Context: an optimization exercise on an open-source flow, tuned for small area and a short achievable clock period. The choices shown serve that exercise and are no tape-out recipe.
At most, simulation tests tie the RTL to the original design; equivalence was not proved.
Some runs may be left out. An edit can pass the tests and still lose a function that they never use.
For runs 4, 12 and 13, only the layout was checked, not whether the RTL still works.
No driver is modelled on the clock port, so clocking that relies on it looks cheaper here than on a real chip.

==> run_1/m3.png <==
Bar = 50 um.
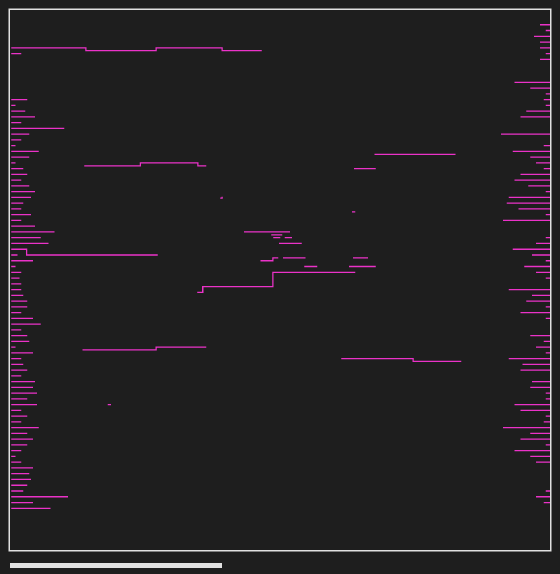
==> run_1/congestion_map.png <==
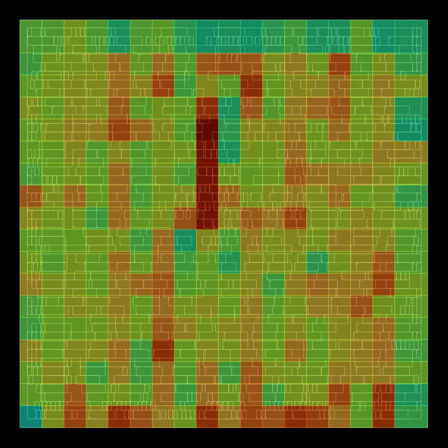
==> run_1/placed.png <==
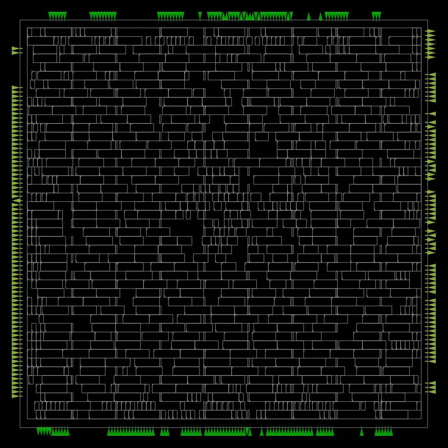
==> run_1/layers.png <==
Bar = 50 um. Two of the layers only.
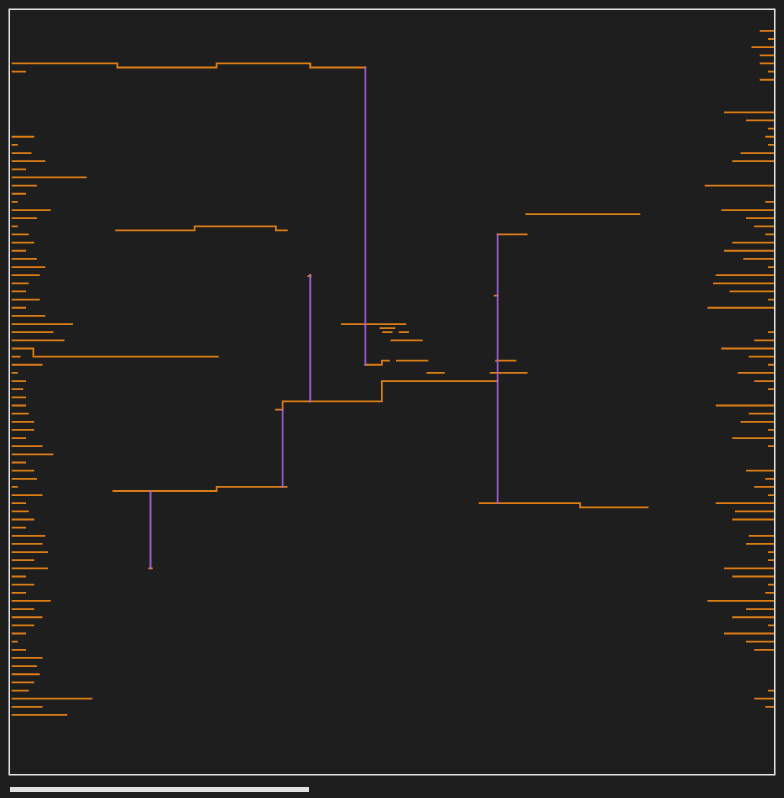
===== config.mk =====
export PLATFORM = sky130hd
export DESIGN_NAME = adder_tree
export DESIGN_NICKNAME = adder_tree
export VERILOG_FILES = /design/flow/design.v
export SDC_FILE = /design/flow/constraint.sdc
export NUM_CORES = 4
export LEC_CHECK = 0
export CAP_MARGIN = 20
export CORE_MARGIN = 2
export CORE_UTILIZATION = 60
export SETUP_SLACK_MARGIN = 4.75
export SLEW_MARGIN = 20
export SYNTH_HIERARCHICAL = 1
export SYNTH_MINIMUM_KEEP_SIZE = 0

===== constraint.sdc =====
create_clock -name core_clock -period 7.0 [get_ports {clk}]
set_input_delay 1.4000 -clock core_clock [delete_from_list [all_inputs] [get_ports {clk}]]
set_output_delay 1.4000 -clock core_clock [all_outputs]
set_load 0.01 [all_outputs]

===== design.v =====
module adder_tree
#(
    parameter   NB_IN               = 16,
    parameter   IN_WIDTH            = 16,
    parameter   OUT_WIDTH           = IN_WIDTH+NB_IN,
    parameter   USE_PIPE            = 0
)
(
    input   wire                        clk,
    input   wire                        aresetn,
    input   wire [NB_IN*IN_WIDTH-1:0]   data_in,
    input   wire                        data_in_en,
    output  reg [OUT_WIDTH-1:0]        data_out,
    output  reg                        data_out_en
);
wire s0;
wire c0;
wire s1;
wire c1;
wire s2;
wire c2;
wire s3;
wire c3;
wire s4;
wire c4;
wire s5;
wire c5;
wire s6;
wire c6;
wire s7;
wire c7;
wire s8;
wire c8;
wire s9;
wire c9;
wire s10;
wire c10;
wire s11;
wire c11;
wire s12;
wire c12;
wire s13;
wire c13;
wire s14;
wire c14;
wire s15;
wire c15;
wire s16;
wire c16;
wire s17;
wire c17;
wire s18;
wire c18;
wire s19;
wire c19;
wire s20;
wire c20;
wire s21;
wire c21;
wire s22;
wire c22;
wire s23;
wire c23;
wire s24;
wire c24;
wire s25;
wire c25;
wire s26;
wire c26;
wire s27;
wire c27;
wire s28;
wire c28;
wire s29;
wire c29;
wire s30;
wire c30;
wire s31;
wire c31;
wire s32;
wire c32;
wire s33;
wire c33;
wire s34;
wire c34;
wire s35;
wire c35;
wire s36;
wire c36;
wire s37;
wire c37;
wire s38;
wire c38;
wire s39;
wire c39;
wire s40;
wire c40;
wire s41;
wire c41;
wire s42;
wire c42;
wire s43;
wire c43;
wire s44;
wire c44;
wire s45;
wire c45;
wire s46;
wire c46;
wire s47;
wire c47;
wire s48;
wire c48;
wire s49;
wire c49;
wire s50;
wire c50;
wire s51;
wire c51;
wire s52;
wire c52;
wire s53;
wire c53;
wire s54;
wire c54;
wire s55;
wire c55;
wire s56;
wire c56;
wire s57;
wire c57;
wire s58;
wire c58;
wire s59;
wire c59;
wire s60;
wire c60;
wire s61;
wire c61;
wire s62;
wire c62;
wire s63;
wire c63;
wire s64;
wire c64;
wire s65;
wire c65;
wire s66;
wire c66;
wire s67;
wire c67;
wire s68;
wire c68;
wire s69;
wire c69;
wire s70;
wire c70;
wire s71;
wire c71;
wire s72;
wire c72;
wire s73;
wire c73;
wire s74;
wire c74;
wire s75;
wire c75;
wire s76;
wire c76;
wire s77;
wire c77;
wire s78;
wire c78;
wire s79;
wire c79;
wire s80;
wire c80;
wire s81;
wire c81;
wire s82;
wire c82;
wire s83;
wire c83;
wire s84;
wire c84;
wire s85;
wire c85;
wire s86;
wire c86;
wire s87;
wire c87;
wire s88;
wire c88;
wire s89;
wire c89;
wire s90;
wire c90;
wire s91;
wire c91;
wire s92;
wire c92;
wire s93;
wire c93;
wire s94;
wire c94;
wire s95;
wire c95;
wire s96;
wire c96;
wire s97;
wire c97;
wire s98;
wire c98;
wire s99;
wire c99;
wire s100;
wire c100;
wire s101;
wire c101;
wire s102;
wire c102;
wire s103;
wire c103;
wire s104;
wire c104;
wire s105;
wire c105;
wire s106;
wire c106;
wire s107;
wire c107;
wire s108;
wire c108;
wire s109;
wire c109;
wire s110;
wire c110;
wire s111;
wire c111;
wire s112;
wire c112;
wire s113;
wire c113;
wire s114;
wire c114;
wire s115;
wire c115;
wire s116;
wire c116;
wire s117;
wire c117;
wire s118;
wire c118;
wire s119;
wire c119;
wire s120;
wire c120;
wire s121;
wire c121;
wire s122;
wire c122;
wire s123;
wire c123;
wire s124;
wire c124;
wire s125;
wire c125;
wire s126;
wire c126;
wire s127;
wire c127;
reg [127:0] p1;
wire s128;
wire c128;
wire s129;
wire c129;
wire s130;
wire c130;
wire s131;
wire c131;
wire s132;
wire c132;
wire s133;
wire c133;
wire s134;
wire c134;
wire s135;
wire c135;
wire s136;
wire c136;
wire s137;
wire c137;
wire s138;
wire c138;
wire s139;
wire c139;
wire s140;
wire c140;
wire s141;
wire c141;
wire s142;
wire c142;
wire s143;
wire c143;
wire s144;
wire c144;
wire s145;
wire c145;
wire s146;
wire c146;
wire s147;
wire c147;
wire s148;
wire c148;
wire s149;
wire c149;
wire s150;
wire c150;
wire s151;
wire c151;
wire s152;
wire c152;
wire s153;
wire c153;
wire s154;
wire c154;
wire s155;
wire c155;
wire s156;
wire c156;
wire s157;
wire c157;
wire s158;
wire c158;
wire s159;
wire c159;
wire s160;
wire c160;
wire s161;
wire c161;
wire s162;
wire c162;
wire s163;
wire c163;
wire s164;
wire c164;
wire s165;
wire c165;
wire s166;
wire c166;
wire s167;
wire c167;
wire s168;
wire c168;
wire s169;
wire c169;
wire s170;
wire c170;
wire s171;
wire c171;
wire s172;
wire c172;
wire s173;
wire c173;
wire s174;
wire c174;
wire s175;
wire c175;
wire s176;
wire c176;
wire s177;
wire c177;
wire s178;
wire c178;
wire s179;
wire c179;
wire s180;
wire c180;
wire s181;
wire c181;
wire s182;
wire c182;
wire s183;
wire c183;
wire s184;
wire c184;
wire s185;
wire c185;
wire s186;
wire c186;
wire s187;
wire c187;
wire s188;
wire c188;
wire s189;
wire c189;
wire s190;
wire c190;
wire s191;
wire c191;
wire s192;
wire c192;
wire s193;
wire c193;
wire s194;
wire c194;
wire s195;
wire c195;
wire s196;
wire c196;
wire s197;
wire c197;
wire s198;
wire c198;
wire s199;
wire c199;
wire s200;
wire c200;
wire s201;
wire c201;
wire s202;
wire c202;
wire s203;
wire c203;
wire s204;
wire c204;
wire s205;
wire c205;
wire s206;
wire c206;
wire s207;
wire c207;
wire s208;
wire c208;
wire s209;
wire c209;
wire s210;
wire c210;
wire s211;
wire c211;
wire s212;
wire c212;
wire s213;
wire c213;
wire s214;
wire c214;
wire s215;
wire c215;
wire s216;
wire c216;
wire s217;
wire c217;
wire s218;
wire c218;
wire s219;
wire c219;
wire s220;
wire c220;
reg [34:0] p2;
wire [19:0] cpa_a = {1'b0, p2[33], p2[31], p2[29], p2[27], p2[25], p2[23], p2[21], p2[19], p2[17], p2[15], p2[13], p2[11], p2[10], p2[7], p2[5], p2[4], p2[3], p2[2], p2[0]};
wire [19:0] cpa_b = {1'b0, p2[34], p2[32], p2[30], p2[28], p2[26], p2[24], p2[22], p2[20], p2[18], p2[16], p2[14], p2[12], p2[9], p2[8], p2[6], 1'b0, 1'b0, 1'b0, p2[1]};
wire [19:0] cpa_s = cpa_a + cpa_b;
adder_tree_fa u_fa0 (.a(data_in[0]), .b(data_in[112]), .c(data_in[128]), .s(s0), .co(c0));
adder_tree_fa u_fa1 (.a(data_in[144]), .b(data_in[160]), .c(data_in[16]), .s(s1), .co(c1));
adder_tree_fa u_fa2 (.a(data_in[176]), .b(data_in[192]), .c(data_in[208]), .s(s2), .co(c2));
adder_tree_fa u_fa3 (.a(data_in[224]), .b(data_in[240]), .c(data_in[32]), .s(s3), .co(c3));
adder_tree_fa u_fa4 (.a(data_in[48]), .b(data_in[64]), .c(data_in[80]), .s(s4), .co(c4));
adder_tree_fa u_fa5 (.a(data_in[96]), .b(s0), .c(s1), .s(s5), .co(c5));
adder_tree_fa u_fa6 (.a(s2), .b(s3), .c(s4), .s(s6), .co(c6));
adder_tree_fa u_fa7 (.a(data_in[113]), .b(data_in[129]), .c(data_in[145]), .s(s7), .co(c7));
adder_tree_fa u_fa8 (.a(data_in[161]), .b(data_in[177]), .c(data_in[17]), .s(s8), .co(c8));
adder_tree_fa u_fa9 (.a(data_in[193]), .b(data_in[1]), .c(data_in[209]), .s(s9), .co(c9));
adder_tree_fa u_fa10 (.a(data_in[225]), .b(data_in[241]), .c(data_in[33]), .s(s10), .co(c10));
adder_tree_fa u_fa11 (.a(data_in[49]), .b(data_in[65]), .c(data_in[81]), .s(s11), .co(c11));
adder_tree_fa u_fa12 (.a(data_in[97]), .b(c0), .c(c1), .s(s12), .co(c12));
adder_tree_fa u_fa13 (.a(c2), .b(c3), .c(c4), .s(s13), .co(c13));
adder_tree_fa u_fa14 (.a(s10), .b(s11), .c(s7), .s(s14), .co(c14));
adder_tree_fa u_fa15 (.a(data_in[114]), .b(data_in[130]), .c(data_in[146]), .s(s15), .co(c15));
adder_tree_fa u_fa16 (.a(data_in[162]), .b(data_in[178]), .c(data_in[18]), .s(s16), .co(c16));
adder_tree_fa u_fa17 (.a(data_in[194]), .b(data_in[210]), .c(data_in[226]), .s(s17), .co(c17));
adder_tree_fa u_fa18 (.a(data_in[242]), .b(data_in[2]), .c(data_in[34]), .s(s18), .co(c18));
adder_tree_fa u_fa19 (.a(data_in[50]), .b(data_in[66]), .c(data_in[82]), .s(s19), .co(c19));
adder_tree_fa u_fa20 (.a(data_in[98]), .b(c10), .c(c11), .s(s20), .co(c20));
adder_tree_fa u_fa21 (.a(c7), .b(c8), .c(c9), .s(s21), .co(c21));
adder_tree_fa u_fa22 (.a(s15), .b(s16), .c(s17), .s(s22), .co(c22));
adder_tree_fa u_fa23 (.a(data_in[115]), .b(data_in[131]), .c(data_in[147]), .s(s23), .co(c23));
adder_tree_fa u_fa24 (.a(data_in[163]), .b(data_in[179]), .c(data_in[195]), .s(s24), .co(c24));
adder_tree_fa u_fa25 (.a(data_in[19]), .b(data_in[211]), .c(data_in[227]), .s(s25), .co(c25));
adder_tree_fa u_fa26 (.a(data_in[243]), .b(data_in[35]), .c(data_in[3]), .s(s26), .co(c26));
adder_tree_fa u_fa27 (.a(data_in[51]), .b(data_in[67]), .c(data_in[83]), .s(s27), .co(c27));
adder_tree_fa u_fa28 (.a(data_in[99]), .b(c15), .c(c16), .s(s28), .co(c28));
adder_tree_fa u_fa29 (.a(c17), .b(c18), .c(c19), .s(s29), .co(c29));
adder_tree_fa u_fa30 (.a(s23), .b(s24), .c(s25), .s(s30), .co(c30));
adder_tree_fa u_fa31 (.a(data_in[100]), .b(data_in[116]), .c(data_in[132]), .s(s31), .co(c31));
adder_tree_fa u_fa32 (.a(data_in[148]), .b(data_in[164]), .c(data_in[180]), .s(s32), .co(c32));
adder_tree_fa u_fa33 (.a(data_in[196]), .b(data_in[20]), .c(data_in[212]), .s(s33), .co(c33));
adder_tree_fa u_fa34 (.a(data_in[228]), .b(data_in[244]), .c(data_in[36]), .s(s34), .co(c34));
adder_tree_fa u_fa35 (.a(data_in[4]), .b(data_in[52]), .c(data_in[68]), .s(s35), .co(c35));
adder_tree_fa u_fa36 (.a(data_in[84]), .b(c23), .c(c24), .s(s36), .co(c36));
adder_tree_fa u_fa37 (.a(c25), .b(c26), .c(c27), .s(s37), .co(c37));
adder_tree_fa u_fa38 (.a(s31), .b(s32), .c(s33), .s(s38), .co(c38));
adder_tree_fa u_fa39 (.a(data_in[101]), .b(data_in[117]), .c(data_in[133]), .s(s39), .co(c39));
adder_tree_fa u_fa40 (.a(data_in[149]), .b(data_in[165]), .c(data_in[181]), .s(s40), .co(c40));
adder_tree_fa u_fa41 (.a(data_in[197]), .b(data_in[213]), .c(data_in[21]), .s(s41), .co(c41));
adder_tree_fa u_fa42 (.a(data_in[229]), .b(data_in[245]), .c(data_in[37]), .s(s42), .co(c42));
adder_tree_fa u_fa43 (.a(data_in[53]), .b(data_in[5]), .c(data_in[69]), .s(s43), .co(c43));
adder_tree_fa u_fa44 (.a(data_in[85]), .b(c31), .c(c32), .s(s44), .co(c44));
adder_tree_fa u_fa45 (.a(c33), .b(c34), .c(c35), .s(s45), .co(c45));
adder_tree_fa u_fa46 (.a(s39), .b(s40), .c(s41), .s(s46), .co(c46));
adder_tree_fa u_fa47 (.a(data_in[102]), .b(data_in[118]), .c(data_in[134]), .s(s47), .co(c47));
adder_tree_fa u_fa48 (.a(data_in[150]), .b(data_in[166]), .c(data_in[182]), .s(s48), .co(c48));
adder_tree_fa u_fa49 (.a(data_in[198]), .b(data_in[214]), .c(data_in[22]), .s(s49), .co(c49));
adder_tree_fa u_fa50 (.a(data_in[230]), .b(data_in[246]), .c(data_in[38]), .s(s50), .co(c50));
adder_tree_fa u_fa51 (.a(data_in[54]), .b(data_in[6]), .c(data_in[70]), .s(s51), .co(c51));
adder_tree_fa u_fa52 (.a(data_in[86]), .b(c39), .c(c40), .s(s52), .co(c52));
adder_tree_fa u_fa53 (.a(c41), .b(c42), .c(c43), .s(s53), .co(c53));
adder_tree_fa u_fa54 (.a(s47), .b(s48), .c(s49), .s(s54), .co(c54));
adder_tree_fa u_fa55 (.a(data_in[103]), .b(data_in[119]), .c(data_in[135]), .s(s55), .co(c55));
adder_tree_fa u_fa56 (.a(data_in[151]), .b(data_in[167]), .c(data_in[183]), .s(s56), .co(c56));
adder_tree_fa u_fa57 (.a(data_in[199]), .b(data_in[215]), .c(data_in[231]), .s(s57), .co(c57));
adder_tree_fa u_fa58 (.a(data_in[23]), .b(data_in[247]), .c(data_in[39]), .s(s58), .co(c58));
adder_tree_fa u_fa59 (.a(data_in[55]), .b(data_in[71]), .c(data_in[7]), .s(s59), .co(c59));
adder_tree_fa u_fa60 (.a(data_in[87]), .b(c47), .c(c48), .s(s60), .co(c60));
adder_tree_fa u_fa61 (.a(c49), .b(c50), .c(c51), .s(s61), .co(c61));
adder_tree_fa u_fa62 (.a(s55), .b(s56), .c(s57), .s(s62), .co(c62));
adder_tree_fa u_fa63 (.a(data_in[104]), .b(data_in[120]), .c(data_in[136]), .s(s63), .co(c63));
adder_tree_fa u_fa64 (.a(data_in[152]), .b(data_in[168]), .c(data_in[184]), .s(s64), .co(c64));
adder_tree_fa u_fa65 (.a(data_in[200]), .b(data_in[216]), .c(data_in[232]), .s(s65), .co(c65));
adder_tree_fa u_fa66 (.a(data_in[248]), .b(data_in[24]), .c(data_in[40]), .s(s66), .co(c66));
adder_tree_fa u_fa67 (.a(data_in[56]), .b(data_in[72]), .c(data_in[88]), .s(s67), .co(c67));
adder_tree_fa u_fa68 (.a(data_in[8]), .b(c55), .c(c56), .s(s68), .co(c68));
adder_tree_fa u_fa69 (.a(c57), .b(c58), .c(c59), .s(s69), .co(c69));
adder_tree_fa u_fa70 (.a(s63), .b(s64), .c(s65), .s(s70), .co(c70));
adder_tree_fa u_fa71 (.a(data_in[105]), .b(data_in[121]), .c(data_in[137]), .s(s71), .co(c71));
adder_tree_fa u_fa72 (.a(data_in[153]), .b(data_in[169]), .c(data_in[185]), .s(s72), .co(c72));
adder_tree_fa u_fa73 (.a(data_in[201]), .b(data_in[217]), .c(data_in[233]), .s(s73), .co(c73));
adder_tree_fa u_fa74 (.a(data_in[249]), .b(data_in[25]), .c(data_in[41]), .s(s74), .co(c74));
adder_tree_fa u_fa75 (.a(data_in[57]), .b(data_in[73]), .c(data_in[89]), .s(s75), .co(c75));
adder_tree_fa u_fa76 (.a(data_in[9]), .b(c63), .c(c64), .s(s76), .co(c76));
adder_tree_fa u_fa77 (.a(c65), .b(c66), .c(c67), .s(s77), .co(c77));
adder_tree_fa u_fa78 (.a(s71), .b(s72), .c(s73), .s(s78), .co(c78));
adder_tree_fa u_fa79 (.a(data_in[106]), .b(data_in[10]), .c(data_in[122]), .s(s79), .co(c79));
adder_tree_fa u_fa80 (.a(data_in[138]), .b(data_in[154]), .c(data_in[170]), .s(s80), .co(c80));
adder_tree_fa u_fa81 (.a(data_in[186]), .b(data_in[202]), .c(data_in[218]), .s(s81), .co(c81));
adder_tree_fa u_fa82 (.a(data_in[234]), .b(data_in[250]), .c(data_in[26]), .s(s82), .co(c82));
adder_tree_fa u_fa83 (.a(data_in[42]), .b(data_in[58]), .c(data_in[74]), .s(s83), .co(c83));
adder_tree_fa u_fa84 (.a(data_in[90]), .b(c71), .c(c72), .s(s84), .co(c84));
adder_tree_fa u_fa85 (.a(c73), .b(c74), .c(c75), .s(s85), .co(c85));
adder_tree_fa u_fa86 (.a(s79), .b(s80), .c(s81), .s(s86), .co(c86));
adder_tree_fa u_fa87 (.a(data_in[107]), .b(data_in[11]), .c(data_in[123]), .s(s87), .co(c87));
adder_tree_fa u_fa88 (.a(data_in[139]), .b(data_in[155]), .c(data_in[171]), .s(s88), .co(c88));
adder_tree_fa u_fa89 (.a(data_in[187]), .b(data_in[203]), .c(data_in[219]), .s(s89), .co(c89));
adder_tree_fa u_fa90 (.a(data_in[235]), .b(data_in[251]), .c(data_in[27]), .s(s90), .co(c90));
adder_tree_fa u_fa91 (.a(data_in[43]), .b(data_in[59]), .c(data_in[75]), .s(s91), .co(c91));
adder_tree_fa u_fa92 (.a(data_in[91]), .b(c79), .c(c80), .s(s92), .co(c92));
adder_tree_fa u_fa93 (.a(c81), .b(c82), .c(c83), .s(s93), .co(c93));
adder_tree_fa u_fa94 (.a(s87), .b(s88), .c(s89), .s(s94), .co(c94));
adder_tree_fa u_fa95 (.a(data_in[108]), .b(data_in[124]), .c(data_in[12]), .s(s95), .co(c95));
adder_tree_fa u_fa96 (.a(data_in[140]), .b(data_in[156]), .c(data_in[172]), .s(s96), .co(c96));
adder_tree_fa u_fa97 (.a(data_in[188]), .b(data_in[204]), .c(data_in[220]), .s(s97), .co(c97));
adder_tree_fa u_fa98 (.a(data_in[236]), .b(data_in[252]), .c(data_in[28]), .s(s98), .co(c98));
adder_tree_fa u_fa99 (.a(data_in[44]), .b(data_in[60]), .c(data_in[76]), .s(s99), .co(c99));
adder_tree_fa u_fa100 (.a(data_in[92]), .b(c87), .c(c88), .s(s100), .co(c100));
adder_tree_fa u_fa101 (.a(c89), .b(c90), .c(c91), .s(s101), .co(c101));
adder_tree_fa u_fa102 (.a(s95), .b(s96), .c(s97), .s(s102), .co(c102));
adder_tree_fa u_fa103 (.a(data_in[109]), .b(data_in[125]), .c(data_in[13]), .s(s103), .co(c103));
adder_tree_fa u_fa104 (.a(data_in[141]), .b(data_in[157]), .c(data_in[173]), .s(s104), .co(c104));
adder_tree_fa u_fa105 (.a(data_in[189]), .b(data_in[205]), .c(data_in[221]), .s(s105), .co(c105));
adder_tree_fa u_fa106 (.a(data_in[237]), .b(data_in[253]), .c(data_in[29]), .s(s106), .co(c106));
adder_tree_fa u_fa107 (.a(data_in[45]), .b(data_in[61]), .c(data_in[77]), .s(s107), .co(c107));
adder_tree_fa u_fa108 (.a(data_in[93]), .b(c95), .c(c96), .s(s108), .co(c108));
adder_tree_fa u_fa109 (.a(c97), .b(c98), .c(c99), .s(s109), .co(c109));
adder_tree_fa u_fa110 (.a(s103), .b(s104), .c(s105), .s(s110), .co(c110));
adder_tree_fa u_fa111 (.a(data_in[110]), .b(data_in[126]), .c(data_in[142]), .s(s111), .co(c111));
adder_tree_fa u_fa112 (.a(data_in[14]), .b(data_in[158]), .c(data_in[174]), .s(s112), .co(c112));
adder_tree_fa u_fa113 (.a(data_in[190]), .b(data_in[206]), .c(data_in[222]), .s(s113), .co(c113));
adder_tree_fa u_fa114 (.a(data_in[238]), .b(data_in[254]), .c(data_in[30]), .s(s114), .co(c114));
adder_tree_fa u_fa115 (.a(data_in[46]), .b(data_in[62]), .c(data_in[78]), .s(s115), .co(c115));
adder_tree_fa u_fa116 (.a(data_in[94]), .b(c103), .c(c104), .s(s116), .co(c116));
adder_tree_fa u_fa117 (.a(c105), .b(c106), .c(c107), .s(s117), .co(c117));
adder_tree_fa u_fa118 (.a(s111), .b(s112), .c(s113), .s(s118), .co(c118));
adder_tree_fa u_fa119 (.a(data_in[111]), .b(data_in[127]), .c(data_in[143]), .s(s119), .co(c119));
adder_tree_fa u_fa120 (.a(data_in[159]), .b(data_in[15]), .c(data_in[175]), .s(s120), .co(c120));
adder_tree_fa u_fa121 (.a(data_in[191]), .b(data_in[207]), .c(data_in[223]), .s(s121), .co(c121));
adder_tree_fa u_fa122 (.a(data_in[239]), .b(data_in[255]), .c(data_in[31]), .s(s122), .co(c122));
adder_tree_fa u_fa123 (.a(data_in[47]), .b(data_in[63]), .c(data_in[79]), .s(s123), .co(c123));
adder_tree_fa u_fa124 (.a(data_in[95]), .b(c111), .c(c112), .s(s124), .co(c124));
adder_tree_fa u_fa125 (.a(c113), .b(c114), .c(c115), .s(s125), .co(c125));
adder_tree_fa u_fa126 (.a(s119), .b(s120), .c(s121), .s(s126), .co(c126));
adder_tree_fa u_fa127 (.a(c119), .b(c120), .c(c121), .s(s127), .co(c127));
adder_tree_fa u_fa128 (.a(p1[2]), .b(p1[3]), .c(p1[4]), .s(s128), .co(c128));
adder_tree_fa u_fa129 (.a(p1[5]), .b(p1[6]), .c(p1[7]), .s(s129), .co(c129));
adder_tree_fa u_fa130 (.a(p1[8]), .b(s128), .c(s129), .s(s130), .co(c130));
adder_tree_fa u_fa131 (.a(p1[10]), .b(p1[11]), .c(p1[12]), .s(s131), .co(c131));
adder_tree_fa u_fa132 (.a(p1[13]), .b(p1[14]), .c(p1[15]), .s(s132), .co(c132));
adder_tree_fa u_fa133 (.a(p1[16]), .b(p1[9]), .c(c128), .s(s133), .co(c133));
adder_tree_fa u_fa134 (.a(c129), .b(s131), .c(s132), .s(s134), .co(c134));
adder_tree_fa u_fa135 (.a(c130), .b(s133), .c(s134), .s(s135), .co(c135));
adder_tree_fa u_fa136 (.a(p1[17]), .b(p1[18]), .c(p1[19]), .s(s136), .co(c136));
adder_tree_fa u_fa137 (.a(p1[20]), .b(p1[21]), .c(p1[22]), .s(s137), .co(c137));
adder_tree_fa u_fa138 (.a(p1[23]), .b(p1[24]), .c(c131), .s(s138), .co(c138));
adder_tree_fa u_fa139 (.a(c132), .b(s136), .c(s137), .s(s139), .co(c139));
adder_tree_fa u_fa140 (.a(c133), .b(c134), .c(s138), .s(s140), .co(c140));
adder_tree_fa u_fa141 (.a(s139), .b(c135), .c(s140), .s(s141), .co(c141));
adder_tree_fa u_fa142 (.a(p1[25]), .b(p1[26]), .c(p1[27]), .s(s142), .co(c142));
adder_tree_fa u_fa143 (.a(p1[28]), .b(p1[29]), .c(p1[30]), .s(s143), .co(c143));
adder_tree_fa u_fa144 (.a(p1[31]), .b(p1[32]), .c(c136), .s(s144), .co(c144));
adder_tree_fa u_fa145 (.a(c137), .b(s142), .c(s143), .s(s145), .co(c145));
adder_tree_fa u_fa146 (.a(c138), .b(c139), .c(s144), .s(s146), .co(c146));
adder_tree_fa u_fa147 (.a(s145), .b(c140), .c(s146), .s(s147), .co(c147));
adder_tree_fa u_fa148 (.a(p1[33]), .b(p1[34]), .c(p1[35]), .s(s148), .co(c148));
adder_tree_fa u_fa149 (.a(p1[36]), .b(p1[37]), .c(p1[38]), .s(s149), .co(c149));
adder_tree_fa u_fa150 (.a(p1[39]), .b(p1[40]), .c(c142), .s(s150), .co(c150));
adder_tree_fa u_fa151 (.a(c143), .b(s148), .c(s149), .s(s151), .co(c151));
adder_tree_fa u_fa152 (.a(c144), .b(c145), .c(s150), .s(s152), .co(c152));
adder_tree_fa u_fa153 (.a(s151), .b(c146), .c(s152), .s(s153), .co(c153));
adder_tree_fa u_fa154 (.a(p1[41]), .b(p1[42]), .c(p1[43]), .s(s154), .co(c154));
adder_tree_fa u_fa155 (.a(p1[44]), .b(p1[45]), .c(p1[46]), .s(s155), .co(c155));
adder_tree_fa u_fa156 (.a(p1[47]), .b(p1[48]), .c(c148), .s(s156), .co(c156));
adder_tree_fa u_fa157 (.a(c149), .b(s154), .c(s155), .s(s157), .co(c157));
adder_tree_fa u_fa158 (.a(c150), .b(c151), .c(s156), .s(s158), .co(c158));
adder_tree_fa u_fa159 (.a(s157), .b(c152), .c(s158), .s(s159), .co(c159));
adder_tree_fa u_fa160 (.a(p1[49]), .b(p1[50]), .c(p1[51]), .s(s160), .co(c160));
adder_tree_fa u_fa161 (.a(p1[52]), .b(p1[53]), .c(p1[54]), .s(s161), .co(c161));
adder_tree_fa u_fa162 (.a(p1[55]), .b(p1[56]), .c(c154), .s(s162), .co(c162));
adder_tree_fa u_fa163 (.a(c155), .b(s160), .c(s161), .s(s163), .co(c163));
adder_tree_fa u_fa164 (.a(c156), .b(c157), .c(s162), .s(s164), .co(c164));
adder_tree_fa u_fa165 (.a(s163), .b(c158), .c(s164), .s(s165), .co(c165));
adder_tree_fa u_fa166 (.a(p1[57]), .b(p1[58]), .c(p1[59]), .s(s166), .co(c166));
adder_tree_fa u_fa167 (.a(p1[60]), .b(p1[61]), .c(p1[62]), .s(s167), .co(c167));
adder_tree_fa u_fa168 (.a(p1[63]), .b(p1[64]), .c(c160), .s(s168), .co(c168));
adder_tree_fa u_fa169 (.a(c161), .b(s166), .c(s167), .s(s169), .co(c169));
adder_tree_fa u_fa170 (.a(c162), .b(c163), .c(s168), .s(s170), .co(c170));
adder_tree_fa u_fa171 (.a(s169), .b(c164), .c(s170), .s(s171), .co(c171));
adder_tree_fa u_fa172 (.a(p1[65]), .b(p1[66]), .c(p1[67]), .s(s172), .co(c172));
adder_tree_fa u_fa173 (.a(p1[68]), .b(p1[69]), .c(p1[70]), .s(s173), .co(c173));
adder_tree_fa u_fa174 (.a(p1[71]), .b(p1[72]), .c(c166), .s(s174), .co(c174));
adder_tree_fa u_fa175 (.a(c167), .b(s172), .c(s173), .s(s175), .co(c175));
adder_tree_fa u_fa176 (.a(c168), .b(c169), .c(s174), .s(s176), .co(c176));
adder_tree_fa u_fa177 (.a(s175), .b(c170), .c(s176), .s(s177), .co(c177));
adder_tree_fa u_fa178 (.a(p1[73]), .b(p1[74]), .c(p1[75]), .s(s178), .co(c178));
adder_tree_fa u_fa179 (.a(p1[76]), .b(p1[77]), .c(p1[78]), .s(s179), .co(c179));
adder_tree_fa u_fa180 (.a(p1[79]), .b(p1[80]), .c(c172), .s(s180), .co(c180));
adder_tree_fa u_fa181 (.a(c173), .b(s178), .c(s179), .s(s181), .co(c181));
adder_tree_fa u_fa182 (.a(c174), .b(c175), .c(s180), .s(s182), .co(c182));
adder_tree_fa u_fa183 (.a(s181), .b(c176), .c(s182), .s(s183), .co(c183));
adder_tree_fa u_fa184 (.a(p1[81]), .b(p1[82]), .c(p1[83]), .s(s184), .co(c184));
adder_tree_fa u_fa185 (.a(p1[84]), .b(p1[85]), .c(p1[86]), .s(s185), .co(c185));
adder_tree_fa u_fa186 (.a(p1[87]), .b(p1[88]), .c(c178), .s(s186), .co(c186));
adder_tree_fa u_fa187 (.a(c179), .b(s184), .c(s185), .s(s187), .co(c187));
adder_tree_fa u_fa188 (.a(c180), .b(c181), .c(s186), .s(s188), .co(c188));
adder_tree_fa u_fa189 (.a(s187), .b(c182), .c(s188), .s(s189), .co(c189));
adder_tree_fa u_fa190 (.a(p1[89]), .b(p1[90]), .c(p1[91]), .s(s190), .co(c190));
adder_tree_fa u_fa191 (.a(p1[92]), .b(p1[93]), .c(p1[94]), .s(s191), .co(c191));
adder_tree_fa u_fa192 (.a(p1[95]), .b(p1[96]), .c(c184), .s(s192), .co(c192));
adder_tree_fa u_fa193 (.a(c185), .b(s190), .c(s191), .s(s193), .co(c193));
adder_tree_fa u_fa194 (.a(c186), .b(c187), .c(s192), .s(s194), .co(c194));
adder_tree_fa u_fa195 (.a(s193), .b(c188), .c(s194), .s(s195), .co(c195));
adder_tree_fa u_fa196 (.a(p1[100]), .b(p1[101]), .c(p1[102]), .s(s196), .co(c196));
adder_tree_fa u_fa197 (.a(p1[103]), .b(p1[104]), .c(p1[97]), .s(s197), .co(c197));
adder_tree_fa u_fa198 (.a(p1[98]), .b(p1[99]), .c(c190), .s(s198), .co(c198));
adder_tree_fa u_fa199 (.a(c191), .b(s196), .c(s197), .s(s199), .co(c199));
adder_tree_fa u_fa200 (.a(c192), .b(c193), .c(s198), .s(s200), .co(c200));
adder_tree_fa u_fa201 (.a(s199), .b(c194), .c(s200), .s(s201), .co(c201));
adder_tree_fa u_fa202 (.a(p1[105]), .b(p1[106]), .c(p1[107]), .s(s202), .co(c202));
adder_tree_fa u_fa203 (.a(p1[108]), .b(p1[109]), .c(p1[110]), .s(s203), .co(c203));
adder_tree_fa u_fa204 (.a(p1[111]), .b(p1[112]), .c(c196), .s(s204), .co(c204));
adder_tree_fa u_fa205 (.a(c197), .b(s202), .c(s203), .s(s205), .co(c205));
adder_tree_fa u_fa206 (.a(c198), .b(c199), .c(s204), .s(s206), .co(c206));
adder_tree_fa u_fa207 (.a(s205), .b(c200), .c(s206), .s(s207), .co(c207));
adder_tree_fa u_fa208 (.a(p1[113]), .b(p1[114]), .c(p1[115]), .s(s208), .co(c208));
adder_tree_fa u_fa209 (.a(p1[116]), .b(p1[117]), .c(p1[118]), .s(s209), .co(c209));
adder_tree_fa u_fa210 (.a(p1[119]), .b(p1[120]), .c(c202), .s(s210), .co(c210));
adder_tree_fa u_fa211 (.a(c203), .b(s208), .c(s209), .s(s211), .co(c211));
adder_tree_fa u_fa212 (.a(c204), .b(c205), .c(s210), .s(s212), .co(c212));
adder_tree_fa u_fa213 (.a(s211), .b(c206), .c(s212), .s(s213), .co(c213));
adder_tree_fa u_fa214 (.a(p1[121]), .b(p1[122]), .c(p1[123]), .s(s214), .co(c214));
adder_tree_fa u_fa215 (.a(p1[124]), .b(p1[125]), .c(p1[126]), .s(s215), .co(c215));
adder_tree_fa u_fa216 (.a(c208), .b(c209), .c(s214), .s(s216), .co(c216));
adder_tree_fa u_fa217 (.a(s215), .b(c210), .c(c211), .s(s217), .co(c217));
adder_tree_fa u_fa218 (.a(s216), .b(c212), .c(s217), .s(s218), .co(c218));
adder_tree_fa u_fa219 (.a(p1[127]), .b(c214), .c(c215), .s(s219), .co(c219));
adder_tree_fa u_fa220 (.a(c216), .b(s219), .c(c217), .s(s220), .co(c220));
always @(posedge clk) begin
    p1 <= {c127, s127, c126, c125, c124, c123, c122, s126, s125, s124, c118, c117, c116, s123, s122, s118, s117, s116, c110, c109, c108, s115, s114, s110, s109, s108, c102, c101, c100, s107, s106, s102, s101, s100, c94, c93, c92, s99, s98, s94, s93, s92, c86, c85, c84, s91, s90, s86, s85, s84, c78, c77, c76, s83, s82, s78, s77, s76, c70, c69, c68, s75, s74, s70, s69, s68, c62, c61, c60, s67, s66, s62, s61, s60, c54, c53, c52, s59, s58, s54, s53, s52, c46, c45, c44, s51, s50, s46, s45, s44, c38, c37, c36, s43, s42, s38, s37, s36, c30, c29, c28, s35, s34, s30, s29, s28, c22, c21, c20, s27, s26, s22, s21, s20, c14, c13, c12, s19, s18, s14, s13, s12, c6, c5, s9, s8, s6, s5};
    p2 <= {c220, c219, s220, c218, s218, c213, s213, c207, s207, c201, s201, c195, s195, c189, s189, c183, s183, c177, s177, c171, s171, c165, s165, c159, s159, c153, s153, c147, s147, c141, s141, s135, s130, p1[1], p1[0]};
    data_out <= {12'd0, cpa_s};
end
reg [1:0] en_pipe;
always @(posedge clk or negedge aresetn) begin
    if (!aresetn) begin
        en_pipe <= 0;
        data_out_en <= 1'b0;
    end else begin
        en_pipe <= {en_pipe[0:0], data_in_en};
        data_out_en <= en_pipe[1];
    end
end
endmodule
module adder_tree_fa (input wire a, input wire b, input wire c, output wire s, output wire co);
assign s  = a ^ b ^ c;
assign co = (a & b) | (a & c) | (b & c);
endmodule

===== flow/run.sh =====
#!/bin/bash
# Own layout flow: the standard ORFS flow (standard.sh, unchanged synthesis),
# with the port buffers chosen explicitly (small buf_1 on inputs, buf_2 on outputs)
# instead of the default clkdlybuf4s50_1 delay buffers.
set -euo pipefail
here=$(pwd)
export PRE_GLOBAL_PLACE_TCL=$here/flow/pre_gp.tcl
export CTS_ARGS="-sink_clustering_enable -repair_clock_nets -dont_use_dummy_load -buf_list sky130_fd_sc_hd__clkbuf_8"
bash standard.sh > $here/orfs_flow.log 2>&1

===== flow/pre_gp.tcl =====
# Sourced by ORFS global_place.tcl before it buffers the ports: make its
# buffer_ports call put buf_1 on every input and buf_2 on every output.
rename buffer_ports orfs_buffer_ports
proc buffer_ports { args } {
  orfs_buffer_ports -inputs -buffer_cell sky130_fd_sc_hd__buf_1
  orfs_buffer_ports -outputs -buffer_cell sky130_fd_sc_hd__buf_2
}

===== standard.sh =====
#!/bin/bash
# synth_recipe.tcl (not shown) runs the flow's synth.tcl, then flattens the netlist and writes it again
# the make line also repeats each setting of config.mk as NAME=value (left out here)
make -C /OpenROAD-flow-scripts/flow DESIGN_CONFIG=/design/flow/config.mk WORK_HOME=/design/flow/orfs CLKGATE_MAP_FILE= SYNTH_SCRIPT=/design/flow/synth_recipe.tcl "${@:-finish}"

==> summary.md, run 1 <==
| Metric | Value |
|---|---|
| Die Footprint | 0.01628 sq mm |
| Worst stage delay on the critical path | 0.60 ns |
| Most common cell after layout, fill and taps aside | buf_1 |
| Worst EP required | approximately 7.3 ns |
| Synth Warn # | 7 |
| Multi-input gates | around 350 |
| Fin crit share | 33.63% |
| Clock buffers | 17 |
| CTS tree | yes |
| IO Port Bufs | 279 |
| Mux share of post-synthesis cell area | 0.1092% |
| Initial antenna violation count | 0 |
| CP Data Arrival Time | 2.64 ns |
| Distinct cells, synth | 46 |
| Commonest cells post-synth | 221 x fa_1, 183 x dfxtp_1, 17 x ha_1, 12 x buf_4 |
| Largest family of logic cells by synthesized area | adder cells |
| Row Count | between 40 and 50 |
| Number of synthesized register bits | 186 |
| GRT busiest layer | met2 |
| Clock-cell share of area | 2.095% |
| CP Launch Type | flip-flop |
| Cts repair resizes | 48 |
| Flop2flop setup slack | 4.65 ns |
| WP buf/inv | 0 |
| Starting Density | a little over 60% |
| Setup crit end kind | flip-flop |
| CTS Root Buffer Type | clkbuf_8 |
| Hold Path Sink | p2[0] |
| Max Slew Vio Count | 0 |
| CP Capture Point | p2[4] |
| Worst Skew | ~0.024 ns |
| Clk buf depth | 2 |
| DRC violations left | 0 |
| First-pass GRT wire length | ~27 mm |
| Total CTS buffers | 17 |
| Worst r2r path cells | 4 |
| Synth Area in Simple Gates | 2.239% |
| Met3 wire len | between 800 and 900 um |
| RSZ-0062 raised after global routing | true |
| Vias per inst | 4.894 |
| Clk latency of the worst-skew pair | 0.44 ns |
| Xor/xnor share of the synthesized area | 1.434% |
| Outcome | complete, no violations |
| Worst path depth | 4 |
| Seq/Total Area, Yosys | 40.80% |
| Adder-cell area share of the yosys netlist | 50.60% |
| Fin nets | 1332 |
| Fraction of area in multi-input gates | a little over 50% |
| Layout area overhead | 21.89% |
| Layout cells sized above 1 | 29.65% |
| Cells after DPL | about 1k |
| RePlAce Congestion | 0.7777 |
| Top cells by area, synth | fa_1 48%, dfxtp_1 40%, ha_1 2.3% |
| M1 WL | around 5.8 mm |
| Critical path type | flip-flop to flip-flop |
| Final Hold Vio Count | 0 |
| Crit path time final | between 2 and 2.5 ns |
Notes on m3.png above:
The layer carries 847 um of wire. The longest straight run is 30.8 um. 152 nets have wire on it. The layer holds 5.5% of the routed length.
final WL: 15.55 mm
via count: 4997
M3 GR Usage: 4.690%

Notes on congestion_map.png above:
GRT Total Usage: 21.23%
met1 usage: 25.47%
Core Util, Final: 74.02%
Wirelength per Cell: 15.23 um

Notes on placed.png above:
fill cell count: 1003
Seq cells: 186
tap cells: 188
fraction of area in registers: 33.90%
final non-filler cell total: 1021

Notes on layers.png above:
M4: marked purple, wire length 141 um. M3: marked orange, wire length 847 um.

==> run 2: changes to the inputs <==
--- a/flow/run.sh
+++ b/flow/run.sh
@@ -2,5 +2,6 @@
 # Own layout flow: the standard ORFS flow (standard.sh, unchanged synthesis),
 # with the port buffers chosen explicitly (small buf_1 on inputs, buf_2 on outputs)
-# instead of the default clkdlybuf4s50_1 delay buffers.
+# instead of the default clkdlybuf4s50_1 delay buffers, and a clock tree of
+# clkbuf_8 without dummy loads.
 set -euo pipefail
 here=$(pwd)
--- a/config.mk
+++ b/config.mk
@@ -9,5 +9,4 @@
 export CORE_MARGIN = 2
 export CORE_UTILIZATION = 60
-export SETUP_SLACK_MARGIN = 4.75
 export SLEW_MARGIN = 20
 export SYNTH_HIERARCHICAL = 1
==> run_2/placed.png <==
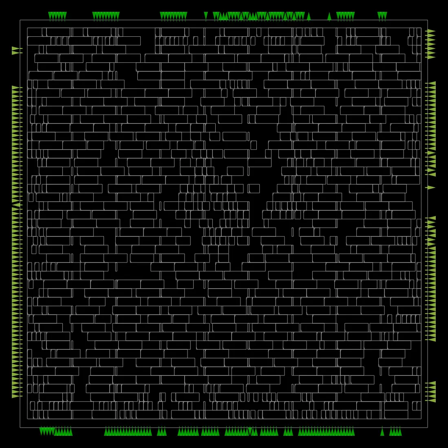
fill cell count: 1084
Row Count: 45
core area: 0.01509 sq mm
Core Util, Final: 70.46%
fraction of area in registers: 35.16%

==> run_2/m3.png <==
Bar = 50 um.
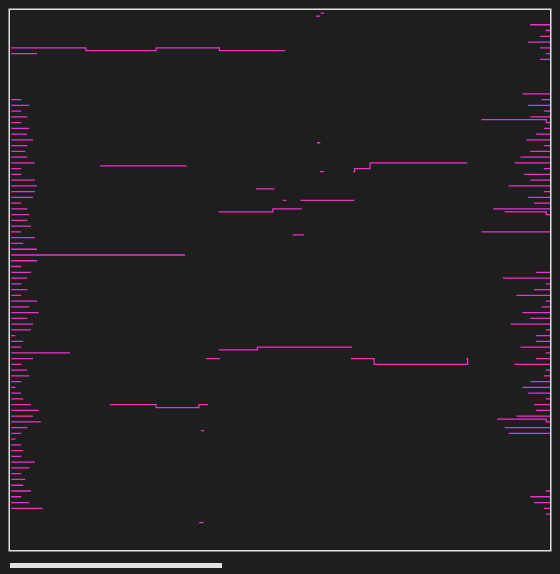
The longest straight run is 40.7 um. The layer carries 852 um of wire. The wires run mostly horizontal. The layer holds 5.6% of the routed length. 144 nets have wire on it.
via count: 4965
M3 GR Usage: 4.858%
final WL: 15.35 mm

==> run_2/closeup.png <==
Bar = 20 um. Region (7, 7) to (57, 57) um. Cells in gray, sequential cells in the stronger gray; small squares are vias.
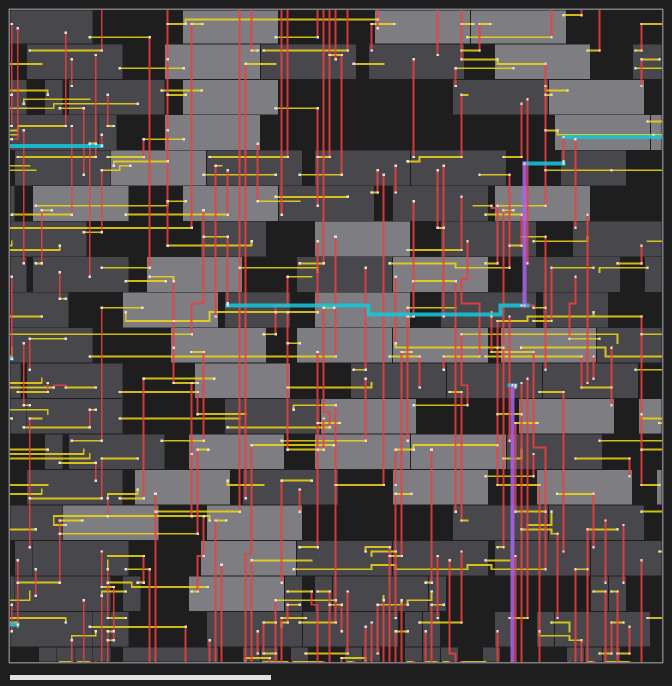
M1: marked yellow. M3: marked cyan. M2: marked red. M4: marked purple.
Sequential cells in the window: 35. Netlist names of flops here include p1 (30), p2 (5). 106 logic cells have their middle in the window. Most frequent: fa_1 (47), dfxtp_1 (35), buf_1 (20).

==> summary.md, run 2 <==
| Metric | Value |
|---|---|
| Seq cells | roughly 190 |
| Largest family of logic cells by synthesized area | adder cells |
| Clock buffers | 17 |
| Dominant synthesized flop cell | dfxtp_1 |
| RePlAce Congestion | 0.7906 |
| Mapped Cells | 542 |
| Reg-to-Reg Start | p1[41] |
| Number of synthesized register bits | 186 |
| Area leader, netlist | fa_1 |
| Setup violators final | 0 |
| Logic inverters | 3 |
| Worst r2r path cells | 4 |
| Largest registers | p1 x128, p2 x35, data_out x20 |
| Kind of cell adding the most delay to the critical path | adder cells |
| Most common cell in the netlist | fa_1 |
| Clk latency of the worst-skew pair | 0.43 ns |
| CTS tree | yes |
| Fin nets | 1332 |
| GRT busiest layer | met2 |
| Reg-to-reg endpoint | p2[12] |
| Clock-cell share of area | 2.201% |
| Multi-input gate area | 0.005340 sq mm |
| Worst Setup SP | p1[41] |
| Adder-cell area share of the yosys netlist | 50.60% |
| Chip height | 127.6 um |
| Fraction of area in multi-input gates | 50.22% |
| Most common cell after layout, fill and taps aside | buf_1 |
| Outcome | complete, no violations |
| Top cells by area, synth | fa_1 48%, dfxtp_1 40%, ha_1 2.3% |
| Placed inst area | 0.01040 sq mm |
| Worst stage delay on the critical path | 0.53 ns |
| Max FO, Critical Path | 1 |
| Mux share of post-synthesis cell area | 0.1092% |
| Mapped Area | approximately 0.0092 sq mm |
| Synth top area share | 48.28% |
| Post-synthesis compound-gate area fraction | under 10% |
| Leading cell kind | multi-input gates |
| Fin crit share | 33.66% |
| Vias in the first global route | 5856 |
| Antenna diodes | 0 |
| Hold_sp | p1[1] |
| # hold bufs at CTS | 0 |
| Worst Skew | about 0.022 ns |
| Die width | 127.6 um |
| Largest register FFs | around 130 |
| Total CTS buffers | 17 |
| Post-route ant nets | 0 |
| Maxcap violations | 0 |
| CTS sink count | approximately 190 |
| DRC violations left | 0 |
| I/O pins | 292 |
| Pre-Repair DR Iteration Count | 4 |
| Remaining Overflow, GRT | 0 |
| Synth Area in Simple Gates | 2.239% |
| Peak Freq | 424.4 MHz |
| DR WL met2 | 8.655 mm |
| Hold/Removal Path Class | flip-flop to flip-flop |
| Worst hold slack | 0.3348 ns |
| Clk buf depth | 2 |
| Cells after DPL | 1004 |
| Post-synth ARST share | 1.613% |
| Tap cells | 188 |
| Wirelength per Cell | 15.04 um |
| WP buf/inv | 0 |
| Multi-input gates | 348 |
| Layout cells sized above 1 | 6.122% |
| Starting Density | 60.73% |
| Crit path cell chain | fa_1 -> fa_1 -> fa_1 -> fa_1 |
| NonClk Buf Share | about a tenth |
| Crit path time final | 2.356 ns |
| Worst path depth | 4 |
| Final non-filler cell total | 1021 |
| RSZ-0062 raised after global routing | false |
| PnR worst setup slack | 4.644 ns |
| Xor/xnor share of the synthesized area | about 1.4% |
| Seq/Total Area, Yosys | just over 40% |
| CP Data Arrival Time | 2.65 ns |
| Commonest cells post-synth | 221 x fa_1, 183 x dfxtp_1, 17 x ha_1, 12 x buf_4 |
| CP Launch Type | flip-flop |
| Number of synthesized flops with an enable pin | 0 |
| Max H-tree Level | 4 |
| Max Slew Vio Count | 0 |
| Iteration-0 DRC count of the detailed router | 117 |
| Non-CTS buffers | 279 |
| Critical path type | flip-flop to flip-flop |
| Met1 usage | roughly a quarter |
| Layout area overhead | 16.03% |
| CTS Root Buffer Type | clkbuf_8 |
| Cts repair resizes | 0 |
| Met2 Usage GRT | 39.23% |
| Design Area, Final | between 0.01 and 0.015 sq mm |
| CP Capture Point | p2[12] |
| Die Footprint | 0.01628 sq mm |
| Synth Warn # | 7 |
| First-pass GRT wire length | 26.40 mm |
| Hold-critical path depth | 0 |
| Setup Buffers After CTS | 0 |
| Most frequent cells in the layout | 258 x buf_1, 221 x fa_1, 183 x dfxtp_1 |
| Sequential cell area | 0.003739 sq mm |
| Worst path slowest cell | fa_1 |
| Vias per inst | 4.863 |
| Clock-pin slew of the registers on the worst-case setup and hold paths | 0.09 ns |
| Most used cell, CP | fa_1 |
| M1 WL | 5.674 mm |
| Post-DP HPWL | about 14 mm |
| Worst EP required | 7.29 ns |
| IO Port Bufs | 279 |
| Hold Path Sink | p2[1] |
| Setup crit end kind | flip-flop |
| GRT Total Usage | 21.17% |
| Met3 wire len | 852 um |
| TNS Setup | 0 ns |
| Final Hold Vio Count | 0 |
| Largest net degree at the start of global routing | 17 |
| Initial antenna violation count | 0 |
| Distinct cells, synth | between 40 and 50 |
| Pre-CTS WS | about 4.4 ns |
| Flop2flop setup slack | 4.64 ns |
==> run 3: changes to the inputs <==
==> flow/run.sh (replaced) <==
#!/bin/bash
# Own layout flow: the standard ORFS flow (standard.sh, unchanged synthesis),
# with the port buffers chosen explicitly (small buf_1 on inputs, buf_2 on outputs)
# instead of the default clkdlybuf4s50_1 delay buffers.
set -euo pipefail
here=$(pwd)
export PRE_GLOBAL_PLACE_TCL=$here/flow/pre_gp.tcl
export CTS_ARGS="-sink_clustering_enable -repair_clock_nets -dont_use_dummy_load -buf_list sky130_fd_sc_hd__clkbuf_8 -sink_clustering_size 30 -sink_clustering_max_diameter 80"
bash standard.sh > $here/orfs_flow.log 2>&1
==> run_3/congestion_map.png <==
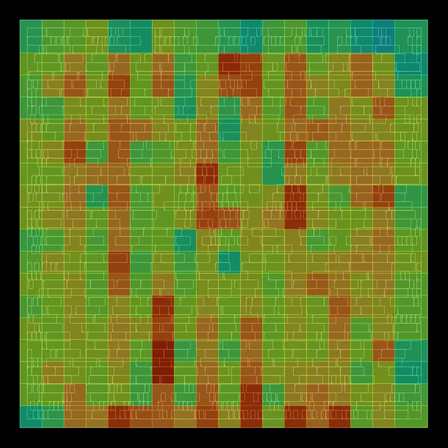
Wirelength per Cell: 15.04 um
met2 Usage GRT: 39.23%
GRT busiest layer: met2
met1 usage: 25.22%
GRT Total Usage: 21.17%

==> run_3/ff_map.png <==
Other sequential cells in the stronger gray, the rest of the logic in the fainter gray.
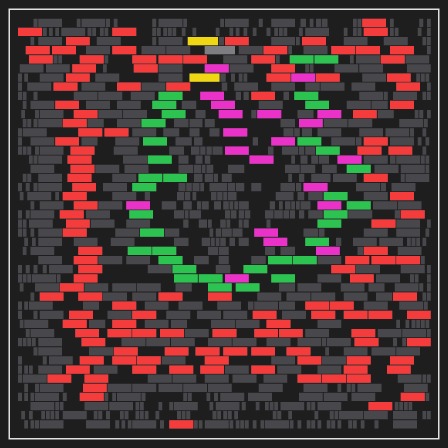
p1: marked red, sequential cells 128, where widely spread. p2: marked green, sequential cells 35. data_out: marked magenta, sequential cells 20. en_pipe: marked yellow, sequential cells 2.
Another 1 sequential cells are not colored.
Sequential cell area: 0.003739 sq mm

==> run_3/layers.png <==
Bar = 50 um. Two of the layers only.
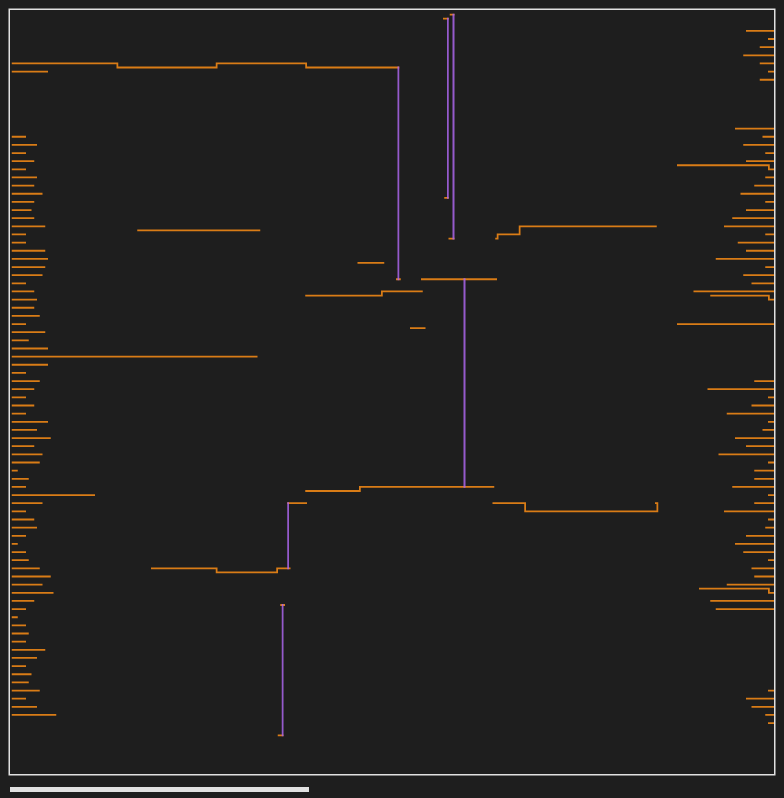

==> summary.md, run 3 <==
| Metric | Value |
|---|---|
| Non-CTS buffers | 279 |
| CP Capture Point | p2[12] |
| Crit path time final | 2.356 ns |
| Setup Buffers After CTS | 0 |
| Remaining Overflow, GRT | 0 |
| Fraction of area in multi-input gates | 50.22% |
| Worst Skew | between 0.02 and 0.025 ns |
| Initial antenna violation count | 0 |
| Mapped Area | 0.009164 sq mm |
| Critical path type | flip-flop to flip-flop |
| Worst r2r path cells | 4 |
| Clk buf depth | 2 |
| Top cells by area, synth | fa_1 48%, dfxtp_1 40%, ha_1 2.3% |
| Hold-critical path depth | 0 |
| Cts repair resizes | 0 |
| Flop2flop setup slack | 4.64 ns |
| Via count | slightly below 5k |
| # hold bufs at CTS | 0 |
| Max Slew Vio Count | 0 |
| Worst EP required | 7.29 ns |
| Hold Path Sink | p2[1] |
| Most common cell after layout, fill and taps aside | buf_1 |
| Worst path slowest cell | fa_1 |
| RSZ-0062 raised after global routing | false |
| Pre-Repair DR Iteration Count | 4 |
| TNS Setup | 0 ns |
| RePlAce Congestion | 0.7906 |
| Vias per inst | 4.863 |
| Row Count | 45 |
| Multi-input gate area | 0.005340 sq mm |
| Crit path cell chain | fa_1 -> fa_1 -> fa_1 -> fa_1 |
| Clock-cell share of area | under 10% |
| Seq cells | 186 |
| Clock buffers | 17 |
| Commonest cells post-synth | 221 x fa_1, 183 x dfxtp_1, 17 x ha_1, 12 x buf_4 |
| Avg Synthesized Cell Area | approximately 17 sq um |
| CP Data Arrival Time | 2.65 ns |
| Post-DP HPWL | 13.55 mm |
| Reg-to-Reg Start | p1[41] |
| Fin nets | 1332 |
| Tap cells | between 150 and 200 |
| Highest Signal Layer | met4 |
| Kind of cell adding the most delay to the critical path | adder cells |
| First-pass GRT wire length | ~26 mm |
| WP buf/inv | 0 |
| Most flops, register | p1 |
| Largest register FFs | 128 |
| Peak Freq | 424.4 MHz |
| Setup violators final | 0 |
| Worst path depth | 4 |
| Leading cell kind | multi-input gates |
| Largest net degree at the start of global routing | 17 |
| Logic inverters | 3 |
| Fill cell count | 1084 |
| Max FO, Critical Path | 1 |
| Number of synthesized flops with an enable pin | 0 |
| Max H-tree Level | 4 |
| Adder-cell area share of the yosys netlist | slightly above 50% |
| Final Hold Vio Count | 0 |
| Iteration-0 DRC count of the detailed router | 117 |
| Outcome | complete, no violations |
| M1 WL | between 5 and 6 mm |
| CTS tree | yes |
| Clk latency of the worst-skew pair | 0.43 ns |
| Post-route ant nets | 0 |
| Chip height | 127.6 um |
| Most used cell, CP | fa_1 |
| Fraction of area in registers | about a third |
| Layout area overhead | 16.03% |
| Antenna diodes | 0 |
| Seq/Total Area, Yosys | 40.80% |
| Most common cell in the netlist | fa_1 |
| PnR worst setup slack | about 4.6 ns |
| DR WL met2 | 8.655 mm |
| Layout cells sized above 1 | 6.122% |
| Fin crit share | roughly a third |
| Core Util, Final | 70.46% |
| Multi-input gates | about 350 |
| Maxcap violations | 0 |
| Die width | 127.6 um |
| Mapped Cells | 542 |
| Synth Warn # | 7 |
| Final non-filler cell total | 1021 |
| Xor/xnor share of the synthesized area | 1.434% |
| Number of synthesized register bits | roughly 190 |
| Worst Setup SP | p1[41] |
| I/O pins | 292 |
| Distinct cells, synth | 46 |
| CP Launch Type | flip-flop |
| Post-synthesis compound-gate area fraction | 3.400% |
| Post-synth ARST share | 1.613% |
| Design Area, Final | 0.01063 sq mm |
| Synth Area in Simple Gates | about 2.2% |
| Area leader, netlist | fa_1 |
| CTS Root Buffer Type | clkbuf_8 |
| Total CTS buffers | 17 |
| Hold_sp | p1[1] |
| M3 GR Usage | 4.858% |
| Most frequent cells in the layout | 258 x buf_1, 221 x fa_1, 183 x dfxtp_1 |
| Clock-pin slew of the registers on the worst-case setup and hold paths | 0.09 ns |
| Hold/Removal Path Class | flip-flop to flip-flop |
| Mux share of post-synthesis cell area | 0.1092% |
| Core area | 0.01509 sq mm |
| Largest registers | p1 x128, p2 x35, data_out x20 |
| Met3 wire len | 852 um |
| Worst stage delay on the critical path | between 0.5 and 0.6 ns |
| DRC violations left | 0 |
| Placed inst area | around 0.010 sq mm |
| Worst hold slack | 0.3348 ns |
| Setup crit end kind | flip-flop |
| Vias in the first global route | 5856 |
| Dominant synthesized flop cell | dfxtp_1 |
| Cells after DPL | ~1k |
| NonClk Buf Share | 10.10% |
| Pre-CTS WS | 4.355 ns |
| Starting Density | 60.73% |
| Final WL | 15.35 mm |
| CTS sink count | 186 |
| Largest family of logic cells by synthesized area | adder cells |
| Die Footprint | about 0.016 sq mm |
| IO Port Bufs | 279 |
| Synth top area share | 48.28% |
| Reg-to-reg endpoint | p2[12] |
==> run 4: changes to the inputs <==
--- a/design.v
+++ b/design.v
@@ -460,5 +460,73 @@
 wire [19:0] cpa_a = {1'b0, p2[33], p2[31], p2[29], p2[27], p2[25], p2[23], p2[21], p2[19], p2[17], p2[15], p2[13], p2[11], p2[10], p2[7], p2[5], p2[4], p2[3], p2[2], p2[0]};
 wire [19:0] cpa_b = {1'b0, p2[34], p2[32], p2[30], p2[28], p2[26], p2[24], p2[22], p2[20], p2[18], p2[16], p2[14], p2[12], p2[9], p2[8], p2[6], 1'b0, 1'b0, 1'b0, p2[1]};
-wire [19:0] cpa_s = cpa_a + cpa_b;
+wire [19:0] cpa_g = cpa_a & cpa_b;
+wire [19:0] cpa_p = cpa_a ^ cpa_b;
+wire pg0 = cpa_g[1] | (cpa_p[1] & cpa_g[0]);
+wire pp0 = cpa_p[1] & cpa_p[0];
+wire pg1 = cpa_g[3] | (cpa_p[3] & cpa_g[2]);
+wire pp1 = cpa_p[3] & cpa_p[2];
+wire pg2 = cpa_g[5] | (cpa_p[5] & cpa_g[4]);
+wire pp2 = cpa_p[5] & cpa_p[4];
+wire pg3 = cpa_g[7] | (cpa_p[7] & cpa_g[6]);
+wire pp3 = cpa_p[7] & cpa_p[6];
+wire pg4 = cpa_g[9] | (cpa_p[9] & cpa_g[8]);
+wire pp4 = cpa_p[9] & cpa_p[8];
+wire pg5 = cpa_g[11] | (cpa_p[11] & cpa_g[10]);
+wire pp5 = cpa_p[11] & cpa_p[10];
+wire pg6 = cpa_g[13] | (cpa_p[13] & cpa_g[12]);
+wire pp6 = cpa_p[13] & cpa_p[12];
+wire pg7 = cpa_g[15] | (cpa_p[15] & cpa_g[14]);
+wire pp7 = cpa_p[15] & cpa_p[14];
+wire pg8 = cpa_g[17] | (cpa_p[17] & cpa_g[16]);
+wire pp8 = cpa_p[17] & cpa_p[16];
+wire pg9 = cpa_g[19] | (cpa_p[19] & cpa_g[18]);
+wire pp9 = cpa_p[19] & cpa_p[18];
+wire pg10 = pg1 | (pp1 & pg0);
+wire pp10 = pp1 & pp0;
+wire pg11 = pg3 | (pp3 & pg2);
+wire pp11 = pp3 & pp2;
+wire pg12 = pg5 | (pp5 & pg4);
+wire pp12 = pp5 & pp4;
+wire pg13 = pg7 | (pp7 & pg6);
+wire pp13 = pp7 & pp6;
+wire pg14 = pg9 | (pp9 & pg8);
+wire pp14 = pp9 & pp8;
+wire pg15 = pg11 | (pp11 & pg10);
+wire pp15 = pp11 & pp10;
+wire pg16 = pg13 | (pp13 & pg12);
+wire pp16 = pp13 & pp12;
+wire pg17 = pg16 | (pp16 & pg15);
+wire pp17 = pp16 & pp15;
+wire pg18 = pg12 | (pp12 & pg15);
+wire pp18 = pp12 & pp15;
+wire pg19 = pg14 | (pp14 & pg17);
+wire pp19 = pp14 & pp17;
+wire pg20 = pg2 | (pp2 & pg10);
+wire pp20 = pp2 & pp10;
+wire pg21 = pg4 | (pp4 & pg15);
+wire pp21 = pp4 & pp15;
+wire pg22 = pg6 | (pp6 & pg18);
+wire pp22 = pp6 & pp18;
+wire pg23 = pg8 | (pp8 & pg17);
+wire pp23 = pp8 & pp17;
+wire pg24 = cpa_g[2] | (cpa_p[2] & pg0);
+wire pp24 = cpa_p[2] & pp0;
+wire pg25 = cpa_g[4] | (cpa_p[4] & pg10);
+wire pp25 = cpa_p[4] & pp10;
+wire pg26 = cpa_g[6] | (cpa_p[6] & pg20);
+wire pp26 = cpa_p[6] & pp20;
+wire pg27 = cpa_g[8] | (cpa_p[8] & pg15);
+wire pp27 = cpa_p[8] & pp15;
+wire pg28 = cpa_g[10] | (cpa_p[10] & pg21);
+wire pp28 = cpa_p[10] & pp21;
+wire pg29 = cpa_g[12] | (cpa_p[12] & pg18);
+wire pp29 = cpa_p[12] & pp18;
+wire pg30 = cpa_g[14] | (cpa_p[14] & pg22);
+wire pp30 = cpa_p[14] & pp22;
+wire pg31 = cpa_g[16] | (cpa_p[16] & pg17);
+wire pp31 = cpa_p[16] & pp17;
+wire pg32 = cpa_g[18] | (cpa_p[18] & pg23);
+wire pp32 = cpa_p[18] & pp23;
+wire [19:0] cpa_s = cpa_p ^ {pg32, pg23, pg31, pg17, pg30, pg22, pg29, pg18, pg28, pg21, pg27, pg15, pg26, pg20, pg25, pg10, pg24, pg0, cpa_g[0], 1'b0};
 adder_tree_fa u_fa0 (.a(data_in[0]), .b(data_in[112]), .c(data_in[128]), .s(s0), .co(c0));
 adder_tree_fa u_fa1 (.a(data_in[144]), .b(data_in[160]), .c(data_in[16]), .s(s1), .co(c1));
--- a/flow/run.sh
+++ b/flow/run.sh
@@ -6,4 +6,4 @@
 here=$(pwd)
 export PRE_GLOBAL_PLACE_TCL=$here/flow/pre_gp.tcl
-export CTS_ARGS="-sink_clustering_enable -repair_clock_nets -dont_use_dummy_load -buf_list sky130_fd_sc_hd__clkbuf_8 -sink_clustering_size 30 -sink_clustering_max_diameter 80"
+export CTS_ARGS="-sink_clustering_enable -repair_clock_nets -dont_use_dummy_load -buf_list sky130_fd_sc_hd__clkbuf_8"
 bash standard.sh > $here/orfs_flow.log 2>&1
==> run_4/congestion_map.png <==
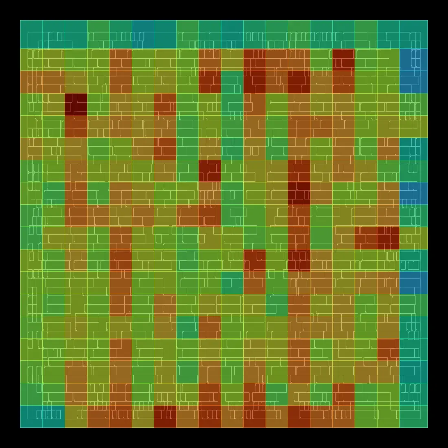
Wirelength per Cell: 14.74 um
GRT Total Usage: 20.54%

==> run_4/placed.png <==
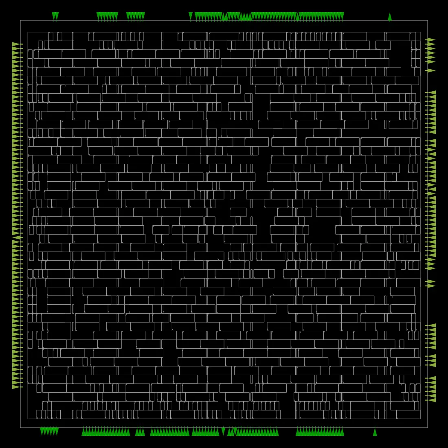
fraction of area in registers: 35.87%
fill cell count: 1025

==> run_4/layers.png <==
Bar = 50 um. Two of the layers only.
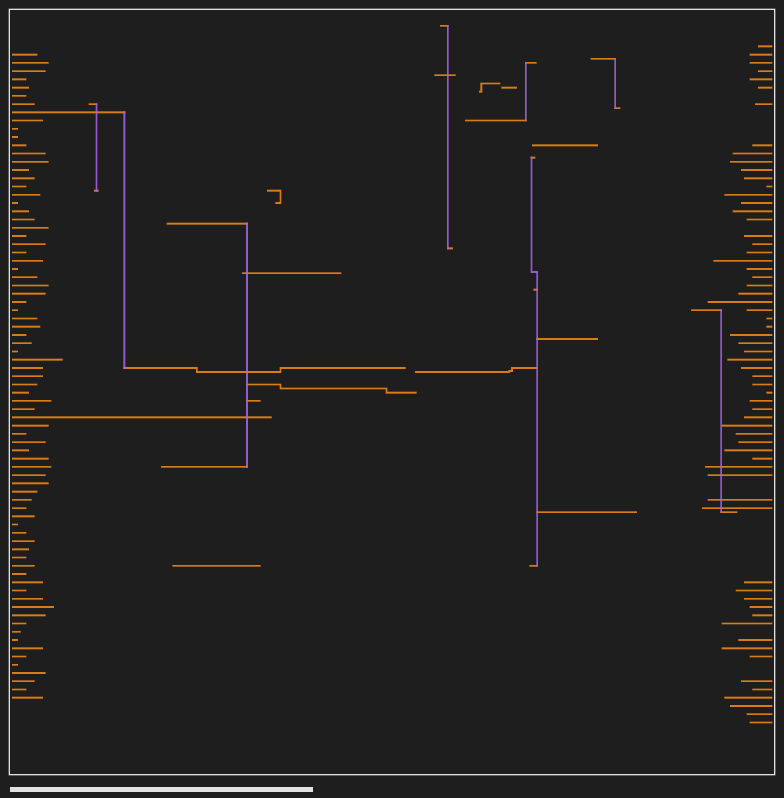
final WL: 14.41 mm
via count: 4626

==> summary.md, run 4 <==
| Metric | Value |
|---|---|
| Synth Area in Simple Gates | 0.7143% |
| Remaining Overflow, GRT | 0 |
| Vias per inst | approximately 4.7 |
| Clock-pin slew of the registers on the worst-case setup and hold paths | ~0.080 ns |
| Mapped Cells | 499 |
| Post-DP HPWL | 13.09 mm |
| Layout cells sized above 1 | 4.912% |
| Top cells by area, synth | fa_1 51%, dfxtp_1 41%, ha_1 2.4% |
| RePlAce Congestion | 0.7538 |
| Largest registers | p1 x128, p2 x35, data_out x20 |
| Commonest cells post-synth | 229 x fa_1, 183 x dfxtp_1, 18 x inv_1, 17 x ha_1, 12 x buf_4 |
| Mux share of post-synthesis cell area | 0% |
| CP Data Arrival Time | 2.72 ns |
| Final non-filler cell total | 978 |
| Die Footprint | between 0.015 and 0.02 sq mm |
| CTS tree | yes |
| Dominant synthesized flop cell | dfxtp_1 |
| Post-synth ARST share | ~1.6% |
| Critical path type | flip-flop to flip-flop |
| Non-CTS buffers | 279 |
| Setup Buffers After CTS | 0 |
| Most common cell in the netlist | fa_1 |
| Max H-tree Level | 4 |
| Sequential cell area | 0.003739 sq mm |
| Worst r2r path cells | 9 |
| Met2 Usage GRT | 37.73% |
| PnR worst setup slack | 4.605 ns |
| Clock-cell share of area | 2.245% |
| Row Count | 44 |
| CTS Root Buffer Type | clkbuf_8 |
| M1 WL | 5.284 mm |
| WP buf/inv | 0 |
| Initial antenna violation count | 0 |
| Number of synthesized register bits | 186 |
| Logic inverters | 18 |
| Seq cells | 186 |
| Outcome | complete, no violations |
| Distinct cells, synth | 25 |
| First-pass GRT wire length | between 20 and 25 mm |
| Maxcap violations | 0 |
| Multi-input gates | around 290 |
| Worst stage delay on the critical path | 0.38 ns |
| Tap cells | about 180 |
| Largest net degree at the start of global routing | 17 |
| Die width | about 130 um |
| CTS sink count | 186 |
| IO Port Bufs | 279 |
| Most common cell after layout, fill and taps aside | buf_1 |
| Synth top area share | 51.32% |
| Max FO, Critical Path | 3 |
| Post-synthesis compound-gate area fraction | under 10% |
| Peak Freq | 417.6 MHz |
| Largest family of logic cells by synthesized area | adder cells |
| Met3 wire len | 879 um |
| DR WL met2 | 7.995 mm |
| Multi-input gate area | 0.005079 sq mm |
| Fin crit share | roughly a third |
| Crit path time final | around 2.4 ns |
| Worst Skew | 0.01482 ns |
| Avg Synthesized Cell Area | 17.90 sq um |
| Highest Signal Layer | met4 |
| Worst EP required | 7.32 ns |
| Kind of cell adding the most delay to the critical path | adder cells |
| TNS Setup | 0 ns |
| Most flops, register | p1 |
| Xor/xnor share of the synthesized area | 0.7843% |
| Reg-to-Reg Start | p2[0] |
| Starting Density | 61.47% |
| Final Hold Vio Count | 0 |
| CP Capture Point | data_out[17] |
| Most used cell, CP | ha_1 |
| Chip height | around 130 um |
| CP Launch Type | flip-flop |
| Pre-CTS WS | 4.349 ns |
| Design Area, Final | 0.01042 sq mm |
| Post-route ant nets | 0 |
| Synth Warn # | 7 |
| Seq/Total Area, Yosys | 41.85% |
| Cells after DPL | 961 |
| Flop2flop setup slack | 4.61 ns |
| Iteration-0 DRC count of the detailed router | 100 |
| Hold_sp | p1[0] |
| M3 GR Usage | 5.098% |
| Mapped Area | 0.008934 sq mm |
| Max Slew Vio Count | 0 |
| Met1 usage | 23.65% |
| Layout area overhead | 16.67% |
| Core Util, Final | just over 70% |
| Hold/Removal Path Class | flip-flop to flip-flop |
| Area leader, netlist | fa_1 |
==> run 5: changes to the inputs <==
--- a/design.v
+++ b/design.v
@@ -482,51 +482,65 @@
 wire pg9 = cpa_g[19] | (cpa_p[19] & cpa_g[18]);
 wire pp9 = cpa_p[19] & cpa_p[18];
-wire pg10 = pg1 | (pp1 & pg0);
-wire pp10 = pp1 & pp0;
-wire pg11 = pg3 | (pp3 & pg2);
-wire pp11 = pp3 & pp2;
-wire pg12 = pg5 | (pp5 & pg4);
-wire pp12 = pp5 & pp4;
-wire pg13 = pg7 | (pp7 & pg6);
-wire pp13 = pp7 & pp6;
-wire pg14 = pg9 | (pp9 & pg8);
-wire pp14 = pp9 & pp8;
-wire pg15 = pg11 | (pp11 & pg10);
-wire pp15 = pp11 & pp10;
-wire pg16 = pg13 | (pp13 & pg12);
-wire pp16 = pp13 & pp12;
-wire pg17 = pg16 | (pp16 & pg15);
-wire pp17 = pp16 & pp15;
-wire pg18 = pg12 | (pp12 & pg15);
-wire pp18 = pp12 & pp15;
-wire pg19 = pg14 | (pp14 & pg17);
-wire pp19 = pp14 & pp17;
-wire pg20 = pg2 | (pp2 & pg10);
-wire pp20 = pp2 & pp10;
-wire pg21 = pg4 | (pp4 & pg15);
-wire pp21 = pp4 & pp15;
-wire pg22 = pg6 | (pp6 & pg18);
-wire pp22 = pp6 & pp18;
-wire pg23 = pg8 | (pp8 & pg17);
-wire pp23 = pp8 & pp17;
-wire pg24 = cpa_g[2] | (cpa_p[2] & pg0);
-wire pp24 = cpa_p[2] & pp0;
-wire pg25 = cpa_g[4] | (cpa_p[4] & pg10);
-wire pp25 = cpa_p[4] & pp10;
-wire pg26 = cpa_g[6] | (cpa_p[6] & pg20);
-wire pp26 = cpa_p[6] & pp20;
-wire pg27 = cpa_g[8] | (cpa_p[8] & pg15);
-wire pp27 = cpa_p[8] & pp15;
-wire pg28 = cpa_g[10] | (cpa_p[10] & pg21);
-wire pp28 = cpa_p[10] & pp21;
-wire pg29 = cpa_g[12] | (cpa_p[12] & pg18);
-wire pp29 = cpa_p[12] & pp18;
-wire pg30 = cpa_g[14] | (cpa_p[14] & pg22);
-wire pp30 = cpa_p[14] & pp22;
-wire pg31 = cpa_g[16] | (cpa_p[16] & pg17);
-wire pp31 = cpa_p[16] & pp17;
-wire pg32 = cpa_g[18] | (cpa_p[18] & pg23);
-wire pp32 = cpa_p[18] & pp23;
-wire [19:0] cpa_s = cpa_p ^ {pg32, pg23, pg31, pg17, pg30, pg22, pg29, pg18, pg28, pg21, pg27, pg15, pg26, pg20, pg25, pg10, pg24, pg0, cpa_g[0], 1'b0};
+wire pg10 = cpa_g[2] | (cpa_p[2] & pg0);
+wire pp10 = cpa_p[2] & pp0;
+wire pg11 = pg1 | (pp1 & pg0);
+wire pp11 = pp1 & pp0;
+wire pg12 = cpa_g[6] | (cpa_p[6] & pg2);
+wire pp12 = cpa_p[6] & pp2;
+wire pg13 = pg3 | (pp3 & pg2);
+wire pp13 = pp3 & pp2;
+wire pg14 = cpa_g[10] | (cpa_p[10] & pg4);
+wire pp14 = cpa_p[10] & pp4;
+wire pg15 = pg5 | (pp5 & pg4);
+wire pp15 = pp5 & pp4;
+wire pg16 = cpa_g[14] | (cpa_p[14] & pg6);
+wire pp16 = cpa_p[14] & pp6;
+wire pg17 = pg7 | (pp7 & pg6);
+wire pp17 = pp7 & pp6;
+wire pg18 = cpa_g[18] | (cpa_p[18] & pg8);
+wire pp18 = cpa_p[18] & pp8;
+wire pg19 = pg9 | (pp9 & pg8);
+wire pp19 = pp9 & pp8;
+wire pg20 = cpa_g[4] | (cpa_p[4] & pg11);
+wire pp20 = cpa_p[4] & pp11;
+wire pg21 = pg2 | (pp2 & pg11);
+wire pp21 = pp2 & pp11;
+wire pg22 = pg12 | (pp12 & pg11);
+wire pp22 = pp12 & pp11;
+wire pg23 = pg13 | (pp13 & pg11);
+wire pp23 = pp13 & pp11;
+wire pg24 = cpa_g[12] | (cpa_p[12] & pg15);
+wire pp24 = cpa_p[12] & pp15;
+wire pg25 = pg6 | (pp6 & pg15);
+wire pp25 = pp6 & pp15;
+wire pg26 = pg16 | (pp16 & pg15);
+wire pp26 = pp16 & pp15;
+wire pg27 = pg17 | (pp17 & pg15);
+wire pp27 = pp17 & pp15;
+wire pg28 = cpa_g[8] | (cpa_p[8] & pg23);
+wire pp28 = cpa_p[8] & pp23;
+wire pg29 = pg4 | (pp4 & pg23);
+wire pp29 = pp4 & pp23;
+wire pg30 = pg14 | (pp14 & pg23);
+wire pp30 = pp14 & pp23;
+wire pg31 = pg15 | (pp15 & pg23);
+wire pp31 = pp15 & pp23;
+wire pg32 = pg24 | (pp24 & pg23);
+wire pp32 = pp24 & pp23;
+wire pg33 = pg25 | (pp25 & pg23);
+wire pp33 = pp25 & pp23;
+wire pg34 = pg26 | (pp26 & pg23);
+wire pp34 = pp26 & pp23;
+wire pg35 = pg27 | (pp27 & pg23);
+wire pp35 = pp27 & pp23;
+wire pg36 = cpa_g[16] | (cpa_p[16] & pg35);
+wire pp36 = cpa_p[16] & pp35;
+wire pg37 = pg8 | (pp8 & pg35);
+wire pp37 = pp8 & pp35;
+wire pg38 = pg18 | (pp18 & pg35);
+wire pp38 = pp18 & pp35;
+wire pg39 = pg19 | (pp19 & pg35);
+wire pp39 = pp19 & pp35;
+wire [19:0] cpa_s = cpa_p ^ {pg38, pg37, pg36, pg35, pg34, pg33, pg32, pg31, pg30, pg29, pg28, pg23, pg22, pg21, pg20, pg11, pg10, pg0, cpa_g[0], 1'b0};
 adder_tree_fa u_fa0 (.a(data_in[0]), .b(data_in[112]), .c(data_in[128]), .s(s0), .co(c0));
 adder_tree_fa u_fa1 (.a(data_in[144]), .b(data_in[160]), .c(data_in[16]), .s(s1), .co(c1));
--- a/config.mk
+++ b/config.mk
@@ -9,4 +9,5 @@
 export CORE_MARGIN = 2
 export CORE_UTILIZATION = 60
+export PLACE_DENSITY = 0.75
 export SLEW_MARGIN = 20
 export SYNTH_HIERARCHICAL = 1
==> run_5/m3.png <==
Bar = 50 um.
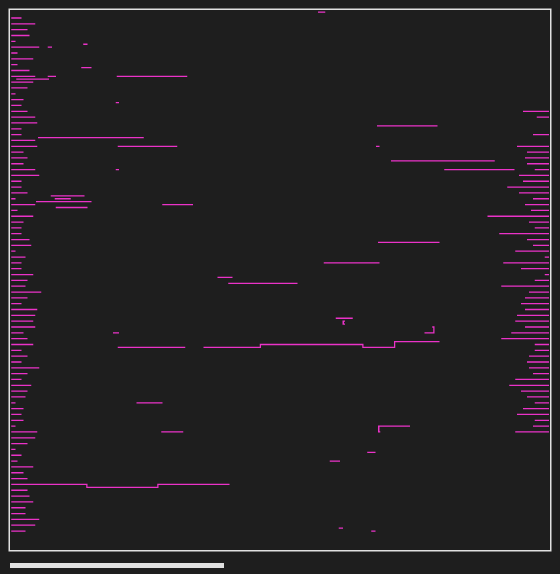
The layer holds 6.2% of the routed length. The longest straight run is 24.4 um. The layer carries 963 um of wire.
M3 GR Usage: 5.055%
via count: 4743
final WL: 15.46 mm

==> run_5/congestion_map.png <==
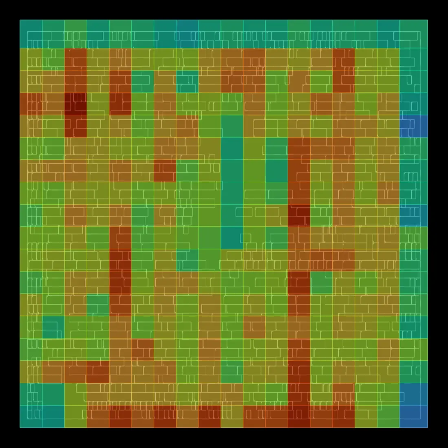
GRT Total Usage: 21.77%
met1 usage: 23.44%
Core Util, Final: 71.66%

==> run_5/layers.png <==
Bar = 50 um. Two of the layers only.
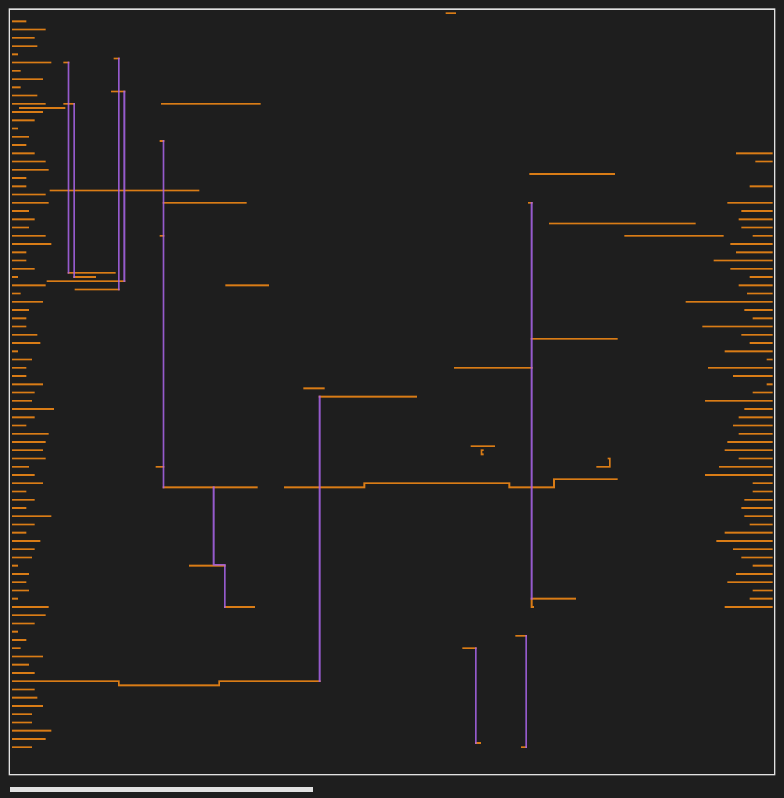
M4: marked purple, wire length 358 um. M3: marked orange, wire length 963 um.
Wirelength per Cell: 15.81 um

==> summary.md, run 5 <==
| Metric | Value |
|---|---|
| Clk buf depth | 2 |
| WP buf/inv | 0 |
| Maxcap violations | 0 |
| Setup crit end kind | flip-flop |
| Worst path slowest cell | fa_1 |
| Row Count | 44 |
| Number of synthesized register bits | 186 |
| DR WL met2 | 8.956 mm |
| Worst path depth | 4 |
| Reg-to-reg endpoint | p2[8] |
| Adder-cell area share of the yosys netlist | a little over half |
| Core area | 0.01453 sq mm |
| Fin nets | 1297 |
| IO Port Bufs | about 280 |
| First-pass GRT wire length | roughly 26 mm |
| Commonest cells post-synth | 224 x fa_1, 183 x dfxtp_1, 18 x ha_1, 12 x buf_4, 8 x inv_1 |
| Pre-CTS WS | ~4.3 ns |
| Worst EP required | between 7 and 8 ns |
| Fraction of area in registers | between 30% and 40% |
| Non-CTS buffers | 279 |
| PnR worst setup slack | between 4 and 5 ns |
| Setup Buffers After CTS | 0 |
| Multi-input gate area | 0.005109 sq mm |
| Largest family of logic cells by synthesized area | adder cells |
| CTS sink count | 186 |
| Worst Setup SP | p1[25] |
| Pre-Repair DR Iteration Count | 4 |
| Logic inverters | 8 |
| Remaining Overflow, GRT | 0 |
| Worst stage delay on the critical path | about 0.55 ns |
| Largest net degree at the start of global routing | 17 |
| Met3 wire len | 963 um |
| Hold-critical path depth | 0 |
| Max FO, Critical Path | 1 |
| Iteration-0 DRC count of the detailed router | 100 |
| Worst hold slack | 0.3311 ns |
| Post-synthesis compound-gate area fraction | 1.920% |
| Post-synth ARST share | 1.613% |
| Vias per inst | 4.850 |
| Chip height | 126.0 um |
| Antenna diodes | 0 |
| Peak Freq | 422.1 MHz |
| Cells after DPL | 961 |
| Design Area, Final | between 0.01 and 0.015 sq mm |
| CP Launch Type | flip-flop |
| Fraction of area in multi-input gates | 49.05% |
| CP Data Arrival Time | 2.70 ns |
| Clk latency of the worst-skew pair | between 0.4 and 0.5 ns |
| Avg Synthesized Cell Area | between 15 and 20 sq um |
| Reg-to-Reg Start | p1[25] |
| Most frequent cells in the layout | 258 x buf_1, 224 x fa_1, 183 x dfxtp_1 |
| # hold bufs at CTS | 0 |
| Vias in the first global route | 5752 |
| Layout area overhead | 16.68% |
| Kind of cell adding the most delay to the critical path | adder cells |
| Most common cell in the netlist | fa_1 |
| CP Capture Point | p2[8] |
| Area leader, netlist | fa_1 |
| Post-DP HPWL | about 14 mm |
| Clock buffers | 17 |
| Mux share of post-synthesis cell area | 0% |
| Multi-input gates | 304 |
| Flop2flop setup slack | 4.63 ns |
| Distinct cells, synth | 31 |
| Most common cell after layout, fill and taps aside | buf_1 |
| CTS Root Buffer Type | clkbuf_8 |
| Final non-filler cell total | 978 |
| Most used cell, CP | fa_1 |
| Most flops, register | p1 |
| Met2 Usage GRT | 41.56% |
| Die width | 126.0 um |
| Crit path cell chain | fa_1 -> fa_1 -> fa_1 -> fa_1 |
| Placed inst area | 0.01018 sq mm |
| Final Hold Vio Count | 0 |
| Worst r2r path cells | 4 |
| Worst Skew | 0.01876 ns |
| CTS tree | yes |
| Crit path time final | roughly 2.4 ns |
| Seq cells | 186 |
| DRC violations left | 0 |
| Mapped Area | roughly 0.0089 sq mm |
| Critical path type | flip-flop to flip-flop |
| Highest Signal Layer | met4 |
| RePlAce Congestion | between 0.9 and 1 |
| Largest registers | p1 x128, p2 x35, data_out x20 |
| Fin crit share | 33.85% |
| Mapped Cells | 499 |
| Largest register FFs | 128 |
| Dominant synthesized flop cell | dfxtp_1 |
| Clock-pin slew of the registers on the worst-case setup and hold paths | around 0.080 ns |
| Synth Warn # | 7 |
| Total CTS buffers | 17 |
| Number of synthesized flops with an enable pin | 0 |
| Post-route ant nets | 0 |
| M1 WL | 5.186 mm |
| Setup violators final | 0 |
| Leading cell kind | multi-input gates |
| Seq/Total Area, Yosys | 41.88% |
| Layout cells sized above 1 | under 10% |
| Clock-cell share of area | 2.247% |
| Sequential cell area | 0.003739 sq mm |
| Hold/Removal Path Class | flip-flop to flip-flop |
| Xor/xnor share of the synthesized area | around 1.1% |
| RSZ-0062 raised after global routing | false |
| I/O pins | around 290 |
| Cts repair resizes | 0 |
| Initial antenna violation count | 0 |
| Synth Area in Simple Gates | 0.9812% |
| Outcome | complete, no violations |
| Hold Path Sink | p2[0] |
| Top cells by area, synth | fa_1 50%, dfxtp_1 41%, ha_1 2.5% |
| Hold_sp | p1[0] |
| GRT busiest layer | met2 |
| Synth top area share | between 50% and 60% |
| Fill cell count | 969 |
| Max Slew Vio Count | 0 |
| NonClk Buf Share | 10.31% |
| TNS Setup | 0 ns |
| Max H-tree Level | 4 |
| Tap cells | 184 |
| Starting Density | between 60% and 70% |
| Die Footprint | 0.01587 sq mm |
==> run 6: changes to the inputs <==
--- a/config.mk
+++ b/config.mk
@@ -9,5 +9,4 @@
 export CORE_MARGIN = 2
 export CORE_UTILIZATION = 60
-export PLACE_DENSITY = 0.75
 export SLEW_MARGIN = 20
 export SYNTH_HIERARCHICAL = 1
==> run_6/ff_map.png <==
Other sequential cells in the stronger gray, the rest of the logic in the fainter gray.
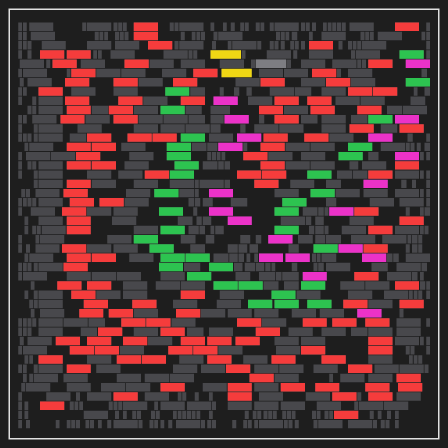
data_out: marked magenta, sequential cells 20. p2: marked green, sequential cells 35, where center. p1: marked red, sequential cells 128, where widely spread. en_pipe: marked yellow, sequential cells 2.
Another 1 sequential cells are not colored.
fraction of area in registers: 35.90%

==> run_6/closeup.png <==
Bar = 20 um. Region (6, 6) to (56, 56) um. Cells in gray, sequential cells in the stronger gray; small squares are vias.
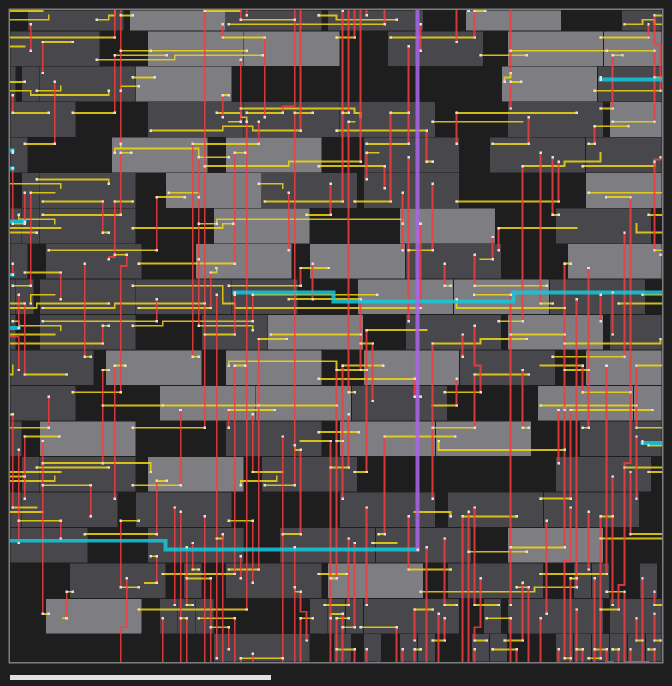
M4: marked purple. M1: marked yellow. M2: marked red. M3: marked cyan.
Most frequent: fa_1 (51), dfxtp_1 (36), buf_1 (33). Netlist names of flops here include p1 (31), p2 (5). Sequential cells in the window: 36. 125 logic cells have their middle in the window.

==> run_6/placed.png <==
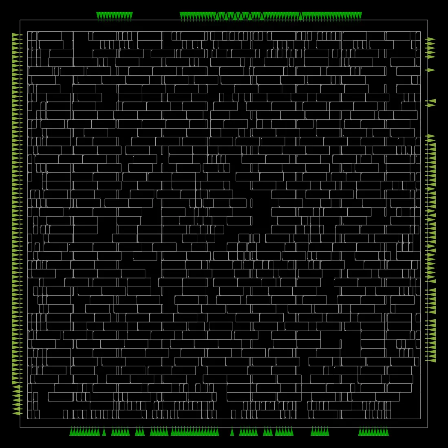
fill cell count: 1001
core area: 0.01453 sq mm

==> summary.md, run 6 <==
| Metric | Value |
|---|---|
| Total CTS buffers | 17 |
| Mapped Area | 0.008926 sq mm |
| Distinct cells, synth | 31 |
| IO Port Bufs | 279 |
| Vias per inst | between 4 and 5 |
| Row Count | 44 |
| CP Capture Point | p2[8] |
| Reg-to-Reg Start | p1[27] |
| Multi-input gate area | roughly 0.0051 sq mm |
| Area leader, netlist | fa_1 |
| Sequential cell area | 0.003739 sq mm |
| Core Util, Final | 71.66% |
| Most common cell in the netlist | fa_1 |
| DR WL met2 | 7.684 mm |
| CTS Root Buffer Type | clkbuf_8 |
| Logic inverters | 8 |
| Most used cell, CP | fa_1 |
| Initial antenna violation count | 0 |
| WP buf/inv | 0 |
| Seq/Total Area, Yosys | 41.88% |
| Clock-pin slew of the registers on the worst-case setup and hold paths | about 0.07 ns |
| DRC violations left | 0 |
| Number of synthesized register bits | 186 |
| Max FO, Critical Path | 1 |
| Largest register FFs | 128 |
| PnR worst setup slack | 4.623 ns |
| Post-synth ARST share | 1.613% |
| NonClk Buf Share | 10.31% |
| Multi-input gates | 304 |
| Worst r2r path cells | 4 |
| Synth Area in Simple Gates | 0.9812% |
| Maxcap violations | 0 |
| Kind of cell adding the most delay to the critical path | adder cells |
| Highest Signal Layer | met4 |
| Post-DP HPWL | 12.95 mm |
| Worst Skew | 0.01415 ns |
| Max H-tree Level | 4 |
| Met3 wire len | around 930 um |
| Hold_sp | p1[1] |
| Via count | 4615 |
| Critical path type | flip-flop to flip-flop |
| Mapped Cells | 499 |
| Leading cell kind | multi-input gates |
| Top cells by area, synth | fa_1 50%, dfxtp_1 41%, ha_1 2.5% |
| Clock buffers | 17 |
| Clock-cell share of area | 2.247% |
| Post-synthesis compound-gate area fraction | a little under 2% |
| CP Data Arrival Time | ~2.7 ns |
| Setup Buffers After CTS | 0 |
| # hold bufs at CTS | 0 |
| Starting Density | 61.42% |
| Commonest cells post-synth | 224 x fa_1, 183 x dfxtp_1, 18 x ha_1, 12 x buf_4, 8 x inv_1 |
| Setup violators final | 0 |
| Most frequent cells in the layout | 258 x buf_1, 224 x fa_1, 183 x dfxtp_1 |
| Fraction of area in multi-input gates | 49.05% |
| Hold/Removal Path Class | flip-flop to flip-flop |
| Post-route ant nets | 0 |
| Final non-filler cell total | 978 |
| Cts repair resizes | 0 |
| RSZ-0062 raised after global routing | false |
| Largest registers | p1 x128, p2 x35, data_out x20 |
| Most common cell after layout, fill and taps aside | buf_1 |
| Wirelength per Cell | 14.58 um |
| Placed inst area | 0.01018 sq mm |
| Final Hold Vio Count | 0 |
| Dominant synthesized flop cell | dfxtp_1 |
| Worst path depth | 4 |
| Worst stage delay on the critical path | between 0.5 and 0.6 ns |
| Die Footprint | 0.01587 sq mm |
| GRT busiest layer | met2 |
| Iteration-0 DRC count of the detailed router | 130 |
| Worst hold slack | 0.3318 ns |
| M1 WL | 5.423 mm |
| Chip height | 126.0 um |
| Antenna diodes | 0 |
| Synth top area share | 50.24% |
| Hold-critical path depth | 0 |
| Clk latency of the worst-skew pair | 0.44 ns |
| CP Launch Type | flip-flop |
| Final WL | roughly 14 mm |
| Crit path cell chain | fa_1 -> fa_1 -> fa_1 -> fa_1 |
| Fin crit share | 33.96% |
| Reg-to-reg endpoint | p2[8] |
| Peak Freq | about 420 MHz |
| Clk buf depth | 2 |
| RePlAce Congestion | 0.8177 |
| Largest net degree at the start of global routing | 17 |
| Met1 usage | 24.78% |
| Worst path slowest cell | fa_1 |
| Fin nets | 1297 |
| Mux share of post-synthesis cell area | 0% |
| Remaining Overflow, GRT | 0 |
| First-pass GRT wire length | 24.78 mm |
| Met2 Usage GRT | 36.43% |
| Crit path time final | 2.377 ns |
| Setup crit end kind | flip-flop |
| CTS sink count | 186 |
| Worst EP required | 7.31 ns |
| Layout area overhead | 16.68% |
| Number of synthesized flops with an enable pin | 0 |
| I/O pins | roughly 290 |
| Avg Synthesized Cell Area | 17.89 sq um |
| Max Slew Vio Count | 0 |
| Pre-CTS WS | around 4.3 ns |
| Synth Warn # | 7 |
| Outcome | complete, no violations |
| Worst Setup SP | p1[27] |
| Layout cells sized above 1 | 5.668% |
| Die width | 126.0 um |
| Non-CTS buffers | 279 |
| Adder-cell area share of the yosys netlist | 52.76% |
| M3 GR Usage | 5.523% |
| Hold Path Sink | p2[1] |
| Seq cells | 186 |
| GRT Total Usage | about a fifth |
| Vias in the first global route | 5577 |
| Flop2flop setup slack | around 4.6 ns |
| Tap cells | roughly 180 |
| CTS tree | yes |
| Pre-Repair DR Iteration Count | 4 |
| TNS Setup | 0 ns |
| Xor/xnor share of the synthesized area | roughly 1.1% |
| Cells after DPL | roughly 960 |
| Largest family of logic cells by synthesized area | adder cells |
| Most flops, register | p1 |
| Design Area, Final | 0.01042 sq mm |
==> run 7: changes to the inputs <==
--- a/flow/run.sh
+++ b/flow/run.sh
@@ -6,4 +6,5 @@
 here=$(pwd)
 export PRE_GLOBAL_PLACE_TCL=$here/flow/pre_gp.tcl
+export SKIP_REPAIR_TIE_FANOUT=1
 export CTS_ARGS="-sink_clustering_enable -repair_clock_nets -dont_use_dummy_load -buf_list sky130_fd_sc_hd__clkbuf_8"
 bash standard.sh > $here/orfs_flow.log 2>&1
==> run_7/congestion_map.png <==
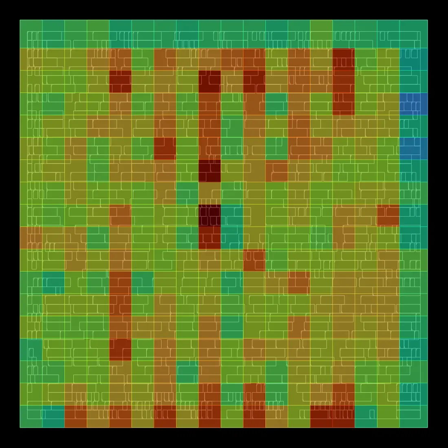
met1 usage: 24.92%
met2 Usage GRT: 36.56%

==> run_7/layers.png <==
Bar = 50 um. Two of the layers only.
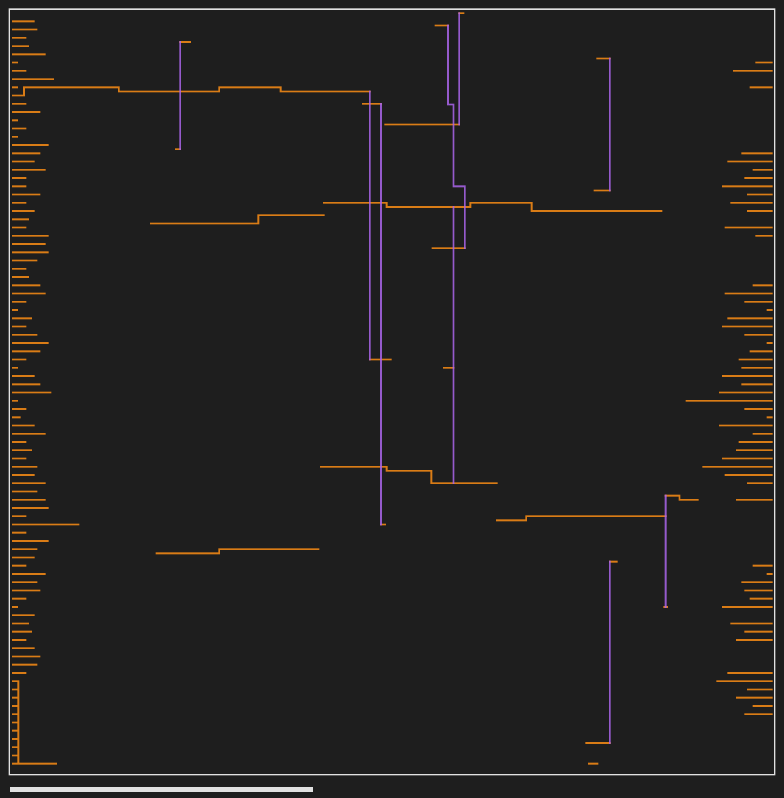
final WL: 14.38 mm
GRT Total Usage: 20.67%
via count: 4588
Wirelength per Cell: 14.87 um

==> run_7/ff_map.png <==
Other sequential cells in the stronger gray, the rest of the logic in the fainter gray.
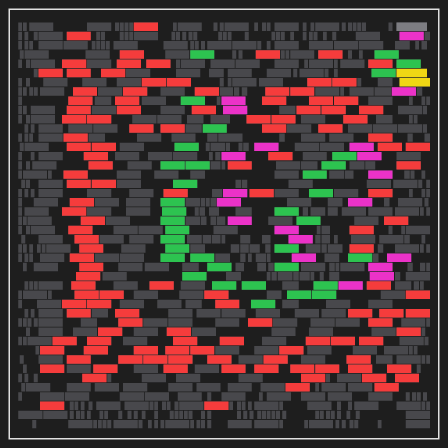
Core Util, Final: 71.38%
fraction of area in registers: 36.04%

==> summary.md, run 7 <==
| Metric | Value |
|---|---|
| Chip height | 126.0 um |
| Clock-cell share of area | 2.255% |
| Mapped Cells | 499 |
| Fin crit share | 33.81% |
| Synth top area share | 50.24% |
| Largest family of logic cells by synthesized area | adder cells |
| CP Launch Type | flip-flop |
| Seq/Total Area, Yosys | between 40% and 50% |
| Reg-to-Reg Start | p1[25] |
| Peak Freq | approximately 420 MHz |
| Antenna diodes | 0 |
| CP Capture Point | p2[8] |
| Max FO, Critical Path | 1 |
| CTS sink count | 186 |
| Sequential cell area | between 0.003 and 0.004 sq mm |
| TNS Setup | 0 ns |
| Largest net degree at the start of global routing | 17 |
| Remaining Overflow, GRT | 0 |
| Max H-tree Level | 4 |
| Crit path cell chain | fa_1 -> fa_1 -> fa_1 -> fa_1 |
| Area leader, netlist | fa_1 |
| NonClk Buf Share | approximately 10% |
| Hold_sp | p1[1] |
| Cts repair resizes | 0 |
| Final non-filler cell total | 967 |
| Clk latency of the worst-skew pair | 0.44 ns |
| Non-CTS buffers | ~280 |
| Final Hold Vio Count | 0 |
| Multi-input gate area | 0.005067 sq mm |
| Outcome | complete, no violations |
| RSZ-0062 raised after global routing | false |
| PnR worst setup slack | about 4.6 ns |
| Post-synthesis compound-gate area fraction | 1.920% |
| Placed inst area | 0.01014 sq mm |
| DR WL met2 | 7.806 mm |
| RePlAce Congestion | 0.7860 |
| Clock-pin slew of the registers on the worst-case setup and hold paths | 0.08 ns |
| Met3 wire len | 871 um |
| Row Count | 44 |
| Post-synth ARST share | 1.613% |
| Hold/Removal Path Class | flip-flop to flip-flop |
| M3 GR Usage | 5.310% |
| Most common cell in the netlist | fa_1 |
| Cells after DPL | 950 |
| Fill cell count | 1004 |
| Xor/xnor share of the synthesized area | under 10% |
| Layout cells sized above 1 | 5.747% |
| CP Data Arrival Time | 2.67 ns |
| Maxcap violations | 0 |
| Synth Warn # | 7 |
| Die width | 126.0 um |
| Hold Path Sink | p2[1] |
| Design Area, Final | 0.01037 sq mm |
| Core area | 0.01453 sq mm |
| Clock buffers | 17 |
| Seq cells | 186 |
| Total CTS buffers | 17 |
| Worst path slowest cell | fa_1 |
| Pre-CTS WS | 4.355 ns |
| First-pass GRT wire length | 25.16 mm |
| Dominant synthesized flop cell | dfxtp_1 |
| # hold bufs at CTS | 0 |
| Post-DP HPWL | 13.16 mm |
| Largest register FFs | 128 |
| CTS Root Buffer Type | clkbuf_8 |
| Worst EP required | 7.31 ns |
| Most frequent cells in the layout | 258 x buf_1, 224 x fa_1, 183 x dfxtp_1 |
| Worst Skew | 0.02251 ns |
| Most flops, register | p1 |
| Tap cells | 184 |
| Fraction of area in multi-input gates | 48.85% |
| Leading cell kind | multi-input gates |
| Most common cell after layout, fill and taps aside | buf_1 |
| Post-route ant nets | 0 |
| Top cells by area, synth | fa_1 50%, dfxtp_1 41%, ha_1 2.5% |
| Kind of cell adding the most delay to the critical path | adder cells |
| Logic inverters | 8 |
| Mux share of post-synthesis cell area | 0% |
| Most used cell, CP | fa_1 |
| Setup crit end kind | flip-flop |
| Commonest cells post-synth | 224 x fa_1, 183 x dfxtp_1, 18 x ha_1, 12 x buf_4, 8 x inv_1 |
| Avg Synthesized Cell Area | 17.89 sq um |
| GRT busiest layer | met2 |
| Worst Setup SP | p1[25] |
| Iteration-0 DRC count of the detailed router | 96 |
| Crit path time final | 2.367 ns |
| CTS tree | yes |
| Mapped Area | 0.008926 sq mm |
| Setup violators final | 0 |
| Layout area overhead | 16.22% |
| IO Port Bufs | 279 |
| DRC violations left | 0 |
| Multi-input gates | ~290 |
| WP buf/inv | 0 |
| Adder-cell area share of the yosys netlist | 52.76% |
| Hold-critical path depth | 0 |
| Initial antenna violation count | 0 |
| Largest registers | p1 x128, p2 x35, data_out x20 |
| Worst stage delay on the critical path | roughly 0.55 ns |
| Worst hold slack | around 0.33 ns |
| Reg-to-reg endpoint | p2[8] |
| Flop2flop setup slack | 4.63 ns |
| I/O pins | 292 |
| Critical path type | flip-flop to flip-flop |
| Setup Buffers After CTS | 0 |
==> run 8: changes to the inputs <==
--- a/config.mk
+++ b/config.mk
@@ -8,5 +8,5 @@
 export CAP_MARGIN = 20
 export CORE_MARGIN = 2
-export CORE_UTILIZATION = 60
+export CORE_UTILIZATION = 68
 export SLEW_MARGIN = 20
 export SYNTH_HIERARCHICAL = 1
==> run_8/layers.png <==
Bar = 20 um. Two of the layers only.
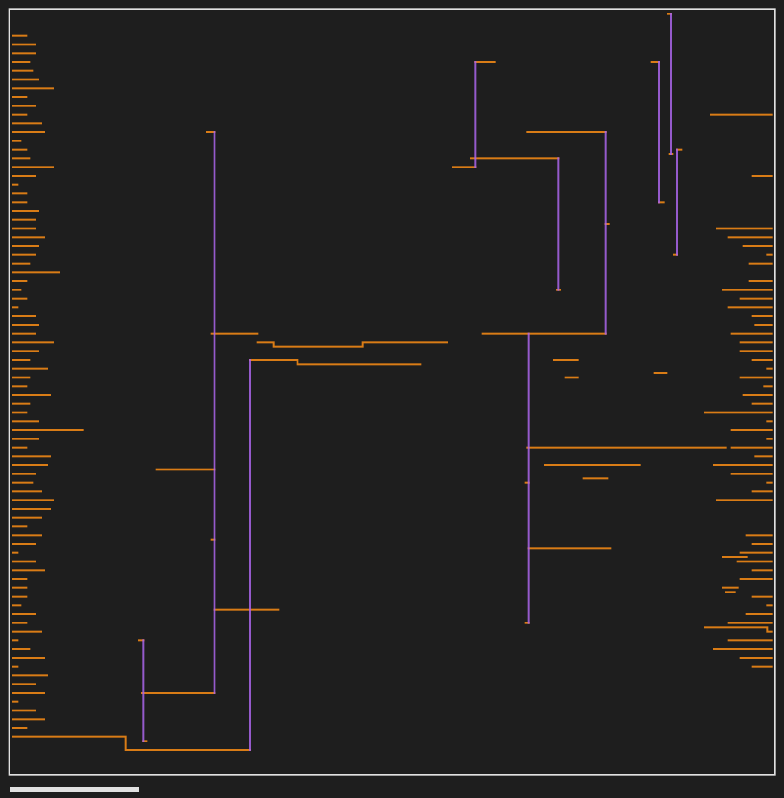
M4: marked purple, wire length 336 um. M3: marked orange, wire length 765 um.
final WL: 16.05 mm
via count: 4649
Wirelength per Cell: 16.81 um

==> run_8/ff_map.png <==
Other sequential cells in the stronger gray, the rest of the logic in the fainter gray.
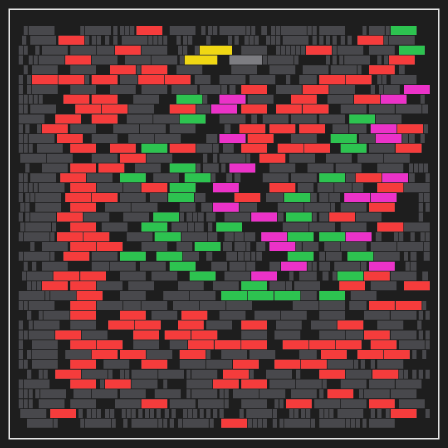
fraction of area in registers: 36.09%
Core Util, Final: 81.42%

==> run_8/closeup.png <==
Bar = 20 um. Region (5, 5) to (55, 55) um. Cells in gray, sequential cells in the stronger gray; small squares are vias.
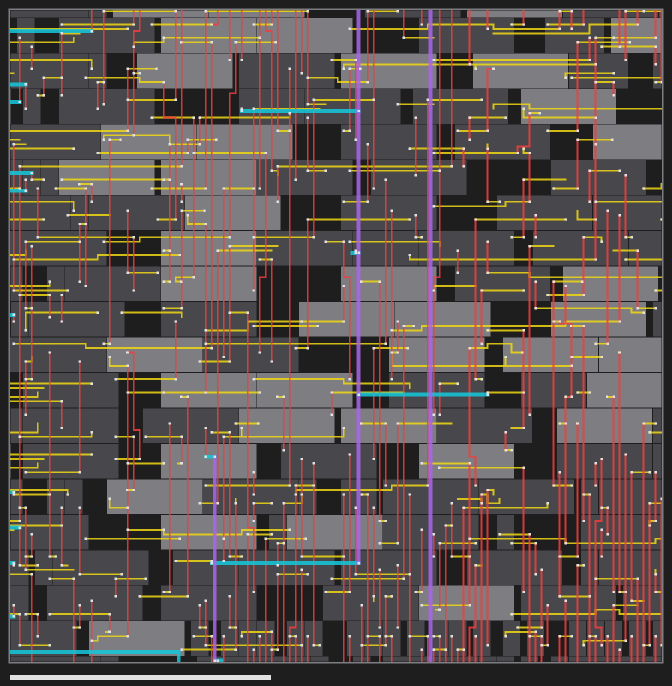

==> summary.md, run 8 <==
| Metric | Value |
|---|---|
| Most used cell, CP | fa_1 |
| DR WL met2 | 9.306 mm |
| Largest register FFs | 128 |
| Fin nets | 1286 |
| Hold_sp | p1[1] |
| CP Capture Point | p2[4] |
| Pre-Repair DR Iteration Count | 4 |
| Fin crit share | about a third |
| Synth Warn # | 7 |
| Most frequent cells in the layout | 258 x buf_1, 224 x fa_1, 183 x dfxtp_1 |
| Worst EP required | ~7.3 ns |
| Clk latency of the worst-skew pair | 0.45 ns |
| GRT Total Usage | 26.24% |
| Worst path slowest cell | fa_1 |
| Peak Freq | 413.2 MHz |
| Final Hold Vio Count | 0 |
| # hold bufs at CTS | 0 |
| Die Footprint | 0.01406 sq mm |
| DRC violations left | 0 |
| Layout area overhead | 16.05% |
| Worst Skew | 0.01553 ns |
| RSZ-0062 raised after global routing | false |
| Post-route ant nets | 0 |
| NonClk Buf Share | 10.36% |
| Critical path type | flip-flop to flip-flop |
| CTS sink count | roughly 190 |
| Crit path time final | 2.420 ns |
| Mapped Area | about 0.009 sq mm |
| Remaining Overflow, GRT | 0 |
| Mux share of post-synthesis cell area | 0% |
| Fill cell count | approximately 720 |
| Highest Signal Layer | met4 |
| Xor/xnor share of the synthesized area | 1.065% |
| Worst r2r path cells | 4 |
| CP Data Arrival Time | 2.73 ns |
| Most flops, register | p1 |
| Reg-to-reg endpoint | p2[4] |
| Placed inst area | 0.01012 sq mm |
| Setup crit end kind | flip-flop |
| Row Count | 41 |
| Worst path depth | 4 |
| Post-synthesis compound-gate area fraction | 1.920% |
| M1 WL | between 5 and 6 mm |
| Maxcap violations | 0 |
| Multi-input gates | 293 |
| Multi-input gate area | 0.005067 sq mm |
| I/O pins | 292 |
| Vias per inst | between 4 and 5 |
| Design Area, Final | 0.01036 sq mm |
| Seq cells | approximately 190 |
| CTS Root Buffer Type | clkbuf_8 |
| WP buf/inv | 0 |
| Max H-tree Level | 4 |
| M3 GR Usage | 5.116% |
| Seq/Total Area, Yosys | about two fifths |
| Fraction of area in multi-input gates | between 40% and 50% |
| Max FO, Critical Path | 1 |
| GRT busiest layer | met2 |
| Reg-to-Reg Start | p1[10] |
| Hold/Removal Path Class | flip-flop to flip-flop |
| Dominant synthesized flop cell | dfxtp_1 |
| Commonest cells post-synth | 224 x fa_1, 183 x dfxtp_1, 18 x ha_1, 12 x buf_4, 8 x inv_1 |
| Die width | 118.6 um |
| Setup Buffers After CTS | 0 |
| Outcome | complete, no violations |
| Most common cell in the netlist | fa_1 |
| Area leader, netlist | fa_1 |
| Synth Area in Simple Gates | 0.9812% |
| Kind of cell adding the most delay to the critical path | adder cells |
| Post-synth ARST share | 1.613% |
| Core area | roughly 0.013 sq mm |
| Most common cell after layout, fill and taps aside | buf_1 |
| Adder-cell area share of the yosys netlist | 52.76% |
| Layout cells sized above 1 | 5.747% |
| Leading cell kind | multi-input gates |
| Largest net degree at the start of global routing | 17 |
| First-pass GRT wire length | 27.46 mm |
| Top cells by area, synth | fa_1 50%, dfxtp_1 41%, ha_1 2.5% |
| Chip height | 118.6 um |
| Final non-filler cell total | 955 |
| PnR worst setup slack | 4.580 ns |
| Synth top area share | 50.24% |
| Distinct cells, synth | 31 |
| Pre-CTS WS | between 4 and 5 ns |
| Worst stage delay on the critical path | 0.57 ns |
| Clock-cell share of area | between 2 and 2.5% |
| Non-CTS buffers | between 200 and 300 |
| Starting Density | 70.16% |
| Initial antenna violation count | 0 |
| CTS tree | yes |
| Worst hold slack | 0.3358 ns |
| CP Launch Type | flip-flop |
| Largest family of logic cells by synthesized area | adder cells |
| Flop2flop setup slack | 4.58 ns |
| Worst Setup SP | p1[10] |
| Logic inverters | 8 |
| RePlAce Congestion | 0.8333 |
| IO Port Bufs | approximately 280 |
| Post-DP HPWL | 14.12 mm |
| Cts repair resizes | 0 |
| Antenna diodes | 0 |
| Cells after DPL | 938 |
| Vias in the first global route | 5954 |
==> run 9: changes to the inputs <==
--- a/flow/run.sh
+++ b/flow/run.sh
@@ -6,5 +6,5 @@
 here=$(pwd)
 export PRE_GLOBAL_PLACE_TCL=$here/flow/pre_gp.tcl
-export SKIP_REPAIR_TIE_FANOUT=1
+export POST_CTS_TCL=$here/flow/post_cts.tcl
 export CTS_ARGS="-sink_clustering_enable -repair_clock_nets -dont_use_dummy_load -buf_list sky130_fd_sc_hd__clkbuf_8"
 bash standard.sh > $here/orfs_flow.log 2>&1
==> flow/post_cts.tcl (new file) <==
# Sourced by ORFS cts.tcl after its own timing repair: upsize cells on the
# critical paths until the setup slack reaches the margin (no buffering).
log_cmd repair_timing -setup -setup_margin 4.70 -sequence "sizeup,swap" -skip_last_gasp
detailed_placement
check_placement -verbose
--- a/config.mk
+++ b/config.mk
@@ -8,5 +8,5 @@
 export CAP_MARGIN = 20
 export CORE_MARGIN = 2
-export CORE_UTILIZATION = 68
+export CORE_UTILIZATION = 60
 export SLEW_MARGIN = 20
 export SYNTH_HIERARCHICAL = 1
==> run_9/layers.png <==
Bar = 50 um. Two of the layers only.
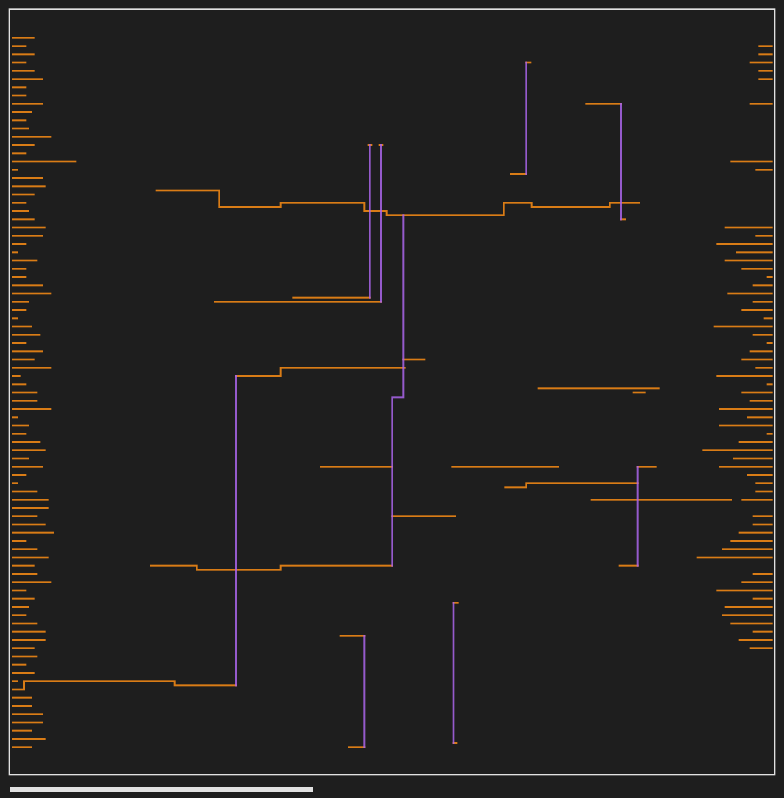
M3: marked orange, wire length 959 um. M4: marked purple, wire length 257 um.
final WL: 14.44 mm
Wirelength per Cell: 14.76 um
via count: 4645

==> run_9/m3.png <==
Bar = 50 um.
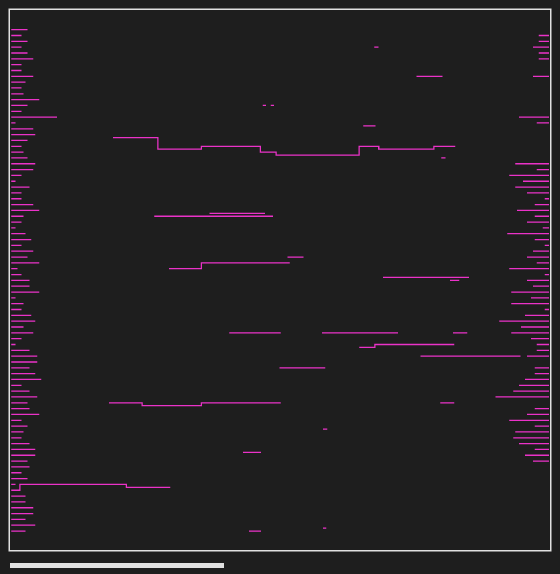
The wires run mostly horizontal. The layer carries 959 um of wire. The layer holds 6.6% of the routed length. 156 nets have wire on it.
M3 GR Usage: 5.607%

==> run_9/closeup.png <==
Bar = 20 um. Region (6, 6) to (56, 56) um. Cells in gray, sequential cells in the stronger gray; small squares are vias.
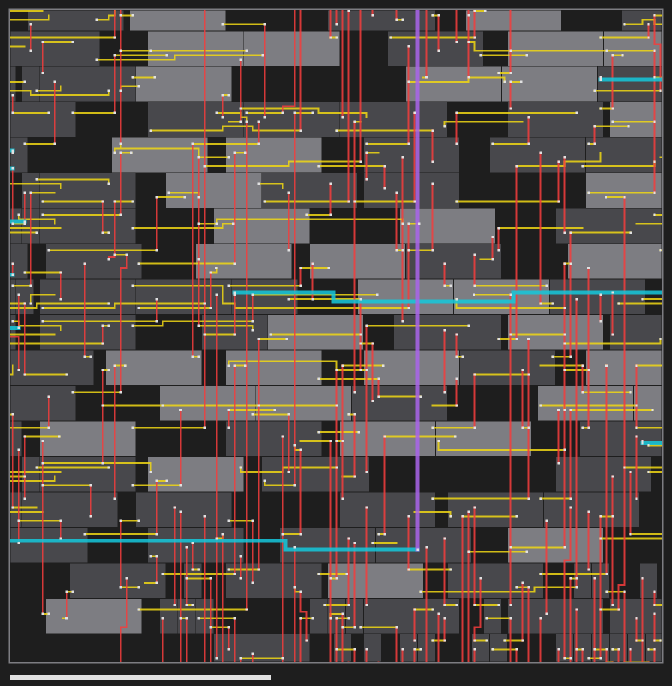
M3: marked cyan. M4: marked purple. M1: marked yellow. M2: marked red.
Netlist names of flops here include p1 (31), p2 (6). Sequential cells in the window: 37. Most frequent: fa_1 (45), dfxtp_1 (37), buf_1 (33). 125 logic cells have their middle in the window.

==> summary.md, run 9 <==
| Metric | Value |
|---|---|
| Post-synth ARST share | 1.613% |
| Highest Signal Layer | met4 |
| Leading cell kind | multi-input gates |
| Worst Setup SP | p1[27] |
| M1 WL | 5.426 mm |
| Pre-Repair DR Iteration Count | 4 |
| RSZ-0062 raised after global routing | false |
| Core area | 0.01453 sq mm |
| Critical path type | flip-flop to flip-flop |
| Hold/Removal Path Class | flip-flop to flip-flop |
| Row Count | 44 |
| Final non-filler cell total | 978 |
| Clk latency of the worst-skew pair | 0.44 ns |
| Reg-to-Reg Start | p1[27] |
| Hold-critical path depth | 0 |
| Mux share of post-synthesis cell area | 0% |
| Sequential cell area | between 0.003 and 0.004 sq mm |
| Tap cells | 184 |
| Most common cell in the netlist | fa_1 |
| IO Port Bufs | 279 |
| Largest registers | p1 x128, p2 x35, data_out x20 |
| CTS tree | yes |
| Adder-cell area share of the yosys netlist | between 50% and 60% |
| CTS sink count | approximately 190 |
| Max FO, Critical Path | 1 |
| Vias per inst | 4.749 |
| Post-route ant nets | 0 |
| Met3 wire len | 958 um |
| Hold Path Sink | p2[1] |
| Non-CTS buffers | about 280 |
| First-pass GRT wire length | about 25 mm |
| Setup violators final | 0 |
| Worst path depth | 4 |
| Clock-pin slew of the registers on the worst-case setup and hold paths | 0.07 ns |
| Antenna diodes | 0 |
| Vias in the first global route | around 5.6k |
| Layout area overhead | 18.19% |
| I/O pins | 292 |
| Multi-input gates | between 300 and 400 |
| Met2 Usage GRT | a little under two fifths |
| Peak Freq | between 400 and 500 MHz |
| Xor/xnor share of the synthesized area | 1.065% |
| Flop2flop setup slack | 4.66 ns |
| Crit path cell chain | fa_1 -> fa_2 -> fa_1 -> fa_1 |
| Die width | 126.0 um |
| Fraction of area in multi-input gates | 48.90% |
| Reg-to-reg endpoint | p2[8] |
| WP buf/inv | 0 |
| Die Footprint | 0.01587 sq mm |
| Cells after DPL | 961 |
| Area leader, netlist | fa_1 |
| Most frequent cells in the layout | 258 x buf_1, 204 x fa_1, 170 x dfxtp_1 |
| Number of synthesized register bits | 186 |
| Fin crit share | approximately 33% |
| Most flops, register | p1 |
| Final Hold Vio Count | 0 |
| Worst Skew | ~0.013 ns |
| Core Util, Final | 72.59% |
| Mapped Cells | 499 |
| Multi-input gate area | 0.005159 sq mm |
| Fraction of area in registers | 35.59% |
| PnR worst setup slack | around 4.7 ns |
| Seq cells | 186 |
| GRT Total Usage | between 20% and 30% |
| GRT busiest layer | met2 |
| Number of synthesized flops with an enable pin | 0 |
| Outcome | complete, no violations |
| Top cells by area, synth | fa_1 50%, dfxtp_1 41%, ha_1 2.5% |
| NonClk Buf Share | 10.83% |
| Seq/Total Area, Yosys | 41.88% |
| Mapped Area | around 0.0089 sq mm |
| Initial antenna violation count | 0 |
| TNS Setup | 0 ns |
| Design Area, Final | approximately 0.011 sq mm |
| Most used cell, CP | fa_1 |
| CP Launch Type | flip-flop |
| Chip height | between 100 and 150 um |
| Starting Density | 61.42% |
| Post-synthesis compound-gate area fraction | 1.920% |
| Kind of cell adding the most delay to the critical path | adder cells |
| Commonest cells post-synth | 224 x fa_1, 183 x dfxtp_1, 18 x ha_1, 12 x buf_4, 8 x inv_1 |
| Maxcap violations | 0 |
| Clock-cell share of area | 2.218% |
| Met1 usage | 25.13% |
| Most common cell after layout, fill and taps aside | buf_1 |
| DR WL met2 | 7.797 mm |
| CP Capture Point | p2[8] |
| Setup crit end kind | flip-flop |
| Worst stage delay on the critical path | 0.55 ns |
| Avg Synthesized Cell Area | 17.89 sq um |
| Pre-CTS WS | about 4.3 ns |
| Worst path slowest cell | fa_1 |
| Clock buffers | 17 |
| Logic inverters | 8 |
| Synth top area share | 50.24% |
| Worst hold slack | approximately 0.33 ns |
| Remaining Overflow, GRT | 0 |
| Max Slew Vio Count | 0 |
| Synth Warn # | 7 |
| Iteration-0 DRC count of the detailed router | about 150 |
| Largest register FFs | 128 |
| CP Data Arrival Time | roughly 2.7 ns |
| DRC violations left | 0 |
| RePlAce Congestion | 0.8177 |
| Synth Area in Simple Gates | 0.9812% |
| Largest family of logic cells by synthesized area | adder cells |
| Crit path time final | 2.340 ns |
| Distinct cells, synth | 31 |
| Largest net degree at the start of global routing | 17 |
| Worst r2r path cells | 4 |
| Hold_sp | p1[1] |
| Worst EP required | 7.31 ns |
| Fin nets | between 1k and 1.5k |
| Post-DP HPWL | roughly 13 mm |
| Dominant synthesized flop cell | dfxtp_1 |
| Placed inst area | 0.01018 sq mm |
| Fill cell count | roughly 980 |
| Layout cells sized above 1 | roughly 9.8% |
==> run 10: changes to the inputs <==
--- a/design.v
+++ b/design.v
@@ -678,16 +678,16 @@
 adder_tree_fa u_fa133 (.a(p1[16]), .b(p1[9]), .c(c128), .s(s133), .co(c133));
 adder_tree_fa u_fa134 (.a(c129), .b(s131), .c(s132), .s(s134), .co(c134));
-adder_tree_fa u_fa135 (.a(c130), .b(s133), .c(s134), .s(s135), .co(c135));
+adder_tree_fa u_fa135 (.a(s133), .b(c130), .c(s134), .s(s135), .co(c135));
 adder_tree_fa u_fa136 (.a(p1[17]), .b(p1[18]), .c(p1[19]), .s(s136), .co(c136));
 adder_tree_fa u_fa137 (.a(p1[20]), .b(p1[21]), .c(p1[22]), .s(s137), .co(c137));
 adder_tree_fa u_fa138 (.a(p1[23]), .b(p1[24]), .c(c131), .s(s138), .co(c138));
 adder_tree_fa u_fa139 (.a(c132), .b(s136), .c(s137), .s(s139), .co(c139));
-adder_tree_fa u_fa140 (.a(c133), .b(c134), .c(s138), .s(s140), .co(c140));
-adder_tree_fa u_fa141 (.a(s139), .b(c135), .c(s140), .s(s141), .co(c141));
+adder_tree_fa u_fa140 (.a(c133), .b(s138), .c(c134), .s(s140), .co(c140));
+adder_tree_fa u_fa141 (.a(s139), .b(s140), .c(c135), .s(s141), .co(c141));
 adder_tree_fa u_fa142 (.a(p1[25]), .b(p1[26]), .c(p1[27]), .s(s142), .co(c142));
 adder_tree_fa u_fa143 (.a(p1[28]), .b(p1[29]), .c(p1[30]), .s(s143), .co(c143));
 adder_tree_fa u_fa144 (.a(p1[31]), .b(p1[32]), .c(c136), .s(s144), .co(c144));
 adder_tree_fa u_fa145 (.a(c137), .b(s142), .c(s143), .s(s145), .co(c145));
-adder_tree_fa u_fa146 (.a(c138), .b(c139), .c(s144), .s(s146), .co(c146));
+adder_tree_fa u_fa146 (.a(c138), .b(s144), .c(c139), .s(s146), .co(c146));
 adder_tree_fa u_fa147 (.a(s145), .b(c140), .c(s146), .s(s147), .co(c147));
 adder_tree_fa u_fa148 (.a(p1[33]), .b(p1[34]), .c(p1[35]), .s(s148), .co(c148));
@@ -695,5 +695,5 @@
 adder_tree_fa u_fa150 (.a(p1[39]), .b(p1[40]), .c(c142), .s(s150), .co(c150));
 adder_tree_fa u_fa151 (.a(c143), .b(s148), .c(s149), .s(s151), .co(c151));
-adder_tree_fa u_fa152 (.a(c144), .b(c145), .c(s150), .s(s152), .co(c152));
+adder_tree_fa u_fa152 (.a(c144), .b(s150), .c(c145), .s(s152), .co(c152));
 adder_tree_fa u_fa153 (.a(s151), .b(c146), .c(s152), .s(s153), .co(c153));
 adder_tree_fa u_fa154 (.a(p1[41]), .b(p1[42]), .c(p1[43]), .s(s154), .co(c154));
@@ -701,5 +701,5 @@
 adder_tree_fa u_fa156 (.a(p1[47]), .b(p1[48]), .c(c148), .s(s156), .co(c156));
 adder_tree_fa u_fa157 (.a(c149), .b(s154), .c(s155), .s(s157), .co(c157));
-adder_tree_fa u_fa158 (.a(c150), .b(c151), .c(s156), .s(s158), .co(c158));
+adder_tree_fa u_fa158 (.a(c150), .b(s156), .c(c151), .s(s158), .co(c158));
 adder_tree_fa u_fa159 (.a(s157), .b(c152), .c(s158), .s(s159), .co(c159));
 adder_tree_fa u_fa160 (.a(p1[49]), .b(p1[50]), .c(p1[51]), .s(s160), .co(c160));
@@ -707,5 +707,5 @@
 adder_tree_fa u_fa162 (.a(p1[55]), .b(p1[56]), .c(c154), .s(s162), .co(c162));
 adder_tree_fa u_fa163 (.a(c155), .b(s160), .c(s161), .s(s163), .co(c163));
-adder_tree_fa u_fa164 (.a(c156), .b(c157), .c(s162), .s(s164), .co(c164));
+adder_tree_fa u_fa164 (.a(c156), .b(s162), .c(c157), .s(s164), .co(c164));
 adder_tree_fa u_fa165 (.a(s163), .b(c158), .c(s164), .s(s165), .co(c165));
 adder_tree_fa u_fa166 (.a(p1[57]), .b(p1[58]), .c(p1[59]), .s(s166), .co(c166));
@@ -713,5 +713,5 @@
 adder_tree_fa u_fa168 (.a(p1[63]), .b(p1[64]), .c(c160), .s(s168), .co(c168));
 adder_tree_fa u_fa169 (.a(c161), .b(s166), .c(s167), .s(s169), .co(c169));
-adder_tree_fa u_fa170 (.a(c162), .b(c163), .c(s168), .s(s170), .co(c170));
+adder_tree_fa u_fa170 (.a(c162), .b(s168), .c(c163), .s(s170), .co(c170));
 adder_tree_fa u_fa171 (.a(s169), .b(c164), .c(s170), .s(s171), .co(c171));
 adder_tree_fa u_fa172 (.a(p1[65]), .b(p1[66]), .c(p1[67]), .s(s172), .co(c172));
@@ -719,5 +719,5 @@
 adder_tree_fa u_fa174 (.a(p1[71]), .b(p1[72]), .c(c166), .s(s174), .co(c174));
 adder_tree_fa u_fa175 (.a(c167), .b(s172), .c(s173), .s(s175), .co(c175));
-adder_tree_fa u_fa176 (.a(c168), .b(c169), .c(s174), .s(s176), .co(c176));
+adder_tree_fa u_fa176 (.a(c168), .b(s174), .c(c169), .s(s176), .co(c176));
 adder_tree_fa u_fa177 (.a(s175), .b(c170), .c(s176), .s(s177), .co(c177));
 adder_tree_fa u_fa178 (.a(p1[73]), .b(p1[74]), .c(p1[75]), .s(s178), .co(c178));
@@ -725,5 +725,5 @@
 adder_tree_fa u_fa180 (.a(p1[79]), .b(p1[80]), .c(c172), .s(s180), .co(c180));
 adder_tree_fa u_fa181 (.a(c173), .b(s178), .c(s179), .s(s181), .co(c181));
-adder_tree_fa u_fa182 (.a(c174), .b(c175), .c(s180), .s(s182), .co(c182));
+adder_tree_fa u_fa182 (.a(c174), .b(s180), .c(c175), .s(s182), .co(c182));
 adder_tree_fa u_fa183 (.a(s181), .b(c176), .c(s182), .s(s183), .co(c183));
 adder_tree_fa u_fa184 (.a(p1[81]), .b(p1[82]), .c(p1[83]), .s(s184), .co(c184));
@@ -731,5 +731,5 @@
 adder_tree_fa u_fa186 (.a(p1[87]), .b(p1[88]), .c(c178), .s(s186), .co(c186));
 adder_tree_fa u_fa187 (.a(c179), .b(s184), .c(s185), .s(s187), .co(c187));
-adder_tree_fa u_fa188 (.a(c180), .b(c181), .c(s186), .s(s188), .co(c188));
+adder_tree_fa u_fa188 (.a(c180), .b(s186), .c(c181), .s(s188), .co(c188));
 adder_tree_fa u_fa189 (.a(s187), .b(c182), .c(s188), .s(s189), .co(c189));
 adder_tree_fa u_fa190 (.a(p1[89]), .b(p1[90]), .c(p1[91]), .s(s190), .co(c190));
@@ -737,5 +737,5 @@
 adder_tree_fa u_fa192 (.a(p1[95]), .b(p1[96]), .c(c184), .s(s192), .co(c192));
 adder_tree_fa u_fa193 (.a(c185), .b(s190), .c(s191), .s(s193), .co(c193));
-adder_tree_fa u_fa194 (.a(c186), .b(c187), .c(s192), .s(s194), .co(c194));
+adder_tree_fa u_fa194 (.a(c186), .b(s192), .c(c187), .s(s194), .co(c194));
 adder_tree_fa u_fa195 (.a(s193), .b(c188), .c(s194), .s(s195), .co(c195));
 adder_tree_fa u_fa196 (.a(p1[100]), .b(p1[101]), .c(p1[102]), .s(s196), .co(c196));
@@ -743,5 +743,5 @@
 adder_tree_fa u_fa198 (.a(p1[98]), .b(p1[99]), .c(c190), .s(s198), .co(c198));
 adder_tree_fa u_fa199 (.a(c191), .b(s196), .c(s197), .s(s199), .co(c199));
-adder_tree_fa u_fa200 (.a(c192), .b(c193), .c(s198), .s(s200), .co(c200));
+adder_tree_fa u_fa200 (.a(c192), .b(s198), .c(c193), .s(s200), .co(c200));
 adder_tree_fa u_fa201 (.a(s199), .b(c194), .c(s200), .s(s201), .co(c201));
 adder_tree_fa u_fa202 (.a(p1[105]), .b(p1[106]), .c(p1[107]), .s(s202), .co(c202));
@@ -749,5 +749,5 @@
 adder_tree_fa u_fa204 (.a(p1[111]), .b(p1[112]), .c(c196), .s(s204), .co(c204));
 adder_tree_fa u_fa205 (.a(c197), .b(s202), .c(s203), .s(s205), .co(c205));
-adder_tree_fa u_fa206 (.a(c198), .b(c199), .c(s204), .s(s206), .co(c206));
+adder_tree_fa u_fa206 (.a(c198), .b(s204), .c(c199), .s(s206), .co(c206));
 adder_tree_fa u_fa207 (.a(s205), .b(c200), .c(s206), .s(s207), .co(c207));
 adder_tree_fa u_fa208 (.a(p1[113]), .b(p1[114]), .c(p1[115]), .s(s208), .co(c208));
@@ -755,5 +755,5 @@
 adder_tree_fa u_fa210 (.a(p1[119]), .b(p1[120]), .c(c202), .s(s210), .co(c210));
 adder_tree_fa u_fa211 (.a(c203), .b(s208), .c(s209), .s(s211), .co(c211));
-adder_tree_fa u_fa212 (.a(c204), .b(c205), .c(s210), .s(s212), .co(c212));
+adder_tree_fa u_fa212 (.a(c204), .b(s210), .c(c205), .s(s212), .co(c212));
 adder_tree_fa u_fa213 (.a(s211), .b(c206), .c(s212), .s(s213), .co(c213));
 adder_tree_fa u_fa214 (.a(p1[121]), .b(p1[122]), .c(p1[123]), .s(s214), .co(c214));
@@ -763,7 +763,7 @@
 adder_tree_fa u_fa218 (.a(s216), .b(c212), .c(s217), .s(s218), .co(c218));
 adder_tree_fa u_fa219 (.a(p1[127]), .b(c214), .c(c215), .s(s219), .co(c219));
-adder_tree_fa u_fa220 (.a(c216), .b(s219), .c(c217), .s(s220), .co(c220));
+adder_tree_fa u_fa220 (.a(s219), .b(c216), .c(c217), .s(s220), .co(c220));
 always @(posedge clk) begin
-    p1 <= {c127, s127, c126, c125, c124, c123, c122, s126, s125, s124, c118, c117, c116, s123, s122, s118, s117, s116, c110, c109, c108, s115, s114, s110, s109, s108, c102, c101, c100, s107, s106, s102, s101, s100, c94, c93, c92, s99, s98, s94, s93, s92, c86, c85, c84, s91, s90, s86, s85, s84, c78, c77, c76, s83, s82, s78, s77, s76, c70, c69, c68, s75, s74, s70, s69, s68, c62, c61, c60, s67, s66, s62, s61, s60, c54, c53, c52, s59, s58, s54, s53, s52, c46, c45, c44, s51, s50, s46, s45, s44, c38, c37, c36, s43, s42, s38, s37, s36, c30, c29, c28, s35, s34, s30, s29, s28, c22, c21, c20, s27, s26, s22, s21, s20, c14, c13, c12, s19, s18, s14, s13, s12, c6, c5, s9, s8, s6, s5};
+    p1 <= {c127, s127, c126, c125, c124, c123, c122, s126, s125, c118, s124, c117, c116, s123, s122, s118, s117, c110, s116, c109, c108, s115, s114, s110, s109, c102, s108, c101, c100, s107, s106, s102, s101, c94, s100, c93, c92, s99, s98, s94, s93, c86, s92, c85, c84, s91, s90, s86, s85, c78, s84, c77, c76, s83, s82, s78, s77, c70, s76, c69, c68, s75, s74, s70, s69, c62, s68, c61, c60, s67, s66, s62, s61, c54, s60, c53, c52, s59, s58, s54, s53, c46, s52, c45, c44, s51, s50, s46, s45, c38, s44, c37, c36, s43, s42, s38, s37, c30, s36, c29, c28, s35, s34, s30, s29, c22, s28, c21, c20, s27, s26, s22, s21, c14, s20, c13, c12, s19, s18, s14, s13, c6, c5, s12, s9, s8, s6, s5};
     p2 <= {c220, c219, s220, c218, s218, c213, s213, c207, s207, c201, s201, c195, s195, c189, s189, c183, s183, c177, s177, c171, s171, c165, s165, c159, s159, c153, s153, c147, s147, c141, s141, s135, s130, p1[1], p1[0]};
     data_out <= {12'd0, cpa_s};
--- a/flow/run.sh
+++ b/flow/run.sh
@@ -6,5 +6,5 @@
 here=$(pwd)
 export PRE_GLOBAL_PLACE_TCL=$here/flow/pre_gp.tcl
-export POST_CTS_TCL=$here/flow/post_cts.tcl
+export SKIP_REPAIR_TIE_FANOUT=1
 export CTS_ARGS="-sink_clustering_enable -repair_clock_nets -dont_use_dummy_load -buf_list sky130_fd_sc_hd__clkbuf_8"
 bash standard.sh > $here/orfs_flow.log 2>&1
removed: flow/post_cts.tcl
==> run_10/ff_map.png <==
Other sequential cells in the stronger gray, the rest of the logic in the fainter gray.
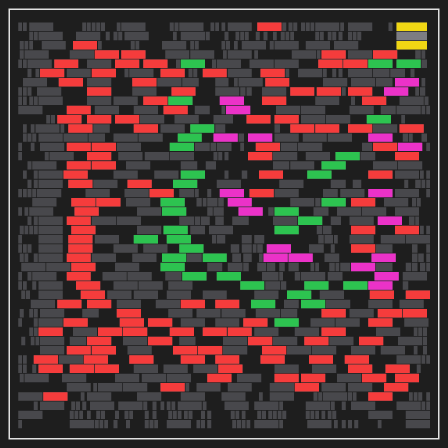
data_out: marked magenta, sequential cells 20. p1: marked red, sequential cells 128, where widely spread. en_pipe: marked yellow, sequential cells 2. p2: marked green, sequential cells 35, where center.
Another 1 sequential cells are not colored.
Core Util, Final: 71.38%
fraction of area in registers: 36.04%

==> run_10/placed.png <==
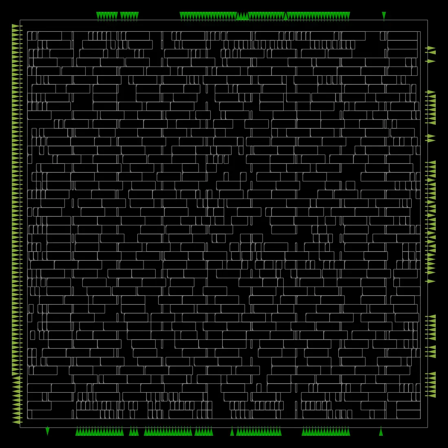
tap cells: 184
fill cell count: 1034
Row Count: 44
final non-filler cell total: 967

==> run_10/congestion_map.png <==
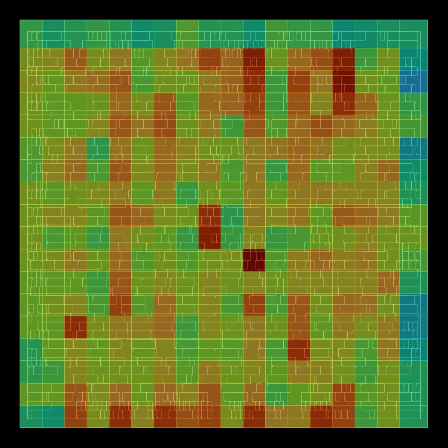
met1 usage: 24.58%
M3 GR Usage: 4.503%
Wirelength per Cell: 15.08 um
GRT Total Usage: 20.97%
met2 Usage GRT: 38.17%

==> summary.md, run 10 <==
| Metric | Value |
|---|---|
| PnR worst setup slack | 4.647 ns |
| Final WL | between 10 and 15 mm |
| Setup Buffers After CTS | 0 |
| Crit path cell chain | fa_1 -> fa_1 -> fa_1 -> fa_1 |
| GRT busiest layer | met2 |
| Dominant synthesized flop cell | dfxtp_1 |
| Synth Warn # | 7 |
| Layout cells sized above 1 | 5.747% |
| Largest registers | p1 x128, p2 x35, data_out x20 |
| IO Port Bufs | between 200 and 300 |
| Logic inverters | 8 |
| Clock buffers | 17 |
| Adder-cell area share of the yosys netlist | 52.76% |
| CP Launch Type | flip-flop |
| Post-route ant nets | 0 |
| Setup crit end kind | flip-flop |
| M1 WL | 5.396 mm |
| Maxcap violations | 0 |
| Flop2flop setup slack | 4.65 ns |
| Number of synthesized register bits | around 190 |
| Placed inst area | 0.01014 sq mm |
| Crit path time final | 2.353 ns |
| I/O pins | 292 |
| Fin crit share | 33.61% |
| Reg-to-reg endpoint | p2[8] |
| Post-synth ARST share | 1.613% |
| Most used cell, CP | fa_1 |
| Reg-to-Reg Start | p1[27] |
| Fraction of area in multi-input gates | ~49% |
| Worst path slowest cell | fa_1 |
| Hold Path Sink | p2[0] |
| Total CTS buffers | 17 |
| Max FO, Critical Path | 1 |
| Design Area, Final | 0.01037 sq mm |
| CTS tree | yes |
| Iteration-0 DRC count of the detailed router | around 130 |
| Largest family of logic cells by synthesized area | adder cells |
| Worst hold slack | 0.3337 ns |
| Largest net degree at the start of global routing | 17 |
| Area leader, netlist | fa_1 |
| Synth top area share | 50.24% |
| Largest register FFs | roughly 130 |
| Clk buf depth | 2 |
| Highest Signal Layer | met4 |
| Fin nets | 1286 |
| Max H-tree Level | 4 |
| DR WL met2 | 7.960 mm |
| Pre-CTS WS | 4.348 ns |
| Worst Skew | about 0.021 ns |
| Worst r2r path cells | 4 |
| Multi-input gate area | 0.005067 sq mm |
| Setup violators final | 0 |
| Hold/Removal Path Class | flip-flop to flip-flop |
| Kind of cell adding the most delay to the critical path | adder cells |
| Worst EP required | 7.31 ns |
| Worst path depth | 4 |
| Mapped Area | 0.008926 sq mm |
| TNS Setup | 0 ns |
| Commonest cells post-synth | 224 x fa_1, 183 x dfxtp_1, 18 x ha_1, 12 x buf_4, 8 x inv_1 |
| Worst stage delay on the critical path | 0.53 ns |
| Max Slew Vio Count | 0 |
| Core area | 0.01453 sq mm |
| Peak Freq | 425.0 MHz |
| CP Capture Point | p2[8] |
| Most frequent cells in the layout | 258 x buf_1, 224 x fa_1, 183 x dfxtp_1 |
| Most flops, register | p1 |
| Multi-input gates | 293 |
| Die Footprint | roughly 0.016 sq mm |
| Antenna diodes | 0 |
| Vias in the first global route | 5672 |
| Avg Synthesized Cell Area | 17.89 sq um |
| Cells after DPL | between 900 and 1k |
| Mux share of post-synthesis cell area | 0% |
| Chip height | approximately 130 um |
| Synth Area in Simple Gates | 0.9812% |
| Xor/xnor share of the synthesized area | 1.065% |
| Distinct cells, synth | 31 |
| Initial antenna violation count | 0 |
| CTS Root Buffer Type | clkbuf_8 |
| # hold bufs at CTS | 0 |
| WP buf/inv | 0 |
| NonClk Buf Share | around 10% |
| Non-CTS buffers | 279 |
| Seq cells | 186 |
| Leading cell kind | multi-input gates |
| Die width | roughly 130 um |
| Number of synthesized flops with an enable pin | 0 |
| Critical path type | flip-flop to flip-flop |
| RePlAce Congestion | 0.8065 |
| Mapped Cells | 499 |
| Via count | 4615 |
| Starting Density | a little over 60% |
| Clock-cell share of area | under 10% |
| Top cells by area, synth | fa_1 50%, dfxtp_1 41%, ha_1 2.5% |
| Clock-pin slew of the registers on the worst-case setup and hold paths | 0.08 ns |
| CTS sink count | 186 |
| Seq/Total Area, Yosys | between 40% and 50% |
| Clk latency of the worst-skew pair | 0.45 ns |
| Hold_sp | p1[0] |
| CP Data Arrival Time | 2.66 ns |
| Pre-Repair DR Iteration Count | 4 |
| Post-synthesis compound-gate area fraction | 1.920% |
| Hold-critical path depth | 0 |
| Most common cell after layout, fill and taps aside | buf_1 |
| Cts repair resizes | 0 |
| Met3 wire len | between 800 and 900 um |
| Sequential cell area | about 0.0037 sq mm |
| RSZ-0062 raised after global routing | false |
| First-pass GRT wire length | 25.19 mm |
| Post-DP HPWL | ~13 mm |
| Vias per inst | 4.772 |
| Most common cell in the netlist | fa_1 |
| Layout area overhead | 16.22% |
| Worst Setup SP | p1[27] |
| Final Hold Vio Count | 0 |
| DRC violations left | 0 |
| Remaining Overflow, GRT | 0 |
| Outcome | complete, no violations |
==> run 11: changes to the inputs <==
==> flow/run.sh (replaced) <==
#!/bin/bash
# Own layout flow: the standard ORFS flow (standard.sh, unchanged synthesis)
# with three changes:
#  - the port buffers are chosen explicitly (buf_1 on inputs, buf_2 on outputs)
#    instead of the default clkdlybuf4s50_1 delay buffers (flow/pre_gp.tcl);
#  - one tie cell drives all the constant outputs (no tie fanout repair);
#  - the clock tree uses clkbuf_8 buffers and no dummy loads.
set -euo pipefail
here=$(pwd)
export PRE_GLOBAL_PLACE_TCL=$here/flow/pre_gp.tcl
export SKIP_REPAIR_TIE_FANOUT=1
export CTS_ARGS="-sink_clustering_enable -repair_clock_nets -dont_use_dummy_load -buf_list sky130_fd_sc_hd__clkbuf_8"
bash standard.sh > $here/orfs_flow.log 2>&1
==> run_11/m3.png <==
Bar = 50 um.
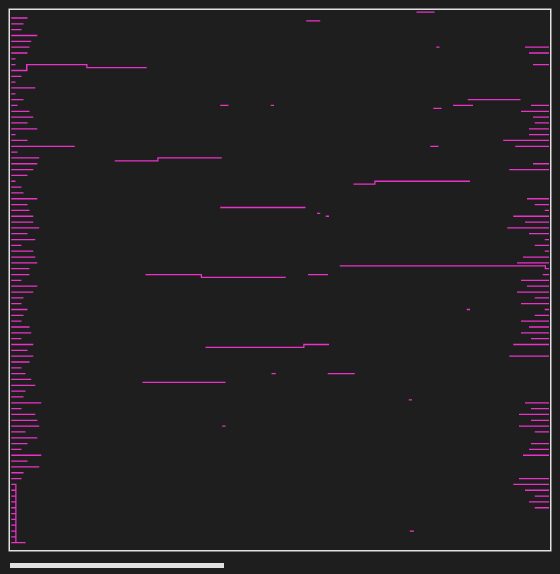
The wires run mostly horizontal. The layer carries 869 um of wire. The longest straight run is 47.8 um. The layer holds 6.0% of the routed length.
via count: 4615
final WL: 14.58 mm

==> run_11/layers.png <==
Bar = 50 um. Two of the layers only.
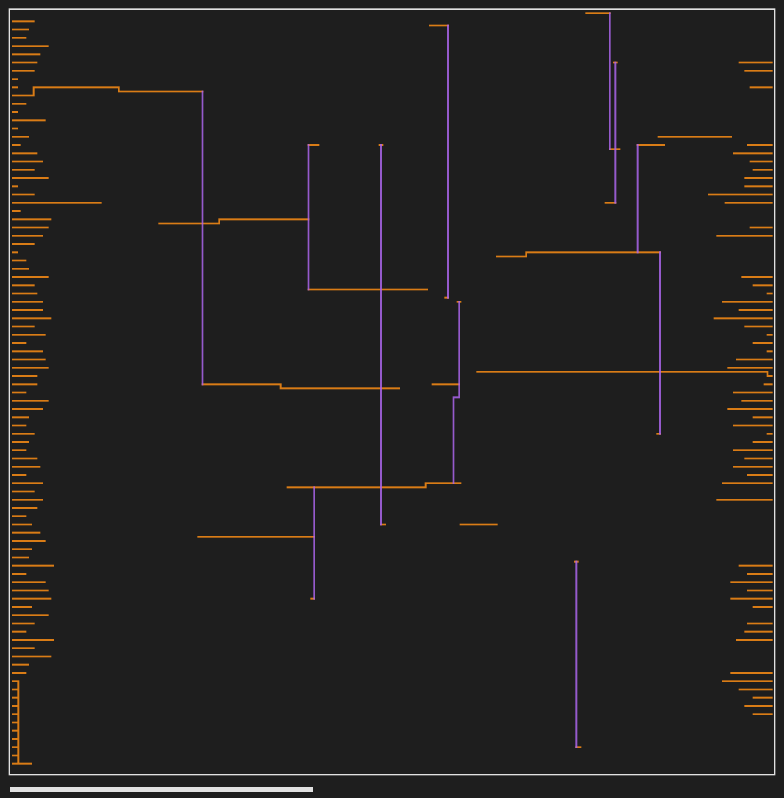
M3: marked orange, wire length 869 um. M4: marked purple, wire length 353 um.

==> run_11/closeup.png <==
Bar = 20 um. Region (6, 6) to (56, 56) um. Cells in gray, sequential cells in the stronger gray; small squares are vias.
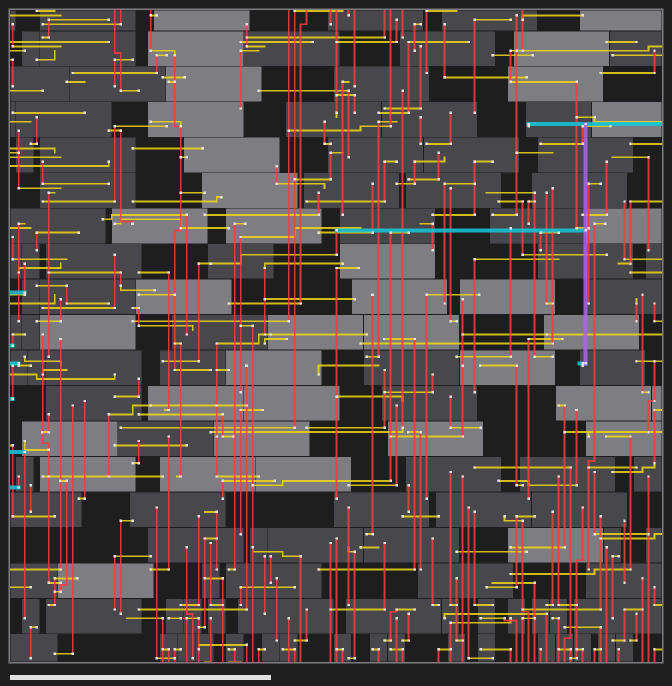
M3: marked cyan. M2: marked red. M4: marked purple. M1: marked yellow.
Most frequent: fa_1 (50), buf_1 (38), dfxtp_1 (35). Netlist names of flops here include p1 (31), p2 (4). 128 logic cells have their middle in the window. Sequential cells in the window: 35.

==> summary.md, run 11 <==
| Metric | Value |
|---|---|
| Cts repair resizes | 0 |
| Vias per inst | 4.772 |
| Worst path slowest cell | fa_1 |
| NonClk Buf Share | about a tenth |
| Most flops, register | p1 |
| Most common cell after layout, fill and taps aside | buf_1 |
| Worst Setup SP | p1[27] |
| Largest registers | p1 x128, p2 x35, data_out x20 |
| Die Footprint | approximately 0.016 sq mm |
| Area leader, netlist | fa_1 |
| Max Slew Vio Count | 0 |
| Layout area overhead | 16.22% |
| Kind of cell adding the most delay to the critical path | adder cells |
| IO Port Bufs | 279 |
| Peak Freq | 425.0 MHz |
| CP Launch Type | flip-flop |
| Setup violators final | 0 |
| Fin nets | 1286 |
| Post-synthesis compound-gate area fraction | 1.920% |
| CTS tree | yes |
| Design Area, Final | 0.01037 sq mm |
| Fraction of area in registers | 36.04% |
| Xor/xnor share of the synthesized area | roughly 1.1% |
| Largest register FFs | 128 |
| Dominant synthesized flop cell | dfxtp_1 |
| Hold-critical path depth | 0 |
| Reg-to-Reg Start | p1[27] |
| Mapped Cells | about 500 |
| Most used cell, CP | fa_1 |
| # hold bufs at CTS | 0 |
| Vias in the first global route | 5672 |
| Seq cells | 186 |
| Outcome | complete, no violations |
| Clock buffers | 17 |
| Top cells by area, synth | fa_1 50%, dfxtp_1 41%, ha_1 2.5% |
| RePlAce Congestion | 0.8065 |
| Most frequent cells in the layout | 258 x buf_1, 224 x fa_1, 183 x dfxtp_1 |
| Worst Skew | 0.02091 ns |
| Initial antenna violation count | 0 |
| Die width | ~130 um |
| Largest net degree at the start of global routing | 17 |
| Largest family of logic cells by synthesized area | adder cells |
| Non-CTS buffers | 279 |
| Sequential cell area | roughly 0.0037 sq mm |
| Multi-input gate area | 0.005067 sq mm |
| Clk latency of the worst-skew pair | between 0.4 and 0.5 ns |
| Met2 Usage GRT | between 30% and 40% |
| Leading cell kind | multi-input gates |
| M1 WL | about 5.4 mm |
| Layout cells sized above 1 | 5.747% |
| Remaining Overflow, GRT | 0 |
| Crit path time final | 2.353 ns |
| Clk buf depth | 2 |
| CTS sink count | 186 |
| Clock-pin slew of the registers on the worst-case setup and hold paths | 0.08 ns |
| Fill cell count | roughly 1.0k |
| Most common cell in the netlist | fa_1 |
| Clock-cell share of area | 2.255% |
| Worst hold slack | 0.3337 ns |
| Row Count | 44 |
| Mux share of post-synthesis cell area | 0% |
| DR WL met2 | 7.960 mm |
| Fraction of area in multi-input gates | around 49% |
| Number of synthesized flops with an enable pin | 0 |
| CP Capture Point | p2[8] |
| Synth Area in Simple Gates | 0.9812% |
==> run 12: changes to the inputs <==
--- a/design.v
+++ b/design.v
@@ -455,9 +455,9 @@
 wire s219;
 wire c219;
+reg [35:0] p2;
 wire s220;
 wire c220;
-reg [34:0] p2;
-wire [19:0] cpa_a = {1'b0, p2[33], p2[31], p2[29], p2[27], p2[25], p2[23], p2[21], p2[19], p2[17], p2[15], p2[13], p2[11], p2[10], p2[7], p2[5], p2[4], p2[3], p2[2], p2[0]};
-wire [19:0] cpa_b = {1'b0, p2[34], p2[32], p2[30], p2[28], p2[26], p2[24], p2[22], p2[20], p2[18], p2[16], p2[14], p2[12], p2[9], p2[8], p2[6], 1'b0, 1'b0, 1'b0, p2[1]};
+wire [19:0] cpa_a = {1'b0, p2[34], p2[32], p2[30], p2[28], p2[26], p2[24], p2[22], p2[20], p2[18], p2[16], p2[14], p2[12], p2[10], p2[8], p2[7], s220, p2[3], p2[2], p2[0]};
+wire [19:0] cpa_b = {1'b0, p2[35], p2[33], p2[31], p2[29], p2[27], p2[25], p2[23], p2[21], p2[19], p2[17], p2[15], p2[13], p2[11], p2[9], c220, 1'b0, 1'b0, 1'b0, p2[1]};
 wire [19:0] cpa_g = cpa_a & cpa_b;
 wire [19:0] cpa_p = cpa_a ^ cpa_b;
@@ -684,87 +684,87 @@
 adder_tree_fa u_fa139 (.a(c132), .b(s136), .c(s137), .s(s139), .co(c139));
 adder_tree_fa u_fa140 (.a(c133), .b(s138), .c(c134), .s(s140), .co(c140));
-adder_tree_fa u_fa141 (.a(s139), .b(s140), .c(c135), .s(s141), .co(c141));
-adder_tree_fa u_fa142 (.a(p1[25]), .b(p1[26]), .c(p1[27]), .s(s142), .co(c142));
-adder_tree_fa u_fa143 (.a(p1[28]), .b(p1[29]), .c(p1[30]), .s(s143), .co(c143));
-adder_tree_fa u_fa144 (.a(p1[31]), .b(p1[32]), .c(c136), .s(s144), .co(c144));
-adder_tree_fa u_fa145 (.a(c137), .b(s142), .c(s143), .s(s145), .co(c145));
-adder_tree_fa u_fa146 (.a(c138), .b(s144), .c(c139), .s(s146), .co(c146));
-adder_tree_fa u_fa147 (.a(s145), .b(c140), .c(s146), .s(s147), .co(c147));
-adder_tree_fa u_fa148 (.a(p1[33]), .b(p1[34]), .c(p1[35]), .s(s148), .co(c148));
-adder_tree_fa u_fa149 (.a(p1[36]), .b(p1[37]), .c(p1[38]), .s(s149), .co(c149));
-adder_tree_fa u_fa150 (.a(p1[39]), .b(p1[40]), .c(c142), .s(s150), .co(c150));
-adder_tree_fa u_fa151 (.a(c143), .b(s148), .c(s149), .s(s151), .co(c151));
-adder_tree_fa u_fa152 (.a(c144), .b(s150), .c(c145), .s(s152), .co(c152));
-adder_tree_fa u_fa153 (.a(s151), .b(c146), .c(s152), .s(s153), .co(c153));
-adder_tree_fa u_fa154 (.a(p1[41]), .b(p1[42]), .c(p1[43]), .s(s154), .co(c154));
-adder_tree_fa u_fa155 (.a(p1[44]), .b(p1[45]), .c(p1[46]), .s(s155), .co(c155));
-adder_tree_fa u_fa156 (.a(p1[47]), .b(p1[48]), .c(c148), .s(s156), .co(c156));
-adder_tree_fa u_fa157 (.a(c149), .b(s154), .c(s155), .s(s157), .co(c157));
-adder_tree_fa u_fa158 (.a(c150), .b(s156), .c(c151), .s(s158), .co(c158));
-adder_tree_fa u_fa159 (.a(s157), .b(c152), .c(s158), .s(s159), .co(c159));
-adder_tree_fa u_fa160 (.a(p1[49]), .b(p1[50]), .c(p1[51]), .s(s160), .co(c160));
-adder_tree_fa u_fa161 (.a(p1[52]), .b(p1[53]), .c(p1[54]), .s(s161), .co(c161));
-adder_tree_fa u_fa162 (.a(p1[55]), .b(p1[56]), .c(c154), .s(s162), .co(c162));
-adder_tree_fa u_fa163 (.a(c155), .b(s160), .c(s161), .s(s163), .co(c163));
-adder_tree_fa u_fa164 (.a(c156), .b(s162), .c(c157), .s(s164), .co(c164));
-adder_tree_fa u_fa165 (.a(s163), .b(c158), .c(s164), .s(s165), .co(c165));
-adder_tree_fa u_fa166 (.a(p1[57]), .b(p1[58]), .c(p1[59]), .s(s166), .co(c166));
-adder_tree_fa u_fa167 (.a(p1[60]), .b(p1[61]), .c(p1[62]), .s(s167), .co(c167));
-adder_tree_fa u_fa168 (.a(p1[63]), .b(p1[64]), .c(c160), .s(s168), .co(c168));
-adder_tree_fa u_fa169 (.a(c161), .b(s166), .c(s167), .s(s169), .co(c169));
-adder_tree_fa u_fa170 (.a(c162), .b(s168), .c(c163), .s(s170), .co(c170));
-adder_tree_fa u_fa171 (.a(s169), .b(c164), .c(s170), .s(s171), .co(c171));
-adder_tree_fa u_fa172 (.a(p1[65]), .b(p1[66]), .c(p1[67]), .s(s172), .co(c172));
-adder_tree_fa u_fa173 (.a(p1[68]), .b(p1[69]), .c(p1[70]), .s(s173), .co(c173));
-adder_tree_fa u_fa174 (.a(p1[71]), .b(p1[72]), .c(c166), .s(s174), .co(c174));
-adder_tree_fa u_fa175 (.a(c167), .b(s172), .c(s173), .s(s175), .co(c175));
-adder_tree_fa u_fa176 (.a(c168), .b(s174), .c(c169), .s(s176), .co(c176));
-adder_tree_fa u_fa177 (.a(s175), .b(c170), .c(s176), .s(s177), .co(c177));
-adder_tree_fa u_fa178 (.a(p1[73]), .b(p1[74]), .c(p1[75]), .s(s178), .co(c178));
-adder_tree_fa u_fa179 (.a(p1[76]), .b(p1[77]), .c(p1[78]), .s(s179), .co(c179));
-adder_tree_fa u_fa180 (.a(p1[79]), .b(p1[80]), .c(c172), .s(s180), .co(c180));
-adder_tree_fa u_fa181 (.a(c173), .b(s178), .c(s179), .s(s181), .co(c181));
-adder_tree_fa u_fa182 (.a(c174), .b(s180), .c(c175), .s(s182), .co(c182));
-adder_tree_fa u_fa183 (.a(s181), .b(c176), .c(s182), .s(s183), .co(c183));
-adder_tree_fa u_fa184 (.a(p1[81]), .b(p1[82]), .c(p1[83]), .s(s184), .co(c184));
-adder_tree_fa u_fa185 (.a(p1[84]), .b(p1[85]), .c(p1[86]), .s(s185), .co(c185));
-adder_tree_fa u_fa186 (.a(p1[87]), .b(p1[88]), .c(c178), .s(s186), .co(c186));
-adder_tree_fa u_fa187 (.a(c179), .b(s184), .c(s185), .s(s187), .co(c187));
-adder_tree_fa u_fa188 (.a(c180), .b(s186), .c(c181), .s(s188), .co(c188));
-adder_tree_fa u_fa189 (.a(s187), .b(c182), .c(s188), .s(s189), .co(c189));
-adder_tree_fa u_fa190 (.a(p1[89]), .b(p1[90]), .c(p1[91]), .s(s190), .co(c190));
-adder_tree_fa u_fa191 (.a(p1[92]), .b(p1[93]), .c(p1[94]), .s(s191), .co(c191));
-adder_tree_fa u_fa192 (.a(p1[95]), .b(p1[96]), .c(c184), .s(s192), .co(c192));
-adder_tree_fa u_fa193 (.a(c185), .b(s190), .c(s191), .s(s193), .co(c193));
-adder_tree_fa u_fa194 (.a(c186), .b(s192), .c(c187), .s(s194), .co(c194));
-adder_tree_fa u_fa195 (.a(s193), .b(c188), .c(s194), .s(s195), .co(c195));
-adder_tree_fa u_fa196 (.a(p1[100]), .b(p1[101]), .c(p1[102]), .s(s196), .co(c196));
-adder_tree_fa u_fa197 (.a(p1[103]), .b(p1[104]), .c(p1[97]), .s(s197), .co(c197));
-adder_tree_fa u_fa198 (.a(p1[98]), .b(p1[99]), .c(c190), .s(s198), .co(c198));
-adder_tree_fa u_fa199 (.a(c191), .b(s196), .c(s197), .s(s199), .co(c199));
-adder_tree_fa u_fa200 (.a(c192), .b(s198), .c(c193), .s(s200), .co(c200));
-adder_tree_fa u_fa201 (.a(s199), .b(c194), .c(s200), .s(s201), .co(c201));
-adder_tree_fa u_fa202 (.a(p1[105]), .b(p1[106]), .c(p1[107]), .s(s202), .co(c202));
-adder_tree_fa u_fa203 (.a(p1[108]), .b(p1[109]), .c(p1[110]), .s(s203), .co(c203));
-adder_tree_fa u_fa204 (.a(p1[111]), .b(p1[112]), .c(c196), .s(s204), .co(c204));
-adder_tree_fa u_fa205 (.a(c197), .b(s202), .c(s203), .s(s205), .co(c205));
-adder_tree_fa u_fa206 (.a(c198), .b(s204), .c(c199), .s(s206), .co(c206));
-adder_tree_fa u_fa207 (.a(s205), .b(c200), .c(s206), .s(s207), .co(c207));
-adder_tree_fa u_fa208 (.a(p1[113]), .b(p1[114]), .c(p1[115]), .s(s208), .co(c208));
-adder_tree_fa u_fa209 (.a(p1[116]), .b(p1[117]), .c(p1[118]), .s(s209), .co(c209));
-adder_tree_fa u_fa210 (.a(p1[119]), .b(p1[120]), .c(c202), .s(s210), .co(c210));
-adder_tree_fa u_fa211 (.a(c203), .b(s208), .c(s209), .s(s211), .co(c211));
-adder_tree_fa u_fa212 (.a(c204), .b(s210), .c(c205), .s(s212), .co(c212));
-adder_tree_fa u_fa213 (.a(s211), .b(c206), .c(s212), .s(s213), .co(c213));
-adder_tree_fa u_fa214 (.a(p1[121]), .b(p1[122]), .c(p1[123]), .s(s214), .co(c214));
-adder_tree_fa u_fa215 (.a(p1[124]), .b(p1[125]), .c(p1[126]), .s(s215), .co(c215));
-adder_tree_fa u_fa216 (.a(c208), .b(c209), .c(s214), .s(s216), .co(c216));
-adder_tree_fa u_fa217 (.a(s215), .b(c210), .c(c211), .s(s217), .co(c217));
-adder_tree_fa u_fa218 (.a(s216), .b(c212), .c(s217), .s(s218), .co(c218));
-adder_tree_fa u_fa219 (.a(p1[127]), .b(c214), .c(c215), .s(s219), .co(c219));
-adder_tree_fa u_fa220 (.a(s219), .b(c216), .c(c217), .s(s220), .co(c220));
+adder_tree_fa u_fa141 (.a(p1[25]), .b(p1[26]), .c(p1[27]), .s(s141), .co(c141));
+adder_tree_fa u_fa142 (.a(p1[28]), .b(p1[29]), .c(p1[30]), .s(s142), .co(c142));
+adder_tree_fa u_fa143 (.a(p1[31]), .b(p1[32]), .c(c136), .s(s143), .co(c143));
+adder_tree_fa u_fa144 (.a(c137), .b(s141), .c(s142), .s(s144), .co(c144));
+adder_tree_fa u_fa145 (.a(c138), .b(s143), .c(c139), .s(s145), .co(c145));
+adder_tree_fa u_fa146 (.a(s144), .b(c140), .c(s145), .s(s146), .co(c146));
+adder_tree_fa u_fa147 (.a(p1[33]), .b(p1[34]), .c(p1[35]), .s(s147), .co(c147));
+adder_tree_fa u_fa148 (.a(p1[36]), .b(p1[37]), .c(p1[38]), .s(s148), .co(c148));
+adder_tree_fa u_fa149 (.a(p1[39]), .b(p1[40]), .c(c141), .s(s149), .co(c149));
+adder_tree_fa u_fa150 (.a(c142), .b(s147), .c(s148), .s(s150), .co(c150));
+adder_tree_fa u_fa151 (.a(c143), .b(s149), .c(c144), .s(s151), .co(c151));
+adder_tree_fa u_fa152 (.a(s150), .b(c145), .c(s151), .s(s152), .co(c152));
+adder_tree_fa u_fa153 (.a(p1[41]), .b(p1[42]), .c(p1[43]), .s(s153), .co(c153));
+adder_tree_fa u_fa154 (.a(p1[44]), .b(p1[45]), .c(p1[46]), .s(s154), .co(c154));
+adder_tree_fa u_fa155 (.a(p1[47]), .b(p1[48]), .c(c147), .s(s155), .co(c155));
+adder_tree_fa u_fa156 (.a(c148), .b(s153), .c(s154), .s(s156), .co(c156));
+adder_tree_fa u_fa157 (.a(c149), .b(s155), .c(c150), .s(s157), .co(c157));
+adder_tree_fa u_fa158 (.a(s156), .b(c151), .c(s157), .s(s158), .co(c158));
+adder_tree_fa u_fa159 (.a(p1[49]), .b(p1[50]), .c(p1[51]), .s(s159), .co(c159));
+adder_tree_fa u_fa160 (.a(p1[52]), .b(p1[53]), .c(p1[54]), .s(s160), .co(c160));
+adder_tree_fa u_fa161 (.a(p1[55]), .b(p1[56]), .c(c153), .s(s161), .co(c161));
+adder_tree_fa u_fa162 (.a(c154), .b(s159), .c(s160), .s(s162), .co(c162));
+adder_tree_fa u_fa163 (.a(c155), .b(s161), .c(c156), .s(s163), .co(c163));
+adder_tree_fa u_fa164 (.a(s162), .b(c157), .c(s163), .s(s164), .co(c164));
+adder_tree_fa u_fa165 (.a(p1[57]), .b(p1[58]), .c(p1[59]), .s(s165), .co(c165));
+adder_tree_fa u_fa166 (.a(p1[60]), .b(p1[61]), .c(p1[62]), .s(s166), .co(c166));
+adder_tree_fa u_fa167 (.a(p1[63]), .b(p1[64]), .c(c159), .s(s167), .co(c167));
+adder_tree_fa u_fa168 (.a(c160), .b(s165), .c(s166), .s(s168), .co(c168));
+adder_tree_fa u_fa169 (.a(c161), .b(s167), .c(c162), .s(s169), .co(c169));
+adder_tree_fa u_fa170 (.a(s168), .b(c163), .c(s169), .s(s170), .co(c170));
+adder_tree_fa u_fa171 (.a(p1[65]), .b(p1[66]), .c(p1[67]), .s(s171), .co(c171));
+adder_tree_fa u_fa172 (.a(p1[68]), .b(p1[69]), .c(p1[70]), .s(s172), .co(c172));
+adder_tree_fa u_fa173 (.a(p1[71]), .b(p1[72]), .c(c165), .s(s173), .co(c173));
+adder_tree_fa u_fa174 (.a(c166), .b(s171), .c(s172), .s(s174), .co(c174));
+adder_tree_fa u_fa175 (.a(c167), .b(s173), .c(c168), .s(s175), .co(c175));
+adder_tree_fa u_fa176 (.a(s174), .b(c169), .c(s175), .s(s176), .co(c176));
+adder_tree_fa u_fa177 (.a(p1[73]), .b(p1[74]), .c(p1[75]), .s(s177), .co(c177));
+adder_tree_fa u_fa178 (.a(p1[76]), .b(p1[77]), .c(p1[78]), .s(s178), .co(c178));
+adder_tree_fa u_fa179 (.a(p1[79]), .b(p1[80]), .c(c171), .s(s179), .co(c179));
+adder_tree_fa u_fa180 (.a(c172), .b(s177), .c(s178), .s(s180), .co(c180));
+adder_tree_fa u_fa181 (.a(c173), .b(s179), .c(c174), .s(s181), .co(c181));
+adder_tree_fa u_fa182 (.a(s180), .b(c175), .c(s181), .s(s182), .co(c182));
+adder_tree_fa u_fa183 (.a(p1[81]), .b(p1[82]), .c(p1[83]), .s(s183), .co(c183));
+adder_tree_fa u_fa184 (.a(p1[84]), .b(p1[85]), .c(p1[86]), .s(s184), .co(c184));
+adder_tree_fa u_fa185 (.a(p1[87]), .b(p1[88]), .c(c177), .s(s185), .co(c185));
+adder_tree_fa u_fa186 (.a(c178), .b(s183), .c(s184), .s(s186), .co(c186));
+adder_tree_fa u_fa187 (.a(c179), .b(s185), .c(c180), .s(s187), .co(c187));
+adder_tree_fa u_fa188 (.a(s186), .b(c181), .c(s187), .s(s188), .co(c188));
+adder_tree_fa u_fa189 (.a(p1[89]), .b(p1[90]), .c(p1[91]), .s(s189), .co(c189));
+adder_tree_fa u_fa190 (.a(p1[92]), .b(p1[93]), .c(p1[94]), .s(s190), .co(c190));
+adder_tree_fa u_fa191 (.a(p1[95]), .b(p1[96]), .c(c183), .s(s191), .co(c191));
+adder_tree_fa u_fa192 (.a(c184), .b(s189), .c(s190), .s(s192), .co(c192));
+adder_tree_fa u_fa193 (.a(c185), .b(s191), .c(c186), .s(s193), .co(c193));
+adder_tree_fa u_fa194 (.a(s192), .b(c187), .c(s193), .s(s194), .co(c194));
+adder_tree_fa u_fa195 (.a(p1[100]), .b(p1[101]), .c(p1[102]), .s(s195), .co(c195));
+adder_tree_fa u_fa196 (.a(p1[103]), .b(p1[104]), .c(p1[97]), .s(s196), .co(c196));
+adder_tree_fa u_fa197 (.a(p1[98]), .b(p1[99]), .c(c189), .s(s197), .co(c197));
+adder_tree_fa u_fa198 (.a(c190), .b(s195), .c(s196), .s(s198), .co(c198));
+adder_tree_fa u_fa199 (.a(c191), .b(s197), .c(c192), .s(s199), .co(c199));
+adder_tree_fa u_fa200 (.a(s198), .b(c193), .c(s199), .s(s200), .co(c200));
+adder_tree_fa u_fa201 (.a(p1[105]), .b(p1[106]), .c(p1[107]), .s(s201), .co(c201));
+adder_tree_fa u_fa202 (.a(p1[108]), .b(p1[109]), .c(p1[110]), .s(s202), .co(c202));
+adder_tree_fa u_fa203 (.a(p1[111]), .b(p1[112]), .c(c195), .s(s203), .co(c203));
+adder_tree_fa u_fa204 (.a(c196), .b(s201), .c(s202), .s(s204), .co(c204));
+adder_tree_fa u_fa205 (.a(c197), .b(s203), .c(c198), .s(s205), .co(c205));
+adder_tree_fa u_fa206 (.a(s204), .b(c199), .c(s205), .s(s206), .co(c206));
+adder_tree_fa u_fa207 (.a(p1[113]), .b(p1[114]), .c(p1[115]), .s(s207), .co(c207));
+adder_tree_fa u_fa208 (.a(p1[116]), .b(p1[117]), .c(p1[118]), .s(s208), .co(c208));
+adder_tree_fa u_fa209 (.a(p1[119]), .b(p1[120]), .c(c201), .s(s209), .co(c209));
+adder_tree_fa u_fa210 (.a(c202), .b(s207), .c(s208), .s(s210), .co(c210));
+adder_tree_fa u_fa211 (.a(c203), .b(s209), .c(c204), .s(s211), .co(c211));
+adder_tree_fa u_fa212 (.a(s210), .b(c205), .c(s211), .s(s212), .co(c212));
+adder_tree_fa u_fa213 (.a(p1[121]), .b(p1[122]), .c(p1[123]), .s(s213), .co(c213));
+adder_tree_fa u_fa214 (.a(p1[124]), .b(p1[125]), .c(p1[126]), .s(s214), .co(c214));
+adder_tree_fa u_fa215 (.a(c207), .b(c208), .c(s213), .s(s215), .co(c215));
+adder_tree_fa u_fa216 (.a(s214), .b(c209), .c(c210), .s(s216), .co(c216));
+adder_tree_fa u_fa217 (.a(s215), .b(c211), .c(s216), .s(s217), .co(c217));
+adder_tree_fa u_fa218 (.a(p1[127]), .b(c213), .c(c214), .s(s218), .co(c218));
+adder_tree_fa u_fa219 (.a(s218), .b(c215), .c(c216), .s(s219), .co(c219));
+adder_tree_fa u_fa220 (.a(p2[4]), .b(p2[5]), .c(p2[6]), .s(s220), .co(c220));
 always @(posedge clk) begin
     p1 <= {c127, s127, c126, c125, c124, c123, c122, s126, s125, c118, s124, c117, c116, s123, s122, s118, s117, c110, s116, c109, c108, s115, s114, s110, s109, c102, s108, c101, c100, s107, s106, s102, s101, c94, s100, c93, c92, s99, s98, s94, s93, c86, s92, c85, c84, s91, s90, s86, s85, c78, s84, c77, c76, s83, s82, s78, s77, c70, s76, c69, c68, s75, s74, s70, s69, c62, s68, c61, c60, s67, s66, s62, s61, c54, s60, c53, c52, s59, s58, s54, s53, c46, s52, c45, c44, s51, s50, s46, s45, c38, s44, c37, c36, s43, s42, s38, s37, c30, s36, c29, c28, s35, s34, s30, s29, c22, s28, c21, c20, s27, s26, s22, s21, c14, s20, c13, c12, s19, s18, s14, s13, c6, c5, s12, s9, s8, s6, s5};
-    p2 <= {c220, c219, s220, c218, s218, c213, s213, c207, s207, c201, s201, c195, s195, c189, s189, c183, s183, c177, s177, c171, s171, c165, s165, c159, s159, c153, s153, c147, s147, c141, s141, s135, s130, p1[1], p1[0]};
+    p2 <= {c219, c218, s219, c217, s217, c212, s212, c206, s206, c200, s200, c194, s194, c188, s188, c182, s182, c176, s176, c170, s170, c164, s164, c158, s158, c152, s152, c146, s146, c135, s140, s139, s135, s130, p1[1], p1[0]};
     data_out <= {12'd0, cpa_s};
 end
==> flow/run.sh (replaced) <==
#!/bin/bash
# Own layout flow: the standard ORFS flow (standard.sh, unchanged synthesis),
# with the port buffers chosen explicitly (small buf_1 on inputs, buf_2 on outputs)
# instead of the default clkdlybuf4s50_1 delay buffers.
set -euo pipefail
here=$(pwd)
export PRE_GLOBAL_PLACE_TCL=$here/flow/pre_gp.tcl
export SKIP_REPAIR_TIE_FANOUT=1
export CTS_ARGS="-sink_clustering_enable -repair_clock_nets -dont_use_dummy_load -buf_list sky130_fd_sc_hd__clkbuf_8"
bash standard.sh > $here/orfs_flow.log 2>&1
==> run_12/congestion_map.png <==
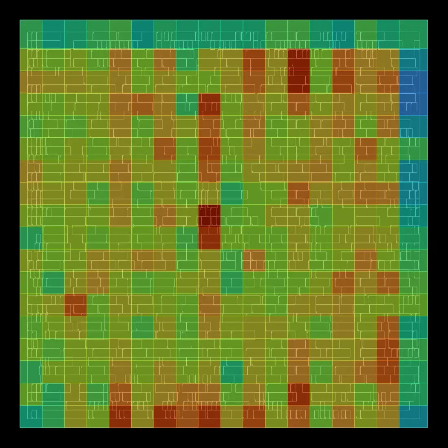
M3 GR Usage: 5.438%
met1 usage: 24.47%
GRT Total Usage: 20.31%
Core Util, Final: 71.51%

==> run_12/placed.png <==
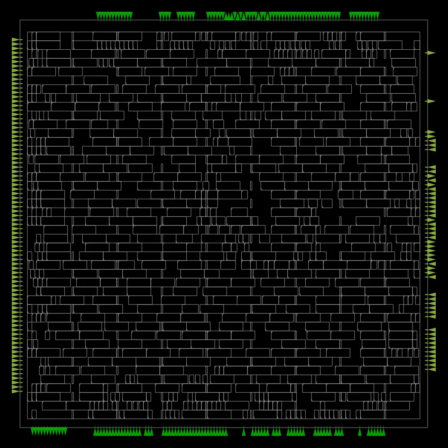
fraction of area in registers: 36.16%
Seq cells: 187
final non-filler cell total: 968

==> run_12/m3.png <==
Bar = 50 um.
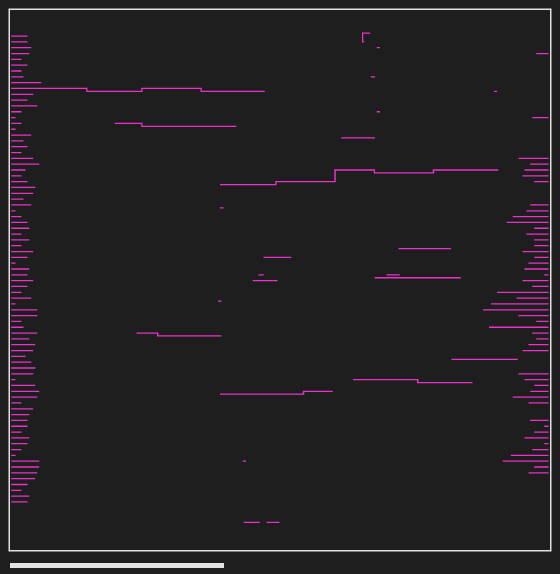
142 nets have wire on it. The layer holds 6.1% of the routed length. The longest straight run is 21.8 um.
final WL: 14.26 mm
via count: 4592

==> summary.md, run 12 <==
| Metric | Value |
|---|---|
| Highest Signal Layer | met4 |
| Setup crit end kind | flip-flop |
| Met3 wire len | approximately 860 um |
| Starting Density | 61.55% |
| RSZ-0062 raised after global routing | false |
| Worst hold slack | 0.3327 ns |
| Clk buf depth | 2 |
| Clock-pin slew of the registers on the worst-case setup and hold paths | 0.08 ns |
| TNS Setup | 0 ns |
| Clk latency of the worst-skew pair | 0.44 ns |
| Hold_sp | p1[0] |
| Adder-cell area share of the yosys netlist | 52.64% |
| Setup Buffers After CTS | 0 |
| CTS tree | yes |
| Largest register FFs | 128 |
| Number of synthesized flops with an enable pin | 0 |
| # hold bufs at CTS | 0 |
| Setup violators final | 0 |
| NonClk Buf Share | 10.33% |
| Row Count | 44 |
| Mapped Area | 0.008946 sq mm |
| Most common cell in the netlist | fa_1 |
| Dominant synthesized flop cell | dfxtp_1 |
| Post-route ant nets | 0 |
| Final Hold Vio Count | 0 |
| CTS sink count | roughly 190 |
| Flop2flop setup slack | 4.35 ns |
| PnR worst setup slack | around 4.4 ns |
| IO Port Bufs | 279 |
| CP Launch Type | flip-flop |
| Chip height | 126.1 um |
| Pre-Repair DR Iteration Count | 4 |
| Max Slew Vio Count | 0 |
| Xor/xnor share of the synthesized area | 1.063% |
| M1 WL | 5.264 mm |
| Multi-input gate area | 0.005067 sq mm |
| Design Area, Final | 0.01039 sq mm |
| Crit path cell chain | fa_1 -> ha_1 -> nand4_2 -> a211oi_2 -> o21ai_2 -> o221a_4 -> fa_1 -> xnor2_1 |
| WP buf/inv | 0 |
| Most frequent cells in the layout | 258 x buf_1, 224 x fa_1, 184 x dfxtp_1 |
| Wirelength per Cell | 14.73 um |
| DRC violations left | 0 |
| Fill cell count | 1033 |
| CTS Root Buffer Type | clkbuf_8 |
| Antenna diodes | 0 |
| GRT busiest layer | met2 |
| Die width | ~130 um |
| Peak Freq | 377.4 MHz |
| Non-CTS buffers | 279 |
| Worst stage delay on the critical path | 0.47 ns |
| Critical path type | flip-flop to flip-flop |
| Crit path time final | between 2 and 3 ns |
| Leading cell kind | multi-input gates |
| Post-DP HPWL | 12.82 mm |
| Worst path slowest cell | fa_1 |
| Clock buffers | 17 |
| Outcome | complete, no violations |
| Post-synth ARST share | 1.604% |
| CP Capture Point | data_out[17] |
| Die Footprint | 0.01590 sq mm |
| Vias per inst | 4.744 |
| Cts repair resizes | 0 |
| Post-synthesis compound-gate area fraction | 1.916% |
| Kind of cell adding the most delay to the critical path | adder cells |
| Largest net degree at the start of global routing | 17 |
| Remaining Overflow, GRT | 0 |
| Worst Setup SP | p2[4] |
| Sequential cell area | 0.003759 sq mm |
| RePlAce Congestion | 0.7759 |
| Pre-CTS WS | 4.343 ns |
| Fin nets | about 1.3k |
| Clock-cell share of area | 2.251% |
| Fin crit share | between 30 and 40% |
| Fraction of area in multi-input gates | roughly half |
| Initial antenna violation count | 0 |
| Worst Skew | around 0.022 ns |
| First-pass GRT wire length | 24.70 mm |
| Met2 Usage GRT | between 30% and 40% |
| Number of synthesized register bits | 187 |
| Mapped Cells | 500 |
| Hold-critical path depth | 0 |
| Largest family of logic cells by synthesized area | adder cells |
| Multi-input gates | 293 |
| Synth Area in Simple Gates | less than 1% |
| Avg Synthesized Cell Area | 17.89 sq um |
| DR WL met2 | 7.969 mm |
| Placed inst area | 0.01016 sq mm |
| Distinct cells, synth | 31 |
| Hold/Removal Path Class | flip-flop to flip-flop |
| Core area | 0.01453 sq mm |
| Maxcap violations | 0 |
| Most flops, register | p1 |
| Max H-tree Level | 4 |
| Mux share of post-synthesis cell area | 0% |
| Most common cell after layout, fill and taps aside | buf_1 |
| Top cells by area, synth | fa_1 50%, dfxtp_1 41%, ha_1 2.5% |
| Hold Path Sink | p2[0] |
| Seq/Total Area, Yosys | 42.01% |
| Layout cells sized above 1 | 5.740% |
| Worst EP required | between 7 and 8 ns |
| Cells after DPL | around 950 |
| Layout area overhead | 16.18% |
| Most used cell, CP | fa_1 |
--- run 13 (changed files replaced; the others as in run 12) ---
removed: flow/run.sh
removed: flow/pre_gp.tcl
removed: standard.sh
==> design.v <==
module adder_tree
#(
    parameter   NB_IN               = 16,
    parameter   IN_WIDTH            = 16,
    parameter   OUT_WIDTH           = IN_WIDTH+NB_IN,
    parameter   USE_PIPE            = 0
)
(
    input   wire                        clk,
    input   wire                        aresetn,
    input   wire [NB_IN*IN_WIDTH-1:0]   data_in,
    input   wire                        data_in_en,
    output  reg [OUT_WIDTH-1:0]        data_out,
    output  reg                        data_out_en
);
wire s0;
wire c0;
wire s1;
wire c1;
wire s2;
wire c2;
wire s3;
wire c3;
wire s4;
wire c4;
wire s5;
wire c5;
wire s6;
wire c6;
wire s7;
wire c7;
wire s8;
wire c8;
wire s9;
wire c9;
wire s10;
wire c10;
wire s11;
wire c11;
wire s12;
wire c12;
wire s13;
wire c13;
wire s14;
wire c14;
wire s15;
wire c15;
wire s16;
wire c16;
wire s17;
wire c17;
wire s18;
wire c18;
wire s19;
wire c19;
wire s20;
wire c20;
wire s21;
wire c21;
wire s22;
wire c22;
wire s23;
wire c23;
wire s24;
wire c24;
wire s25;
wire c25;
wire s26;
wire c26;
wire s27;
wire c27;
wire s28;
wire c28;
wire s29;
wire c29;
wire s30;
wire c30;
wire s31;
wire c31;
wire s32;
wire c32;
wire s33;
wire c33;
wire s34;
wire c34;
wire s35;
wire c35;
wire s36;
wire c36;
wire s37;
wire c37;
wire s38;
wire c38;
wire s39;
wire c39;
wire s40;
wire c40;
wire s41;
wire c41;
wire s42;
wire c42;
wire s43;
wire c43;
wire s44;
wire c44;
wire s45;
wire c45;
wire s46;
wire c46;
wire s47;
wire c47;
wire s48;
wire c48;
wire s49;
wire c49;
wire s50;
wire c50;
wire s51;
wire c51;
wire s52;
wire c52;
wire s53;
wire c53;
wire s54;
wire c54;
wire s55;
wire c55;
wire s56;
wire c56;
wire s57;
wire c57;
wire s58;
wire c58;
wire s59;
wire c59;
wire s60;
wire c60;
wire s61;
wire c61;
wire s62;
wire c62;
wire s63;
wire c63;
wire s64;
wire c64;
wire s65;
wire c65;
wire s66;
wire c66;
wire s67;
wire c67;
wire s68;
wire c68;
wire s69;
wire c69;
wire s70;
wire c70;
wire s71;
wire c71;
wire s72;
wire c72;
wire s73;
wire c73;
wire s74;
wire c74;
wire s75;
wire c75;
wire s76;
wire c76;
wire s77;
wire c77;
wire s78;
wire c78;
wire s79;
wire c79;
wire s80;
wire c80;
wire s81;
wire c81;
wire s82;
wire c82;
wire s83;
wire c83;
wire s84;
wire c84;
wire s85;
wire c85;
wire s86;
wire c86;
wire s87;
wire c87;
wire s88;
wire c88;
wire s89;
wire c89;
wire s90;
wire c90;
wire s91;
wire c91;
wire s92;
wire c92;
wire s93;
wire c93;
wire s94;
wire c94;
wire s95;
wire c95;
wire s96;
wire c96;
wire s97;
wire c97;
wire s98;
wire c98;
wire s99;
wire c99;
wire s100;
wire c100;
wire s101;
wire c101;
wire s102;
wire c102;
wire s103;
wire c103;
wire s104;
wire c104;
wire s105;
wire c105;
wire s106;
wire c106;
wire s107;
wire c107;
wire s108;
wire c108;
wire s109;
wire c109;
wire s110;
wire c110;
wire s111;
wire c111;
wire s112;
wire c112;
wire s113;
wire c113;
wire s114;
wire c114;
wire s115;
wire c115;
wire s116;
wire c116;
wire s117;
wire c117;
wire s118;
wire c118;
wire s119;
wire c119;
wire s120;
wire c120;
wire s121;
wire c121;
wire s122;
wire c122;
wire s123;
wire c123;
wire s124;
wire c124;
wire s125;
wire c125;
wire s126;
wire c126;
wire s127;
wire c127;
wire s128;
wire c128;
wire s129;
wire c129;
wire s130;
wire c130;
wire s131;
wire c131;
wire s132;
wire c132;
wire s133;
wire c133;
wire s134;
wire c134;
wire s135;
wire c135;
wire s136;
wire c136;
wire s137;
wire c137;
wire s138;
wire c138;
wire s139;
wire c139;
wire s140;
wire c140;
wire s141;
wire c141;
wire s142;
wire c142;
wire s143;
wire c143;
wire s144;
wire c144;
wire s145;
wire c145;
wire s146;
wire c146;
wire s147;
wire c147;
wire s148;
wire c148;
wire s149;
wire c149;
wire s150;
wire c150;
wire s151;
wire c151;
wire s152;
wire c152;
wire s153;
wire c153;
wire s154;
wire c154;
wire s155;
wire c155;
wire s156;
wire c156;
reg [103:0] p1;
wire s157;
wire c157;
wire s158;
wire c158;
wire s159;
wire c159;
wire s160;
wire c160;
wire s161;
wire c161;
wire s162;
wire c162;
wire s163;
wire c163;
wire s164;
wire c164;
wire s165;
wire c165;
wire s166;
wire c166;
wire s167;
wire c167;
wire s168;
wire c168;
wire s169;
wire c169;
wire s170;
wire c170;
wire s171;
wire c171;
wire s172;
wire c172;
wire s173;
wire c173;
wire s174;
wire c174;
wire s175;
wire c175;
wire s176;
wire c176;
wire s177;
wire c177;
wire s178;
wire c178;
wire s179;
wire c179;
wire s180;
wire c180;
wire s181;
wire c181;
wire s182;
wire c182;
wire s183;
wire c183;
wire s184;
wire c184;
wire s185;
wire c185;
wire s186;
wire c186;
wire s187;
wire c187;
wire s188;
wire c188;
wire s189;
wire c189;
wire s190;
wire c190;
wire s191;
wire c191;
wire s192;
wire c192;
wire s193;
wire c193;
wire s194;
wire c194;
wire s195;
wire c195;
wire s196;
wire c196;
wire s197;
wire c197;
wire s198;
wire c198;
wire s199;
wire c199;
wire s200;
wire c200;
wire s201;
wire c201;
wire s202;
wire c202;
wire s203;
wire c203;
wire s204;
wire c204;
wire s205;
wire c205;
wire s206;
wire c206;
wire s207;
wire c207;
wire s208;
wire c208;
wire s209;
wire c209;
wire s210;
wire c210;
wire s211;
wire c211;
wire s212;
wire c212;
wire s213;
wire c213;
wire s214;
wire c214;
wire s215;
wire c215;
wire s216;
wire c216;
wire s217;
wire c217;
wire s218;
wire c218;
wire s219;
wire c219;
wire s220;
wire c220;
wire s221;
wire c221;
wire s222;
wire c222;
wire s223;
wire c223;
wire s224;
wire c224;
wire s225;
wire c225;
wire [19:0] cpa_a = {1'b0, c207, s225, s224, s223, s222, s221, s220, s219, s218, s217, s216, s215, s214, s213, s212, s211, s210, s209, s190};
wire [19:0] cpa_b = {1'b0, c225, c224, c223, c222, c221, c220, c219, c218, c217, c216, c215, c214, c213, c212, c211, c210, c209, c208, s208};
wire [19:0] cpa_s = cpa_a + cpa_b;
assign s0 = data_in[0] ^ data_in[16] ^ data_in[32];
assign c0 = (data_in[0] & data_in[16]) | (data_in[0] & data_in[32]) | (data_in[16] & data_in[32]);
assign s1 = data_in[48] ^ data_in[64];
assign c1 = data_in[48] & data_in[64];
assign s2 = data_in[1] ^ data_in[17] ^ data_in[33];
assign c2 = (data_in[1] & data_in[17]) | (data_in[1] & data_in[33]) | (data_in[17] & data_in[33]);
assign s3 = data_in[49] ^ data_in[65] ^ data_in[81];
assign c3 = (data_in[49] & data_in[65]) | (data_in[49] & data_in[81]) | (data_in[65] & data_in[81]);
assign s4 = data_in[97] ^ data_in[113];
assign c4 = data_in[97] & data_in[113];
assign s5 = data_in[2] ^ data_in[18] ^ data_in[34];
assign c5 = (data_in[2] & data_in[18]) | (data_in[2] & data_in[34]) | (data_in[18] & data_in[34]);
assign s6 = data_in[50] ^ data_in[66] ^ data_in[82];
assign c6 = (data_in[50] & data_in[66]) | (data_in[50] & data_in[82]) | (data_in[66] & data_in[82]);
assign s7 = data_in[98] ^ data_in[114] ^ data_in[130];
assign c7 = (data_in[98] & data_in[114]) | (data_in[98] & data_in[130]) | (data_in[114] & data_in[130]);
assign s8 = data_in[3] ^ data_in[19] ^ data_in[35];
assign c8 = (data_in[3] & data_in[19]) | (data_in[3] & data_in[35]) | (data_in[19] & data_in[35]);
assign s9 = data_in[51] ^ data_in[67] ^ data_in[83];
assign c9 = (data_in[51] & data_in[67]) | (data_in[51] & data_in[83]) | (data_in[67] & data_in[83]);
assign s10 = data_in[99] ^ data_in[115] ^ data_in[131];
assign c10 = (data_in[99] & data_in[115]) | (data_in[99] & data_in[131]) | (data_in[115] & data_in[131]);
assign s11 = data_in[4] ^ data_in[20] ^ data_in[36];
assign c11 = (data_in[4] & data_in[20]) | (data_in[4] & data_in[36]) | (data_in[20] & data_in[36]);
assign s12 = data_in[52] ^ data_in[68] ^ data_in[84];
assign c12 = (data_in[52] & data_in[68]) | (data_in[52] & data_in[84]) | (data_in[68] & data_in[84]);
assign s13 = data_in[100] ^ data_in[116] ^ data_in[132];
assign c13 = (data_in[100] & data_in[116]) | (data_in[100] & data_in[132]) | (data_in[116] & data_in[132]);
assign s14 = data_in[5] ^ data_in[21] ^ data_in[37];
assign c14 = (data_in[5] & data_in[21]) | (data_in[5] & data_in[37]) | (data_in[21] & data_in[37]);
assign s15 = data_in[53] ^ data_in[69] ^ data_in[85];
assign c15 = (data_in[53] & data_in[69]) | (data_in[53] & data_in[85]) | (data_in[69] & data_in[85]);
assign s16 = data_in[101] ^ data_in[117] ^ data_in[133];
assign c16 = (data_in[101] & data_in[117]) | (data_in[101] & data_in[133]) | (data_in[117] & data_in[133]);
assign s17 = data_in[6] ^ data_in[22] ^ data_in[38];
assign c17 = (data_in[6] & data_in[22]) | (data_in[6] & data_in[38]) | (data_in[22] & data_in[38]);
assign s18 = data_in[54] ^ data_in[70] ^ data_in[86];
assign c18 = (data_in[54] & data_in[70]) | (data_in[54] & data_in[86]) | (data_in[70] & data_in[86]);
assign s19 = data_in[102] ^ data_in[118] ^ data_in[134];
assign c19 = (data_in[102] & data_in[118]) | (data_in[102] & data_in[134]) | (data_in[118] & data_in[134]);
assign s20 = data_in[7] ^ data_in[23] ^ data_in[39];
assign c20 = (data_in[7] & data_in[23]) | (data_in[7] & data_in[39]) | (data_in[23] & data_in[39]);
assign s21 = data_in[55] ^ data_in[71] ^ data_in[87];
assign c21 = (data_in[55] & data_in[71]) | (data_in[55] & data_in[87]) | (data_in[71] & data_in[87]);
assign s22 = data_in[103] ^ data_in[119] ^ data_in[135];
assign c22 = (data_in[103] & data_in[119]) | (data_in[103] & data_in[135]) | (data_in[119] & data_in[135]);
assign s23 = data_in[8] ^ data_in[24] ^ data_in[40];
assign c23 = (data_in[8] & data_in[24]) | (data_in[8] & data_in[40]) | (data_in[24] & data_in[40]);
assign s24 = data_in[56] ^ data_in[72] ^ data_in[88];
assign c24 = (data_in[56] & data_in[72]) | (data_in[56] & data_in[88]) | (data_in[72] & data_in[88]);
assign s25 = data_in[104] ^ data_in[120] ^ data_in[136];
assign c25 = (data_in[104] & data_in[120]) | (data_in[104] & data_in[136]) | (data_in[120] & data_in[136]);
assign s26 = data_in[9] ^ data_in[25] ^ data_in[41];
assign c26 = (data_in[9] & data_in[25]) | (data_in[9] & data_in[41]) | (data_in[25] & data_in[41]);
assign s27 = data_in[57] ^ data_in[73] ^ data_in[89];
assign c27 = (data_in[57] & data_in[73]) | (data_in[57] & data_in[89]) | (data_in[73] & data_in[89]);
assign s28 = data_in[105] ^ data_in[121] ^ data_in[137];
assign c28 = (data_in[105] & data_in[121]) | (data_in[105] & data_in[137]) | (data_in[121] & data_in[137]);
assign s29 = data_in[10] ^ data_in[26] ^ data_in[42];
assign c29 = (data_in[10] & data_in[26]) | (data_in[10] & data_in[42]) | (data_in[26] & data_in[42]);
assign s30 = data_in[58] ^ data_in[74] ^ data_in[90];
assign c30 = (data_in[58] & data_in[74]) | (data_in[58] & data_in[90]) | (data_in[74] & data_in[90]);
assign s31 = data_in[106] ^ data_in[122] ^ data_in[138];
assign c31 = (data_in[106] & data_in[122]) | (data_in[106] & data_in[138]) | (data_in[122] & data_in[138]);
assign s32 = data_in[11] ^ data_in[27] ^ data_in[43];
assign c32 = (data_in[11] & data_in[27]) | (data_in[11] & data_in[43]) | (data_in[27] & data_in[43]);
assign s33 = data_in[59] ^ data_in[75] ^ data_in[91];
assign c33 = (data_in[59] & data_in[75]) | (data_in[59] & data_in[91]) | (data_in[75] & data_in[91]);
assign s34 = data_in[107] ^ data_in[123] ^ data_in[139];
assign c34 = (data_in[107] & data_in[123]) | (data_in[107] & data_in[139]) | (data_in[123] & data_in[139]);
assign s35 = data_in[12] ^ data_in[28] ^ data_in[44];
assign c35 = (data_in[12] & data_in[28]) | (data_in[12] & data_in[44]) | (data_in[28] & data_in[44]);
assign s36 = data_in[60] ^ data_in[76] ^ data_in[92];
assign c36 = (data_in[60] & data_in[76]) | (data_in[60] & data_in[92]) | (data_in[76] & data_in[92]);
assign s37 = data_in[108] ^ data_in[124] ^ data_in[140];
assign c37 = (data_in[108] & data_in[124]) | (data_in[108] & data_in[140]) | (data_in[124] & data_in[140]);
assign s38 = data_in[13] ^ data_in[29] ^ data_in[45];
assign c38 = (data_in[13] & data_in[29]) | (data_in[13] & data_in[45]) | (data_in[29] & data_in[45]);
assign s39 = data_in[61] ^ data_in[77] ^ data_in[93];
assign c39 = (data_in[61] & data_in[77]) | (data_in[61] & data_in[93]) | (data_in[77] & data_in[93]);
assign s40 = data_in[109] ^ data_in[125] ^ data_in[141];
assign c40 = (data_in[109] & data_in[125]) | (data_in[109] & data_in[141]) | (data_in[125] & data_in[141]);
assign s41 = data_in[14] ^ data_in[30] ^ data_in[46];
assign c41 = (data_in[14] & data_in[30]) | (data_in[14] & data_in[46]) | (data_in[30] & data_in[46]);
assign s42 = data_in[62] ^ data_in[78] ^ data_in[94];
assign c42 = (data_in[62] & data_in[78]) | (data_in[62] & data_in[94]) | (data_in[78] & data_in[94]);
assign s43 = data_in[110] ^ data_in[126] ^ data_in[142];
assign c43 = (data_in[110] & data_in[126]) | (data_in[110] & data_in[142]) | (data_in[126] & data_in[142]);
assign s44 = data_in[15] ^ data_in[31] ^ data_in[47];
assign c44 = (data_in[15] & data_in[31]) | (data_in[15] & data_in[47]) | (data_in[31] & data_in[47]);
assign s45 = data_in[63] ^ data_in[79] ^ data_in[95];
assign c45 = (data_in[63] & data_in[79]) | (data_in[63] & data_in[95]) | (data_in[79] & data_in[95]);
assign s46 = data_in[111] ^ data_in[127] ^ data_in[143];
assign c46 = (data_in[111] & data_in[127]) | (data_in[111] & data_in[143]) | (data_in[127] & data_in[143]);
assign s47 = data_in[80] ^ data_in[96] ^ data_in[112];
assign c47 = (data_in[80] & data_in[96]) | (data_in[80] & data_in[112]) | (data_in[96] & data_in[112]);
assign s48 = data_in[128] ^ data_in[144] ^ data_in[160];
assign c48 = (data_in[128] & data_in[144]) | (data_in[128] & data_in[160]) | (data_in[144] & data_in[160]);
assign s49 = data_in[129] ^ data_in[145] ^ data_in[161];
assign c49 = (data_in[129] & data_in[145]) | (data_in[129] & data_in[161]) | (data_in[145] & data_in[161]);
assign s50 = data_in[177] ^ data_in[193] ^ data_in[209];
assign c50 = (data_in[177] & data_in[193]) | (data_in[177] & data_in[209]) | (data_in[193] & data_in[209]);
assign s51 = data_in[225] ^ data_in[241] ^ s2;
assign c51 = (data_in[225] & data_in[241]) | (data_in[225] & s2) | (data_in[241] & s2);
assign s52 = data_in[146] ^ data_in[162] ^ data_in[178];
assign c52 = (data_in[146] & data_in[162]) | (data_in[146] & data_in[178]) | (data_in[162] & data_in[178]);
assign s53 = data_in[194] ^ data_in[210] ^ data_in[226];
assign c53 = (data_in[194] & data_in[210]) | (data_in[194] & data_in[226]) | (data_in[210] & data_in[226]);
assign s54 = data_in[242] ^ s5 ^ s6;
assign c54 = (data_in[242] & s5) | (data_in[242] & s6) | (s5 & s6);
assign s55 = s7 ^ c2;
assign c55 = s7 & c2;
assign s56 = data_in[147] ^ data_in[163] ^ data_in[179];
assign c56 = (data_in[147] & data_in[163]) | (data_in[147] & data_in[179]) | (data_in[163] & data_in[179]);
assign s57 = data_in[195] ^ data_in[211] ^ data_in[227];
assign c57 = (data_in[195] & data_in[211]) | (data_in[195] & data_in[227]) | (data_in[211] & data_in[227]);
assign s58 = data_in[243] ^ s8 ^ s9;
assign c58 = (data_in[243] & s8) | (data_in[243] & s9) | (s8 & s9);
assign s59 = s10 ^ c5 ^ c6;
assign c59 = (s10 & c5) | (s10 & c6) | (c5 & c6);
assign s60 = data_in[148] ^ data_in[164] ^ data_in[180];
assign c60 = (data_in[148] & data_in[164]) | (data_in[148] & data_in[180]) | (data_in[164] & data_in[180]);
assign s61 = data_in[196] ^ data_in[212] ^ data_in[228];
assign c61 = (data_in[196] & data_in[212]) | (data_in[196] & data_in[228]) | (data_in[212] & data_in[228]);
assign s62 = data_in[244] ^ s11 ^ s12;
assign c62 = (data_in[244] & s11) | (data_in[244] & s12) | (s11 & s12);
assign s63 = s13 ^ c8 ^ c9;
assign c63 = (s13 & c8) | (s13 & c9) | (c8 & c9);
assign s64 = data_in[149] ^ data_in[165] ^ data_in[181];
assign c64 = (data_in[149] & data_in[165]) | (data_in[149] & data_in[181]) | (data_in[165] & data_in[181]);
assign s65 = data_in[197] ^ data_in[213] ^ data_in[229];
assign c65 = (data_in[197] & data_in[213]) | (data_in[197] & data_in[229]) | (data_in[213] & data_in[229]);
assign s66 = data_in[245] ^ s14 ^ s15;
assign c66 = (data_in[245] & s14) | (data_in[245] & s15) | (s14 & s15);
assign s67 = s16 ^ c11 ^ c12;
assign c67 = (s16 & c11) | (s16 & c12) | (c11 & c12);
assign s68 = data_in[150] ^ data_in[166] ^ data_in[182];
assign c68 = (data_in[150] & data_in[166]) | (data_in[150] & data_in[182]) | (data_in[166] & data_in[182]);
assign s69 = data_in[198] ^ data_in[214] ^ data_in[230];
assign c69 = (data_in[198] & data_in[214]) | (data_in[198] & data_in[230]) | (data_in[214] & data_in[230]);
assign s70 = data_in[246] ^ s17 ^ s18;
assign c70 = (data_in[246] & s17) | (data_in[246] & s18) | (s17 & s18);
assign s71 = s19 ^ c14 ^ c15;
assign c71 = (s19 & c14) | (s19 & c15) | (c14 & c15);
assign s72 = data_in[151] ^ data_in[167] ^ data_in[183];
assign c72 = (data_in[151] & data_in[167]) | (data_in[151] & data_in[183]) | (data_in[167] & data_in[183]);
assign s73 = data_in[199] ^ data_in[215] ^ data_in[231];
assign c73 = (data_in[199] & data_in[215]) | (data_in[199] & data_in[231]) | (data_in[215] & data_in[231]);
assign s74 = data_in[247] ^ s20 ^ s21;
assign c74 = (data_in[247] & s20) | (data_in[247] & s21) | (s20 & s21);
assign s75 = s22 ^ c17 ^ c18;
assign c75 = (s22 & c17) | (s22 & c18) | (c17 & c18);
assign s76 = data_in[152] ^ data_in[168] ^ data_in[184];
assign c76 = (data_in[152] & data_in[168]) | (data_in[152] & data_in[184]) | (data_in[168] & data_in[184]);
assign s77 = data_in[200] ^ data_in[216] ^ data_in[232];
assign c77 = (data_in[200] & data_in[216]) | (data_in[200] & data_in[232]) | (data_in[216] & data_in[232]);
assign s78 = data_in[248] ^ s23 ^ s24;
assign c78 = (data_in[248] & s23) | (data_in[248] & s24) | (s23 & s24);
assign s79 = s25 ^ c20 ^ c21;
assign c79 = (s25 & c20) | (s25 & c21) | (c20 & c21);
assign s80 = data_in[153] ^ data_in[169] ^ data_in[185];
assign c80 = (data_in[153] & data_in[169]) | (data_in[153] & data_in[185]) | (data_in[169] & data_in[185]);
assign s81 = data_in[201] ^ data_in[217] ^ data_in[233];
assign c81 = (data_in[201] & data_in[217]) | (data_in[201] & data_in[233]) | (data_in[217] & data_in[233]);
assign s82 = data_in[249] ^ s26 ^ s27;
assign c82 = (data_in[249] & s26) | (data_in[249] & s27) | (s26 & s27);
assign s83 = s28 ^ c23 ^ c24;
assign c83 = (s28 & c23) | (s28 & c24) | (c23 & c24);
assign s84 = data_in[154] ^ data_in[170] ^ data_in[186];
assign c84 = (data_in[154] & data_in[170]) | (data_in[154] & data_in[186]) | (data_in[170] & data_in[186]);
assign s85 = data_in[202] ^ data_in[218] ^ data_in[234];
assign c85 = (data_in[202] & data_in[218]) | (data_in[202] & data_in[234]) | (data_in[218] & data_in[234]);
assign s86 = data_in[250] ^ s29 ^ s30;
assign c86 = (data_in[250] & s29) | (data_in[250] & s30) | (s29 & s30);
assign s87 = s31 ^ c26 ^ c27;
assign c87 = (s31 & c26) | (s31 & c27) | (c26 & c27);
assign s88 = data_in[155] ^ data_in[171] ^ data_in[187];
assign c88 = (data_in[155] & data_in[171]) | (data_in[155] & data_in[187]) | (data_in[171] & data_in[187]);
assign s89 = data_in[203] ^ data_in[219] ^ data_in[235];
assign c89 = (data_in[203] & data_in[219]) | (data_in[203] & data_in[235]) | (data_in[219] & data_in[235]);
assign s90 = data_in[251] ^ s32 ^ s33;
assign c90 = (data_in[251] & s32) | (data_in[251] & s33) | (s32 & s33);
assign s91 = s34 ^ c29 ^ c30;
assign c91 = (s34 & c29) | (s34 & c30) | (c29 & c30);
assign s92 = data_in[156] ^ data_in[172] ^ data_in[188];
assign c92 = (data_in[156] & data_in[172]) | (data_in[156] & data_in[188]) | (data_in[172] & data_in[188]);
assign s93 = data_in[204] ^ data_in[220] ^ data_in[236];
assign c93 = (data_in[204] & data_in[220]) | (data_in[204] & data_in[236]) | (data_in[220] & data_in[236]);
assign s94 = data_in[252] ^ s35 ^ s36;
assign c94 = (data_in[252] & s35) | (data_in[252] & s36) | (s35 & s36);
assign s95 = s37 ^ c32 ^ c33;
assign c95 = (s37 & c32) | (s37 & c33) | (c32 & c33);
assign s96 = data_in[157] ^ data_in[173] ^ data_in[189];
assign c96 = (data_in[157] & data_in[173]) | (data_in[157] & data_in[189]) | (data_in[173] & data_in[189]);
assign s97 = data_in[205] ^ data_in[221] ^ data_in[237];
assign c97 = (data_in[205] & data_in[221]) | (data_in[205] & data_in[237]) | (data_in[221] & data_in[237]);
assign s98 = data_in[253] ^ s38 ^ s39;
assign c98 = (data_in[253] & s38) | (data_in[253] & s39) | (s38 & s39);
assign s99 = s40 ^ c35 ^ c36;
assign c99 = (s40 & c35) | (s40 & c36) | (c35 & c36);
assign s100 = data_in[158] ^ data_in[174] ^ data_in[190];
assign c100 = (data_in[158] & data_in[174]) | (data_in[158] & data_in[190]) | (data_in[174] & data_in[190]);
assign s101 = data_in[206] ^ data_in[222] ^ data_in[238];
assign c101 = (data_in[206] & data_in[222]) | (data_in[206] & data_in[238]) | (data_in[222] & data_in[238]);
assign s102 = data_in[254] ^ s41 ^ s42;
assign c102 = (data_in[254] & s41) | (data_in[254] & s42) | (s41 & s42);
assign s103 = s43 ^ c38 ^ c39;
assign c103 = (s43 & c38) | (s43 & c39) | (c38 & c39);
assign s104 = data_in[159] ^ data_in[175] ^ data_in[191];
assign c104 = (data_in[159] & data_in[175]) | (data_in[159] & data_in[191]) | (data_in[175] & data_in[191]);
assign s105 = data_in[207] ^ data_in[223] ^ data_in[239];
assign c105 = (data_in[207] & data_in[223]) | (data_in[207] & data_in[239]) | (data_in[223] & data_in[239]);
assign s106 = data_in[255] ^ s44 ^ s45;
assign c106 = (data_in[255] & s44) | (data_in[255] & s45) | (s44 & s45);
assign s107 = s46 ^ c41 ^ c42;
assign c107 = (s46 & c41) | (s46 & c42) | (c41 & c42);
assign s108 = data_in[176] ^ data_in[192] ^ data_in[208];
assign c108 = (data_in[176] & data_in[192]) | (data_in[176] & data_in[208]) | (data_in[192] & data_in[208]);
assign s109 = data_in[224] ^ data_in[240];
assign c109 = data_in[224] & data_in[240];
assign s110 = s3 ^ s4 ^ c0;
assign c110 = (s3 & s4) | (s3 & c0) | (s4 & c0);
assign s111 = c1 ^ s49 ^ s50;
assign c111 = (c1 & s49) | (c1 & s50) | (s49 & s50);
assign s112 = s51 ^ c47;
assign c112 = s51 & c47;
assign s113 = c3 ^ c4 ^ s52;
assign c113 = (c3 & c4) | (c3 & s52) | (c4 & s52);
assign s114 = s53 ^ s54 ^ s55;
assign c114 = (s53 & s54) | (s53 & s55) | (s54 & s55);
assign s115 = c49 ^ c50 ^ c51;
assign c115 = (c49 & c50) | (c49 & c51) | (c50 & c51);
assign s116 = c7 ^ s56 ^ s57;
assign c116 = (c7 & s56) | (c7 & s57) | (s56 & s57);
assign s117 = s58 ^ s59 ^ c52;
assign c117 = (s58 & s59) | (s58 & c52) | (s59 & c52);
assign s118 = c53 ^ c54 ^ c55;
assign c118 = (c53 & c54) | (c53 & c55) | (c54 & c55);
assign s119 = c10 ^ s60 ^ s61;
assign c119 = (c10 & s60) | (c10 & s61) | (s60 & s61);
assign s120 = s62 ^ s63 ^ c56;
assign c120 = (s62 & s63) | (s62 & c56) | (s63 & c56);
assign s121 = c57 ^ c58 ^ c59;
assign c121 = (c57 & c58) | (c57 & c59) | (c58 & c59);
assign s122 = c13 ^ s64 ^ s65;
assign c122 = (c13 & s64) | (c13 & s65) | (s64 & s65);
assign s123 = s66 ^ s67 ^ c60;
assign c123 = (s66 & s67) | (s66 & c60) | (s67 & c60);
assign s124 = c61 ^ c62 ^ c63;
assign c124 = (c61 & c62) | (c61 & c63) | (c62 & c63);
assign s125 = c16 ^ s68 ^ s69;
assign c125 = (c16 & s68) | (c16 & s69) | (s68 & s69);
assign s126 = s70 ^ s71 ^ c64;
assign c126 = (s70 & s71) | (s70 & c64) | (s71 & c64);
assign s127 = c65 ^ c66 ^ c67;
assign c127 = (c65 & c66) | (c65 & c67) | (c66 & c67);
assign s128 = c19 ^ s72 ^ s73;
assign c128 = (c19 & s72) | (c19 & s73) | (s72 & s73);
assign s129 = s74 ^ s75 ^ c68;
assign c129 = (s74 & s75) | (s74 & c68) | (s75 & c68);
assign s130 = c69 ^ c70 ^ c71;
assign c130 = (c69 & c70) | (c69 & c71) | (c70 & c71);
assign s131 = c22 ^ s76 ^ s77;
assign c131 = (c22 & s76) | (c22 & s77) | (s76 & s77);
assign s132 = s78 ^ s79 ^ c72;
assign c132 = (s78 & s79) | (s78 & c72) | (s79 & c72);
assign s133 = c73 ^ c74 ^ c75;
assign c133 = (c73 & c74) | (c73 & c75) | (c74 & c75);
assign s134 = c25 ^ s80 ^ s81;
assign c134 = (c25 & s80) | (c25 & s81) | (s80 & s81);
assign s135 = s82 ^ s83 ^ c76;
assign c135 = (s82 & s83) | (s82 & c76) | (s83 & c76);
assign s136 = c77 ^ c78 ^ c79;
assign c136 = (c77 & c78) | (c77 & c79) | (c78 & c79);
assign s137 = c28 ^ s84 ^ s85;
assign c137 = (c28 & s84) | (c28 & s85) | (s84 & s85);
assign s138 = s86 ^ s87 ^ c80;
assign c138 = (s86 & s87) | (s86 & c80) | (s87 & c80);
assign s139 = c81 ^ c82 ^ c83;
assign c139 = (c81 & c82) | (c81 & c83) | (c82 & c83);
assign s140 = c31 ^ s88 ^ s89;
assign c140 = (c31 & s88) | (c31 & s89) | (s88 & s89);
assign s141 = s90 ^ s91 ^ c84;
assign c141 = (s90 & s91) | (s90 & c84) | (s91 & c84);
assign s142 = c85 ^ c86 ^ c87;
assign c142 = (c85 & c86) | (c85 & c87) | (c86 & c87);
assign s143 = c34 ^ s92 ^ s93;
assign c143 = (c34 & s92) | (c34 & s93) | (s92 & s93);
assign s144 = s94 ^ s95 ^ c88;
assign c144 = (s94 & s95) | (s94 & c88) | (s95 & c88);
assign s145 = c89 ^ c90 ^ c91;
assign c145 = (c89 & c90) | (c89 & c91) | (c90 & c91);
assign s146 = c37 ^ s96 ^ s97;
assign c146 = (c37 & s96) | (c37 & s97) | (s96 & s97);
assign s147 = s98 ^ s99 ^ c92;
assign c147 = (s98 & s99) | (s98 & c92) | (s99 & c92);
assign s148 = c93 ^ c94 ^ c95;
assign c148 = (c93 & c94) | (c93 & c95) | (c94 & c95);
assign s149 = c40 ^ s100 ^ s101;
assign c149 = (c40 & s100) | (c40 & s101) | (s100 & s101);
assign s150 = s102 ^ s103 ^ c96;
assign c150 = (s102 & s103) | (s102 & c96) | (s103 & c96);
assign s151 = c97 ^ c98 ^ c99;
assign c151 = (c97 & c98) | (c97 & c99) | (c98 & c99);
assign s152 = c43 ^ s104 ^ s105;
assign c152 = (c43 & s104) | (c43 & s105) | (s104 & s105);
assign s153 = s106 ^ s107 ^ c100;
assign c153 = (s106 & s107) | (s106 & c100) | (s107 & c100);
assign s154 = c101 ^ c102 ^ c103;
assign c154 = (c101 & c102) | (c101 & c103) | (c102 & c103);
assign s155 = c44 ^ c45 ^ c46;
assign c155 = (c44 & c45) | (c44 & c46) | (c45 & c46);
assign s156 = c104 ^ c105 ^ c106;
assign c156 = (c104 & c105) | (c104 & c106) | (c105 & c106);
assign s157 = p1[0] ^ p1[1] ^ p1[2];
assign c157 = (p1[0] & p1[1]) | (p1[0] & p1[2]) | (p1[1] & p1[2]);
assign s158 = p1[6] ^ p1[7] ^ p1[8];
assign c158 = (p1[6] & p1[7]) | (p1[6] & p1[8]) | (p1[7] & p1[8]);
assign s159 = p1[9] ^ p1[10];
assign c159 = p1[9] & p1[10];
assign s160 = p1[12] ^ p1[13] ^ p1[14];
assign c160 = (p1[12] & p1[13]) | (p1[12] & p1[14]) | (p1[13] & p1[14]);
assign s161 = p1[15] ^ p1[16] ^ p1[17];
assign c161 = (p1[15] & p1[16]) | (p1[15] & p1[17]) | (p1[16] & p1[17]);
assign s162 = p1[18] ^ p1[19] ^ p1[20];
assign c162 = (p1[18] & p1[19]) | (p1[18] & p1[20]) | (p1[19] & p1[20]);
assign s163 = p1[21] ^ p1[22] ^ p1[23];
assign c163 = (p1[21] & p1[22]) | (p1[21] & p1[23]) | (p1[22] & p1[23]);
assign s164 = p1[24] ^ p1[25] ^ p1[26];
assign c164 = (p1[24] & p1[25]) | (p1[24] & p1[26]) | (p1[25] & p1[26]);
assign s165 = p1[27] ^ p1[28] ^ p1[29];
assign c165 = (p1[27] & p1[28]) | (p1[27] & p1[29]) | (p1[28] & p1[29]);
assign s166 = p1[30] ^ p1[31] ^ p1[32];
assign c166 = (p1[30] & p1[31]) | (p1[30] & p1[32]) | (p1[31] & p1[32]);
assign s167 = p1[33] ^ p1[34] ^ p1[35];
assign c167 = (p1[33] & p1[34]) | (p1[33] & p1[35]) | (p1[34] & p1[35]);
assign s168 = p1[36] ^ p1[37] ^ p1[38];
assign c168 = (p1[36] & p1[37]) | (p1[36] & p1[38]) | (p1[37] & p1[38]);
assign s169 = p1[39] ^ p1[40] ^ p1[41];
assign c169 = (p1[39] & p1[40]) | (p1[39] & p1[41]) | (p1[40] & p1[41]);
assign s170 = p1[42] ^ p1[43] ^ p1[44];
assign c170 = (p1[42] & p1[43]) | (p1[42] & p1[44]) | (p1[43] & p1[44]);
assign s171 = p1[45] ^ p1[46] ^ p1[47];
assign c171 = (p1[45] & p1[46]) | (p1[45] & p1[47]) | (p1[46] & p1[47]);
assign s172 = p1[48] ^ p1[49] ^ p1[50];
assign c172 = (p1[48] & p1[49]) | (p1[48] & p1[50]) | (p1[49] & p1[50]);
assign s173 = p1[51] ^ p1[52] ^ p1[53];
assign c173 = (p1[51] & p1[52]) | (p1[51] & p1[53]) | (p1[52] & p1[53]);
assign s174 = p1[54] ^ p1[55] ^ p1[56];
assign c174 = (p1[54] & p1[55]) | (p1[54] & p1[56]) | (p1[55] & p1[56]);
assign s175 = p1[57] ^ p1[58] ^ p1[59];
assign c175 = (p1[57] & p1[58]) | (p1[57] & p1[59]) | (p1[58] & p1[59]);
assign s176 = p1[60] ^ p1[61] ^ p1[62];
assign c176 = (p1[60] & p1[61]) | (p1[60] & p1[62]) | (p1[61] & p1[62]);
assign s177 = p1[63] ^ p1[64] ^ p1[65];
assign c177 = (p1[63] & p1[64]) | (p1[63] & p1[65]) | (p1[64] & p1[65]);
assign s178 = p1[66] ^ p1[67] ^ p1[68];
assign c178 = (p1[66] & p1[67]) | (p1[66] & p1[68]) | (p1[67] & p1[68]);
assign s179 = p1[69] ^ p1[70] ^ p1[71];
assign c179 = (p1[69] & p1[70]) | (p1[69] & p1[71]) | (p1[70] & p1[71]);
assign s180 = p1[72] ^ p1[73] ^ p1[74];
assign c180 = (p1[72] & p1[73]) | (p1[72] & p1[74]) | (p1[73] & p1[74]);
assign s181 = p1[75] ^ p1[76] ^ p1[77];
assign c181 = (p1[75] & p1[76]) | (p1[75] & p1[77]) | (p1[76] & p1[77]);
assign s182 = p1[78] ^ p1[79] ^ p1[80];
assign c182 = (p1[78] & p1[79]) | (p1[78] & p1[80]) | (p1[79] & p1[80]);
assign s183 = p1[81] ^ p1[82] ^ p1[83];
assign c183 = (p1[81] & p1[82]) | (p1[81] & p1[83]) | (p1[82] & p1[83]);
assign s184 = p1[84] ^ p1[85] ^ p1[86];
assign c184 = (p1[84] & p1[85]) | (p1[84] & p1[86]) | (p1[85] & p1[86]);
assign s185 = p1[87] ^ p1[88] ^ p1[89];
assign c185 = (p1[87] & p1[88]) | (p1[87] & p1[89]) | (p1[88] & p1[89]);
assign s186 = p1[90] ^ p1[91] ^ p1[92];
assign c186 = (p1[90] & p1[91]) | (p1[90] & p1[92]) | (p1[91] & p1[92]);
assign s187 = p1[93] ^ p1[94] ^ p1[95];
assign c187 = (p1[93] & p1[94]) | (p1[93] & p1[95]) | (p1[94] & p1[95]);
assign s188 = p1[96] ^ p1[97] ^ p1[98];
assign c188 = (p1[96] & p1[97]) | (p1[96] & p1[98]) | (p1[97] & p1[98]);
assign s189 = p1[99] ^ p1[100] ^ p1[101];
assign c189 = (p1[99] & p1[100]) | (p1[99] & p1[101]) | (p1[100] & p1[101]);
assign s190 = p1[3] ^ p1[4];
assign c190 = p1[3] & p1[4];
assign s191 = p1[11] ^ s158 ^ s159;
assign c191 = (p1[11] & s158) | (p1[11] & s159) | (s158 & s159);
assign s192 = s160 ^ s161 ^ c158;
assign c192 = (s160 & s161) | (s160 & c158) | (s161 & c158);
assign s193 = s162 ^ s163 ^ c160;
assign c193 = (s162 & s163) | (s162 & c160) | (s163 & c160);
assign s194 = s164 ^ s165 ^ c162;
assign c194 = (s164 & s165) | (s164 & c162) | (s165 & c162);
assign s195 = s166 ^ s167 ^ c164;
assign c195 = (s166 & s167) | (s166 & c164) | (s167 & c164);
assign s196 = s168 ^ s169 ^ c166;
assign c196 = (s168 & s169) | (s168 & c166) | (s169 & c166);
assign s197 = s170 ^ s171 ^ c168;
assign c197 = (s170 & s171) | (s170 & c168) | (s171 & c168);
assign s198 = s172 ^ s173 ^ c170;
assign c198 = (s172 & s173) | (s172 & c170) | (s173 & c170);
assign s199 = s174 ^ s175 ^ c172;
assign c199 = (s174 & s175) | (s174 & c172) | (s175 & c172);
assign s200 = s176 ^ s177 ^ c174;
assign c200 = (s176 & s177) | (s176 & c174) | (s177 & c174);
assign s201 = s178 ^ s179 ^ c176;
assign c201 = (s178 & s179) | (s178 & c176) | (s179 & c176);
assign s202 = s180 ^ s181 ^ c178;
assign c202 = (s180 & s181) | (s180 & c178) | (s181 & c178);
assign s203 = s182 ^ s183 ^ c180;
assign c203 = (s182 & s183) | (s182 & c180) | (s183 & c180);
assign s204 = s184 ^ s185 ^ c182;
assign c204 = (s184 & s185) | (s184 & c182) | (s185 & c182);
assign s205 = s186 ^ s187 ^ c184;
assign c205 = (s186 & s187) | (s186 & c184) | (s187 & c184);
assign s206 = s188 ^ s189 ^ c186;
assign c206 = (s188 & s189) | (s188 & c186) | (s189 & c186);
assign s207 = p1[102] ^ p1[103] ^ c188;
assign c207 = (p1[102] & p1[103]) | (p1[102] & c188) | (p1[103] & c188);
assign s208 = p1[5] ^ s157;
assign c208 = p1[5] & s157;
assign s209 = c157 ^ s191 ^ c190;
assign c209 = (c157 & s191) | (c157 & c190) | (s191 & c190);
assign s210 = c159 ^ s192 ^ c191;
assign c210 = (c159 & s192) | (c159 & c191) | (s192 & c191);
assign s211 = c161 ^ s193 ^ c192;
assign c211 = (c161 & s193) | (c161 & c192) | (s193 & c192);
assign s212 = c163 ^ s194 ^ c193;
assign c212 = (c163 & s194) | (c163 & c193) | (s194 & c193);
assign s213 = c165 ^ s195 ^ c194;
assign c213 = (c165 & s195) | (c165 & c194) | (s195 & c194);
assign s214 = c167 ^ s196 ^ c195;
assign c214 = (c167 & s196) | (c167 & c195) | (s196 & c195);
assign s215 = c169 ^ s197 ^ c196;
assign c215 = (c169 & s197) | (c169 & c196) | (s197 & c196);
assign s216 = c171 ^ s198 ^ c197;
assign c216 = (c171 & s198) | (c171 & c197) | (s198 & c197);
assign s217 = c173 ^ s199 ^ c198;
assign c217 = (c173 & s199) | (c173 & c198) | (s199 & c198);
assign s218 = c175 ^ s200 ^ c199;
assign c218 = (c175 & s200) | (c175 & c199) | (s200 & c199);
assign s219 = c177 ^ s201 ^ c200;
assign c219 = (c177 & s201) | (c177 & c200) | (s201 & c200);
assign s220 = c179 ^ s202 ^ c201;
assign c220 = (c179 & s202) | (c179 & c201) | (s202 & c201);
assign s221 = c181 ^ s203 ^ c202;
assign c221 = (c181 & s203) | (c181 & c202) | (s203 & c202);
assign s222 = c183 ^ s204 ^ c203;
assign c222 = (c183 & s204) | (c183 & c203) | (s204 & c203);
assign s223 = c185 ^ s205 ^ c204;
assign c223 = (c185 & s205) | (c185 & c204) | (s205 & c204);
assign s224 = c187 ^ s206 ^ c205;
assign c224 = (c187 & s206) | (c187 & c205) | (s206 & c205);
assign s225 = c189 ^ s207 ^ c206;
assign c225 = (c189 & s207) | (c189 & c206) | (s207 & c206);
always @(posedge clk) begin
    p1 <= {c156, c155, c154, c153, c152, s156, s155, c107, c151, c150, c149, s154, s153, s152, c148, c147, c146, s151, s150, s149, c145, c144, c143, s148, s147, s146, c142, c141, c140, s145, s144, s143, c139, c138, c137, s142, s141, s140, c136, c135, c134, s139, s138, s137, c133, c132, c131, s136, s135, s134, c130, c129, c128, s133, s132, s131, c127, c126, c125, s130, s129, s128, c124, c123, c122, s127, s126, s125, c121, c120, c119, s124, s123, s122, c118, c117, c116, s121, s120, s119, c115, c114, c113, s118, s117, s116, c112, c111, c110, s115, s114, s113, c109, c108, s112, s111, s110, c48, s109, s108, s48, s47, s1, s0};
    data_out <= {12'd0, cpa_s};
end
reg [0:0] en_pipe;
always @(posedge clk or negedge aresetn) begin
    if (!aresetn) begin
        en_pipe <= 0;
        data_out_en <= 1'b0;
    end else begin
        en_pipe <= data_in_en;
        data_out_en <= en_pipe[0];
    end
end
endmodule
==> run.sh <==
#!/bin/bash
# synth_recipe.tcl (not shown) runs the flow's synth.tcl, then flattens the netlist and writes it again
# the make line also repeats each setting of config.mk as NAME=value (left out here)
make -C /OpenROAD-flow-scripts/flow DESIGN_CONFIG=/design/flow/config.mk WORK_HOME=/design/flow/orfs CLKGATE_MAP_FILE= SYNTH_SCRIPT=/design/flow/synth_recipe.tcl finish
==> config.mk <==
export PLATFORM = sky130hd
export DESIGN_NAME = adder_tree
export DESIGN_NICKNAME = adder_tree
export VERILOG_FILES = /design/flow/design.v
export SDC_FILE = /design/flow/constraint.sdc
export NUM_CORES = 4
export LEC_CHECK = 0
export CAP_MARGIN = 20
export CORE_MARGIN = 2
export CORE_UTILIZATION = 40
export SLEW_MARGIN = 20
==> run_13/congestion_map.png <==
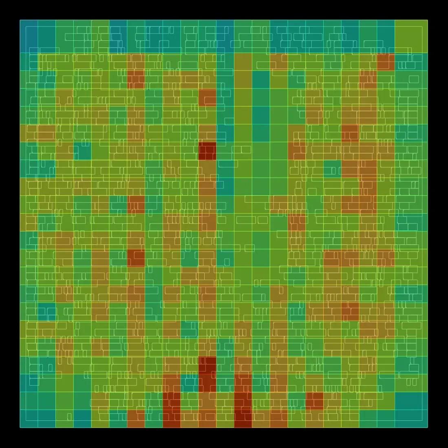
met1 usage: 18.27%
GRT Total Usage: 15.77%
Core Util, Final: 56.35%
M3 GR Usage: 4.598%

==> run_13/m3.png <==
Bar = 50 um.
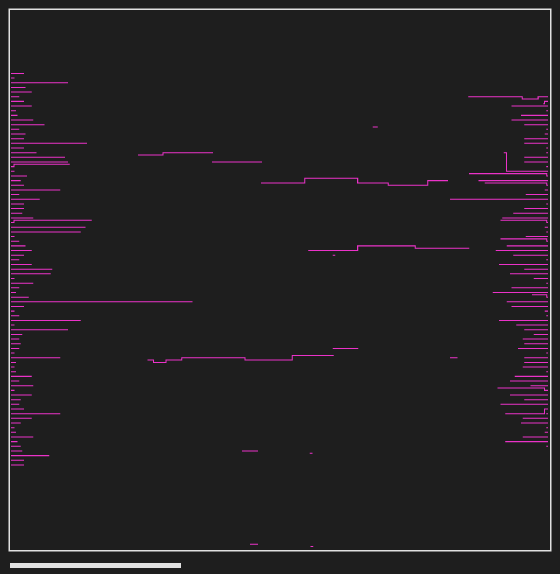
The wires run mostly horizontal. 164 nets have wire on it.
final WL: 17.88 mm
via count: 5968

==> run_13/closeup.png <==
Bar = 20 um. Region (14, 14) to (64, 64) um. Cells in gray, sequential cells in the stronger gray; small squares are vias.
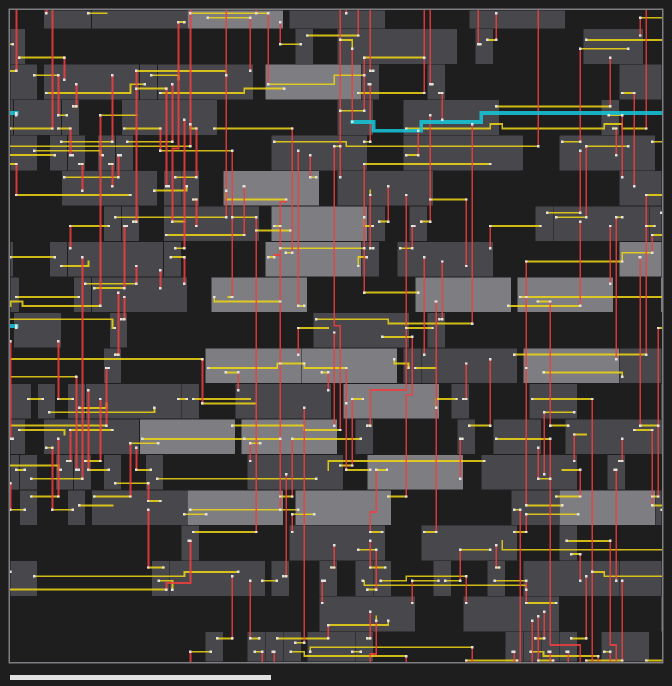
M1: marked yellow. M2: marked red. M3: marked cyan.
Most frequent: inv_1 (61), fa_1 (31), dfxtp_1 (18). Netlist names of flops here include p1 (18). 125 logic cells have their middle in the window. Sequential cells in the window: 18.

==> summary.md, run 13 <==
| Metric | Value |
|---|---|
| Die width | 157.6 um |
| Post-synthesis compound-gate area fraction | 3.542% |
| Design Area, Final | 0.01315 sq mm |
| Antenna diodes | 0 |
| Worst EP required | approximately 7.3 ns |
| Peak Freq | approximately 280 MHz |
| Number of synthesized register bits | 126 |
| Cts repair resizes | 0 |
| Seq/Total Area, Yosys | roughly 27% |
| Worst hold slack | around 0.36 ns |
| Iteration-0 DRC count of the detailed router | 59 |
| Core area | 0.02333 sq mm |
| CP Data Arrival Time | 3.90 ns |
| Met3 wire len | 1.350 mm |
| Clock-pin slew of the registers on the worst-case setup and hold paths | 0.06 ns |
| Worst path depth | 13 |
| Kind of cell adding the most delay to the critical path | adder cells |
| Post-route ant nets | 0 |
| Non-CTS buffers | 279 |
| Pre-CTS WS | 3.377 ns |
| Sequential cell area | 0.002532 sq mm |
| Final Hold Vio Count | 0 |
| Number of synthesized flops with an enable pin | 0 |
| Initial antenna violation count | 0 |
| Hold/Removal Path Class | flip-flop to flip-flop |
| Distinct cells, synth | 35 |
| Mapped Area | 0.009433 sq mm |
| Area leader, netlist | fa_1 |
| NonClk Buf Share | a little over a fifth |
| Post-synth ARST share | 1.587% |
| Largest net degree at the start of global routing | 17 |
| CP Capture Point | data_out[19] |
| Worst path slowest cell | fa_1 |
| Final non-filler cell total | roughly 1.5k |
| First-pass GRT wire length | 30.26 mm |
| Outcome | complete, no violations |
| RePlAce Congestion | 0.7600 |
| Most flops, register | p1 |
| Seq cells | 126 |
| Layout area overhead | 39.40% |
| Critical path type | flip-flop to flip-flop |
| Hold_sp | en_pipe |
| Most used cell, CP | inv_1 |
| Setup Buffers After CTS | 0 |
| # hold bufs at CTS | 0 |
| Fraction of area in registers | 19.26% |
| Pre-Repair DR Iteration Count | 4 |
| Hold-critical path depth | 0 |
| Clock-cell share of area | roughly 4.5% |
| Vias in the first global route | 6875 |
| Multi-input gate area | 0.005385 sq mm |
| Logic inverters | 387 |
| Worst r2r path cells | 13 |
| RSZ-0062 raised after global routing | false |
| Commonest cells post-synth | 387 x inv_1, 219 x fa_1, 124 x dfxtp_1, 27 x ha_1, 18 x a21oi_1 |
| Reg-to-Reg Start | p1[12] |
| CTS Root Buffer Type | clkbuf_16 |
| Post-DP HPWL | 16.11 mm |
| Row Count | 56 |
| Worst Setup SP | p1[12] |
| Total CTS buffers | 17 |
| Most common cell after layout, fill and taps aside | inv_1 |
| Tap cells | 319 |
| Max FO, Critical Path | 4 |
| Adder-cell area share of the yosys netlist | around half |
| Fin nets | 1669 |
| Top cells by area, synth | fa_1 46%, dfxtp_1 26%, inv_1 15% |

## Gallery

The metal 3 layer.
Plate I
Bar = 50 um.
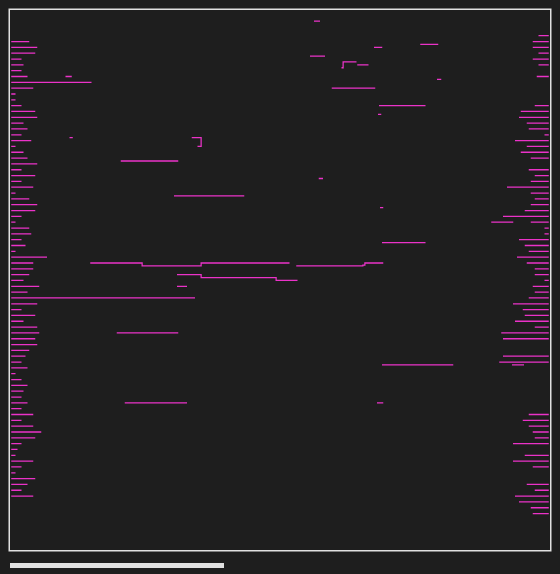
Plate II
Bar = 20 um.
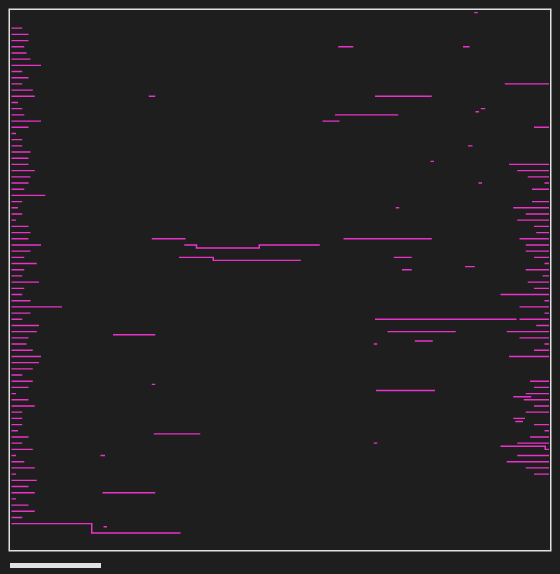
Plate III
Bar = 50 um.
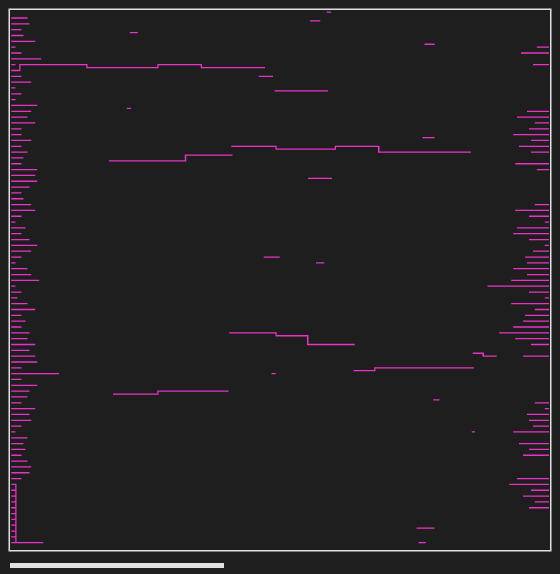
run 8: Plate II
run 4: Plate I
run 7: Plate III

==> afterwards: timing with drivers on the ports <==
In the flow no input, the clock included, has a driving cell. The finished layouts below were timed again as built, in two steps. Step 1 assumes that a clkbuf_16 drives the clock port and a buf_2 every other input. Step 2, shift: input delay + t, output delay - t, t = (earliest + latest rising clock arrival at the registers) / 2. This alone moves slack from input paths to output paths. a / b / c = ideal ports / drivers / drivers and shift; a / b = the first two.
run | shift t [ns] | setup WS [ns] | worst register clock-pin slew, ns
run 1 | 0.467 | 4.646 / 4.629 / 4.345 | 0.09 / 0.09
run 2 | 0.455 | 4.644 / 4.636 / 4.330 | 0.09 / 0.09
run 3 | 0.455 | 4.644 / 4.636 / 4.330 | 0.09 / 0.09
run 4 | 0.461 | 4.605 / 4.605 / 4.345 | 0.08 / 0.08
run 5 | 0.480 | 4.631 / 4.608 / 4.311 | 0.08 / 0.08
run 6 | 0.466 | 4.623 / 4.623 / 4.292 | 0.08 / 0.08
run 7 | 0.463 | 4.633 / 4.633 / 4.349 | 0.09 / 0.09
run 8 | 0.476 | 4.580 / 4.580 / 4.333 | 0.08 / 0.08
run 9 | 0.467 | 4.660 / 4.642 / 4.292 | 0.08 / 0.08
run 10 | 0.472 | 4.647 / 4.621 / 4.350 | 0.09 / 0.09
run 11 | 0.472 | 4.647 / 4.621 / 4.350 | 0.09 / 0.09
run 12 | 0.467 | 4.350 / 4.350 / 4.349 | 0.09 / 0.09
run 13 | 0.453 | 3.397 / 3.397 / 3.386 | 0.06 / 0.06
After both steps setup and hold are still met in every run listed. For run 9, which loses most, drivers alone change the setup slack by -0.018 ns; drivers and shift together by -0.368 ns.
